Source: an optimization exercise on an open RTL-to-GDS flow (aim: small area, a short achievable clock period and few clock cycles). Production flows keep margins and buffers that such runs may drop.
Not every run is shown, and edits may drop behaviour that the tests do not exercise.
No run shown here included a check of the RTL's function; only the layout flow was run.

`design/flow/config.mk`:
```
export PLATFORM = sky130hd
export DESIGN_NAME = GAN_shared_hw
export DESIGN_NICKNAME = GAN_shared_hw
export VERILOG_FILES = /design/flow/design.v
export SDC_FILE = /design/flow/constraint.sdc
export NUM_CORES = 4
export LEC_CHECK = 0
export CAP_MARGIN = 20
export CORE_MARGIN = 2
export CORE_UTILIZATION = 40
export SETUP_SLACK_MARGIN = 5
export SLEW_MARGIN = 60
export SYNTH_HIERARCHICAL = 1
```
`design/flow/constraint.sdc`:
```
create_clock -name core_clock -period 12.5 [get_ports {Clock}]
set_input_delay 2.5000 -clock core_clock [delete_from_list [all_inputs] [get_ports {Clock}]]
set_output_delay 2.5000 -clock core_clock [all_outputs]
set_load 0.01 [all_outputs]
```
`design/flow/design.v`:
```
module csa_fa (a, b, c, s, co);
input a, b, c;
output s, co;
assign s = a ^ b ^ c;
assign co = (a & b) | (a & c) | (b & c);
endmodule
module csa_ha (a, b, s, co);
input a, b;
output s, co;
assign s = a ^ b;
assign co = a & b;
endmodule
module gan_nu (a0, a1, a2, a3, e0, e1, e2, e3, k, r);
input [31:0] a0, a1, a2, a3;
input [8:0] e0, e1, e2, e3;
input [7:0] k;
output [31:0] r;
wire [31:0] pp0_0;
assign pp0_0[0] = ((e0[0] & a0[0]) | (e0[3] & 1'b0)) ^ e0[6];
assign pp0_0[1] = ((e0[0] & a0[1]) | (e0[3] & a0[0])) ^ e0[6];
assign pp0_0[2] = ((e0[0] & a0[2]) | (e0[3] & a0[1])) ^ e0[6];
assign pp0_0[3] = ((e0[0] & a0[3]) | (e0[3] & a0[2])) ^ e0[6];
assign pp0_0[4] = ((e0[0] & a0[4]) | (e0[3] & a0[3])) ^ e0[6];
assign pp0_0[5] = ((e0[0] & a0[5]) | (e0[3] & a0[4])) ^ e0[6];
assign pp0_0[6] = ((e0[0] & a0[6]) | (e0[3] & a0[5])) ^ e0[6];
assign pp0_0[7] = ((e0[0] & a0[7]) | (e0[3] & a0[6])) ^ e0[6];
assign pp0_0[8] = ((e0[0] & a0[8]) | (e0[3] & a0[7])) ^ e0[6];
assign pp0_0[9] = ((e0[0] & a0[9]) | (e0[3] & a0[8])) ^ e0[6];
assign pp0_0[10] = ((e0[0] & a0[10]) | (e0[3] & a0[9])) ^ e0[6];
assign pp0_0[11] = ((e0[0] & a0[11]) | (e0[3] & a0[10])) ^ e0[6];
assign pp0_0[12] = ((e0[0] & a0[12]) | (e0[3] & a0[11])) ^ e0[6];
assign pp0_0[13] = ((e0[0] & a0[13]) | (e0[3] & a0[12])) ^ e0[6];
assign pp0_0[14] = ((e0[0] & a0[14]) | (e0[3] & a0[13])) ^ e0[6];
assign pp0_0[15] = ((e0[0] & a0[15]) | (e0[3] & a0[14])) ^ e0[6];
assign pp0_0[16] = ((e0[0] & a0[16]) | (e0[3] & a0[15])) ^ e0[6];
assign pp0_0[17] = ((e0[0] & a0[17]) | (e0[3] & a0[16])) ^ e0[6];
assign pp0_0[18] = ((e0[0] & a0[18]) | (e0[3] & a0[17])) ^ e0[6];
assign pp0_0[19] = ((e0[0] & a0[19]) | (e0[3] & a0[18])) ^ e0[6];
assign pp0_0[20] = ((e0[0] & a0[20]) | (e0[3] & a0[19])) ^ e0[6];
assign pp0_0[21] = ((e0[0] & a0[21]) | (e0[3] & a0[20])) ^ e0[6];
assign pp0_0[22] = ((e0[0] & a0[22]) | (e0[3] & a0[21])) ^ e0[6];
assign pp0_0[23] = ((e0[0] & a0[23]) | (e0[3] & a0[22])) ^ e0[6];
assign pp0_0[24] = ((e0[0] & a0[24]) | (e0[3] & a0[23])) ^ e0[6];
assign pp0_0[25] = ((e0[0] & a0[25]) | (e0[3] & a0[24])) ^ e0[6];
assign pp0_0[26] = ((e0[0] & a0[26]) | (e0[3] & a0[25])) ^ e0[6];
assign pp0_0[27] = ((e0[0] & a0[27]) | (e0[3] & a0[26])) ^ e0[6];
assign pp0_0[28] = ((e0[0] & a0[28]) | (e0[3] & a0[27])) ^ e0[6];
assign pp0_0[29] = ((e0[0] & a0[29]) | (e0[3] & a0[28])) ^ e0[6];
assign pp0_0[30] = ((e0[0] & a0[30]) | (e0[3] & a0[29])) ^ e0[6];
assign pp0_0[31] = ((e0[0] & a0[31]) | (e0[3] & a0[30])) ^ e0[6];
wire [29:0] pp0_1;
assign pp0_1[0] = ((e0[1] & a0[0]) | (e0[4] & 1'b0)) ^ e0[7];
assign pp0_1[1] = ((e0[1] & a0[1]) | (e0[4] & a0[0])) ^ e0[7];
assign pp0_1[2] = ((e0[1] & a0[2]) | (e0[4] & a0[1])) ^ e0[7];
assign pp0_1[3] = ((e0[1] & a0[3]) | (e0[4] & a0[2])) ^ e0[7];
assign pp0_1[4] = ((e0[1] & a0[4]) | (e0[4] & a0[3])) ^ e0[7];
assign pp0_1[5] = ((e0[1] & a0[5]) | (e0[4] & a0[4])) ^ e0[7];
assign pp0_1[6] = ((e0[1] & a0[6]) | (e0[4] & a0[5])) ^ e0[7];
assign pp0_1[7] = ((e0[1] & a0[7]) | (e0[4] & a0[6])) ^ e0[7];
assign pp0_1[8] = ((e0[1] & a0[8]) | (e0[4] & a0[7])) ^ e0[7];
assign pp0_1[9] = ((e0[1] & a0[9]) | (e0[4] & a0[8])) ^ e0[7];
assign pp0_1[10] = ((e0[1] & a0[10]) | (e0[4] & a0[9])) ^ e0[7];
assign pp0_1[11] = ((e0[1] & a0[11]) | (e0[4] & a0[10])) ^ e0[7];
assign pp0_1[12] = ((e0[1] & a0[12]) | (e0[4] & a0[11])) ^ e0[7];
assign pp0_1[13] = ((e0[1] & a0[13]) | (e0[4] & a0[12])) ^ e0[7];
assign pp0_1[14] = ((e0[1] & a0[14]) | (e0[4] & a0[13])) ^ e0[7];
assign pp0_1[15] = ((e0[1] & a0[15]) | (e0[4] & a0[14])) ^ e0[7];
assign pp0_1[16] = ((e0[1] & a0[16]) | (e0[4] & a0[15])) ^ e0[7];
assign pp0_1[17] = ((e0[1] & a0[17]) | (e0[4] & a0[16])) ^ e0[7];
assign pp0_1[18] = ((e0[1] & a0[18]) | (e0[4] & a0[17])) ^ e0[7];
assign pp0_1[19] = ((e0[1] & a0[19]) | (e0[4] & a0[18])) ^ e0[7];
assign pp0_1[20] = ((e0[1] & a0[20]) | (e0[4] & a0[19])) ^ e0[7];
assign pp0_1[21] = ((e0[1] & a0[21]) | (e0[4] & a0[20])) ^ e0[7];
assign pp0_1[22] = ((e0[1] & a0[22]) | (e0[4] & a0[21])) ^ e0[7];
assign pp0_1[23] = ((e0[1] & a0[23]) | (e0[4] & a0[22])) ^ e0[7];
assign pp0_1[24] = ((e0[1] & a0[24]) | (e0[4] & a0[23])) ^ e0[7];
assign pp0_1[25] = ((e0[1] & a0[25]) | (e0[4] & a0[24])) ^ e0[7];
assign pp0_1[26] = ((e0[1] & a0[26]) | (e0[4] & a0[25])) ^ e0[7];
assign pp0_1[27] = ((e0[1] & a0[27]) | (e0[4] & a0[26])) ^ e0[7];
assign pp0_1[28] = ((e0[1] & a0[28]) | (e0[4] & a0[27])) ^ e0[7];
assign pp0_1[29] = ((e0[1] & a0[29]) | (e0[4] & a0[28])) ^ e0[7];
wire [27:0] pp0_2;
assign pp0_2[0] = ((e0[2] & a0[0]) | (e0[5] & 1'b0)) ^ e0[8];
assign pp0_2[1] = ((e0[2] & a0[1]) | (e0[5] & a0[0])) ^ e0[8];
assign pp0_2[2] = ((e0[2] & a0[2]) | (e0[5] & a0[1])) ^ e0[8];
assign pp0_2[3] = ((e0[2] & a0[3]) | (e0[5] & a0[2])) ^ e0[8];
assign pp0_2[4] = ((e0[2] & a0[4]) | (e0[5] & a0[3])) ^ e0[8];
assign pp0_2[5] = ((e0[2] & a0[5]) | (e0[5] & a0[4])) ^ e0[8];
assign pp0_2[6] = ((e0[2] & a0[6]) | (e0[5] & a0[5])) ^ e0[8];
assign pp0_2[7] = ((e0[2] & a0[7]) | (e0[5] & a0[6])) ^ e0[8];
assign pp0_2[8] = ((e0[2] & a0[8]) | (e0[5] & a0[7])) ^ e0[8];
assign pp0_2[9] = ((e0[2] & a0[9]) | (e0[5] & a0[8])) ^ e0[8];
assign pp0_2[10] = ((e0[2] & a0[10]) | (e0[5] & a0[9])) ^ e0[8];
assign pp0_2[11] = ((e0[2] & a0[11]) | (e0[5] & a0[10])) ^ e0[8];
assign pp0_2[12] = ((e0[2] & a0[12]) | (e0[5] & a0[11])) ^ e0[8];
assign pp0_2[13] = ((e0[2] & a0[13]) | (e0[5] & a0[12])) ^ e0[8];
assign pp0_2[14] = ((e0[2] & a0[14]) | (e0[5] & a0[13])) ^ e0[8];
assign pp0_2[15] = ((e0[2] & a0[15]) | (e0[5] & a0[14])) ^ e0[8];
assign pp0_2[16] = ((e0[2] & a0[16]) | (e0[5] & a0[15])) ^ e0[8];
assign pp0_2[17] = ((e0[2] & a0[17]) | (e0[5] & a0[16])) ^ e0[8];
assign pp0_2[18] = ((e0[2] & a0[18]) | (e0[5] & a0[17])) ^ e0[8];
assign pp0_2[19] = ((e0[2] & a0[19]) | (e0[5] & a0[18])) ^ e0[8];
assign pp0_2[20] = ((e0[2] & a0[20]) | (e0[5] & a0[19])) ^ e0[8];
assign pp0_2[21] = ((e0[2] & a0[21]) | (e0[5] & a0[20])) ^ e0[8];
assign pp0_2[22] = ((e0[2] & a0[22]) | (e0[5] & a0[21])) ^ e0[8];
assign pp0_2[23] = ((e0[2] & a0[23]) | (e0[5] & a0[22])) ^ e0[8];
assign pp0_2[24] = ((e0[2] & a0[24]) | (e0[5] & a0[23])) ^ e0[8];
assign pp0_2[25] = ((e0[2] & a0[25]) | (e0[5] & a0[24])) ^ e0[8];
assign pp0_2[26] = ((e0[2] & a0[26]) | (e0[5] & a0[25])) ^ e0[8];
assign pp0_2[27] = ((e0[2] & a0[27]) | (e0[5] & a0[26])) ^ e0[8];
wire [31:0] pp1_0;
assign pp1_0[0] = ((e1[0] & a1[0]) | (e1[3] & 1'b0)) ^ e1[6];
assign pp1_0[1] = ((e1[0] & a1[1]) | (e1[3] & a1[0])) ^ e1[6];
assign pp1_0[2] = ((e1[0] & a1[2]) | (e1[3] & a1[1])) ^ e1[6];
assign pp1_0[3] = ((e1[0] & a1[3]) | (e1[3] & a1[2])) ^ e1[6];
assign pp1_0[4] = ((e1[0] & a1[4]) | (e1[3] & a1[3])) ^ e1[6];
assign pp1_0[5] = ((e1[0] & a1[5]) | (e1[3] & a1[4])) ^ e1[6];
assign pp1_0[6] = ((e1[0] & a1[6]) | (e1[3] & a1[5])) ^ e1[6];
assign pp1_0[7] = ((e1[0] & a1[7]) | (e1[3] & a1[6])) ^ e1[6];
assign pp1_0[8] = ((e1[0] & a1[8]) | (e1[3] & a1[7])) ^ e1[6];
assign pp1_0[9] = ((e1[0] & a1[9]) | (e1[3] & a1[8])) ^ e1[6];
assign pp1_0[10] = ((e1[0] & a1[10]) | (e1[3] & a1[9])) ^ e1[6];
assign pp1_0[11] = ((e1[0] & a1[11]) | (e1[3] & a1[10])) ^ e1[6];
assign pp1_0[12] = ((e1[0] & a1[12]) | (e1[3] & a1[11])) ^ e1[6];
assign pp1_0[13] = ((e1[0] & a1[13]) | (e1[3] & a1[12])) ^ e1[6];
assign pp1_0[14] = ((e1[0] & a1[14]) | (e1[3] & a1[13])) ^ e1[6];
assign pp1_0[15] = ((e1[0] & a1[15]) | (e1[3] & a1[14])) ^ e1[6];
assign pp1_0[16] = ((e1[0] & a1[16]) | (e1[3] & a1[15])) ^ e1[6];
assign pp1_0[17] = ((e1[0] & a1[17]) | (e1[3] & a1[16])) ^ e1[6];
assign pp1_0[18] = ((e1[0] & a1[18]) | (e1[3] & a1[17])) ^ e1[6];
assign pp1_0[19] = ((e1[0] & a1[19]) | (e1[3] & a1[18])) ^ e1[6];
assign pp1_0[20] = ((e1[0] & a1[20]) | (e1[3] & a1[19])) ^ e1[6];
assign pp1_0[21] = ((e1[0] & a1[21]) | (e1[3] & a1[20])) ^ e1[6];
assign pp1_0[22] = ((e1[0] & a1[22]) | (e1[3] & a1[21])) ^ e1[6];
assign pp1_0[23] = ((e1[0] & a1[23]) | (e1[3] & a1[22])) ^ e1[6];
assign pp1_0[24] = ((e1[0] & a1[24]) | (e1[3] & a1[23])) ^ e1[6];
assign pp1_0[25] = ((e1[0] & a1[25]) | (e1[3] & a1[24])) ^ e1[6];
assign pp1_0[26] = ((e1[0] & a1[26]) | (e1[3] & a1[25])) ^ e1[6];
assign pp1_0[27] = ((e1[0] & a1[27]) | (e1[3] & a1[26])) ^ e1[6];
assign pp1_0[28] = ((e1[0] & a1[28]) | (e1[3] & a1[27])) ^ e1[6];
assign pp1_0[29] = ((e1[0] & a1[29]) | (e1[3] & a1[28])) ^ e1[6];
assign pp1_0[30] = ((e1[0] & a1[30]) | (e1[3] & a1[29])) ^ e1[6];
assign pp1_0[31] = ((e1[0] & a1[31]) | (e1[3] & a1[30])) ^ e1[6];
wire [29:0] pp1_1;
assign pp1_1[0] = ((e1[1] & a1[0]) | (e1[4] & 1'b0)) ^ e1[7];
assign pp1_1[1] = ((e1[1] & a1[1]) | (e1[4] & a1[0])) ^ e1[7];
assign pp1_1[2] = ((e1[1] & a1[2]) | (e1[4] & a1[1])) ^ e1[7];
assign pp1_1[3] = ((e1[1] & a1[3]) | (e1[4] & a1[2])) ^ e1[7];
assign pp1_1[4] = ((e1[1] & a1[4]) | (e1[4] & a1[3])) ^ e1[7];
assign pp1_1[5] = ((e1[1] & a1[5]) | (e1[4] & a1[4])) ^ e1[7];
assign pp1_1[6] = ((e1[1] & a1[6]) | (e1[4] & a1[5])) ^ e1[7];
assign pp1_1[7] = ((e1[1] & a1[7]) | (e1[4] & a1[6])) ^ e1[7];
assign pp1_1[8] = ((e1[1] & a1[8]) | (e1[4] & a1[7])) ^ e1[7];
assign pp1_1[9] = ((e1[1] & a1[9]) | (e1[4] & a1[8])) ^ e1[7];
assign pp1_1[10] = ((e1[1] & a1[10]) | (e1[4] & a1[9])) ^ e1[7];
assign pp1_1[11] = ((e1[1] & a1[11]) | (e1[4] & a1[10])) ^ e1[7];
assign pp1_1[12] = ((e1[1] & a1[12]) | (e1[4] & a1[11])) ^ e1[7];
assign pp1_1[13] = ((e1[1] & a1[13]) | (e1[4] & a1[12])) ^ e1[7];
assign pp1_1[14] = ((e1[1] & a1[14]) | (e1[4] & a1[13])) ^ e1[7];
assign pp1_1[15] = ((e1[1] & a1[15]) | (e1[4] & a1[14])) ^ e1[7];
assign pp1_1[16] = ((e1[1] & a1[16]) | (e1[4] & a1[15])) ^ e1[7];
assign pp1_1[17] = ((e1[1] & a1[17]) | (e1[4] & a1[16])) ^ e1[7];
assign pp1_1[18] = ((e1[1] & a1[18]) | (e1[4] & a1[17])) ^ e1[7];
assign pp1_1[19] = ((e1[1] & a1[19]) | (e1[4] & a1[18])) ^ e1[7];
assign pp1_1[20] = ((e1[1] & a1[20]) | (e1[4] & a1[19])) ^ e1[7];
assign pp1_1[21] = ((e1[1] & a1[21]) | (e1[4] & a1[20])) ^ e1[7];
assign pp1_1[22] = ((e1[1] & a1[22]) | (e1[4] & a1[21])) ^ e1[7];
assign pp1_1[23] = ((e1[1] & a1[23]) | (e1[4] & a1[22])) ^ e1[7];
assign pp1_1[24] = ((e1[1] & a1[24]) | (e1[4] & a1[23])) ^ e1[7];
assign pp1_1[25] = ((e1[1] & a1[25]) | (e1[4] & a1[24])) ^ e1[7];
assign pp1_1[26] = ((e1[1] & a1[26]) | (e1[4] & a1[25])) ^ e1[7];
assign pp1_1[27] = ((e1[1] & a1[27]) | (e1[4] & a1[26])) ^ e1[7];
assign pp1_1[28] = ((e1[1] & a1[28]) | (e1[4] & a1[27])) ^ e1[7];
assign pp1_1[29] = ((e1[1] & a1[29]) | (e1[4] & a1[28])) ^ e1[7];
wire [27:0] pp1_2;
assign pp1_2[0] = ((e1[2] & a1[0]) | (e1[5] & 1'b0)) ^ e1[8];
assign pp1_2[1] = ((e1[2] & a1[1]) | (e1[5] & a1[0])) ^ e1[8];
assign pp1_2[2] = ((e1[2] & a1[2]) | (e1[5] & a1[1])) ^ e1[8];
assign pp1_2[3] = ((e1[2] & a1[3]) | (e1[5] & a1[2])) ^ e1[8];
assign pp1_2[4] = ((e1[2] & a1[4]) | (e1[5] & a1[3])) ^ e1[8];
assign pp1_2[5] = ((e1[2] & a1[5]) | (e1[5] & a1[4])) ^ e1[8];
assign pp1_2[6] = ((e1[2] & a1[6]) | (e1[5] & a1[5])) ^ e1[8];
assign pp1_2[7] = ((e1[2] & a1[7]) | (e1[5] & a1[6])) ^ e1[8];
assign pp1_2[8] = ((e1[2] & a1[8]) | (e1[5] & a1[7])) ^ e1[8];
assign pp1_2[9] = ((e1[2] & a1[9]) | (e1[5] & a1[8])) ^ e1[8];
assign pp1_2[10] = ((e1[2] & a1[10]) | (e1[5] & a1[9])) ^ e1[8];
assign pp1_2[11] = ((e1[2] & a1[11]) | (e1[5] & a1[10])) ^ e1[8];
assign pp1_2[12] = ((e1[2] & a1[12]) | (e1[5] & a1[11])) ^ e1[8];
assign pp1_2[13] = ((e1[2] & a1[13]) | (e1[5] & a1[12])) ^ e1[8];
assign pp1_2[14] = ((e1[2] & a1[14]) | (e1[5] & a1[13])) ^ e1[8];
assign pp1_2[15] = ((e1[2] & a1[15]) | (e1[5] & a1[14])) ^ e1[8];
assign pp1_2[16] = ((e1[2] & a1[16]) | (e1[5] & a1[15])) ^ e1[8];
assign pp1_2[17] = ((e1[2] & a1[17]) | (e1[5] & a1[16])) ^ e1[8];
assign pp1_2[18] = ((e1[2] & a1[18]) | (e1[5] & a1[17])) ^ e1[8];
assign pp1_2[19] = ((e1[2] & a1[19]) | (e1[5] & a1[18])) ^ e1[8];
assign pp1_2[20] = ((e1[2] & a1[20]) | (e1[5] & a1[19])) ^ e1[8];
assign pp1_2[21] = ((e1[2] & a1[21]) | (e1[5] & a1[20])) ^ e1[8];
assign pp1_2[22] = ((e1[2] & a1[22]) | (e1[5] & a1[21])) ^ e1[8];
assign pp1_2[23] = ((e1[2] & a1[23]) | (e1[5] & a1[22])) ^ e1[8];
assign pp1_2[24] = ((e1[2] & a1[24]) | (e1[5] & a1[23])) ^ e1[8];
assign pp1_2[25] = ((e1[2] & a1[25]) | (e1[5] & a1[24])) ^ e1[8];
assign pp1_2[26] = ((e1[2] & a1[26]) | (e1[5] & a1[25])) ^ e1[8];
assign pp1_2[27] = ((e1[2] & a1[27]) | (e1[5] & a1[26])) ^ e1[8];
wire [31:0] pp2_0;
assign pp2_0[0] = ((e2[0] & a2[0]) | (e2[3] & 1'b0)) ^ e2[6];
assign pp2_0[1] = ((e2[0] & a2[1]) | (e2[3] & a2[0])) ^ e2[6];
assign pp2_0[2] = ((e2[0] & a2[2]) | (e2[3] & a2[1])) ^ e2[6];
assign pp2_0[3] = ((e2[0] & a2[3]) | (e2[3] & a2[2])) ^ e2[6];
assign pp2_0[4] = ((e2[0] & a2[4]) | (e2[3] & a2[3])) ^ e2[6];
assign pp2_0[5] = ((e2[0] & a2[5]) | (e2[3] & a2[4])) ^ e2[6];
assign pp2_0[6] = ((e2[0] & a2[6]) | (e2[3] & a2[5])) ^ e2[6];
assign pp2_0[7] = ((e2[0] & a2[7]) | (e2[3] & a2[6])) ^ e2[6];
assign pp2_0[8] = ((e2[0] & a2[8]) | (e2[3] & a2[7])) ^ e2[6];
assign pp2_0[9] = ((e2[0] & a2[9]) | (e2[3] & a2[8])) ^ e2[6];
assign pp2_0[10] = ((e2[0] & a2[10]) | (e2[3] & a2[9])) ^ e2[6];
assign pp2_0[11] = ((e2[0] & a2[11]) | (e2[3] & a2[10])) ^ e2[6];
assign pp2_0[12] = ((e2[0] & a2[12]) | (e2[3] & a2[11])) ^ e2[6];
assign pp2_0[13] = ((e2[0] & a2[13]) | (e2[3] & a2[12])) ^ e2[6];
assign pp2_0[14] = ((e2[0] & a2[14]) | (e2[3] & a2[13])) ^ e2[6];
assign pp2_0[15] = ((e2[0] & a2[15]) | (e2[3] & a2[14])) ^ e2[6];
assign pp2_0[16] = ((e2[0] & a2[16]) | (e2[3] & a2[15])) ^ e2[6];
assign pp2_0[17] = ((e2[0] & a2[17]) | (e2[3] & a2[16])) ^ e2[6];
assign pp2_0[18] = ((e2[0] & a2[18]) | (e2[3] & a2[17])) ^ e2[6];
assign pp2_0[19] = ((e2[0] & a2[19]) | (e2[3] & a2[18])) ^ e2[6];
assign pp2_0[20] = ((e2[0] & a2[20]) | (e2[3] & a2[19])) ^ e2[6];
assign pp2_0[21] = ((e2[0] & a2[21]) | (e2[3] & a2[20])) ^ e2[6];
assign pp2_0[22] = ((e2[0] & a2[22]) | (e2[3] & a2[21])) ^ e2[6];
assign pp2_0[23] = ((e2[0] & a2[23]) | (e2[3] & a2[22])) ^ e2[6];
assign pp2_0[24] = ((e2[0] & a2[24]) | (e2[3] & a2[23])) ^ e2[6];
assign pp2_0[25] = ((e2[0] & a2[25]) | (e2[3] & a2[24])) ^ e2[6];
assign pp2_0[26] = ((e2[0] & a2[26]) | (e2[3] & a2[25])) ^ e2[6];
assign pp2_0[27] = ((e2[0] & a2[27]) | (e2[3] & a2[26])) ^ e2[6];
assign pp2_0[28] = ((e2[0] & a2[28]) | (e2[3] & a2[27])) ^ e2[6];
assign pp2_0[29] = ((e2[0] & a2[29]) | (e2[3] & a2[28])) ^ e2[6];
assign pp2_0[30] = ((e2[0] & a2[30]) | (e2[3] & a2[29])) ^ e2[6];
assign pp2_0[31] = ((e2[0] & a2[31]) | (e2[3] & a2[30])) ^ e2[6];
wire [29:0] pp2_1;
assign pp2_1[0] = ((e2[1] & a2[0]) | (e2[4] & 1'b0)) ^ e2[7];
assign pp2_1[1] = ((e2[1] & a2[1]) | (e2[4] & a2[0])) ^ e2[7];
assign pp2_1[2] = ((e2[1] & a2[2]) | (e2[4] & a2[1])) ^ e2[7];
assign pp2_1[3] = ((e2[1] & a2[3]) | (e2[4] & a2[2])) ^ e2[7];
assign pp2_1[4] = ((e2[1] & a2[4]) | (e2[4] & a2[3])) ^ e2[7];
assign pp2_1[5] = ((e2[1] & a2[5]) | (e2[4] & a2[4])) ^ e2[7];
assign pp2_1[6] = ((e2[1] & a2[6]) | (e2[4] & a2[5])) ^ e2[7];
assign pp2_1[7] = ((e2[1] & a2[7]) | (e2[4] & a2[6])) ^ e2[7];
assign pp2_1[8] = ((e2[1] & a2[8]) | (e2[4] & a2[7])) ^ e2[7];
assign pp2_1[9] = ((e2[1] & a2[9]) | (e2[4] & a2[8])) ^ e2[7];
assign pp2_1[10] = ((e2[1] & a2[10]) | (e2[4] & a2[9])) ^ e2[7];
assign pp2_1[11] = ((e2[1] & a2[11]) | (e2[4] & a2[10])) ^ e2[7];
assign pp2_1[12] = ((e2[1] & a2[12]) | (e2[4] & a2[11])) ^ e2[7];
assign pp2_1[13] = ((e2[1] & a2[13]) | (e2[4] & a2[12])) ^ e2[7];
assign pp2_1[14] = ((e2[1] & a2[14]) | (e2[4] & a2[13])) ^ e2[7];
assign pp2_1[15] = ((e2[1] & a2[15]) | (e2[4] & a2[14])) ^ e2[7];
assign pp2_1[16] = ((e2[1] & a2[16]) | (e2[4] & a2[15])) ^ e2[7];
assign pp2_1[17] = ((e2[1] & a2[17]) | (e2[4] & a2[16])) ^ e2[7];
assign pp2_1[18] = ((e2[1] & a2[18]) | (e2[4] & a2[17])) ^ e2[7];
assign pp2_1[19] = ((e2[1] & a2[19]) | (e2[4] & a2[18])) ^ e2[7];
assign pp2_1[20] = ((e2[1] & a2[20]) | (e2[4] & a2[19])) ^ e2[7];
assign pp2_1[21] = ((e2[1] & a2[21]) | (e2[4] & a2[20])) ^ e2[7];
assign pp2_1[22] = ((e2[1] & a2[22]) | (e2[4] & a2[21])) ^ e2[7];
assign pp2_1[23] = ((e2[1] & a2[23]) | (e2[4] & a2[22])) ^ e2[7];
assign pp2_1[24] = ((e2[1] & a2[24]) | (e2[4] & a2[23])) ^ e2[7];
assign pp2_1[25] = ((e2[1] & a2[25]) | (e2[4] & a2[24])) ^ e2[7];
assign pp2_1[26] = ((e2[1] & a2[26]) | (e2[4] & a2[25])) ^ e2[7];
assign pp2_1[27] = ((e2[1] & a2[27]) | (e2[4] & a2[26])) ^ e2[7];
assign pp2_1[28] = ((e2[1] & a2[28]) | (e2[4] & a2[27])) ^ e2[7];
assign pp2_1[29] = ((e2[1] & a2[29]) | (e2[4] & a2[28])) ^ e2[7];
wire [27:0] pp2_2;
assign pp2_2[0] = ((e2[2] & a2[0]) | (e2[5] & 1'b0)) ^ e2[8];
assign pp2_2[1] = ((e2[2] & a2[1]) | (e2[5] & a2[0])) ^ e2[8];
assign pp2_2[2] = ((e2[2] & a2[2]) | (e2[5] & a2[1])) ^ e2[8];
assign pp2_2[3] = ((e2[2] & a2[3]) | (e2[5] & a2[2])) ^ e2[8];
assign pp2_2[4] = ((e2[2] & a2[4]) | (e2[5] & a2[3])) ^ e2[8];
assign pp2_2[5] = ((e2[2] & a2[5]) | (e2[5] & a2[4])) ^ e2[8];
assign pp2_2[6] = ((e2[2] & a2[6]) | (e2[5] & a2[5])) ^ e2[8];
assign pp2_2[7] = ((e2[2] & a2[7]) | (e2[5] & a2[6])) ^ e2[8];
assign pp2_2[8] = ((e2[2] & a2[8]) | (e2[5] & a2[7])) ^ e2[8];
assign pp2_2[9] = ((e2[2] & a2[9]) | (e2[5] & a2[8])) ^ e2[8];
assign pp2_2[10] = ((e2[2] & a2[10]) | (e2[5] & a2[9])) ^ e2[8];
assign pp2_2[11] = ((e2[2] & a2[11]) | (e2[5] & a2[10])) ^ e2[8];
assign pp2_2[12] = ((e2[2] & a2[12]) | (e2[5] & a2[11])) ^ e2[8];
assign pp2_2[13] = ((e2[2] & a2[13]) | (e2[5] & a2[12])) ^ e2[8];
assign pp2_2[14] = ((e2[2] & a2[14]) | (e2[5] & a2[13])) ^ e2[8];
assign pp2_2[15] = ((e2[2] & a2[15]) | (e2[5] & a2[14])) ^ e2[8];
assign pp2_2[16] = ((e2[2] & a2[16]) | (e2[5] & a2[15])) ^ e2[8];
assign pp2_2[17] = ((e2[2] & a2[17]) | (e2[5] & a2[16])) ^ e2[8];
assign pp2_2[18] = ((e2[2] & a2[18]) | (e2[5] & a2[17])) ^ e2[8];
assign pp2_2[19] = ((e2[2] & a2[19]) | (e2[5] & a2[18])) ^ e2[8];
assign pp2_2[20] = ((e2[2] & a2[20]) | (e2[5] & a2[19])) ^ e2[8];
assign pp2_2[21] = ((e2[2] & a2[21]) | (e2[5] & a2[20])) ^ e2[8];
assign pp2_2[22] = ((e2[2] & a2[22]) | (e2[5] & a2[21])) ^ e2[8];
assign pp2_2[23] = ((e2[2] & a2[23]) | (e2[5] & a2[22])) ^ e2[8];
assign pp2_2[24] = ((e2[2] & a2[24]) | (e2[5] & a2[23])) ^ e2[8];
assign pp2_2[25] = ((e2[2] & a2[25]) | (e2[5] & a2[24])) ^ e2[8];
assign pp2_2[26] = ((e2[2] & a2[26]) | (e2[5] & a2[25])) ^ e2[8];
assign pp2_2[27] = ((e2[2] & a2[27]) | (e2[5] & a2[26])) ^ e2[8];
wire [31:0] pp3_0;
assign pp3_0[0] = ((e3[0] & a3[0]) | (e3[3] & 1'b0)) ^ e3[6];
assign pp3_0[1] = ((e3[0] & a3[1]) | (e3[3] & a3[0])) ^ e3[6];
assign pp3_0[2] = ((e3[0] & a3[2]) | (e3[3] & a3[1])) ^ e3[6];
assign pp3_0[3] = ((e3[0] & a3[3]) | (e3[3] & a3[2])) ^ e3[6];
assign pp3_0[4] = ((e3[0] & a3[4]) | (e3[3] & a3[3])) ^ e3[6];
assign pp3_0[5] = ((e3[0] & a3[5]) | (e3[3] & a3[4])) ^ e3[6];
assign pp3_0[6] = ((e3[0] & a3[6]) | (e3[3] & a3[5])) ^ e3[6];
assign pp3_0[7] = ((e3[0] & a3[7]) | (e3[3] & a3[6])) ^ e3[6];
assign pp3_0[8] = ((e3[0] & a3[8]) | (e3[3] & a3[7])) ^ e3[6];
assign pp3_0[9] = ((e3[0] & a3[9]) | (e3[3] & a3[8])) ^ e3[6];
assign pp3_0[10] = ((e3[0] & a3[10]) | (e3[3] & a3[9])) ^ e3[6];
assign pp3_0[11] = ((e3[0] & a3[11]) | (e3[3] & a3[10])) ^ e3[6];
assign pp3_0[12] = ((e3[0] & a3[12]) | (e3[3] & a3[11])) ^ e3[6];
assign pp3_0[13] = ((e3[0] & a3[13]) | (e3[3] & a3[12])) ^ e3[6];
assign pp3_0[14] = ((e3[0] & a3[14]) | (e3[3] & a3[13])) ^ e3[6];
assign pp3_0[15] = ((e3[0] & a3[15]) | (e3[3] & a3[14])) ^ e3[6];
assign pp3_0[16] = ((e3[0] & a3[16]) | (e3[3] & a3[15])) ^ e3[6];
assign pp3_0[17] = ((e3[0] & a3[17]) | (e3[3] & a3[16])) ^ e3[6];
assign pp3_0[18] = ((e3[0] & a3[18]) | (e3[3] & a3[17])) ^ e3[6];
assign pp3_0[19] = ((e3[0] & a3[19]) | (e3[3] & a3[18])) ^ e3[6];
assign pp3_0[20] = ((e3[0] & a3[20]) | (e3[3] & a3[19])) ^ e3[6];
assign pp3_0[21] = ((e3[0] & a3[21]) | (e3[3] & a3[20])) ^ e3[6];
assign pp3_0[22] = ((e3[0] & a3[22]) | (e3[3] & a3[21])) ^ e3[6];
assign pp3_0[23] = ((e3[0] & a3[23]) | (e3[3] & a3[22])) ^ e3[6];
assign pp3_0[24] = ((e3[0] & a3[24]) | (e3[3] & a3[23])) ^ e3[6];
assign pp3_0[25] = ((e3[0] & a3[25]) | (e3[3] & a3[24])) ^ e3[6];
assign pp3_0[26] = ((e3[0] & a3[26]) | (e3[3] & a3[25])) ^ e3[6];
assign pp3_0[27] = ((e3[0] & a3[27]) | (e3[3] & a3[26])) ^ e3[6];
assign pp3_0[28] = ((e3[0] & a3[28]) | (e3[3] & a3[27])) ^ e3[6];
assign pp3_0[29] = ((e3[0] & a3[29]) | (e3[3] & a3[28])) ^ e3[6];
assign pp3_0[30] = ((e3[0] & a3[30]) | (e3[3] & a3[29])) ^ e3[6];
assign pp3_0[31] = ((e3[0] & a3[31]) | (e3[3] & a3[30])) ^ e3[6];
wire [29:0] pp3_1;
assign pp3_1[0] = ((e3[1] & a3[0]) | (e3[4] & 1'b0)) ^ e3[7];
assign pp3_1[1] = ((e3[1] & a3[1]) | (e3[4] & a3[0])) ^ e3[7];
assign pp3_1[2] = ((e3[1] & a3[2]) | (e3[4] & a3[1])) ^ e3[7];
assign pp3_1[3] = ((e3[1] & a3[3]) | (e3[4] & a3[2])) ^ e3[7];
assign pp3_1[4] = ((e3[1] & a3[4]) | (e3[4] & a3[3])) ^ e3[7];
assign pp3_1[5] = ((e3[1] & a3[5]) | (e3[4] & a3[4])) ^ e3[7];
assign pp3_1[6] = ((e3[1] & a3[6]) | (e3[4] & a3[5])) ^ e3[7];
assign pp3_1[7] = ((e3[1] & a3[7]) | (e3[4] & a3[6])) ^ e3[7];
assign pp3_1[8] = ((e3[1] & a3[8]) | (e3[4] & a3[7])) ^ e3[7];
assign pp3_1[9] = ((e3[1] & a3[9]) | (e3[4] & a3[8])) ^ e3[7];
assign pp3_1[10] = ((e3[1] & a3[10]) | (e3[4] & a3[9])) ^ e3[7];
assign pp3_1[11] = ((e3[1] & a3[11]) | (e3[4] & a3[10])) ^ e3[7];
assign pp3_1[12] = ((e3[1] & a3[12]) | (e3[4] & a3[11])) ^ e3[7];
assign pp3_1[13] = ((e3[1] & a3[13]) | (e3[4] & a3[12])) ^ e3[7];
assign pp3_1[14] = ((e3[1] & a3[14]) | (e3[4] & a3[13])) ^ e3[7];
assign pp3_1[15] = ((e3[1] & a3[15]) | (e3[4] & a3[14])) ^ e3[7];
assign pp3_1[16] = ((e3[1] & a3[16]) | (e3[4] & a3[15])) ^ e3[7];
assign pp3_1[17] = ((e3[1] & a3[17]) | (e3[4] & a3[16])) ^ e3[7];
assign pp3_1[18] = ((e3[1] & a3[18]) | (e3[4] & a3[17])) ^ e3[7];
assign pp3_1[19] = ((e3[1] & a3[19]) | (e3[4] & a3[18])) ^ e3[7];
assign pp3_1[20] = ((e3[1] & a3[20]) | (e3[4] & a3[19])) ^ e3[7];
assign pp3_1[21] = ((e3[1] & a3[21]) | (e3[4] & a3[20])) ^ e3[7];
assign pp3_1[22] = ((e3[1] & a3[22]) | (e3[4] & a3[21])) ^ e3[7];
assign pp3_1[23] = ((e3[1] & a3[23]) | (e3[4] & a3[22])) ^ e3[7];
assign pp3_1[24] = ((e3[1] & a3[24]) | (e3[4] & a3[23])) ^ e3[7];
assign pp3_1[25] = ((e3[1] & a3[25]) | (e3[4] & a3[24])) ^ e3[7];
assign pp3_1[26] = ((e3[1] & a3[26]) | (e3[4] & a3[25])) ^ e3[7];
assign pp3_1[27] = ((e3[1] & a3[27]) | (e3[4] & a3[26])) ^ e3[7];
assign pp3_1[28] = ((e3[1] & a3[28]) | (e3[4] & a3[27])) ^ e3[7];
assign pp3_1[29] = ((e3[1] & a3[29]) | (e3[4] & a3[28])) ^ e3[7];
wire [27:0] pp3_2;
assign pp3_2[0] = ((e3[2] & a3[0]) | (e3[5] & 1'b0)) ^ e3[8];
assign pp3_2[1] = ((e3[2] & a3[1]) | (e3[5] & a3[0])) ^ e3[8];
assign pp3_2[2] = ((e3[2] & a3[2]) | (e3[5] & a3[1])) ^ e3[8];
assign pp3_2[3] = ((e3[2] & a3[3]) | (e3[5] & a3[2])) ^ e3[8];
assign pp3_2[4] = ((e3[2] & a3[4]) | (e3[5] & a3[3])) ^ e3[8];
assign pp3_2[5] = ((e3[2] & a3[5]) | (e3[5] & a3[4])) ^ e3[8];
assign pp3_2[6] = ((e3[2] & a3[6]) | (e3[5] & a3[5])) ^ e3[8];
assign pp3_2[7] = ((e3[2] & a3[7]) | (e3[5] & a3[6])) ^ e3[8];
assign pp3_2[8] = ((e3[2] & a3[8]) | (e3[5] & a3[7])) ^ e3[8];
assign pp3_2[9] = ((e3[2] & a3[9]) | (e3[5] & a3[8])) ^ e3[8];
assign pp3_2[10] = ((e3[2] & a3[10]) | (e3[5] & a3[9])) ^ e3[8];
assign pp3_2[11] = ((e3[2] & a3[11]) | (e3[5] & a3[10])) ^ e3[8];
assign pp3_2[12] = ((e3[2] & a3[12]) | (e3[5] & a3[11])) ^ e3[8];
assign pp3_2[13] = ((e3[2] & a3[13]) | (e3[5] & a3[12])) ^ e3[8];
assign pp3_2[14] = ((e3[2] & a3[14]) | (e3[5] & a3[13])) ^ e3[8];
assign pp3_2[15] = ((e3[2] & a3[15]) | (e3[5] & a3[14])) ^ e3[8];
assign pp3_2[16] = ((e3[2] & a3[16]) | (e3[5] & a3[15])) ^ e3[8];
assign pp3_2[17] = ((e3[2] & a3[17]) | (e3[5] & a3[16])) ^ e3[8];
assign pp3_2[18] = ((e3[2] & a3[18]) | (e3[5] & a3[17])) ^ e3[8];
assign pp3_2[19] = ((e3[2] & a3[19]) | (e3[5] & a3[18])) ^ e3[8];
assign pp3_2[20] = ((e3[2] & a3[20]) | (e3[5] & a3[19])) ^ e3[8];
assign pp3_2[21] = ((e3[2] & a3[21]) | (e3[5] & a3[20])) ^ e3[8];
assign pp3_2[22] = ((e3[2] & a3[22]) | (e3[5] & a3[21])) ^ e3[8];
assign pp3_2[23] = ((e3[2] & a3[23]) | (e3[5] & a3[22])) ^ e3[8];
assign pp3_2[24] = ((e3[2] & a3[24]) | (e3[5] & a3[23])) ^ e3[8];
assign pp3_2[25] = ((e3[2] & a3[25]) | (e3[5] & a3[24])) ^ e3[8];
assign pp3_2[26] = ((e3[2] & a3[26]) | (e3[5] & a3[25])) ^ e3[8];
assign pp3_2[27] = ((e3[2] & a3[27]) | (e3[5] & a3[26])) ^ e3[8];
wire t1;
wire t2;
csa_fa ft1 (.a(pp0_0[4]), .b(pp0_1[2]), .c(pp0_2[0]), .s(t1), .co(t2));
wire t3;
wire t4;
csa_fa ft3 (.a(pp1_0[4]), .b(pp1_1[2]), .c(pp1_2[0]), .s(t3), .co(t4));
wire t5;
wire t6;
csa_fa ft5 (.a(pp0_0[5]), .b(pp0_1[3]), .c(pp0_2[1]), .s(t5), .co(t6));
wire t7;
wire t8;
csa_fa ft7 (.a(pp1_0[5]), .b(pp1_1[3]), .c(pp1_2[1]), .s(t7), .co(t8));
wire t9;
wire t10;
csa_fa ft9 (.a(pp2_0[5]), .b(pp2_1[3]), .c(pp2_2[1]), .s(t9), .co(t10));
wire t11;
wire t12;
csa_fa ft11 (.a(pp0_0[6]), .b(pp0_1[4]), .c(pp0_2[2]), .s(t11), .co(t12));
wire t13;
wire t14;
csa_fa ft13 (.a(pp1_0[6]), .b(pp1_1[4]), .c(pp1_2[2]), .s(t13), .co(t14));
wire t15;
wire t16;
csa_fa ft15 (.a(pp2_0[6]), .b(pp2_1[4]), .c(pp2_2[2]), .s(t15), .co(t16));
wire t17;
wire t18;
csa_ha ht17 (.a(pp3_0[6]), .b(pp3_1[4]), .s(t17), .co(t18));
wire t19;
wire t20;
csa_fa ft19 (.a(pp0_0[7]), .b(pp0_1[5]), .c(pp0_2[3]), .s(t19), .co(t20));
wire t21;
wire t22;
csa_fa ft21 (.a(pp1_0[7]), .b(pp1_1[5]), .c(pp1_2[3]), .s(t21), .co(t22));
wire t23;
wire t24;
csa_fa ft23 (.a(pp2_0[7]), .b(pp2_1[5]), .c(pp2_2[3]), .s(t23), .co(t24));
wire t25;
wire t26;
csa_fa ft25 (.a(pp3_0[7]), .b(pp3_1[5]), .c(pp3_2[3]), .s(t25), .co(t26));
wire t27;
wire t28;
csa_fa ft27 (.a(pp0_0[8]), .b(pp0_1[6]), .c(pp0_2[4]), .s(t27), .co(t28));
wire t29;
wire t30;
csa_fa ft29 (.a(pp1_0[8]), .b(pp1_1[6]), .c(pp1_2[4]), .s(t29), .co(t30));
wire t31;
wire t32;
csa_fa ft31 (.a(pp2_0[8]), .b(pp2_1[6]), .c(pp2_2[4]), .s(t31), .co(t32));
wire t33;
wire t34;
csa_fa ft33 (.a(pp3_0[8]), .b(pp3_1[6]), .c(pp3_2[4]), .s(t33), .co(t34));
wire t35;
wire t36;
csa_fa ft35 (.a(pp0_0[9]), .b(pp0_1[7]), .c(pp0_2[5]), .s(t35), .co(t36));
wire t37;
wire t38;
csa_fa ft37 (.a(pp1_0[9]), .b(pp1_1[7]), .c(pp1_2[5]), .s(t37), .co(t38));
wire t39;
wire t40;
csa_fa ft39 (.a(pp2_0[9]), .b(pp2_1[7]), .c(pp2_2[5]), .s(t39), .co(t40));
wire t41;
wire t42;
csa_fa ft41 (.a(pp3_0[9]), .b(pp3_1[7]), .c(pp3_2[5]), .s(t41), .co(t42));
wire t43;
wire t44;
csa_fa ft43 (.a(pp0_0[10]), .b(pp0_1[8]), .c(pp0_2[6]), .s(t43), .co(t44));
wire t45;
wire t46;
csa_fa ft45 (.a(pp1_0[10]), .b(pp1_1[8]), .c(pp1_2[6]), .s(t45), .co(t46));
wire t47;
wire t48;
csa_fa ft47 (.a(pp2_0[10]), .b(pp2_1[8]), .c(pp2_2[6]), .s(t47), .co(t48));
wire t49;
wire t50;
csa_fa ft49 (.a(pp3_0[10]), .b(pp3_1[8]), .c(pp3_2[6]), .s(t49), .co(t50));
wire t51;
wire t52;
csa_fa ft51 (.a(pp0_0[11]), .b(pp0_1[9]), .c(pp0_2[7]), .s(t51), .co(t52));
wire t53;
wire t54;
csa_fa ft53 (.a(pp1_0[11]), .b(pp1_1[9]), .c(pp1_2[7]), .s(t53), .co(t54));
wire t55;
wire t56;
csa_fa ft55 (.a(pp2_0[11]), .b(pp2_1[9]), .c(pp2_2[7]), .s(t55), .co(t56));
wire t57;
wire t58;
csa_fa ft57 (.a(pp3_0[11]), .b(pp3_1[9]), .c(pp3_2[7]), .s(t57), .co(t58));
wire t59;
wire t60;
csa_fa ft59 (.a(pp0_0[12]), .b(pp0_1[10]), .c(pp0_2[8]), .s(t59), .co(t60));
wire t61;
wire t62;
csa_fa ft61 (.a(pp1_0[12]), .b(pp1_1[10]), .c(pp1_2[8]), .s(t61), .co(t62));
wire t63;
wire t64;
csa_fa ft63 (.a(pp2_0[12]), .b(pp2_1[10]), .c(pp2_2[8]), .s(t63), .co(t64));
wire t65;
wire t66;
csa_fa ft65 (.a(pp3_0[12]), .b(pp3_1[10]), .c(pp3_2[8]), .s(t65), .co(t66));
wire t67;
wire t68;
csa_fa ft67 (.a(pp0_0[13]), .b(pp0_1[11]), .c(pp0_2[9]), .s(t67), .co(t68));
wire t69;
wire t70;
csa_fa ft69 (.a(pp1_0[13]), .b(pp1_1[11]), .c(pp1_2[9]), .s(t69), .co(t70));
wire t71;
wire t72;
csa_fa ft71 (.a(pp2_0[13]), .b(pp2_1[11]), .c(pp2_2[9]), .s(t71), .co(t72));
wire t73;
wire t74;
csa_fa ft73 (.a(pp3_0[13]), .b(pp3_1[11]), .c(pp3_2[9]), .s(t73), .co(t74));
wire t75;
wire t76;
csa_fa ft75 (.a(pp0_0[14]), .b(pp0_1[12]), .c(pp0_2[10]), .s(t75), .co(t76));
wire t77;
wire t78;
csa_fa ft77 (.a(pp1_0[14]), .b(pp1_1[12]), .c(pp1_2[10]), .s(t77), .co(t78));
wire t79;
wire t80;
csa_fa ft79 (.a(pp2_0[14]), .b(pp2_1[12]), .c(pp2_2[10]), .s(t79), .co(t80));
wire t81;
wire t82;
csa_fa ft81 (.a(pp3_0[14]), .b(pp3_1[12]), .c(pp3_2[10]), .s(t81), .co(t82));
wire t83;
wire t84;
csa_fa ft83 (.a(pp0_0[15]), .b(pp0_1[13]), .c(pp0_2[11]), .s(t83), .co(t84));
wire t85;
wire t86;
csa_fa ft85 (.a(pp1_0[15]), .b(pp1_1[13]), .c(pp1_2[11]), .s(t85), .co(t86));
wire t87;
wire t88;
csa_fa ft87 (.a(pp2_0[15]), .b(pp2_1[13]), .c(pp2_2[11]), .s(t87), .co(t88));
wire t89;
wire t90;
csa_fa ft89 (.a(pp3_0[15]), .b(pp3_1[13]), .c(pp3_2[11]), .s(t89), .co(t90));
wire t91;
wire t92;
csa_fa ft91 (.a(pp0_0[16]), .b(pp0_1[14]), .c(pp0_2[12]), .s(t91), .co(t92));
wire t93;
wire t94;
csa_fa ft93 (.a(pp1_0[16]), .b(pp1_1[14]), .c(pp1_2[12]), .s(t93), .co(t94));
wire t95;
wire t96;
csa_fa ft95 (.a(pp2_0[16]), .b(pp2_1[14]), .c(pp2_2[12]), .s(t95), .co(t96));
wire t97;
wire t98;
csa_fa ft97 (.a(pp3_0[16]), .b(pp3_1[14]), .c(pp3_2[12]), .s(t97), .co(t98));
wire t99;
wire t100;
csa_fa ft99 (.a(pp0_0[17]), .b(pp0_1[15]), .c(pp0_2[13]), .s(t99), .co(t100));
wire t101;
wire t102;
csa_fa ft101 (.a(pp1_0[17]), .b(pp1_1[15]), .c(pp1_2[13]), .s(t101), .co(t102));
wire t103;
wire t104;
csa_fa ft103 (.a(pp2_0[17]), .b(pp2_1[15]), .c(pp2_2[13]), .s(t103), .co(t104));
wire t105;
wire t106;
csa_fa ft105 (.a(pp3_0[17]), .b(pp3_1[15]), .c(pp3_2[13]), .s(t105), .co(t106));
wire t107;
wire t108;
csa_fa ft107 (.a(pp0_0[18]), .b(pp0_1[16]), .c(pp0_2[14]), .s(t107), .co(t108));
wire t109;
wire t110;
csa_fa ft109 (.a(pp1_0[18]), .b(pp1_1[16]), .c(pp1_2[14]), .s(t109), .co(t110));
wire t111;
wire t112;
csa_fa ft111 (.a(pp2_0[18]), .b(pp2_1[16]), .c(pp2_2[14]), .s(t111), .co(t112));
wire t113;
wire t114;
csa_fa ft113 (.a(pp3_0[18]), .b(pp3_1[16]), .c(pp3_2[14]), .s(t113), .co(t114));
wire t115;
wire t116;
csa_fa ft115 (.a(pp0_0[19]), .b(pp0_1[17]), .c(pp0_2[15]), .s(t115), .co(t116));
wire t117;
wire t118;
csa_fa ft117 (.a(pp1_0[19]), .b(pp1_1[17]), .c(pp1_2[15]), .s(t117), .co(t118));
wire t119;
wire t120;
csa_fa ft119 (.a(pp2_0[19]), .b(pp2_1[17]), .c(pp2_2[15]), .s(t119), .co(t120));
wire t121;
wire t122;
csa_fa ft121 (.a(pp3_0[19]), .b(pp3_1[17]), .c(pp3_2[15]), .s(t121), .co(t122));
wire t123;
wire t124;
csa_fa ft123 (.a(pp0_0[20]), .b(pp0_1[18]), .c(pp0_2[16]), .s(t123), .co(t124));
wire t125;
wire t126;
csa_fa ft125 (.a(pp1_0[20]), .b(pp1_1[18]), .c(pp1_2[16]), .s(t125), .co(t126));
wire t127;
wire t128;
csa_fa ft127 (.a(pp2_0[20]), .b(pp2_1[18]), .c(pp2_2[16]), .s(t127), .co(t128));
wire t129;
wire t130;
csa_fa ft129 (.a(pp3_0[20]), .b(pp3_1[18]), .c(pp3_2[16]), .s(t129), .co(t130));
wire t131;
wire t132;
csa_fa ft131 (.a(pp0_0[21]), .b(pp0_1[19]), .c(pp0_2[17]), .s(t131), .co(t132));
wire t133;
wire t134;
csa_fa ft133 (.a(pp1_0[21]), .b(pp1_1[19]), .c(pp1_2[17]), .s(t133), .co(t134));
wire t135;
wire t136;
csa_fa ft135 (.a(pp2_0[21]), .b(pp2_1[19]), .c(pp2_2[17]), .s(t135), .co(t136));
wire t137;
wire t138;
csa_fa ft137 (.a(pp3_0[21]), .b(pp3_1[19]), .c(pp3_2[17]), .s(t137), .co(t138));
wire t139;
wire t140;
csa_fa ft139 (.a(pp0_0[22]), .b(pp0_1[20]), .c(pp0_2[18]), .s(t139), .co(t140));
wire t141;
wire t142;
csa_fa ft141 (.a(pp1_0[22]), .b(pp1_1[20]), .c(pp1_2[18]), .s(t141), .co(t142));
wire t143;
wire t144;
csa_fa ft143 (.a(pp2_0[22]), .b(pp2_1[20]), .c(pp2_2[18]), .s(t143), .co(t144));
wire t145;
wire t146;
csa_fa ft145 (.a(pp3_0[22]), .b(pp3_1[20]), .c(pp3_2[18]), .s(t145), .co(t146));
wire t147;
wire t148;
csa_fa ft147 (.a(pp0_0[23]), .b(pp0_1[21]), .c(pp0_2[19]), .s(t147), .co(t148));
wire t149;
wire t150;
csa_fa ft149 (.a(pp1_0[23]), .b(pp1_1[21]), .c(pp1_2[19]), .s(t149), .co(t150));
wire t151;
wire t152;
csa_fa ft151 (.a(pp2_0[23]), .b(pp2_1[21]), .c(pp2_2[19]), .s(t151), .co(t152));
wire t153;
wire t154;
csa_fa ft153 (.a(pp3_0[23]), .b(pp3_1[21]), .c(pp3_2[19]), .s(t153), .co(t154));
wire t155;
wire t156;
csa_fa ft155 (.a(pp0_0[24]), .b(pp0_1[22]), .c(pp0_2[20]), .s(t155), .co(t156));
wire t157;
wire t158;
csa_fa ft157 (.a(pp1_0[24]), .b(pp1_1[22]), .c(pp1_2[20]), .s(t157), .co(t158));
wire t159;
wire t160;
csa_fa ft159 (.a(pp2_0[24]), .b(pp2_1[22]), .c(pp2_2[20]), .s(t159), .co(t160));
wire t161;
wire t162;
csa_fa ft161 (.a(pp3_0[24]), .b(pp3_1[22]), .c(pp3_2[20]), .s(t161), .co(t162));
wire t163;
wire t164;
csa_fa ft163 (.a(pp0_0[25]), .b(pp0_1[23]), .c(pp0_2[21]), .s(t163), .co(t164));
wire t165;
wire t166;
csa_fa ft165 (.a(pp1_0[25]), .b(pp1_1[23]), .c(pp1_2[21]), .s(t165), .co(t166));
wire t167;
wire t168;
csa_fa ft167 (.a(pp2_0[25]), .b(pp2_1[23]), .c(pp2_2[21]), .s(t167), .co(t168));
wire t169;
wire t170;
csa_fa ft169 (.a(pp3_0[25]), .b(pp3_1[23]), .c(pp3_2[21]), .s(t169), .co(t170));
wire t171;
wire t172;
csa_fa ft171 (.a(pp0_0[26]), .b(pp0_1[24]), .c(pp0_2[22]), .s(t171), .co(t172));
wire t173;
wire t174;
csa_fa ft173 (.a(pp1_0[26]), .b(pp1_1[24]), .c(pp1_2[22]), .s(t173), .co(t174));
wire t175;
wire t176;
csa_fa ft175 (.a(pp2_0[26]), .b(pp2_1[24]), .c(pp2_2[22]), .s(t175), .co(t176));
wire t177;
wire t178;
csa_fa ft177 (.a(pp3_0[26]), .b(pp3_1[24]), .c(pp3_2[22]), .s(t177), .co(t178));
wire t179;
wire t180;
csa_fa ft179 (.a(pp0_0[27]), .b(pp0_1[25]), .c(pp0_2[23]), .s(t179), .co(t180));
wire t181;
wire t182;
csa_fa ft181 (.a(pp1_0[27]), .b(pp1_1[25]), .c(pp1_2[23]), .s(t181), .co(t182));
wire t183;
wire t184;
csa_fa ft183 (.a(pp2_0[27]), .b(pp2_1[25]), .c(pp2_2[23]), .s(t183), .co(t184));
wire t185;
wire t186;
csa_fa ft185 (.a(pp3_0[27]), .b(pp3_1[25]), .c(pp3_2[23]), .s(t185), .co(t186));
wire t187;
wire t188;
csa_fa ft187 (.a(pp0_0[28]), .b(pp0_1[26]), .c(pp0_2[24]), .s(t187), .co(t188));
wire t189;
wire t190;
csa_fa ft189 (.a(pp1_0[28]), .b(pp1_1[26]), .c(pp1_2[24]), .s(t189), .co(t190));
wire t191;
wire t192;
csa_fa ft191 (.a(pp2_0[28]), .b(pp2_1[26]), .c(pp2_2[24]), .s(t191), .co(t192));
wire t193;
wire t194;
csa_fa ft193 (.a(pp3_0[28]), .b(pp3_1[26]), .c(pp3_2[24]), .s(t193), .co(t194));
wire t195;
wire t196;
csa_fa ft195 (.a(pp0_0[29]), .b(pp0_1[27]), .c(pp0_2[25]), .s(t195), .co(t196));
wire t197;
wire t198;
csa_fa ft197 (.a(pp1_0[29]), .b(pp1_1[27]), .c(pp1_2[25]), .s(t197), .co(t198));
wire t199;
wire t200;
csa_fa ft199 (.a(pp2_0[29]), .b(pp2_1[27]), .c(pp2_2[25]), .s(t199), .co(t200));
wire t201;
wire t202;
csa_fa ft201 (.a(pp3_0[29]), .b(pp3_1[27]), .c(pp3_2[25]), .s(t201), .co(t202));
wire t203;
wire t204;
csa_fa ft203 (.a(pp0_0[30]), .b(pp0_1[28]), .c(pp0_2[26]), .s(t203), .co(t204));
wire t205;
wire t206;
csa_fa ft205 (.a(pp1_0[30]), .b(pp1_1[28]), .c(pp1_2[26]), .s(t205), .co(t206));
wire t207;
wire t208;
csa_fa ft207 (.a(pp2_0[30]), .b(pp2_1[28]), .c(pp2_2[26]), .s(t207), .co(t208));
wire t209;
wire t210;
csa_fa ft209 (.a(pp3_0[30]), .b(pp3_1[28]), .c(pp3_2[26]), .s(t209), .co(t210));
wire t211;
wire t212;
csa_fa ft211 (.a(pp0_0[31]), .b(pp0_1[29]), .c(pp0_2[27]), .s(t211), .co(t212));
wire t213;
wire t214;
csa_fa ft213 (.a(pp1_0[31]), .b(pp1_1[29]), .c(pp1_2[27]), .s(t213), .co(t214));
wire t215;
wire t216;
csa_fa ft215 (.a(pp2_0[31]), .b(pp2_1[29]), .c(pp2_2[27]), .s(t215), .co(t216));
wire t217;
wire t218;
csa_fa ft217 (.a(pp3_0[31]), .b(pp3_1[29]), .c(pp3_2[27]), .s(t217), .co(t218));
wire t219;
wire t220;
csa_fa ft219 (.a(pp0_0[2]), .b(pp0_1[0]), .c(pp1_0[2]), .s(t219), .co(t220));
wire t221;
wire t222;
csa_ha ht221 (.a(pp1_1[0]), .b(pp2_0[2]), .s(t221), .co(t222));
wire t223;
wire t224;
csa_fa ft223 (.a(pp0_0[3]), .b(pp0_1[1]), .c(pp1_0[3]), .s(t223), .co(t224));
wire t225;
wire t226;
csa_fa ft225 (.a(pp1_1[1]), .b(pp2_0[3]), .c(pp2_1[1]), .s(t225), .co(t226));
wire t227;
wire t228;
csa_ha ht227 (.a(pp3_0[3]), .b(pp3_1[1]), .s(t227), .co(t228));
wire t229;
wire t230;
csa_fa ft229 (.a(pp2_0[4]), .b(pp2_1[2]), .c(pp2_2[0]), .s(t229), .co(t230));
wire t231;
wire t232;
csa_fa ft231 (.a(pp3_0[4]), .b(pp3_1[2]), .c(pp3_2[0]), .s(t231), .co(t232));
wire t233;
wire t234;
csa_fa ft233 (.a(k[4]), .b(t1), .c(t3), .s(t233), .co(t234));
wire t235;
wire t236;
csa_fa ft235 (.a(pp3_0[5]), .b(pp3_1[3]), .c(pp3_2[1]), .s(t235), .co(t236));
wire t237;
wire t238;
csa_fa ft237 (.a(k[5]), .b(t5), .c(t7), .s(t237), .co(t238));
wire t239;
wire t240;
csa_fa ft239 (.a(t9), .b(t2), .c(t4), .s(t239), .co(t240));
wire t241;
wire t242;
csa_fa ft241 (.a(pp3_2[2]), .b(k[6]), .c(t11), .s(t241), .co(t242));
wire t243;
wire t244;
csa_fa ft243 (.a(t13), .b(t15), .c(t17), .s(t243), .co(t244));
wire t245;
wire t246;
csa_fa ft245 (.a(t6), .b(t8), .c(t10), .s(t245), .co(t246));
wire t247;
wire t248;
csa_fa ft247 (.a(k[7]), .b(t19), .c(t21), .s(t247), .co(t248));
wire t249;
wire t250;
csa_fa ft249 (.a(t23), .b(t25), .c(t12), .s(t249), .co(t250));
wire t251;
wire t252;
csa_fa ft251 (.a(t14), .b(t16), .c(t18), .s(t251), .co(t252));
wire t253;
wire t254;
csa_fa ft253 (.a(k[7]), .b(t27), .c(t29), .s(t253), .co(t254));
wire t255;
wire t256;
csa_fa ft255 (.a(t31), .b(t33), .c(t20), .s(t255), .co(t256));
wire t257;
wire t258;
csa_fa ft257 (.a(t22), .b(t24), .c(t26), .s(t257), .co(t258));
wire t259;
wire t260;
csa_fa ft259 (.a(k[7]), .b(t35), .c(t37), .s(t259), .co(t260));
wire t261;
wire t262;
csa_fa ft261 (.a(t39), .b(t41), .c(t28), .s(t261), .co(t262));
wire t263;
wire t264;
csa_fa ft263 (.a(t30), .b(t32), .c(t34), .s(t263), .co(t264));
wire t265;
wire t266;
csa_fa ft265 (.a(k[7]), .b(t43), .c(t45), .s(t265), .co(t266));
wire t267;
wire t268;
csa_fa ft267 (.a(t47), .b(t49), .c(t36), .s(t267), .co(t268));
wire t269;
wire t270;
csa_fa ft269 (.a(t38), .b(t40), .c(t42), .s(t269), .co(t270));
wire t271;
wire t272;
csa_fa ft271 (.a(k[7]), .b(t51), .c(t53), .s(t271), .co(t272));
wire t273;
wire t274;
csa_fa ft273 (.a(t55), .b(t57), .c(t44), .s(t273), .co(t274));
wire t275;
wire t276;
csa_fa ft275 (.a(t46), .b(t48), .c(t50), .s(t275), .co(t276));
wire t277;
wire t278;
csa_fa ft277 (.a(k[7]), .b(t59), .c(t61), .s(t277), .co(t278));
wire t279;
wire t280;
csa_fa ft279 (.a(t63), .b(t65), .c(t52), .s(t279), .co(t280));
wire t281;
wire t282;
csa_fa ft281 (.a(t54), .b(t56), .c(t58), .s(t281), .co(t282));
wire t283;
wire t284;
csa_fa ft283 (.a(k[7]), .b(t67), .c(t69), .s(t283), .co(t284));
wire t285;
wire t286;
csa_fa ft285 (.a(t71), .b(t73), .c(t60), .s(t285), .co(t286));
wire t287;
wire t288;
csa_fa ft287 (.a(t62), .b(t64), .c(t66), .s(t287), .co(t288));
wire t289;
wire t290;
csa_fa ft289 (.a(k[7]), .b(t75), .c(t77), .s(t289), .co(t290));
wire t291;
wire t292;
csa_fa ft291 (.a(t79), .b(t81), .c(t68), .s(t291), .co(t292));
wire t293;
wire t294;
csa_fa ft293 (.a(t70), .b(t72), .c(t74), .s(t293), .co(t294));
wire t295;
wire t296;
csa_fa ft295 (.a(k[7]), .b(t83), .c(t85), .s(t295), .co(t296));
wire t297;
wire t298;
csa_fa ft297 (.a(t87), .b(t89), .c(t76), .s(t297), .co(t298));
wire t299;
wire t300;
csa_fa ft299 (.a(t78), .b(t80), .c(t82), .s(t299), .co(t300));
wire t301;
wire t302;
csa_fa ft301 (.a(k[7]), .b(t91), .c(t93), .s(t301), .co(t302));
wire t303;
wire t304;
csa_fa ft303 (.a(t95), .b(t97), .c(t84), .s(t303), .co(t304));
wire t305;
wire t306;
csa_fa ft305 (.a(t86), .b(t88), .c(t90), .s(t305), .co(t306));
wire t307;
wire t308;
csa_fa ft307 (.a(k[7]), .b(t99), .c(t101), .s(t307), .co(t308));
wire t309;
wire t310;
csa_fa ft309 (.a(t103), .b(t105), .c(t92), .s(t309), .co(t310));
wire t311;
wire t312;
csa_fa ft311 (.a(t94), .b(t96), .c(t98), .s(t311), .co(t312));
wire t313;
wire t314;
csa_fa ft313 (.a(k[7]), .b(t107), .c(t109), .s(t313), .co(t314));
wire t315;
wire t316;
csa_fa ft315 (.a(t111), .b(t113), .c(t100), .s(t315), .co(t316));
wire t317;
wire t318;
csa_fa ft317 (.a(t102), .b(t104), .c(t106), .s(t317), .co(t318));
wire t319;
wire t320;
csa_fa ft319 (.a(k[7]), .b(t115), .c(t117), .s(t319), .co(t320));
wire t321;
wire t322;
csa_fa ft321 (.a(t119), .b(t121), .c(t108), .s(t321), .co(t322));
wire t323;
wire t324;
csa_fa ft323 (.a(t110), .b(t112), .c(t114), .s(t323), .co(t324));
wire t325;
wire t326;
csa_fa ft325 (.a(k[7]), .b(t123), .c(t125), .s(t325), .co(t326));
wire t327;
wire t328;
csa_fa ft327 (.a(t127), .b(t129), .c(t116), .s(t327), .co(t328));
wire t329;
wire t330;
csa_fa ft329 (.a(t118), .b(t120), .c(t122), .s(t329), .co(t330));
wire t331;
wire t332;
csa_fa ft331 (.a(k[7]), .b(t131), .c(t133), .s(t331), .co(t332));
wire t333;
wire t334;
csa_fa ft333 (.a(t135), .b(t137), .c(t124), .s(t333), .co(t334));
wire t335;
wire t336;
csa_fa ft335 (.a(t126), .b(t128), .c(t130), .s(t335), .co(t336));
wire t337;
wire t338;
csa_fa ft337 (.a(k[7]), .b(t139), .c(t141), .s(t337), .co(t338));
wire t339;
wire t340;
csa_fa ft339 (.a(t143), .b(t145), .c(t132), .s(t339), .co(t340));
wire t341;
wire t342;
csa_fa ft341 (.a(t134), .b(t136), .c(t138), .s(t341), .co(t342));
wire t343;
wire t344;
csa_fa ft343 (.a(k[7]), .b(t147), .c(t149), .s(t343), .co(t344));
wire t345;
wire t346;
csa_fa ft345 (.a(t151), .b(t153), .c(t140), .s(t345), .co(t346));
wire t347;
wire t348;
csa_fa ft347 (.a(t142), .b(t144), .c(t146), .s(t347), .co(t348));
wire t349;
wire t350;
csa_fa ft349 (.a(k[7]), .b(t155), .c(t157), .s(t349), .co(t350));
wire t351;
wire t352;
csa_fa ft351 (.a(t159), .b(t161), .c(t148), .s(t351), .co(t352));
wire t353;
wire t354;
csa_fa ft353 (.a(t150), .b(t152), .c(t154), .s(t353), .co(t354));
wire t355;
wire t356;
csa_fa ft355 (.a(k[7]), .b(t163), .c(t165), .s(t355), .co(t356));
wire t357;
wire t358;
csa_fa ft357 (.a(t167), .b(t169), .c(t156), .s(t357), .co(t358));
wire t359;
wire t360;
csa_fa ft359 (.a(t158), .b(t160), .c(t162), .s(t359), .co(t360));
wire t361;
wire t362;
csa_fa ft361 (.a(k[7]), .b(t171), .c(t173), .s(t361), .co(t362));
wire t363;
wire t364;
csa_fa ft363 (.a(t175), .b(t177), .c(t164), .s(t363), .co(t364));
wire t365;
wire t366;
csa_fa ft365 (.a(t166), .b(t168), .c(t170), .s(t365), .co(t366));
wire t367;
wire t368;
csa_fa ft367 (.a(k[7]), .b(t179), .c(t181), .s(t367), .co(t368));
wire t369;
wire t370;
csa_fa ft369 (.a(t183), .b(t185), .c(t172), .s(t369), .co(t370));
wire t371;
wire t372;
csa_fa ft371 (.a(t174), .b(t176), .c(t178), .s(t371), .co(t372));
wire t373;
wire t374;
csa_fa ft373 (.a(k[7]), .b(t187), .c(t189), .s(t373), .co(t374));
wire t375;
wire t376;
csa_fa ft375 (.a(t191), .b(t193), .c(t180), .s(t375), .co(t376));
wire t377;
wire t378;
csa_fa ft377 (.a(t182), .b(t184), .c(t186), .s(t377), .co(t378));
wire t379;
wire t380;
csa_fa ft379 (.a(k[7]), .b(t195), .c(t197), .s(t379), .co(t380));
wire t381;
wire t382;
csa_fa ft381 (.a(t199), .b(t201), .c(t188), .s(t381), .co(t382));
wire t383;
wire t384;
csa_fa ft383 (.a(t190), .b(t192), .c(t194), .s(t383), .co(t384));
wire t385;
wire t386;
csa_fa ft385 (.a(k[7]), .b(t203), .c(t205), .s(t385), .co(t386));
wire t387;
wire t388;
csa_fa ft387 (.a(t207), .b(t209), .c(t196), .s(t387), .co(t388));
wire t389;
wire t390;
csa_fa ft389 (.a(t198), .b(t200), .c(t202), .s(t389), .co(t390));
wire t391;
wire t392;
csa_fa ft391 (.a(k[7]), .b(t211), .c(t213), .s(t391), .co(t392));
wire t393;
wire t394;
csa_fa ft393 (.a(t215), .b(t217), .c(t204), .s(t393), .co(t394));
wire t395;
wire t396;
csa_fa ft395 (.a(t206), .b(t208), .c(t210), .s(t395), .co(t396));
wire t397;
wire t398;
csa_ha ht397 (.a(pp0_0[0]), .b(pp1_0[0]), .s(t397), .co(t398));
wire t399;
wire t400;
csa_fa ft399 (.a(pp0_0[1]), .b(pp1_0[1]), .c(pp2_0[1]), .s(t399), .co(t400));
wire t401;
wire t402;
csa_fa ft401 (.a(pp2_1[0]), .b(pp3_0[2]), .c(pp3_1[0]), .s(t401), .co(t402));
wire t403;
wire t404;
csa_ha ht403 (.a(k[2]), .b(t219), .s(t403), .co(t404));
wire t405;
wire t406;
csa_fa ft405 (.a(k[3]), .b(t223), .c(t225), .s(t405), .co(t406));
wire t407;
wire t408;
csa_fa ft407 (.a(t227), .b(t220), .c(t222), .s(t407), .co(t408));
wire t409;
wire t410;
csa_fa ft409 (.a(t229), .b(t231), .c(t233), .s(t409), .co(t410));
wire t411;
wire t412;
csa_fa ft411 (.a(t224), .b(t226), .c(t228), .s(t411), .co(t412));
wire t413;
wire t414;
csa_fa ft413 (.a(t235), .b(t237), .c(t239), .s(t413), .co(t414));
wire t415;
wire t416;
csa_fa ft415 (.a(t230), .b(t232), .c(t234), .s(t415), .co(t416));
wire t417;
wire t418;
csa_fa ft417 (.a(t241), .b(t243), .c(t245), .s(t417), .co(t418));
wire t419;
wire t420;
csa_fa ft419 (.a(t236), .b(t238), .c(t240), .s(t419), .co(t420));
wire t421;
wire t422;
csa_fa ft421 (.a(t247), .b(t249), .c(t251), .s(t421), .co(t422));
wire t423;
wire t424;
csa_fa ft423 (.a(t242), .b(t244), .c(t246), .s(t423), .co(t424));
wire t425;
wire t426;
csa_fa ft425 (.a(t253), .b(t255), .c(t257), .s(t425), .co(t426));
wire t427;
wire t428;
csa_fa ft427 (.a(t248), .b(t250), .c(t252), .s(t427), .co(t428));
wire t429;
wire t430;
csa_fa ft429 (.a(t259), .b(t261), .c(t263), .s(t429), .co(t430));
wire t431;
wire t432;
csa_fa ft431 (.a(t254), .b(t256), .c(t258), .s(t431), .co(t432));
wire t433;
wire t434;
csa_fa ft433 (.a(t265), .b(t267), .c(t269), .s(t433), .co(t434));
wire t435;
wire t436;
csa_fa ft435 (.a(t260), .b(t262), .c(t264), .s(t435), .co(t436));
wire t437;
wire t438;
csa_fa ft437 (.a(t271), .b(t273), .c(t275), .s(t437), .co(t438));
wire t439;
wire t440;
csa_fa ft439 (.a(t266), .b(t268), .c(t270), .s(t439), .co(t440));
wire t441;
wire t442;
csa_fa ft441 (.a(t277), .b(t279), .c(t281), .s(t441), .co(t442));
wire t443;
wire t444;
csa_fa ft443 (.a(t272), .b(t274), .c(t276), .s(t443), .co(t444));
wire t445;
wire t446;
csa_fa ft445 (.a(t283), .b(t285), .c(t287), .s(t445), .co(t446));
wire t447;
wire t448;
csa_fa ft447 (.a(t278), .b(t280), .c(t282), .s(t447), .co(t448));
wire t449;
wire t450;
csa_fa ft449 (.a(t289), .b(t291), .c(t293), .s(t449), .co(t450));
wire t451;
wire t452;
csa_fa ft451 (.a(t284), .b(t286), .c(t288), .s(t451), .co(t452));
wire t453;
wire t454;
csa_fa ft453 (.a(t295), .b(t297), .c(t299), .s(t453), .co(t454));
wire t455;
wire t456;
csa_fa ft455 (.a(t290), .b(t292), .c(t294), .s(t455), .co(t456));
wire t457;
wire t458;
csa_fa ft457 (.a(t301), .b(t303), .c(t305), .s(t457), .co(t458));
wire t459;
wire t460;
csa_fa ft459 (.a(t296), .b(t298), .c(t300), .s(t459), .co(t460));
wire t461;
wire t462;
csa_fa ft461 (.a(t307), .b(t309), .c(t311), .s(t461), .co(t462));
wire t463;
wire t464;
csa_fa ft463 (.a(t302), .b(t304), .c(t306), .s(t463), .co(t464));
wire t465;
wire t466;
csa_fa ft465 (.a(t313), .b(t315), .c(t317), .s(t465), .co(t466));
wire t467;
wire t468;
csa_fa ft467 (.a(t308), .b(t310), .c(t312), .s(t467), .co(t468));
wire t469;
wire t470;
csa_fa ft469 (.a(t319), .b(t321), .c(t323), .s(t469), .co(t470));
wire t471;
wire t472;
csa_fa ft471 (.a(t314), .b(t316), .c(t318), .s(t471), .co(t472));
wire t473;
wire t474;
csa_fa ft473 (.a(t325), .b(t327), .c(t329), .s(t473), .co(t474));
wire t475;
wire t476;
csa_fa ft475 (.a(t320), .b(t322), .c(t324), .s(t475), .co(t476));
wire t477;
wire t478;
csa_fa ft477 (.a(t331), .b(t333), .c(t335), .s(t477), .co(t478));
wire t479;
wire t480;
csa_fa ft479 (.a(t326), .b(t328), .c(t330), .s(t479), .co(t480));
wire t481;
wire t482;
csa_fa ft481 (.a(t337), .b(t339), .c(t341), .s(t481), .co(t482));
wire t483;
wire t484;
csa_fa ft483 (.a(t332), .b(t334), .c(t336), .s(t483), .co(t484));
wire t485;
wire t486;
csa_fa ft485 (.a(t343), .b(t345), .c(t347), .s(t485), .co(t486));
wire t487;
wire t488;
csa_fa ft487 (.a(t338), .b(t340), .c(t342), .s(t487), .co(t488));
wire t489;
wire t490;
csa_fa ft489 (.a(t349), .b(t351), .c(t353), .s(t489), .co(t490));
wire t491;
wire t492;
csa_fa ft491 (.a(t344), .b(t346), .c(t348), .s(t491), .co(t492));
wire t493;
wire t494;
csa_fa ft493 (.a(t355), .b(t357), .c(t359), .s(t493), .co(t494));
wire t495;
wire t496;
csa_fa ft495 (.a(t350), .b(t352), .c(t354), .s(t495), .co(t496));
wire t497;
wire t498;
csa_fa ft497 (.a(t361), .b(t363), .c(t365), .s(t497), .co(t498));
wire t499;
wire t500;
csa_fa ft499 (.a(t356), .b(t358), .c(t360), .s(t499), .co(t500));
wire t501;
wire t502;
csa_fa ft501 (.a(t367), .b(t369), .c(t371), .s(t501), .co(t502));
wire t503;
wire t504;
csa_fa ft503 (.a(t362), .b(t364), .c(t366), .s(t503), .co(t504));
wire t505;
wire t506;
csa_fa ft505 (.a(t373), .b(t375), .c(t377), .s(t505), .co(t506));
wire t507;
wire t508;
csa_fa ft507 (.a(t368), .b(t370), .c(t372), .s(t507), .co(t508));
wire t509;
wire t510;
csa_fa ft509 (.a(t379), .b(t381), .c(t383), .s(t509), .co(t510));
wire t511;
wire t512;
csa_fa ft511 (.a(t374), .b(t376), .c(t378), .s(t511), .co(t512));
wire t513;
wire t514;
csa_fa ft513 (.a(t385), .b(t387), .c(t389), .s(t513), .co(t514));
wire t515;
wire t516;
csa_fa ft515 (.a(t380), .b(t382), .c(t384), .s(t515), .co(t516));
wire t517;
wire t518;
csa_fa ft517 (.a(t391), .b(t393), .c(t395), .s(t517), .co(t518));
wire t519;
wire t520;
csa_fa ft519 (.a(t386), .b(t388), .c(t390), .s(t519), .co(t520));
wire t521;
wire t522;
csa_ha ht521 (.a(pp2_0[0]), .b(pp3_0[0]), .s(t521), .co(t522));
wire t523;
wire t524;
csa_fa ft523 (.a(pp3_0[1]), .b(k[1]), .c(t399), .s(t523), .co(t524));
wire t525;
wire t526;
csa_fa ft525 (.a(t221), .b(t401), .c(t403), .s(t525), .co(t526));
wire t527;
wire t528;
csa_fa ft527 (.a(t405), .b(t407), .c(t402), .s(t527), .co(t528));
wire t529;
wire t530;
csa_fa ft529 (.a(t409), .b(t411), .c(t406), .s(t529), .co(t530));
wire t531;
wire t532;
csa_fa ft531 (.a(t413), .b(t415), .c(t410), .s(t531), .co(t532));
wire t533;
wire t534;
csa_fa ft533 (.a(t417), .b(t419), .c(t414), .s(t533), .co(t534));
wire t535;
wire t536;
csa_fa ft535 (.a(t421), .b(t423), .c(t418), .s(t535), .co(t536));
wire t537;
wire t538;
csa_fa ft537 (.a(t425), .b(t427), .c(t422), .s(t537), .co(t538));
wire t539;
wire t540;
csa_fa ft539 (.a(t429), .b(t431), .c(t426), .s(t539), .co(t540));
wire t541;
wire t542;
csa_fa ft541 (.a(t433), .b(t435), .c(t430), .s(t541), .co(t542));
wire t543;
wire t544;
csa_fa ft543 (.a(t437), .b(t439), .c(t434), .s(t543), .co(t544));
wire t545;
wire t546;
csa_fa ft545 (.a(t441), .b(t443), .c(t438), .s(t545), .co(t546));
wire t547;
wire t548;
csa_fa ft547 (.a(t445), .b(t447), .c(t442), .s(t547), .co(t548));
wire t549;
wire t550;
csa_fa ft549 (.a(t449), .b(t451), .c(t446), .s(t549), .co(t550));
wire t551;
wire t552;
csa_fa ft551 (.a(t453), .b(t455), .c(t450), .s(t551), .co(t552));
wire t553;
wire t554;
csa_fa ft553 (.a(t457), .b(t459), .c(t454), .s(t553), .co(t554));
wire t555;
wire t556;
csa_fa ft555 (.a(t461), .b(t463), .c(t458), .s(t555), .co(t556));
wire t557;
wire t558;
csa_fa ft557 (.a(t465), .b(t467), .c(t462), .s(t557), .co(t558));
wire t559;
wire t560;
csa_fa ft559 (.a(t469), .b(t471), .c(t466), .s(t559), .co(t560));
wire t561;
wire t562;
csa_fa ft561 (.a(t473), .b(t475), .c(t470), .s(t561), .co(t562));
wire t563;
wire t564;
csa_fa ft563 (.a(t477), .b(t479), .c(t474), .s(t563), .co(t564));
wire t565;
wire t566;
csa_fa ft565 (.a(t481), .b(t483), .c(t478), .s(t565), .co(t566));
wire t567;
wire t568;
csa_fa ft567 (.a(t485), .b(t487), .c(t482), .s(t567), .co(t568));
wire t569;
wire t570;
csa_fa ft569 (.a(t489), .b(t491), .c(t486), .s(t569), .co(t570));
wire t571;
wire t572;
csa_fa ft571 (.a(t493), .b(t495), .c(t490), .s(t571), .co(t572));
wire t573;
wire t574;
csa_fa ft573 (.a(t497), .b(t499), .c(t494), .s(t573), .co(t574));
wire t575;
wire t576;
csa_fa ft575 (.a(t501), .b(t503), .c(t498), .s(t575), .co(t576));
wire t577;
wire t578;
csa_fa ft577 (.a(t505), .b(t507), .c(t502), .s(t577), .co(t578));
wire t579;
wire t580;
csa_fa ft579 (.a(t509), .b(t511), .c(t506), .s(t579), .co(t580));
wire t581;
wire t582;
csa_fa ft581 (.a(t513), .b(t515), .c(t510), .s(t581), .co(t582));
wire t583;
wire t584;
csa_fa ft583 (.a(t517), .b(t519), .c(t514), .s(t583), .co(t584));
wire t585;
wire t586;
csa_ha ht585 (.a(k[0]), .b(t397), .s(t585), .co(t586));
wire t587;
wire t588;
csa_fa ft587 (.a(t398), .b(t523), .c(t522), .s(t587), .co(t588));
wire t589;
wire t590;
csa_fa ft589 (.a(t400), .b(t525), .c(t524), .s(t589), .co(t590));
wire t591;
wire t592;
csa_fa ft591 (.a(t404), .b(t527), .c(t526), .s(t591), .co(t592));
wire t593;
wire t594;
csa_fa ft593 (.a(t408), .b(t529), .c(t528), .s(t593), .co(t594));
wire t595;
wire t596;
csa_fa ft595 (.a(t412), .b(t531), .c(t530), .s(t595), .co(t596));
wire t597;
wire t598;
csa_fa ft597 (.a(t416), .b(t533), .c(t532), .s(t597), .co(t598));
wire t599;
wire t600;
csa_fa ft599 (.a(t420), .b(t535), .c(t534), .s(t599), .co(t600));
wire t601;
wire t602;
csa_fa ft601 (.a(t424), .b(t537), .c(t536), .s(t601), .co(t602));
wire t603;
wire t604;
csa_fa ft603 (.a(t428), .b(t539), .c(t538), .s(t603), .co(t604));
wire t605;
wire t606;
csa_fa ft605 (.a(t432), .b(t541), .c(t540), .s(t605), .co(t606));
wire t607;
wire t608;
csa_fa ft607 (.a(t436), .b(t543), .c(t542), .s(t607), .co(t608));
wire t609;
wire t610;
csa_fa ft609 (.a(t440), .b(t545), .c(t544), .s(t609), .co(t610));
wire t611;
wire t612;
csa_fa ft611 (.a(t444), .b(t547), .c(t546), .s(t611), .co(t612));
wire t613;
wire t614;
csa_fa ft613 (.a(t448), .b(t549), .c(t548), .s(t613), .co(t614));
wire t615;
wire t616;
csa_fa ft615 (.a(t452), .b(t551), .c(t550), .s(t615), .co(t616));
wire t617;
wire t618;
csa_fa ft617 (.a(t456), .b(t553), .c(t552), .s(t617), .co(t618));
wire t619;
wire t620;
csa_fa ft619 (.a(t460), .b(t555), .c(t554), .s(t619), .co(t620));
wire t621;
wire t622;
csa_fa ft621 (.a(t464), .b(t557), .c(t556), .s(t621), .co(t622));
wire t623;
wire t624;
csa_fa ft623 (.a(t468), .b(t559), .c(t558), .s(t623), .co(t624));
wire t625;
wire t626;
csa_fa ft625 (.a(t472), .b(t561), .c(t560), .s(t625), .co(t626));
wire t627;
wire t628;
csa_fa ft627 (.a(t476), .b(t563), .c(t562), .s(t627), .co(t628));
wire t629;
wire t630;
csa_fa ft629 (.a(t480), .b(t565), .c(t564), .s(t629), .co(t630));
wire t631;
wire t632;
csa_fa ft631 (.a(t484), .b(t567), .c(t566), .s(t631), .co(t632));
wire t633;
wire t634;
csa_fa ft633 (.a(t488), .b(t569), .c(t568), .s(t633), .co(t634));
wire t635;
wire t636;
csa_fa ft635 (.a(t492), .b(t571), .c(t570), .s(t635), .co(t636));
wire t637;
wire t638;
csa_fa ft637 (.a(t496), .b(t573), .c(t572), .s(t637), .co(t638));
wire t639;
wire t640;
csa_fa ft639 (.a(t500), .b(t575), .c(t574), .s(t639), .co(t640));
wire t641;
wire t642;
csa_fa ft641 (.a(t504), .b(t577), .c(t576), .s(t641), .co(t642));
wire t643;
wire t644;
csa_fa ft643 (.a(t508), .b(t579), .c(t578), .s(t643), .co(t644));
wire t645;
wire t646;
csa_fa ft645 (.a(t512), .b(t581), .c(t580), .s(t645), .co(t646));
wire t647;
wire t648;
csa_fa ft647 (.a(t516), .b(t583), .c(t582), .s(t647), .co(t648));
wire [31:0] s0, s1;
assign s0[0] = t521;
assign s1[0] = t585;
assign s0[1] = t587;
assign s1[1] = t586;
assign s0[2] = t589;
assign s1[2] = t588;
assign s0[3] = t591;
assign s1[3] = t590;
assign s0[4] = t593;
assign s1[4] = t592;
assign s0[5] = t595;
assign s1[5] = t594;
assign s0[6] = t597;
assign s1[6] = t596;
assign s0[7] = t599;
assign s1[7] = t598;
assign s0[8] = t601;
assign s1[8] = t600;
assign s0[9] = t603;
assign s1[9] = t602;
assign s0[10] = t605;
assign s1[10] = t604;
assign s0[11] = t607;
assign s1[11] = t606;
assign s0[12] = t609;
assign s1[12] = t608;
assign s0[13] = t611;
assign s1[13] = t610;
assign s0[14] = t613;
assign s1[14] = t612;
assign s0[15] = t615;
assign s1[15] = t614;
assign s0[16] = t617;
assign s1[16] = t616;
assign s0[17] = t619;
assign s1[17] = t618;
assign s0[18] = t621;
assign s1[18] = t620;
assign s0[19] = t623;
assign s1[19] = t622;
assign s0[20] = t625;
assign s1[20] = t624;
assign s0[21] = t627;
assign s1[21] = t626;
assign s0[22] = t629;
assign s1[22] = t628;
assign s0[23] = t631;
assign s1[23] = t630;
assign s0[24] = t633;
assign s1[24] = t632;
assign s0[25] = t635;
assign s1[25] = t634;
assign s0[26] = t637;
assign s1[26] = t636;
assign s0[27] = t639;
assign s1[27] = t638;
assign s0[28] = t641;
assign s1[28] = t640;
assign s0[29] = t643;
assign s1[29] = t642;
assign s0[30] = t645;
assign s1[30] = t644;
assign s0[31] = t647;
assign s1[31] = t646;
assign r = s0 + s1;
endmodule
module GAN_shared_hw (x1, x2, x3, x4,
                     w_l1_11, w_l1_12, w_l1_13, w_l1_14, w_l1_21, w_l1_22, w_l1_23, w_l1_24, w_l1_31, w_l1_32, w_l1_33, w_l1_34, w_l1_41, w_l1_42, w_l1_43, w_l1_44, b_l1_1, b_l1_2, b_l1_3, b_l1_4,
                     w_l2_11, w_l2_12, w_l2_21, w_l2_22, w_l2_31, w_l2_32, w_l2_41, w_l2_42, b_l2_1, b_l2_2,
                     w_l3_11, w_l3_21, b_l3_1,
                     w_l4_11, b_l4_1,
                     w_l5_11, b_l5_1,
                     w_l6_11, w_l6_12, b_l6_1, b_l6_2,
                     w_l7_11, w_l7_12, w_l7_13, w_l7_14, w_l7_21, w_l7_22, w_l7_23, w_l7_24, b_l7_1, b_l7_2, b_l7_3, b_l7_4,
                     w_l8_11, w_l8_12, w_l8_13, w_l8_14, w_l8_21, w_l8_22, w_l8_23, w_l8_24, w_l8_31, w_l8_32, w_l8_33, w_l8_34, w_l8_41, w_l8_42, w_l8_43, w_l8_44, b_l8_1, b_l8_2, b_l8_3, b_l8_4,
                     f1, f2, f3, f4, Done, Start, Reset, Clock);
input Start, Reset, Clock;
input [5:0] x1, x2, x3, x4,
            w_l1_11, w_l1_12, w_l1_13, w_l1_14, w_l1_21, w_l1_22, w_l1_23, w_l1_24, w_l1_31, w_l1_32, w_l1_33, w_l1_34, w_l1_41, w_l1_42, w_l1_43, w_l1_44, b_l1_1, b_l1_2, b_l1_3, b_l1_4,
            w_l2_11, w_l2_12, w_l2_21, w_l2_22, w_l2_31, w_l2_32, w_l2_41, w_l2_42, b_l2_1, b_l2_2,
            w_l3_11, w_l3_21, b_l3_1,
            w_l4_11, b_l4_1,
            w_l5_11, b_l5_1,
            w_l6_11, w_l6_12, b_l6_1, b_l6_2,
            w_l7_11, w_l7_12, w_l7_13, w_l7_14, w_l7_21, w_l7_22, w_l7_23, w_l7_24, b_l7_1, b_l7_2, b_l7_3, b_l7_4,
            w_l8_11, w_l8_12, w_l8_13, w_l8_14, w_l8_21, w_l8_22, w_l8_23, w_l8_24, w_l8_31, w_l8_32, w_l8_33, w_l8_34, w_l8_41, w_l8_42, w_l8_43, w_l8_44, b_l8_1, b_l8_2, b_l8_3, b_l8_4;
output [31:0] f1, f2, f3, f4;
output Done;
wire Start, Reset, Clock;
wire [5:0] x1, x2, x3, x4,
            w_l1_11, w_l1_12, w_l1_13, w_l1_14, w_l1_21, w_l1_22, w_l1_23, w_l1_24, w_l1_31, w_l1_32, w_l1_33, w_l1_34, w_l1_41, w_l1_42, w_l1_43, w_l1_44, b_l1_1, b_l1_2, b_l1_3, b_l1_4,
            w_l2_11, w_l2_12, w_l2_21, w_l2_22, w_l2_31, w_l2_32, w_l2_41, w_l2_42, b_l2_1, b_l2_2,
            w_l3_11, w_l3_21, b_l3_1,
            w_l4_11, b_l4_1,
            w_l5_11, b_l5_1,
            w_l6_11, w_l6_12, b_l6_1, b_l6_2,
            w_l7_11, w_l7_12, w_l7_13, w_l7_14, w_l7_21, w_l7_22, w_l7_23, w_l7_24, b_l7_1, b_l7_2, b_l7_3, b_l7_4,
            w_l8_11, w_l8_12, w_l8_13, w_l8_14, w_l8_21, w_l8_22, w_l8_23, w_l8_24, w_l8_31, w_l8_32, w_l8_33, w_l8_34, w_l8_41, w_l8_42, w_l8_43, w_l8_44, b_l8_1, b_l8_2, b_l8_3, b_l8_4;
wire [31:0] f1, f2, f3, f4;
reg [3:0] cyc;      
reg done_r;
wire idle = (cyc == 4'd0) & ~done_r;
assign Done = done_r;
always @(posedge Clock) begin
  if (!Reset) begin
    cyc <= 4'd0;
    done_r <= 1'b0;
  end else if (idle) begin
    if (Start) cyc <= 4'd1;
  end else if (cyc == 4'd11) begin
    cyc <= 4'd0;
    done_r <= 1'b1;
  end else if (cyc != 4'd0) begin
    cyc <= cyc + 4'd1;
  end
end
reg [5:0] s_w2_11, s_w2_12, s_w2_21, s_w2_22, s_w2_31, s_w2_32, s_w2_41, s_w2_42, s_b2_1, s_b2_2;
reg [5:0] s_w3_11, s_w3_21, s_b3_1, s_w4_11, s_b4_1, s_w5_11, s_b5_1;
reg [5:0] s_w6_11, s_w6_12, s_b6_1, s_b6_2;
reg [5:0] s_w7_11, s_w7_12, s_w7_13, s_w7_14, s_w7_21, s_w7_22, s_w7_23, s_w7_24;
reg [5:0] s_b7_1, s_b7_2, s_b7_3, s_b7_4;
reg [5:0] s_w8_11, s_w8_12, s_w8_13, s_w8_14, s_w8_21, s_w8_22, s_w8_23, s_w8_24;
reg [5:0] s_w8_31, s_w8_32, s_w8_33, s_w8_34, s_w8_41, s_w8_42, s_w8_43, s_w8_44;
reg [5:0] s_b8_1, s_b8_2, s_b8_3, s_b8_4;
always @(posedge Clock) begin
  if (idle) begin
    s_w2_11 <= w_l2_11; s_w2_12 <= w_l2_12; s_w2_21 <= w_l2_21; s_w2_22 <= w_l2_22;
    s_w2_31 <= w_l2_31; s_w2_32 <= w_l2_32; s_w2_41 <= w_l2_41; s_w2_42 <= w_l2_42;
    s_b2_1 <= b_l2_1; s_b2_2 <= b_l2_2;
    s_w3_11 <= w_l3_11; s_w3_21 <= w_l3_21; s_b3_1 <= b_l3_1;
    s_w4_11 <= w_l4_11; s_b4_1 <= b_l4_1; s_w5_11 <= w_l5_11; s_b5_1 <= b_l5_1;
    s_w6_11 <= w_l6_11; s_w6_12 <= w_l6_12; s_b6_1 <= b_l6_1; s_b6_2 <= b_l6_2;
    s_w7_11 <= w_l7_11; s_w7_12 <= w_l7_12; s_w7_13 <= w_l7_13; s_w7_14 <= w_l7_14;
    s_w7_21 <= w_l7_21; s_w7_22 <= w_l7_22; s_w7_23 <= w_l7_23; s_w7_24 <= w_l7_24;
    s_b7_1 <= b_l7_1; s_b7_2 <= b_l7_2; s_b7_3 <= b_l7_3; s_b7_4 <= b_l7_4;
    s_w8_11 <= w_l8_11; s_w8_12 <= w_l8_12; s_w8_13 <= w_l8_13; s_w8_14 <= w_l8_14;
    s_w8_21 <= w_l8_21; s_w8_22 <= w_l8_22; s_w8_23 <= w_l8_23; s_w8_24 <= w_l8_24;
    s_w8_31 <= w_l8_31; s_w8_32 <= w_l8_32; s_w8_33 <= w_l8_33; s_w8_34 <= w_l8_34;
    s_w8_41 <= w_l8_41; s_w8_42 <= w_l8_42; s_w8_43 <= w_l8_43; s_w8_44 <= w_l8_44;
    s_b8_1 <= b_l8_1; s_b8_2 <= b_l8_2; s_b8_3 <= b_l8_3; s_b8_4 <= b_l8_4;
  end
end
reg [5:0] n00, n01, n02, n03, nb0, n10, n11, n12, n13, nb1;
always @(*) begin
  case (cyc)
    4'd1: begin  
      n00 = w_l1_13; n01 = w_l1_23; n02 = w_l1_33; n03 = w_l1_43; nb0 = b_l1_3;
      n10 = w_l1_14; n11 = w_l1_24; n12 = w_l1_34; n13 = w_l1_44; nb1 = b_l1_4;
    end
    4'd2: begin  
      n00 = s_w2_11; n01 = s_w2_21; n02 = s_w2_31; n03 = s_w2_41; nb0 = s_b2_1;
      n10 = s_w2_12; n11 = s_w2_22; n12 = s_w2_32; n13 = s_w2_42; nb1 = s_b2_2;
    end
    4'd3: begin  
      n00 = s_w3_11; n01 = s_w3_21; n02 = s_w8_31; n03 = s_w8_41; nb0 = s_b3_1;
      n10 = s_w6_12; n11 = s_w7_22; n12 = s_w8_32; n13 = s_w8_42; nb1 = s_b6_2;
    end
    4'd4: begin  
      n00 = s_w4_11; n01 = s_w7_21; n02 = s_w8_31; n03 = s_w8_41; nb0 = s_b4_1;
      n10 = s_w6_12; n11 = s_w7_22; n12 = s_w8_32; n13 = s_w8_42; nb1 = s_b6_2;
    end
    4'd5: begin  
      n00 = s_w5_11; n01 = s_w7_21; n02 = s_w8_31; n03 = s_w8_41; nb0 = s_b5_1;
      n10 = s_w6_12; n11 = s_w7_22; n12 = s_w8_32; n13 = s_w8_42; nb1 = s_b6_2;
    end
    4'd6: begin  
      n00 = s_w6_11; n01 = s_w7_21; n02 = s_w8_31; n03 = s_w8_41; nb0 = s_b6_1;
      n10 = s_w6_12; n11 = s_w7_22; n12 = s_w8_32; n13 = s_w8_42; nb1 = s_b6_2;
    end
    4'd7: begin  
      n00 = s_w7_11; n01 = s_w7_21; n02 = s_w8_31; n03 = s_w8_41; nb0 = s_b7_1;
      n10 = s_w7_12; n11 = s_w7_22; n12 = s_w8_32; n13 = s_w8_42; nb1 = s_b7_2;
    end
    4'd8: begin  
      n00 = s_w7_13; n01 = s_w7_23; n02 = s_w8_31; n03 = s_w8_41; nb0 = s_b7_3;
      n10 = s_w7_14; n11 = s_w7_24; n12 = s_w8_32; n13 = s_w8_42; nb1 = s_b7_4;
    end
    4'd9: begin  
      n00 = s_w8_11; n01 = s_w8_21; n02 = s_w8_31; n03 = s_w8_41; nb0 = s_b8_1;
      n10 = s_w8_12; n11 = s_w8_22; n12 = s_w8_32; n13 = s_w8_42; nb1 = s_b8_2;
    end
    4'd10: begin  
      n00 = s_w8_13; n01 = s_w8_23; n02 = s_w8_33; n03 = s_w8_43; nb0 = s_b8_3;
      n10 = s_w8_14; n11 = s_w8_24; n12 = s_w8_34; n13 = s_w8_44; nb1 = s_b8_4;
    end
    default: begin  
      n00 = w_l1_11; n01 = w_l1_21; n02 = w_l1_31; n03 = w_l1_41; nb0 = b_l1_1;
      n10 = w_l1_12; n11 = w_l1_22; n12 = w_l1_32; n13 = w_l1_42; nb1 = b_l1_2;
    end
  endcase
end
function [8:0] benc;
  input [5:0] w;
  reg [6:0] x;
  integer d;
  begin
    x = {w, 1'b0};
    for (d = 0; d < 3; d = d + 1) begin
      benc[d]     = x[2*d+1] ^ x[2*d];
      benc[3 + d] = (x[2*d+2] & ~x[2*d+1] & ~x[2*d]) | (~x[2*d+2] & x[2*d+1] & x[2*d]);
      benc[6 + d] = x[2*d+2];
    end
  end
endfunction
function [7:0] negs;
  input [8:0] e;
  begin
    negs = {7'd0, e[6]} + {5'd0, e[7], 2'd0} + {3'd0, e[8], 4'd0};
  end
endfunction
wire [8:0] q00 = benc(n00), q01 = benc(n01), q02 = benc(n02), q03 = benc(n03);
wire [8:0] q10 = benc(n10), q11 = benc(n11), q12 = benc(n12), q13 = benc(n13);
wire [7:0] qk0 = {{2{nb0[5]}}, nb0} + negs(q00) + negs(q01) + negs(q02) + negs(q03);
wire [7:0] qk1 = {{2{nb1[5]}}, nb1} + negs(q10) + negs(q11) + negs(q12) + negs(q13);
reg [8:0] e00, e01, e02, e03, e10, e11, e12, e13;
reg [7:0] k0, k1;
reg rmode;    
always @(posedge Clock) begin
  e00 <= q00; e01 <= q01; e02 <= q02; e03 <= q03;
  e10 <= q10; e11 <= q11; e12 <= q12; e13 <= q13;
  k0 <= qk0; k1 <= qk1;
  if (idle) rmode <= 1'b0;
  else if (cyc == 4'd2) rmode <= 1'b1;
end
wire [31:0] act0, act1, act2, act3;
wire z0 = rmode & act0[31], z1 = rmode & act1[31], z2 = rmode & act2[31], z3 = rmode & act3[31];
wire [8:0] d00 = {e00[8:6], e00[5:0] & {6{~z0}}}, d01 = {e01[8:6], e01[5:0] & {6{~z1}}};
wire [8:0] d02 = {e02[8:6], e02[5:0] & {6{~z2}}}, d03 = {e03[8:6], e03[5:0] & {6{~z3}}};
wire [8:0] d10 = {e10[8:6], e10[5:0] & {6{~z0}}}, d11 = {e11[8:6], e11[5:0] & {6{~z1}}};
wire [8:0] d12 = {e12[8:6], e12[5:0] & {6{~z2}}}, d13 = {e13[8:6], e13[5:0] & {6{~z3}}};
reg [31:0] a0_r, a1_r, a2_r, a3_r;
reg [31:0] o0, o1;
wire [31:0] r0, r1;
assign act0 = a0_r;
assign act1 = a1_r;
assign act2 = a2_r;
assign act3 = a3_r;
gan_nu NU0 (.a0(act0), .a1(act1), .a2(act2), .a3(act3),
            .e0(d00), .e1(d01), .e2(d02), .e3(d03), .k(k0), .r(r0));
gan_nu NU1 (.a0(act0), .a1(act1), .a2(act2), .a3(act3),
            .e0(d10), .e1(d11), .e2(d12), .e3(d13), .k(k1), .r(r1));
always @(posedge Clock) begin
  if (idle) begin
    a0_r <= {{26{x1[5]}}, x1};
    a1_r <= {{26{x2[5]}}, x2};
    a2_r <= {{26{x3[5]}}, x3};
    a3_r <= {{26{x4[5]}}, x4};
  end else begin
    case (cyc)
      4'd2, 4'd9: begin
        a0_r <= o0; a1_r <= o1; a2_r <= r0; a3_r <= r1;
      end
      4'd3: begin
        a0_r <= r0; a1_r <= r1; a2_r <= 32'd0; a3_r <= 32'd0;
      end
      4'd4: begin
        a0_r <= r0; a1_r <= 32'd0;
      end
      4'd5, 4'd6: begin
        a0_r <= r0;
      end
      4'd7, 4'd11: begin
        a0_r <= r0; a1_r <= r1;
      end
      default: ;
    endcase
  end
end
always @(posedge Clock) begin
  if (cyc == 4'd1 || cyc == 4'd8 || cyc == 4'd10) begin
    o0 <= r0;
    o1 <= r1;
  end
end
assign f1 = {1'b0, o0[30:0] & {31{~o0[31]}}};
assign f2 = {1'b0, o1[30:0] & {31{~o1[31]}}};
assign f3 = {1'b0, act0[30:0] & {31{~act0[31]}}};
assign f4 = {1'b0, act1[30:0] & {31{~act1[31]}}};
endmodule
```
`design/flow/flow/run.sh`:
```
#!/bin/bash
# The standard layout (synthesis included), with the port buffers made
# of the smallest buffer cell.
set -euo pipefail
export BUFFER_PORTS_ARGS="-buffer_cell sky130_fd_sc_hd__buf_1"
bash standard.sh finish > standard_flow.log 2>&1
```
`design/flow/standard.sh`:
```
#!/bin/bash
# synth_recipe.tcl (not shown) runs the flow's synth.tcl, then flattens the netlist and writes it again
# the make line also repeats each setting of config.mk as NAME=value (left out here)
make -C /OpenROAD-flow-scripts/flow DESIGN_CONFIG=/design/flow/config.mk WORK_HOME=/design/flow/orfs CLKGATE_MAP_FILE= SYNTH_SCRIPT=/design/flow/synth_recipe.tcl "${@:-finish}"
```
==> out/qor.log, run 1 <==
qor: setup_path.timing.critical_path.from_type register
qor: clocking.cts_root_buffer sky130_fd_sc_hd__clkbuf_16
qor: clocking.cts.clk_slew.worst_paths 70 ps
qor: clocking.postCtsResizedCells 0
qor: setup_path.timing.critical_path.required 12,910 ps
qor: grt.global_route.peak_usage_layer met2
qor: grt.antenna_found_initial 28
qor: final_layout.fin_area 61,200 um2
qor: setup_path.r2r_setup_slack 5270 ps
qor: timing.setup_viol 0
qor: placement.hpwl_reported_at_the_end_of_detailed_placement 162 mm
qor: synthesis.synth-edff-count 510
qor: setup_path.crit_slowest_cell sky130_fd_sc_hd__fa_1
qor: synthesis.post-synth-top-area-fraction 28.7%
qor: grt.global_route_wire_length_before_repair 304 mm
qor: synthesis.synth_cell_types 91
qor: grt.met2_usage 49.6%
qor: setup_path.path_delay_family adder cells
qor: clocking.tritoncts_num_sinks 604
qor: clocking.numCtsBuffers 66
qor: setup_path.r2r-end a1_r[25]
qor: clocking.tritoncts yes
qor: clocking.cts_buffer_depth 3
qor: synthesis.synth_top_cells_by_count sky130_fd_sc_hd__xnor2_1, sky130_fd_sc_hd__a22oi_1, sky130_fd_sc_hd__fa_1
qor: timing.post-route-period-util 57.8%
qor: final_layout.area_delta_synth_final 14.5%
qor: clocking.post_cts.repair.setup_buffers 0
qor: synthesis.largest_family_of_logic_cells_by_synthesized_area adder cells
qor: setup_path.timing.critical_path.cells nand2_1, and2_1, buf_4, a22oi_1, xnor2_1, fa_1, fa_1, fa_1, fa_1, fa_1, ha_1, a21oi_1, o21ai_0, a2bb2oi_1, o311ai_4, o2bb2ai_2, o21ai_0, xor2_1, a221o_1
qor: synthesis.share_of_synthesized_cell_area_in_full_adder_half_adder_and_majority_cells 26.9%
qor: grt.grt_max_degree 70
qor: worst_hold_path.worst_hold_startpoint rmode
qor: setup_path.worstSetupPathType reg2reg
qor: floorplan.initial_utilization 40.2%
qor: synthesis.yosys_register_bits 604
qor: setup_path.critical_path.max_fanout 31
qor: run_status.status finished clean
qor: grt.overflow 0
qor: final_layout.nets 6,314
qor: synthesis.post_syn_area 53,400 um2
qor: timing.final-hold-violation-count 0
qor: synthesis.yosys.area_share.simple 5.99%
qor: detailed_routing.wire_per_inst 30.4 um
qor: placement.detailedPlace.worstSlack 5380 ps
qor: floorplan.fp.dieArea 137,000 um2
qor: synthesis.synth_compound_area_share 18.2%
qor: synthesis.synthArstFlopShare 0%
qor: detailed_routing.postRouteWirelength 211 mm
qor: timing.timing.setup.tns 0 ps
qor: synthesis.synth_top_flop_cell sky130_fd_sc_hd__edfxtp_1
qor: detailed_routing.detail_route.first_pass.iterations 7
qor: final_layout.mostFrequentLayoutCells sky130_fd_sc_hd__xnor2_1, sky130_fd_sc_hd__a22oi_1, sky130_fd_sc_hd__fa_1
qor: setup_path.timing.critical_path.arrival 7630 ps
qor: setup_path.critical_path.startpoint a0_r[31]
qor: worst_hold_path.worst_hold_path.num_cells 2
qor: setup_path.cp.depth 19
qor: setup_path.critical_path.endpoint_type register
==> run 1: per-stage QoR <==
step,hold slack (ps),std cells
final,537,6932
after global routing,566,6917
after CTS,535,6900
after global placement,517,6610
after detailed placement,528,6779
after floorplan,454,4515
==> run 1: modules after synthesis, one instance, submodules excluded <==
module,copies in the design,flip-flops and latches,cells
GAN_shared_hw,1,604,1706
csa_ha,14,0,1
gan_nu,2,0,1079
csa_fa,634,0,1
==> run 1: cell type report <==
| type | instances | area [um2] | share of cell area, % |
|---|---|---|---|
| Tap cell | 1768 | 2210 | 3.62 |
| Timing Repair Buffer | 866 | 4560 | 7.46 |
| Clock inverter | 45 | 547 | 0.894 |
| Inverter | 59 | 229 | 0.374 |
| Multi-Input combinational cell | 3492 | 34600 | 56.6 |
| Sequential cell | 604 | 17200 | 28.1 |
| Antenna cell | 22 | 55.1 | 0.0900 |
| Clock buffer | 76 | 1730 | 2.82 |
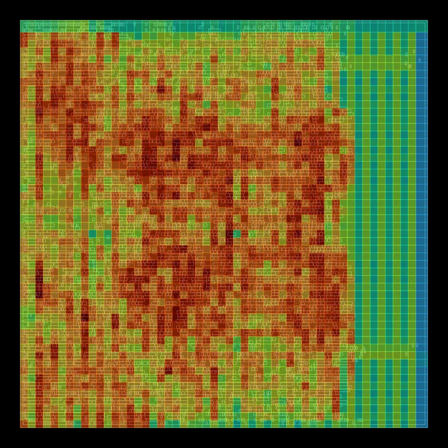
Figure 1: run 1, track usage over the die.
utilization after layout: 46.0%
total track usage: 30.5%
met3 Resource Use GR: 6.15%
Global Route met1 Usage: 37.6%

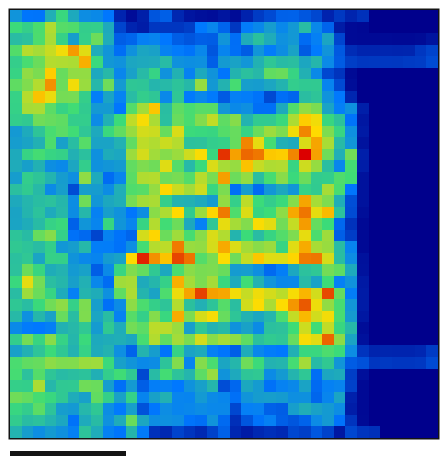
Figure 2: run 1, signal metal coverage by tile.
The bar under the picture is 100 um long. The die is cut into 37 by 37 equal tiles; dark blue is low, red is high, scaled to the fullest tile. Values are wire area over tile area, all layers added.
densest ninth of the die: middle
tiles over half the peak: 28%
mean over tiles: 0.27
emptiest ninth of the die: top right

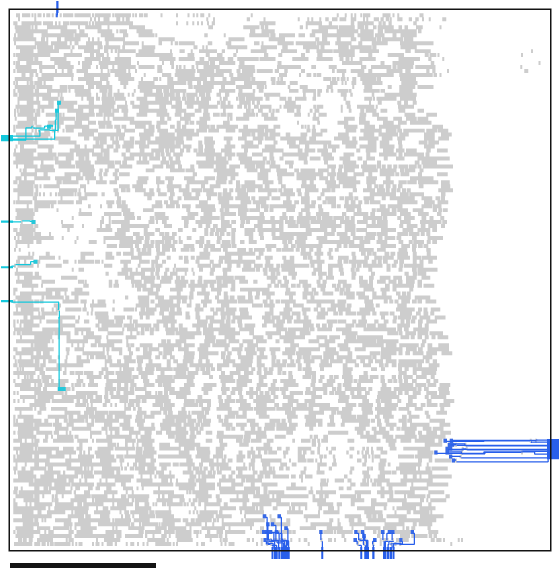
Figure 3: run 1, I/O nets highlighted.
The bar under the picture is 100 um long.
| colour | port | bits | direction | end cells | buffers | wire |
|---|---|---|---|---|---|---|
| blue | `f3` | 32 | output | 32 | 31 | 1,040 um |
| cyan | `w_l1_24` | 6 | input | 6 | 6 | 277 um |

Figure 4. Pin placement (run 1).
Pins as bars across the die edge, other pins in grey.
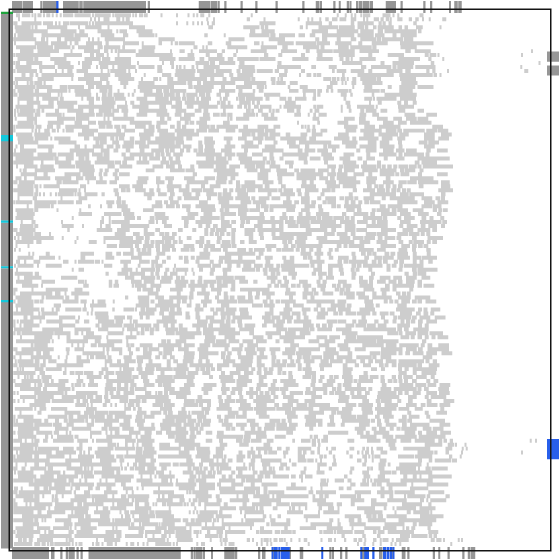

==> inputs of run 2 (changes only) <==
--- a/design/flow/design.v
+++ b/design/flow/design.v
@@ -1574,60 +1574,54 @@
 wire [8:0] q10 = benc(n10), q11 = benc(n11), q12 = benc(n12), q13 = benc(n13);
 wire [7:0] qk0 = {{2{nb0[5]}}, nb0} + negs(q00) + negs(q01) + negs(q02) + negs(q03);
 wire [7:0] qk1 = {{2{nb1[5]}}, nb1} + negs(q10) + negs(q11) + negs(q12) + negs(q13);
-reg [8:0] e00, e01, e02, e03, e10, e11, e12, e13;
-reg [7:0] k0, k1;
-reg rmode;    
-always @(posedge Clock) begin
-  e00 <= q00; e01 <= q01; e02 <= q02; e03 <= q03;
-  e10 <= q10; e11 <= q11; e12 <= q12; e13 <= q13;
-  k0 <= qk0; k1 <= qk1;
-  if (idle) rmode <= 1'b0;
-  else if (cyc == 4'd2) rmode <= 1'b1;
-end
-wire [31:0] act0, act1, act2, act3;
-wire z0 = rmode & act0[31], z1 = rmode & act1[31], z2 = rmode & act2[31], z3 = rmode & act3[31];
-wire [8:0] d00 = {e00[8:6], e00[5:0] & {6{~z0}}}, d01 = {e01[8:6], e01[5:0] & {6{~z1}}};
-wire [8:0] d02 = {e02[8:6], e02[5:0] & {6{~z2}}}, d03 = {e03[8:6], e03[5:0] & {6{~z3}}};
-wire [8:0] d10 = {e10[8:6], e10[5:0] & {6{~z0}}}, d11 = {e11[8:6], e11[5:0] & {6{~z1}}};
-wire [8:0] d12 = {e12[8:6], e12[5:0] & {6{~z2}}}, d13 = {e13[8:6], e13[5:0] & {6{~z3}}};
-reg [31:0] a0_r, a1_r, a2_r, a3_r;
+reg [31:0] act0, act1, act2, act3;
 reg [31:0] o0, o1;
 wire [31:0] r0, r1;
-assign act0 = a0_r;
-assign act1 = a1_r;
-assign act2 = a2_r;
-assign act3 = a3_r;
 gan_nu NU0 (.a0(act0), .a1(act1), .a2(act2), .a3(act3),
-            .e0(d00), .e1(d01), .e2(d02), .e3(d03), .k(k0), .r(r0));
+            .e0(e00), .e1(e01), .e2(e02), .e3(e03), .k(k0), .r(r0));
 gan_nu NU1 (.a0(act0), .a1(act1), .a2(act2), .a3(act3),
-            .e0(d10), .e1(d11), .e2(d12), .e3(d13), .k(k1), .r(r1));
-always @(posedge Clock) begin
+            .e0(e10), .e1(e11), .e2(e12), .e3(e13), .k(k1), .r(r1));
+reg [31:0] an0, an1, an2, an3;    
+always @(*) begin
+  an0 = act0; an1 = act1; an2 = act2; an3 = act3;
   if (idle) begin
-    a0_r <= {{26{x1[5]}}, x1};
-    a1_r <= {{26{x2[5]}}, x2};
-    a2_r <= {{26{x3[5]}}, x3};
-    a3_r <= {{26{x4[5]}}, x4};
+    an0 = {{26{x1[5]}}, x1};
+    an1 = {{26{x2[5]}}, x2};
+    an2 = {{26{x3[5]}}, x3};
+    an3 = {{26{x4[5]}}, x4};
   end else begin
     case (cyc)
       4'd2, 4'd9: begin
-        a0_r <= o0; a1_r <= o1; a2_r <= r0; a3_r <= r1;
+        an0 = o0; an1 = o1; an2 = r0; an3 = r1;
       end
       4'd3: begin
-        a0_r <= r0; a1_r <= r1; a2_r <= 32'd0; a3_r <= 32'd0;
+        an0 = r0; an1 = r1; an2 = 32'd0; an3 = 32'd0;
       end
       4'd4: begin
-        a0_r <= r0; a1_r <= 32'd0;
+        an0 = r0; an1 = 32'd0;
       end
       4'd5, 4'd6: begin
-        a0_r <= r0;
+        an0 = r0;
       end
       4'd7, 4'd11: begin
-        a0_r <= r0; a1_r <= r1;
+        an0 = r0; an1 = r1;
       end
       default: ;
     endcase
   end
 end
+wire sums = (cyc >= 4'd2);
+wire zn0 = sums & an0[31], zn1 = sums & an1[31], zn2 = sums & an2[31], zn3 = sums & an3[31];
+reg [8:0] e00, e01, e02, e03, e10, e11, e12, e13;
+reg [7:0] k0, k1;
+always @(posedge Clock) begin
+  act0 <= an0; act1 <= an1; act2 <= an2; act3 <= an3;
+  e00 <= {q00[8:6], q00[5:0] & {6{~zn0}}}; e01 <= {q01[8:6], q01[5:0] & {6{~zn1}}};
+  e02 <= {q02[8:6], q02[5:0] & {6{~zn2}}}; e03 <= {q03[8:6], q03[5:0] & {6{~zn3}}};
+  e10 <= {q10[8:6], q10[5:0] & {6{~zn0}}}; e11 <= {q11[8:6], q11[5:0] & {6{~zn1}}};
+  e12 <= {q12[8:6], q12[5:0] & {6{~zn2}}}; e13 <= {q13[8:6], q13[5:0] & {6{~zn3}}};
+  k0 <= qk0; k1 <= qk1;
+end
 always @(posedge Clock) begin
   if (cyc == 4'd1 || cyc == 4'd8 || cyc == 4'd10) begin
     o0 <= r0;
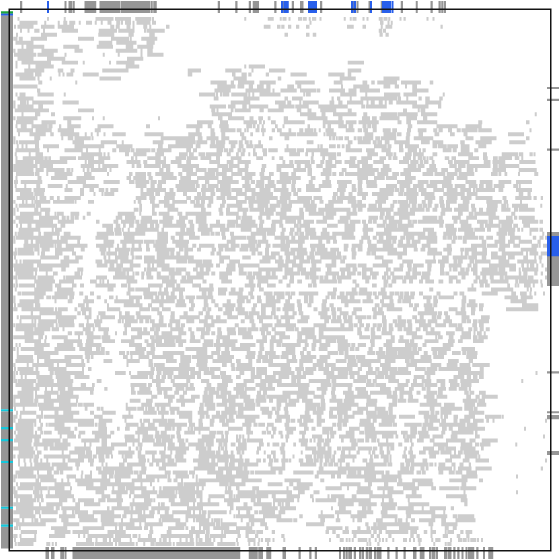
Figure 5: run 2, pin placement.
Pins as bars across the die edge, other pins in grey.
| colour | port | pins | direction | edge |
|---|---|---|---|---|
| cyan | `w_l1_24` | 6 | input | left |
| blue | `f3` | 32 | output | 21 top, 10 right, 1 left |
| green | `Clock` | 1 | input | left |

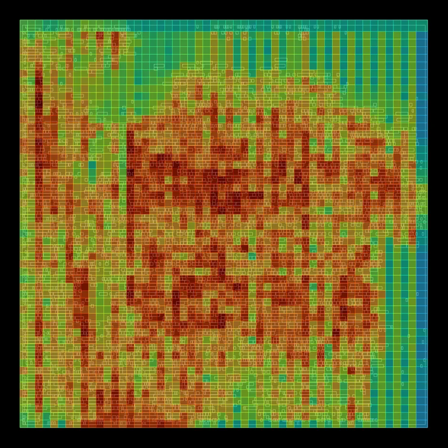
Figure 6: run 2, track usage over the die.
wire length per cell after detailed routing: 29.1 um
met2 demand-to-capacity share in global routing: 50.6%
total track usage: 29.4%
utilization after layout: 46.6%

==> run 2 against run 1 <==
- critical path depth fell by 1
- worst hold slack better by 14 ps
- clock-buffer cell count increased by 12
- sequential cell count decreased by 1
- cell count is essentially flat
- synthesized cell count grew 0.71%
- via count fell by 0.39%
- setup slack worse by 21 ps
- highest routed layer unchanged
==> out/qor.log, run 2 <==
qor: floorplan.initial_utilization 40.4%
qor: final_layout.multi_input_area 34,900 um2
qor: final_layout.final-clk-cell-share 4.10%
qor: final_layout.proportion_of_cell_area_occupied_by_registers 28.0%
qor: synthesis.yosys_register_bits 603
qor: synthesis.synth_cell_types 84
qor: grt.global_route_wire_length_before_repair 295 mm
qor: placement.placed_cells 6,775
qor: final_layout.final_cell_count_no_fill 6,931
qor: synthesis.share_of_synthesized_cell_area_in_full_adder_half_adder_and_majority_cells 27.0%
qor: clocking.post_cts.repair.setup_buffers 0
qor: detailed_routing.postRouteWirelength 202 mm
qor: final_layout.antenna-diode-count 13
qor: setup_path.timing.critical_path.from_type register
qor: grt.global_route.peak_usage_layer met2
qor: final_layout.final.signal_inverter_count 51
qor: synthesis.synthArstFlopShare 0%
qor: grt.overflow 0
qor: placement.hpwl_reported_at_the_end_of_detailed_placement 156 mm
qor: setup_path.critical_path.endpoint_type register
qor: final_layout.area_delta_synth_final 15.4%
qor: detailed_routing.detail_route.first_pass.iterations 11
qor: synthesis.largest_family_of_logic_cells_by_synthesized_area adder cells
qor: clocking.cts.clk_slew.worst_paths 60 ps
qor: timing.final.hold.worst_slack 551 ps
qor: clocking.cts_buffer_depth 3
qor: final_layout.mostFrequentLayoutCells sky130_fd_sc_hd__xnor2_1, sky130_fd_sc_hd__a22oi_1, sky130_fd_sc_hd__fa_1
qor: grt.met3_usage 5.71%
qor: timing.final-hold-violation-count 0
qor: final_layout.layout.cells.largest_class multi-input combinational cells
qor: final_layout.multi_input_gates 3,523
qor: synthesis.synth-edff-count 506
qor: timing.setup_viol 0
qor: final_layout.area.sequential 17,200 um2
qor: timing.post-route-period-util 58.0%
qor: run_status.status finished clean
qor: floorplan.fp.dieArea 136,000 um2
qor: worst_hold_path.worst_hold_startpoint done_r
qor: synthesis.synth_compound_area_share 18.6%
qor: setup_path.path_delay_family adder cells
qor: grt.antenna_found_initial 23
qor: synthesis.yosys.area_share.simple 5.67%
==> run 2: cell types whose count changed in the layout (fill, tap and decap cells not counted), moves of 12 or more <==
cell | before | now
sky130_fd_sc_hd__nand2_1 | 242 | 150
sky130_fd_sc_hd__or3_1 | 1 | 16
sky130_fd_sc_hd__and2_1 | 36 | 3
sky130_fd_sc_hd__a31oi_1 | 38 | 9
sky130_fd_sc_hd__dfxtp_4 | 0 | 20
sky130_fd_sc_hd__a221oi_1 | 20 | 81
sky130_fd_sc_hd__dfxtp_2 | 18 | 6
sky130_fd_sc_hd__nor3_1 | 18 | 32
sky130_fd_sc_hd__a221o_1 | 45 | 23
sky130_fd_sc_hd__and2_4 | 16 | 1
sky130_fd_sc_hd__a221oi_2 | 20 | 5
sky130_fd_sc_hd__nor2_1 | 76 | 162
sky130_fd_sc_hd__a21oi_1 | 92 | 136
==> run 2: per-module statistics from Yosys, one instance, submodules excluded <==
module	cells	copies in the design
csa_fa	1	634
csa_ha	1	14
GAN_shared_hw	1738	1
gan_nu	1079	2
==> run 2: repair_timing <==
item                       in CTS  in global routing
hold buffers                    0                  0
gates resized for setup         0                  2
setup endpoints to repair       0                  6
Figure 7. Signal metal coverage by tile (run 2).
The bar under the picture is 100 um long. The die is cut into 37 by 37 equal tiles; dark blue is low, red is high, scaled to the fullest tile. Values are wire area over tile area, all layers added.
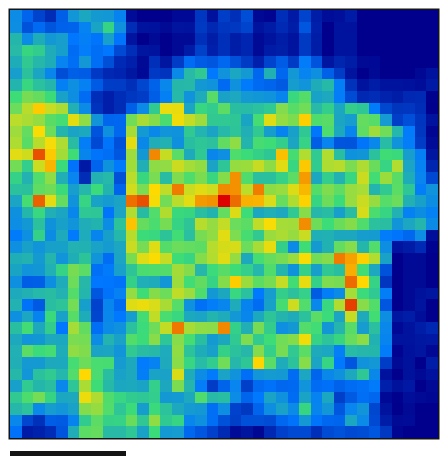

==> inputs of run 3 (changes only) <==
==> design/flow/flow/run.sh (replaced) <==
#!/bin/bash
set -euo pipefail
export BUFFER_PORTS_ARGS="-buffer_cell sky130_fd_sc_hd__buf_1"
bash standard.sh SETUP_SLACK_MARGIN=8 finish > standard_flow.log 2>&1
--- a/design/flow/config.mk
+++ b/design/flow/config.mk
@@ -7,7 +7,7 @@
 export LEC_CHECK = 0
 export CAP_MARGIN = 20
 export CORE_MARGIN = 2
-export CORE_UTILIZATION = 40
-export SETUP_SLACK_MARGIN = 5
+export CORE_UTILIZATION = 60
+export CTS_BUF_LIST = sky130_fd_sc_hd__clkbuf_8
 export SLEW_MARGIN = 60
 export SYNTH_HIERARCHICAL = 1
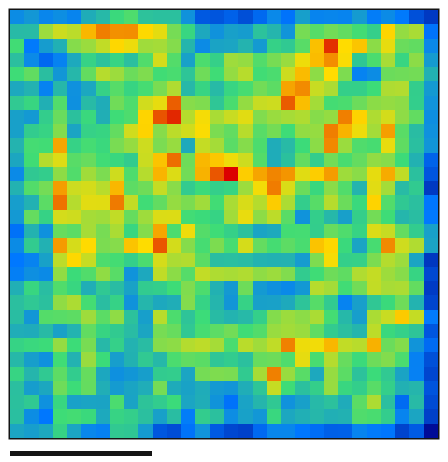
Figure 8: run 3, signal metal coverage by tile.
The bar under the picture is 100 um long. The die is cut into 30 by 30 equal tiles; dark blue is low, red is high, scaled to the fullest tile. Values are wire area over tile area, all layers added.
mean over tiles: 0.42
fullest tile: 0.83
tiles over half the peak: 52%

==> run 3 against run 2 <==
- clock-buffer cell count rose by 18
- critical path depth grew 3
- clock skew increased by 40 ps
- sequential cell count unchanged
- synthesized cell count did not move
- cell count fell by 1.1%
- via count rose by 11%
- non-clock buffer count up 456
- register-to-register slack improved by 740 ps
- routed wire length increased by 6.0%
- critical endpoint unchanged
- largest cell class unchanged
==> out/qor.log, run 3 <==
qor: run_status.status finished clean
qor: synthesis.yosys_register_bits 603
qor: setup_path.critical_path.endpoint_type register
qor: synthesis.synthArstFlopShare 0%
qor: worst_hold_path.worst_hold_startpoint o0[18]
qor: setup_path.worstSetupPathType reg2reg
qor: final_layout.numSequentialCells 603
qor: grt.antenna_found_initial 19
qor: final_layout.final-clk-cell-share 2.86%
qor: setup_path.timing.critical_path.from_type register
qor: floorplan.fp.dieArea 91,300 um2
qor: floorplan.initial_utilization 60.5%
qor: placement.detailedPlace.worstSlack 5660 ps
qor: final_layout.nonClockBufferCount 1,310
qor: timing.timing.setup.tns 0 ps
qor: timing.final-hold-violation-count 0
qor: clocking.postCtsResizedCells 536
qor: worst_hold_path.worst_hold_path.num_cells 2
qor: setup_path.critical_path.max_fanout 7
qor: timing.post-route-period-util 52.0%
qor: setup_path.r2r-end e00[5]
qor: setup_path.timing.critical_path.required 13,200 ps
qor: grt.overflow 0
qor: final_layout.multi_input_area 39,700 um2
qor: setup_path.timing.critical_path.arrival 7210 ps
qor: final_layout.final.signal_inverter_count 51
qor: clocking.tritoncts_num_sinks 603
qor: final_layout.number_of_clock_buffer_instances_in_the_layout 106
qor: clocking.tritoncts yes
qor: detailed_routing.postRouteWirelength 214 mm
qor: clocking.holdBufCountCts 0
qor: synthesis.post-synth-top-area-fraction 28.5%
qor: clocking.cts_buffer_depth 3
qor: final_layout.mostFrequentLayoutCells sky130_fd_sc_hd__xnor2_1, sky130_fd_sc_hd__fa_1, sky130_fd_sc_hd__buf_1
qor: final_layout.area.sequential 17,200 um2
qor: grt.global_route.usage.total 45.0%
qor: setup_path.cp.depth 21
qor: timing.setup_viol 0
qor: final_layout.multi_input_gates 3,524
qor: final_layout.area_delta_synth_final 31.6%
qor: clocking.numCtsBuffers 101
qor: setup_path.path_delay_family adder cells
qor: final_layout.proportion_of_cell_area_occupied_by_registers 24.6%
qor: placement.hpwl_reported_at_the_end_of_detailed_placement 146 mm
qor: clocking.cts_root_buffer sky130_fd_sc_hd__clkbuf_8
qor: detailed_routing.detail_route.first_pass.iterations 8
qor: final_layout.layout.cells.largest_class multi-input combinational cells
qor: final_layout.post-route-util 79.6%
qor: detailed_routing.wire_per_inst 31.2 um
qor: setup_path.crit_slowest_cell sky130_fd_sc_hd__fa_2
qor: synthesis.synth_top_flop_cell sky130_fd_sc_hd__edfxtp_1
qor: final_layout.buf_share 13.5%
qor: synthesis.synth-edff-count 506
qor: synthesis.post_syn_area 53,300 um2
qor: setup_path.critical_path.startpoint act1[14]
qor: grt.global_route_wire_length_before_repair 300 mm
qor: grt.grt_max_degree 67
qor: final_layout.antenna-diode-count 17
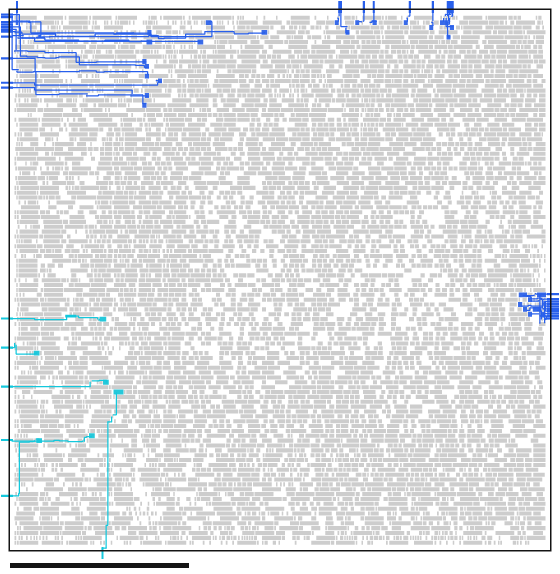
Figure 9: run 3, I/O nets highlighted.
The bar under the picture is 100 um long.
| colour | port | bits | direction | end cells | buffers | wire |
|---|---|---|---|---|---|---|
| cyan | `w_l1_24` | 6 | input | 6 | 6 | 323 um |
| blue | `f3` | 32 | output | 32 | 31 | 1,420 um |

[run 3: cell counts after synthesis]
No cell type changed its count.
[run 3: cells by family (layout without fill, tap and decap cells)]
group	Yosys count	in the layout	share of synthesized area (%)
compound gates	1326	1326	18.6
other cells	1	21	0.00703
mux	12	12	0.244
simple gates	616	617	5.67
fa+ha+maj	763	763	27.0
flops	603	603	32.1
buf+inv	421	1543	3.15
xor+xnor	802	802	13.2
[run 3: metrics by stage]
step / cell area, um2 / hold slack, ps / cells
2_1_floorplan: 55700 / 495 / 4547
3_3_place_gp: 58100 / 544 / 6033
4_1_cts: 67000 / 565 / 6670
6_report: 70200 / 593 / 6852
5_1_grt: 70200 / 614 / 6846
3_5_place_dp: 59400 / 580 / 6160
[run 3: metal layers]
layer  track usage (%)  vias up  wire length [um]
met3              11.4     1053             23200
li1                  -    18780                 -
met2              70.7     3693             99600
met4              37.2        4             22100
met1              52.3    23199             69000
met5                 0        -                18
Figure 10. Track usage over the die (run 3).
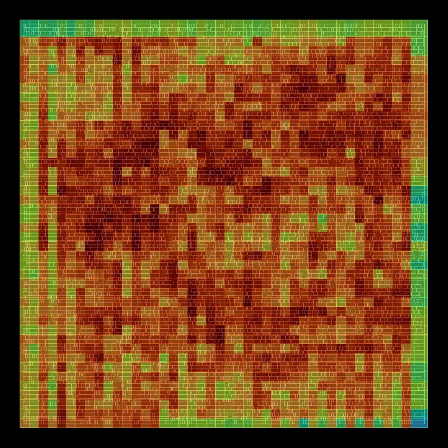

==> run 4: too many edits to list; what changed since run 3 <==
design/flow/design.v: 1635 -> 1684 lines; modules unchanged: 2
  gan_nu: edited, 1416 -> 1453 lines
  GAN_shared_hw: edited, 207 -> 219 lines
==> module GAN_shared_hw as of run 4 <==
module GAN_shared_hw (x1, x2, x3, x4,
                     w_l1_11, w_l1_12, w_l1_13, w_l1_14, w_l1_21, w_l1_22, w_l1_23, w_l1_24, w_l1_31, w_l1_32, w_l1_33, w_l1_34, w_l1_41, w_l1_42, w_l1_43, w_l1_44, b_l1_1, b_l1_2, b_l1_3, b_l1_4,
                     w_l2_11, w_l2_12, w_l2_21, w_l2_22, w_l2_31, w_l2_32, w_l2_41, w_l2_42, b_l2_1, b_l2_2,
                     w_l3_11, w_l3_21, b_l3_1,
                     w_l4_11, b_l4_1,
                     w_l5_11, b_l5_1,
                     w_l6_11, w_l6_12, b_l6_1, b_l6_2,
                     w_l7_11, w_l7_12, w_l7_13, w_l7_14, w_l7_21, w_l7_22, w_l7_23, w_l7_24, b_l7_1, b_l7_2, b_l7_3, b_l7_4,
                     w_l8_11, w_l8_12, w_l8_13, w_l8_14, w_l8_21, w_l8_22, w_l8_23, w_l8_24, w_l8_31, w_l8_32, w_l8_33, w_l8_34, w_l8_41, w_l8_42, w_l8_43, w_l8_44, b_l8_1, b_l8_2, b_l8_3, b_l8_4,
                     f1, f2, f3, f4, Done, Start, Reset, Clock);
input Start, Reset, Clock;
input [5:0] x1, x2, x3, x4,
            w_l1_11, w_l1_12, w_l1_13, w_l1_14, w_l1_21, w_l1_22, w_l1_23, w_l1_24, w_l1_31, w_l1_32, w_l1_33, w_l1_34, w_l1_41, w_l1_42, w_l1_43, w_l1_44, b_l1_1, b_l1_2, b_l1_3, b_l1_4,
            w_l2_11, w_l2_12, w_l2_21, w_l2_22, w_l2_31, w_l2_32, w_l2_41, w_l2_42, b_l2_1, b_l2_2,
            w_l3_11, w_l3_21, b_l3_1,
            w_l4_11, b_l4_1,
            w_l5_11, b_l5_1,
            w_l6_11, w_l6_12, b_l6_1, b_l6_2,
            w_l7_11, w_l7_12, w_l7_13, w_l7_14, w_l7_21, w_l7_22, w_l7_23, w_l7_24, b_l7_1, b_l7_2, b_l7_3, b_l7_4,
            w_l8_11, w_l8_12, w_l8_13, w_l8_14, w_l8_21, w_l8_22, w_l8_23, w_l8_24, w_l8_31, w_l8_32, w_l8_33, w_l8_34, w_l8_41, w_l8_42, w_l8_43, w_l8_44, b_l8_1, b_l8_2, b_l8_3, b_l8_4;
output [31:0] f1, f2, f3, f4;
output Done;
wire Start, Reset, Clock;
wire [5:0] x1, x2, x3, x4,
            w_l1_11, w_l1_12, w_l1_13, w_l1_14, w_l1_21, w_l1_22, w_l1_23, w_l1_24, w_l1_31, w_l1_32, w_l1_33, w_l1_34, w_l1_41, w_l1_42, w_l1_43, w_l1_44, b_l1_1, b_l1_2, b_l1_3, b_l1_4,
            w_l2_11, w_l2_12, w_l2_21, w_l2_22, w_l2_31, w_l2_32, w_l2_41, w_l2_42, b_l2_1, b_l2_2,
            w_l3_11, w_l3_21, b_l3_1,
            w_l4_11, b_l4_1,
            w_l5_11, b_l5_1,
            w_l6_11, w_l6_12, b_l6_1, b_l6_2,
            w_l7_11, w_l7_12, w_l7_13, w_l7_14, w_l7_21, w_l7_22, w_l7_23, w_l7_24, b_l7_1, b_l7_2, b_l7_3, b_l7_4,
            w_l8_11, w_l8_12, w_l8_13, w_l8_14, w_l8_21, w_l8_22, w_l8_23, w_l8_24, w_l8_31, w_l8_32, w_l8_33, w_l8_34, w_l8_41, w_l8_42, w_l8_43, w_l8_44, b_l8_1, b_l8_2, b_l8_3, b_l8_4;
wire [31:0] f1, f2, f3, f4;
reg [3:0] cyc;      
reg done_r;
wire idle = (cyc == 4'd0) & ~done_r;
assign Done = done_r;
always @(posedge Clock) begin
  if (!Reset) begin
    cyc <= 4'd0;
    done_r <= 1'b0;
  end else if (idle) begin
    if (Start) cyc <= 4'd1;
  end else if (cyc == 4'd10) begin
    cyc <= 4'd0;
    done_r <= 1'b1;
  end else if (cyc != 4'd0) begin
    cyc <= cyc + 4'd1;
  end
end
reg [5:0] s_w3_11, s_w3_21, s_b3_1, s_w4_11, s_b4_1, s_w5_11, s_b5_1;
reg [5:0] s_w6_11, s_w6_12, s_b6_1, s_b6_2;
reg [5:0] s_w7_11, s_w7_12, s_w7_13, s_w7_14, s_w7_21, s_w7_22, s_w7_23, s_w7_24;
reg [5:0] s_b7_1, s_b7_2, s_b7_3, s_b7_4;
reg [5:0] s_w8_11, s_w8_12, s_w8_13, s_w8_14, s_w8_21, s_w8_22, s_w8_23, s_w8_24;
reg [5:0] s_w8_31, s_w8_32, s_w8_33, s_w8_34, s_w8_41, s_w8_42, s_w8_43, s_w8_44;
reg [5:0] s_b8_1, s_b8_2, s_b8_3, s_b8_4;
always @(posedge Clock) begin
  if (idle) begin
    s_w3_11 <= w_l3_11; s_w3_21 <= w_l3_21; s_b3_1 <= b_l3_1;
    s_w4_11 <= w_l4_11; s_b4_1 <= b_l4_1; s_w5_11 <= w_l5_11; s_b5_1 <= b_l5_1;
    s_w6_11 <= w_l6_11; s_w6_12 <= w_l6_12; s_b6_1 <= b_l6_1; s_b6_2 <= b_l6_2;
    s_w7_11 <= w_l7_11; s_w7_12 <= w_l7_12; s_w7_13 <= w_l7_13; s_w7_14 <= w_l7_14;
    s_w7_21 <= w_l7_21; s_w7_22 <= w_l7_22; s_w7_23 <= w_l7_23; s_w7_24 <= w_l7_24;
    s_b7_1 <= b_l7_1; s_b7_2 <= b_l7_2; s_b7_3 <= b_l7_3; s_b7_4 <= b_l7_4;
    s_w8_11 <= w_l8_11; s_w8_12 <= w_l8_12; s_w8_13 <= w_l8_13; s_w8_14 <= w_l8_14;
    s_w8_21 <= w_l8_21; s_w8_22 <= w_l8_22; s_w8_23 <= w_l8_23; s_w8_24 <= w_l8_24;
    s_w8_31 <= w_l8_31; s_w8_32 <= w_l8_32; s_w8_33 <= w_l8_33; s_w8_34 <= w_l8_34;
    s_w8_41 <= w_l8_41; s_w8_42 <= w_l8_42; s_w8_43 <= w_l8_43; s_w8_44 <= w_l8_44;
    s_b8_1 <= b_l8_1; s_b8_2 <= b_l8_2; s_b8_3 <= b_l8_3; s_b8_4 <= b_l8_4;
  end
end
reg [5:0] n00, n01, n02, n03, nb0, n10, n11, n12, n13, nb1;
always @(*) begin
  case (cyc)
    4'd1: begin  
      n00 = w_l2_11; n01 = w_l2_21; n02 = w_l2_31; n03 = w_l2_41; nb0 = b_l2_1;
      n10 = w_l2_12; n11 = w_l2_22; n12 = w_l2_32; n13 = w_l2_42; nb1 = b_l2_2;
    end
    4'd2: begin  
      n00 = s_w3_11; n01 = s_w3_21; n02 = s_w8_31; n03 = s_w8_41; nb0 = s_b3_1;
      n10 = s_w6_12; n11 = s_w7_22; n12 = s_w8_32; n13 = s_w8_42; nb1 = s_b6_2;
    end
    4'd3: begin  
      n00 = s_w4_11; n01 = s_w7_21; n02 = s_w8_31; n03 = s_w8_41; nb0 = s_b4_1;
      n10 = s_w6_12; n11 = s_w7_22; n12 = s_w8_32; n13 = s_w8_42; nb1 = s_b6_2;
    end
    4'd4: begin  
      n00 = s_w5_11; n01 = s_w7_21; n02 = s_w8_31; n03 = s_w8_41; nb0 = s_b5_1;
      n10 = s_w6_12; n11 = s_w7_22; n12 = s_w8_32; n13 = s_w8_42; nb1 = s_b6_2;
    end
    4'd5: begin  
      n00 = s_w6_11; n01 = s_w7_21; n02 = s_w8_31; n03 = s_w8_41; nb0 = s_b6_1;
      n10 = s_w6_12; n11 = s_w7_22; n12 = s_w8_32; n13 = s_w8_42; nb1 = s_b6_2;
    end
    4'd6: begin  
      n00 = s_w7_11; n01 = s_w7_21; n02 = s_w8_31; n03 = s_w8_41; nb0 = s_b7_1;
      n10 = s_w7_12; n11 = s_w7_22; n12 = s_w8_32; n13 = s_w8_42; nb1 = s_b7_2;
    end
    4'd7: begin  
      n00 = s_w7_13; n01 = s_w7_23; n02 = s_w8_31; n03 = s_w8_41; nb0 = s_b7_3;
      n10 = s_w7_14; n11 = s_w7_24; n12 = s_w8_32; n13 = s_w8_42; nb1 = s_b7_4;
    end
    4'd8: begin  
      n00 = s_w8_11; n01 = s_w8_21; n02 = s_w8_31; n03 = s_w8_41; nb0 = s_b8_1;
      n10 = s_w8_12; n11 = s_w8_22; n12 = s_w8_32; n13 = s_w8_42; nb1 = s_b8_2;
    end
    4'd9: begin  
      n00 = s_w8_13; n01 = s_w8_23; n02 = s_w8_33; n03 = s_w8_43; nb0 = s_b8_3;
      n10 = s_w8_14; n11 = s_w8_24; n12 = s_w8_34; n13 = s_w8_44; nb1 = s_b8_4;
    end
    default: begin  
      n00 = w_l1_11; n01 = w_l1_21; n02 = w_l1_31; n03 = w_l1_41; nb0 = b_l1_1;
      n10 = w_l1_13; n11 = w_l1_23; n12 = w_l1_33; n13 = w_l1_43; nb1 = b_l1_3;
    end
  endcase
end
function [8:0] benc;
  input [5:0] w;
  reg [6:0] x;
  integer d;
  begin
    x = {w, 1'b0};
    for (d = 0; d < 3; d = d + 1) begin
      benc[d]     = x[2*d+1] ^ x[2*d];
      benc[3 + d] = (x[2*d+2] & ~x[2*d+1] & ~x[2*d]) | (~x[2*d+2] & x[2*d+1] & x[2*d]);
      benc[6 + d] = x[2*d+2];
    end
  end
endfunction
function [7:0] negs;
  input [8:0] e;
  begin
    negs = {7'd0, e[6]} + {5'd0, e[7], 2'd0} + {3'd0, e[8], 4'd0};
  end
endfunction
wire [8:0] q00 = benc(n00), q01 = benc(n01), q02 = benc(n02), q03 = benc(n03);
wire [8:0] q10 = benc(n10), q11 = benc(n11), q12 = benc(n12), q13 = benc(n13);
wire [7:0] qk0 = {{2{nb0[5]}}, nb0} + negs(q00) + negs(q01) + negs(q02) + negs(q03);
wire [7:0] qk1 = {{2{nb1[5]}}, nb1} + negs(q10) + negs(q11) + negs(q12) + negs(q13);
wire [8:0] p00 = benc(w_l1_12), p01 = benc(w_l1_22), p02 = benc(w_l1_32), p03 = benc(w_l1_42);
wire [8:0] p10 = benc(w_l1_14), p11 = benc(w_l1_24), p12 = benc(w_l1_34), p13 = benc(w_l1_44);
wire [7:0] pk0 = {{2{b_l1_2[5]}}, b_l1_2} + negs(p00) + negs(p01) + negs(p02) + negs(p03);
wire [7:0] pk1 = {{2{b_l1_4[5]}}, b_l1_4} + negs(p10) + negs(p11) + negs(p12) + negs(p13);
reg [8:0] e00, e01, e02, e03, e10, e11, e12, e13;
reg [8:0] h00, h01, h02, h03, h10, h11, h12, h13;
reg [7:0] k0, k1, kh0, kh1;
reg simd;
always @(posedge Clock) begin
  e00 <= q00; e01 <= q01; e02 <= q02; e03 <= q03;
  e10 <= q10; e11 <= q11; e12 <= q12; e13 <= q13;
  k0 <= qk0; k1 <= qk1;
  simd <= idle;
  if (idle) begin
    h00 <= p00; h01 <= p01; h02 <= p02; h03 <= p03;
    h10 <= p10; h11 <= p11; h12 <= p12; h13 <= p13;
    kh0 <= pk0; kh1 <= pk1;
  end else begin
    h00 <= q00; h01 <= q01; h02 <= q02; h03 <= q03;
    h10 <= q10; h11 <= q11; h12 <= q12; h13 <= q13;
    kh0 <= {8{qk0[7]}}; kh1 <= {8{qk1[7]}};
  end
end
reg [31:0] act0, act1, act2, act3;
reg [30:0] o0, o1;
wire [31:0] r0, r1;
gan_nu NU0 (.a0(act0), .a1(act1), .a2(act2), .a3(act3),
            .e0(e00), .e1(e01), .e2(e02), .e3(e03), .h0(h00), .h1(h01), .h2(h02), .h3(h03),
            .k(k0), .kh(kh0), .simd(simd), .r(r0));
gan_nu NU1 (.a0(act0), .a1(act1), .a2(act2), .a3(act3),
            .e0(e10), .e1(e11), .e2(e12), .e3(e13), .h0(h10), .h1(h11), .h2(h12), .h3(h13),
            .k(k1), .kh(kh1), .simd(simd), .r(r1));
wire [30:0] u0 = r0[31] ? 31'd0 : r0[30:0];
wire [30:0] u1 = r1[31] ? 31'd0 : r1[30:0];
wire [14:0] l0 = r0[15] ? 15'd0 : r0[14:0];
wire [14:0] m0 = r0[31] ? 15'd0 : r0[30:16];
wire [14:0] l1 = r1[15] ? 15'd0 : r1[14:0];
wire [14:0] m1 = r1[31] ? 15'd0 : r1[30:16];
always @(posedge Clock) begin
  if (idle) begin
    act0 <= {{10{x1[5]}}, x1, {10{x1[5]}}, x1};
    act1 <= {{10{x2[5]}}, x2, {10{x2[5]}}, x2};
    act2 <= {{10{x3[5]}}, x3, {10{x3[5]}}, x3};
    act3 <= {{10{x4[5]}}, x4, {10{x4[5]}}, x4};
  end else begin
    case (cyc)
      4'd1: begin
        act0 <= {17'd0, l0}; act1 <= {17'd0, m0}; act2 <= {17'd0, l1}; act3 <= {17'd0, m1};
      end
      4'd2: begin
        act0 <= {1'b0, u0}; act1 <= {1'b0, u1}; act2 <= 32'd0; act3 <= 32'd0;
      end
      4'd3: begin
        act0 <= {1'b0, u0}; act1 <= 32'd0;
      end
      4'd4, 4'd5: begin
        act0 <= {1'b0, u0};
      end
      4'd6, 4'd10: begin
        act0 <= {1'b0, u0}; act1 <= {1'b0, u1};
      end
      4'd8: begin
        act0 <= {1'b0, o0}; act1 <= {1'b0, o1}; act2 <= {1'b0, u0}; act3 <= {1'b0, u1};
      end
      default: ;
    endcase
  end
end
always @(posedge Clock) begin
  if (cyc == 4'd7 || cyc == 4'd9) begin
    o0 <= u0;
    o1 <= u1;
  end
end
assign f1 = {1'b0, o0};
assign f2 = {1'b0, o1};
assign f3 = act0;
assign f4 = act1;
endmodule
==> design/flow/flow/run.sh (replaced) <==
#!/bin/bash
set -euo pipefail
export BUFFER_PORTS_ARGS="-buffer_cell sky130_fd_sc_hd__buf_1"
bash standard.sh SETUP_SLACK_MARGIN=7 finish > standard_flow.log 2>&1
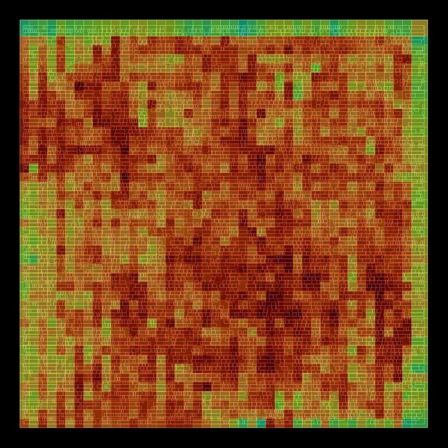
Figure 11: run 4, track usage over the die.
met2 demand-to-capacity share in global routing: 71.8%
wire length per cell after detailed routing: 33.2 um
met3 Resource Use GR: 18.9%
gr busiest metal: met2
utilization after layout: 72.9%

==> run 4 against run 3 <==
- clock-buffer cell count up 13
- largest cell class unchanged
- area after synthesis grew 4.5%
- die area increased by 4.4%
- sequential share of layout area is 1.3 points higher
- setup slack worse by 410 ps
- core utilization is 6.7 points lower
- register-to-register slack worse by 410 ps
- sequential cell count increased by 27
==> out/qor.log, run 4 <==
qor: synthesis.yosys_register_bits 630
qor: floorplan.initial_utilization 60.7%
qor: grt.global_route.usage.total 48.7%
qor: setup_path.r2r_setup_slack 5580 ps
qor: synthesis.post_syn_area 55,700 um2
qor: floorplan.fp.dieArea 95,300 um2
qor: grt.overflow 0
qor: run_status.status finished clean
qor: setup_path.timing.critical_path.arrival 7550 ps
qor: setup_path.timing.critical_path.from_type register
qor: synthesis.post-synth-top-area-fraction 24.1%
qor: final_layout.mostFrequentLayoutCells sky130_fd_sc_hd__xnor2_1, sky130_fd_sc_hd__a22oi_1, sky130_fd_sc_hd__fa_1
qor: synthesis.synth_compound_area_share 18.2%
qor: setup_path.cp.depth 24
qor: clocking.cts_buffer_depth 3
qor: setup_path.path_delay_family adder cells
qor: clocking.holdBufCountCts 0
qor: final_layout.nets 6,905
qor: detailed_routing.dr.max_layer_used met5
qor: final_layout.fin_area 66,900 um2
qor: synthesis.synth-edff-count 448
qor: detailed_routing.detail_route.first_pass.iterations 7
qor: clocking.cts.clk_slew.worst_paths 60 ps
qor: timing.post-route-period-util 55.3%
qor: final_layout.final_cell_count_no_fill 6,997
qor: final_layout.area_delta_synth_final 20.0%
qor: synthesis.synth_cell_types 86
qor: worst_hold_path.worst_hold_path.num_cells 1
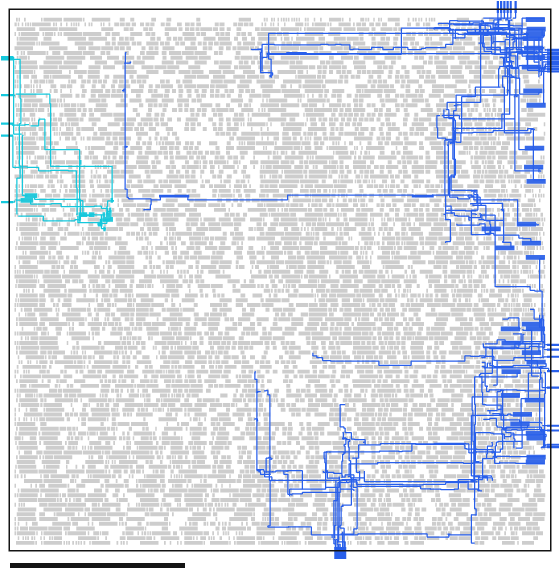
Figure 12: run 4, I/O nets highlighted.
The bar under the picture is 100 um long.
| colour | port | bits | direction | end cells | buffers | wire |
|---|---|---|---|---|---|---|
| cyan | `w_l1_24` | 6 | input | 16 | 6 | 724 um |
| blue | `f3` | 32 | output | 32 | 55 | 6,560 um |

==> run 4: cell count changes in the layout (fill, tap and decap cells not counted), moves of 52 or more <==
cell,before,now
sky130_fd_sc_hd__dfxtp_2,7,119
sky130_fd_sc_hd__a22oi_2,230,69
sky130_fd_sc_hd__nor2_1,132,213
sky130_fd_sc_hd__a21oi_1,74,126
sky130_fd_sc_hd__buf_4,433,257
sky130_fd_sc_hd__nor2b_1,130,55
sky130_fd_sc_hd__nand2_1,133,229
sky130_fd_sc_hd__ha_1,47,111
sky130_fd_sc_hd__edfxtp_1,506,448
sky130_fd_sc_hd__fa_1,585,640
sky130_fd_sc_hd__a22oi_1,521,674
sky130_fd_sc_hd__xor2_1,7,78
sky130_fd_sc_hd__buf_6,196,73
==> run 4: final cells by class <==
cell class	count	share of cell area, %
diodes	26	0.0972
flip-flops and latches	630	25.9
multi-input cells	3831	58.6
well taps	1243	2.32
inverters	93	0.576
clock buffers	119	2.45
repair buffers	975	9.11
clock inverters	80	1.01
==> run 4: timing repair <==
action	4_1_cts	5_1_grt
cloned	7	1
pin swaps	112	113
resized for setup	225	105
endpoints found under the setup margin	207	203
setup buffers	150	33

-- port drivers added, routing unchanged --
The results above use ideal ports. As a check the final layouts listed here were re-extracted and re-timed, cells and wires unchanged.
Step 1 sets driving cells, clkbuf_16 on the clock port and buf_2 on the other inputs (assumed; they add their load-dependent delay and slew).
Step 2, shift: input delay + t, output delay - t, t = (earliest + latest rising clock arrival at the registers) / 2. This alone moves slack from input paths to output paths.
a / b / c = ideal ports / drivers / drivers and shift; a / b = the first two.
run	shift t [ns]	setup slack, ns	clock arrival spread, ns	slew at the worst register clock pin (ns)
run 1	0.738	5.275 / 5.275 / 5.275	0.063 / 0.063	0.09 / 0.09
run 2	0.770	5.253 / 5.253 / 5.253	0.051 / 0.051	0.07 / 0.07
run 3	0.859	5.994 / 5.994 / 5.994	0.090 / 0.090	0.08 / 0.08
run 4	0.875	5.582 / 5.582 / 5.582	0.041 / 0.041	0.08 / 0.08
After both steps setup and hold are still met in every run listed.
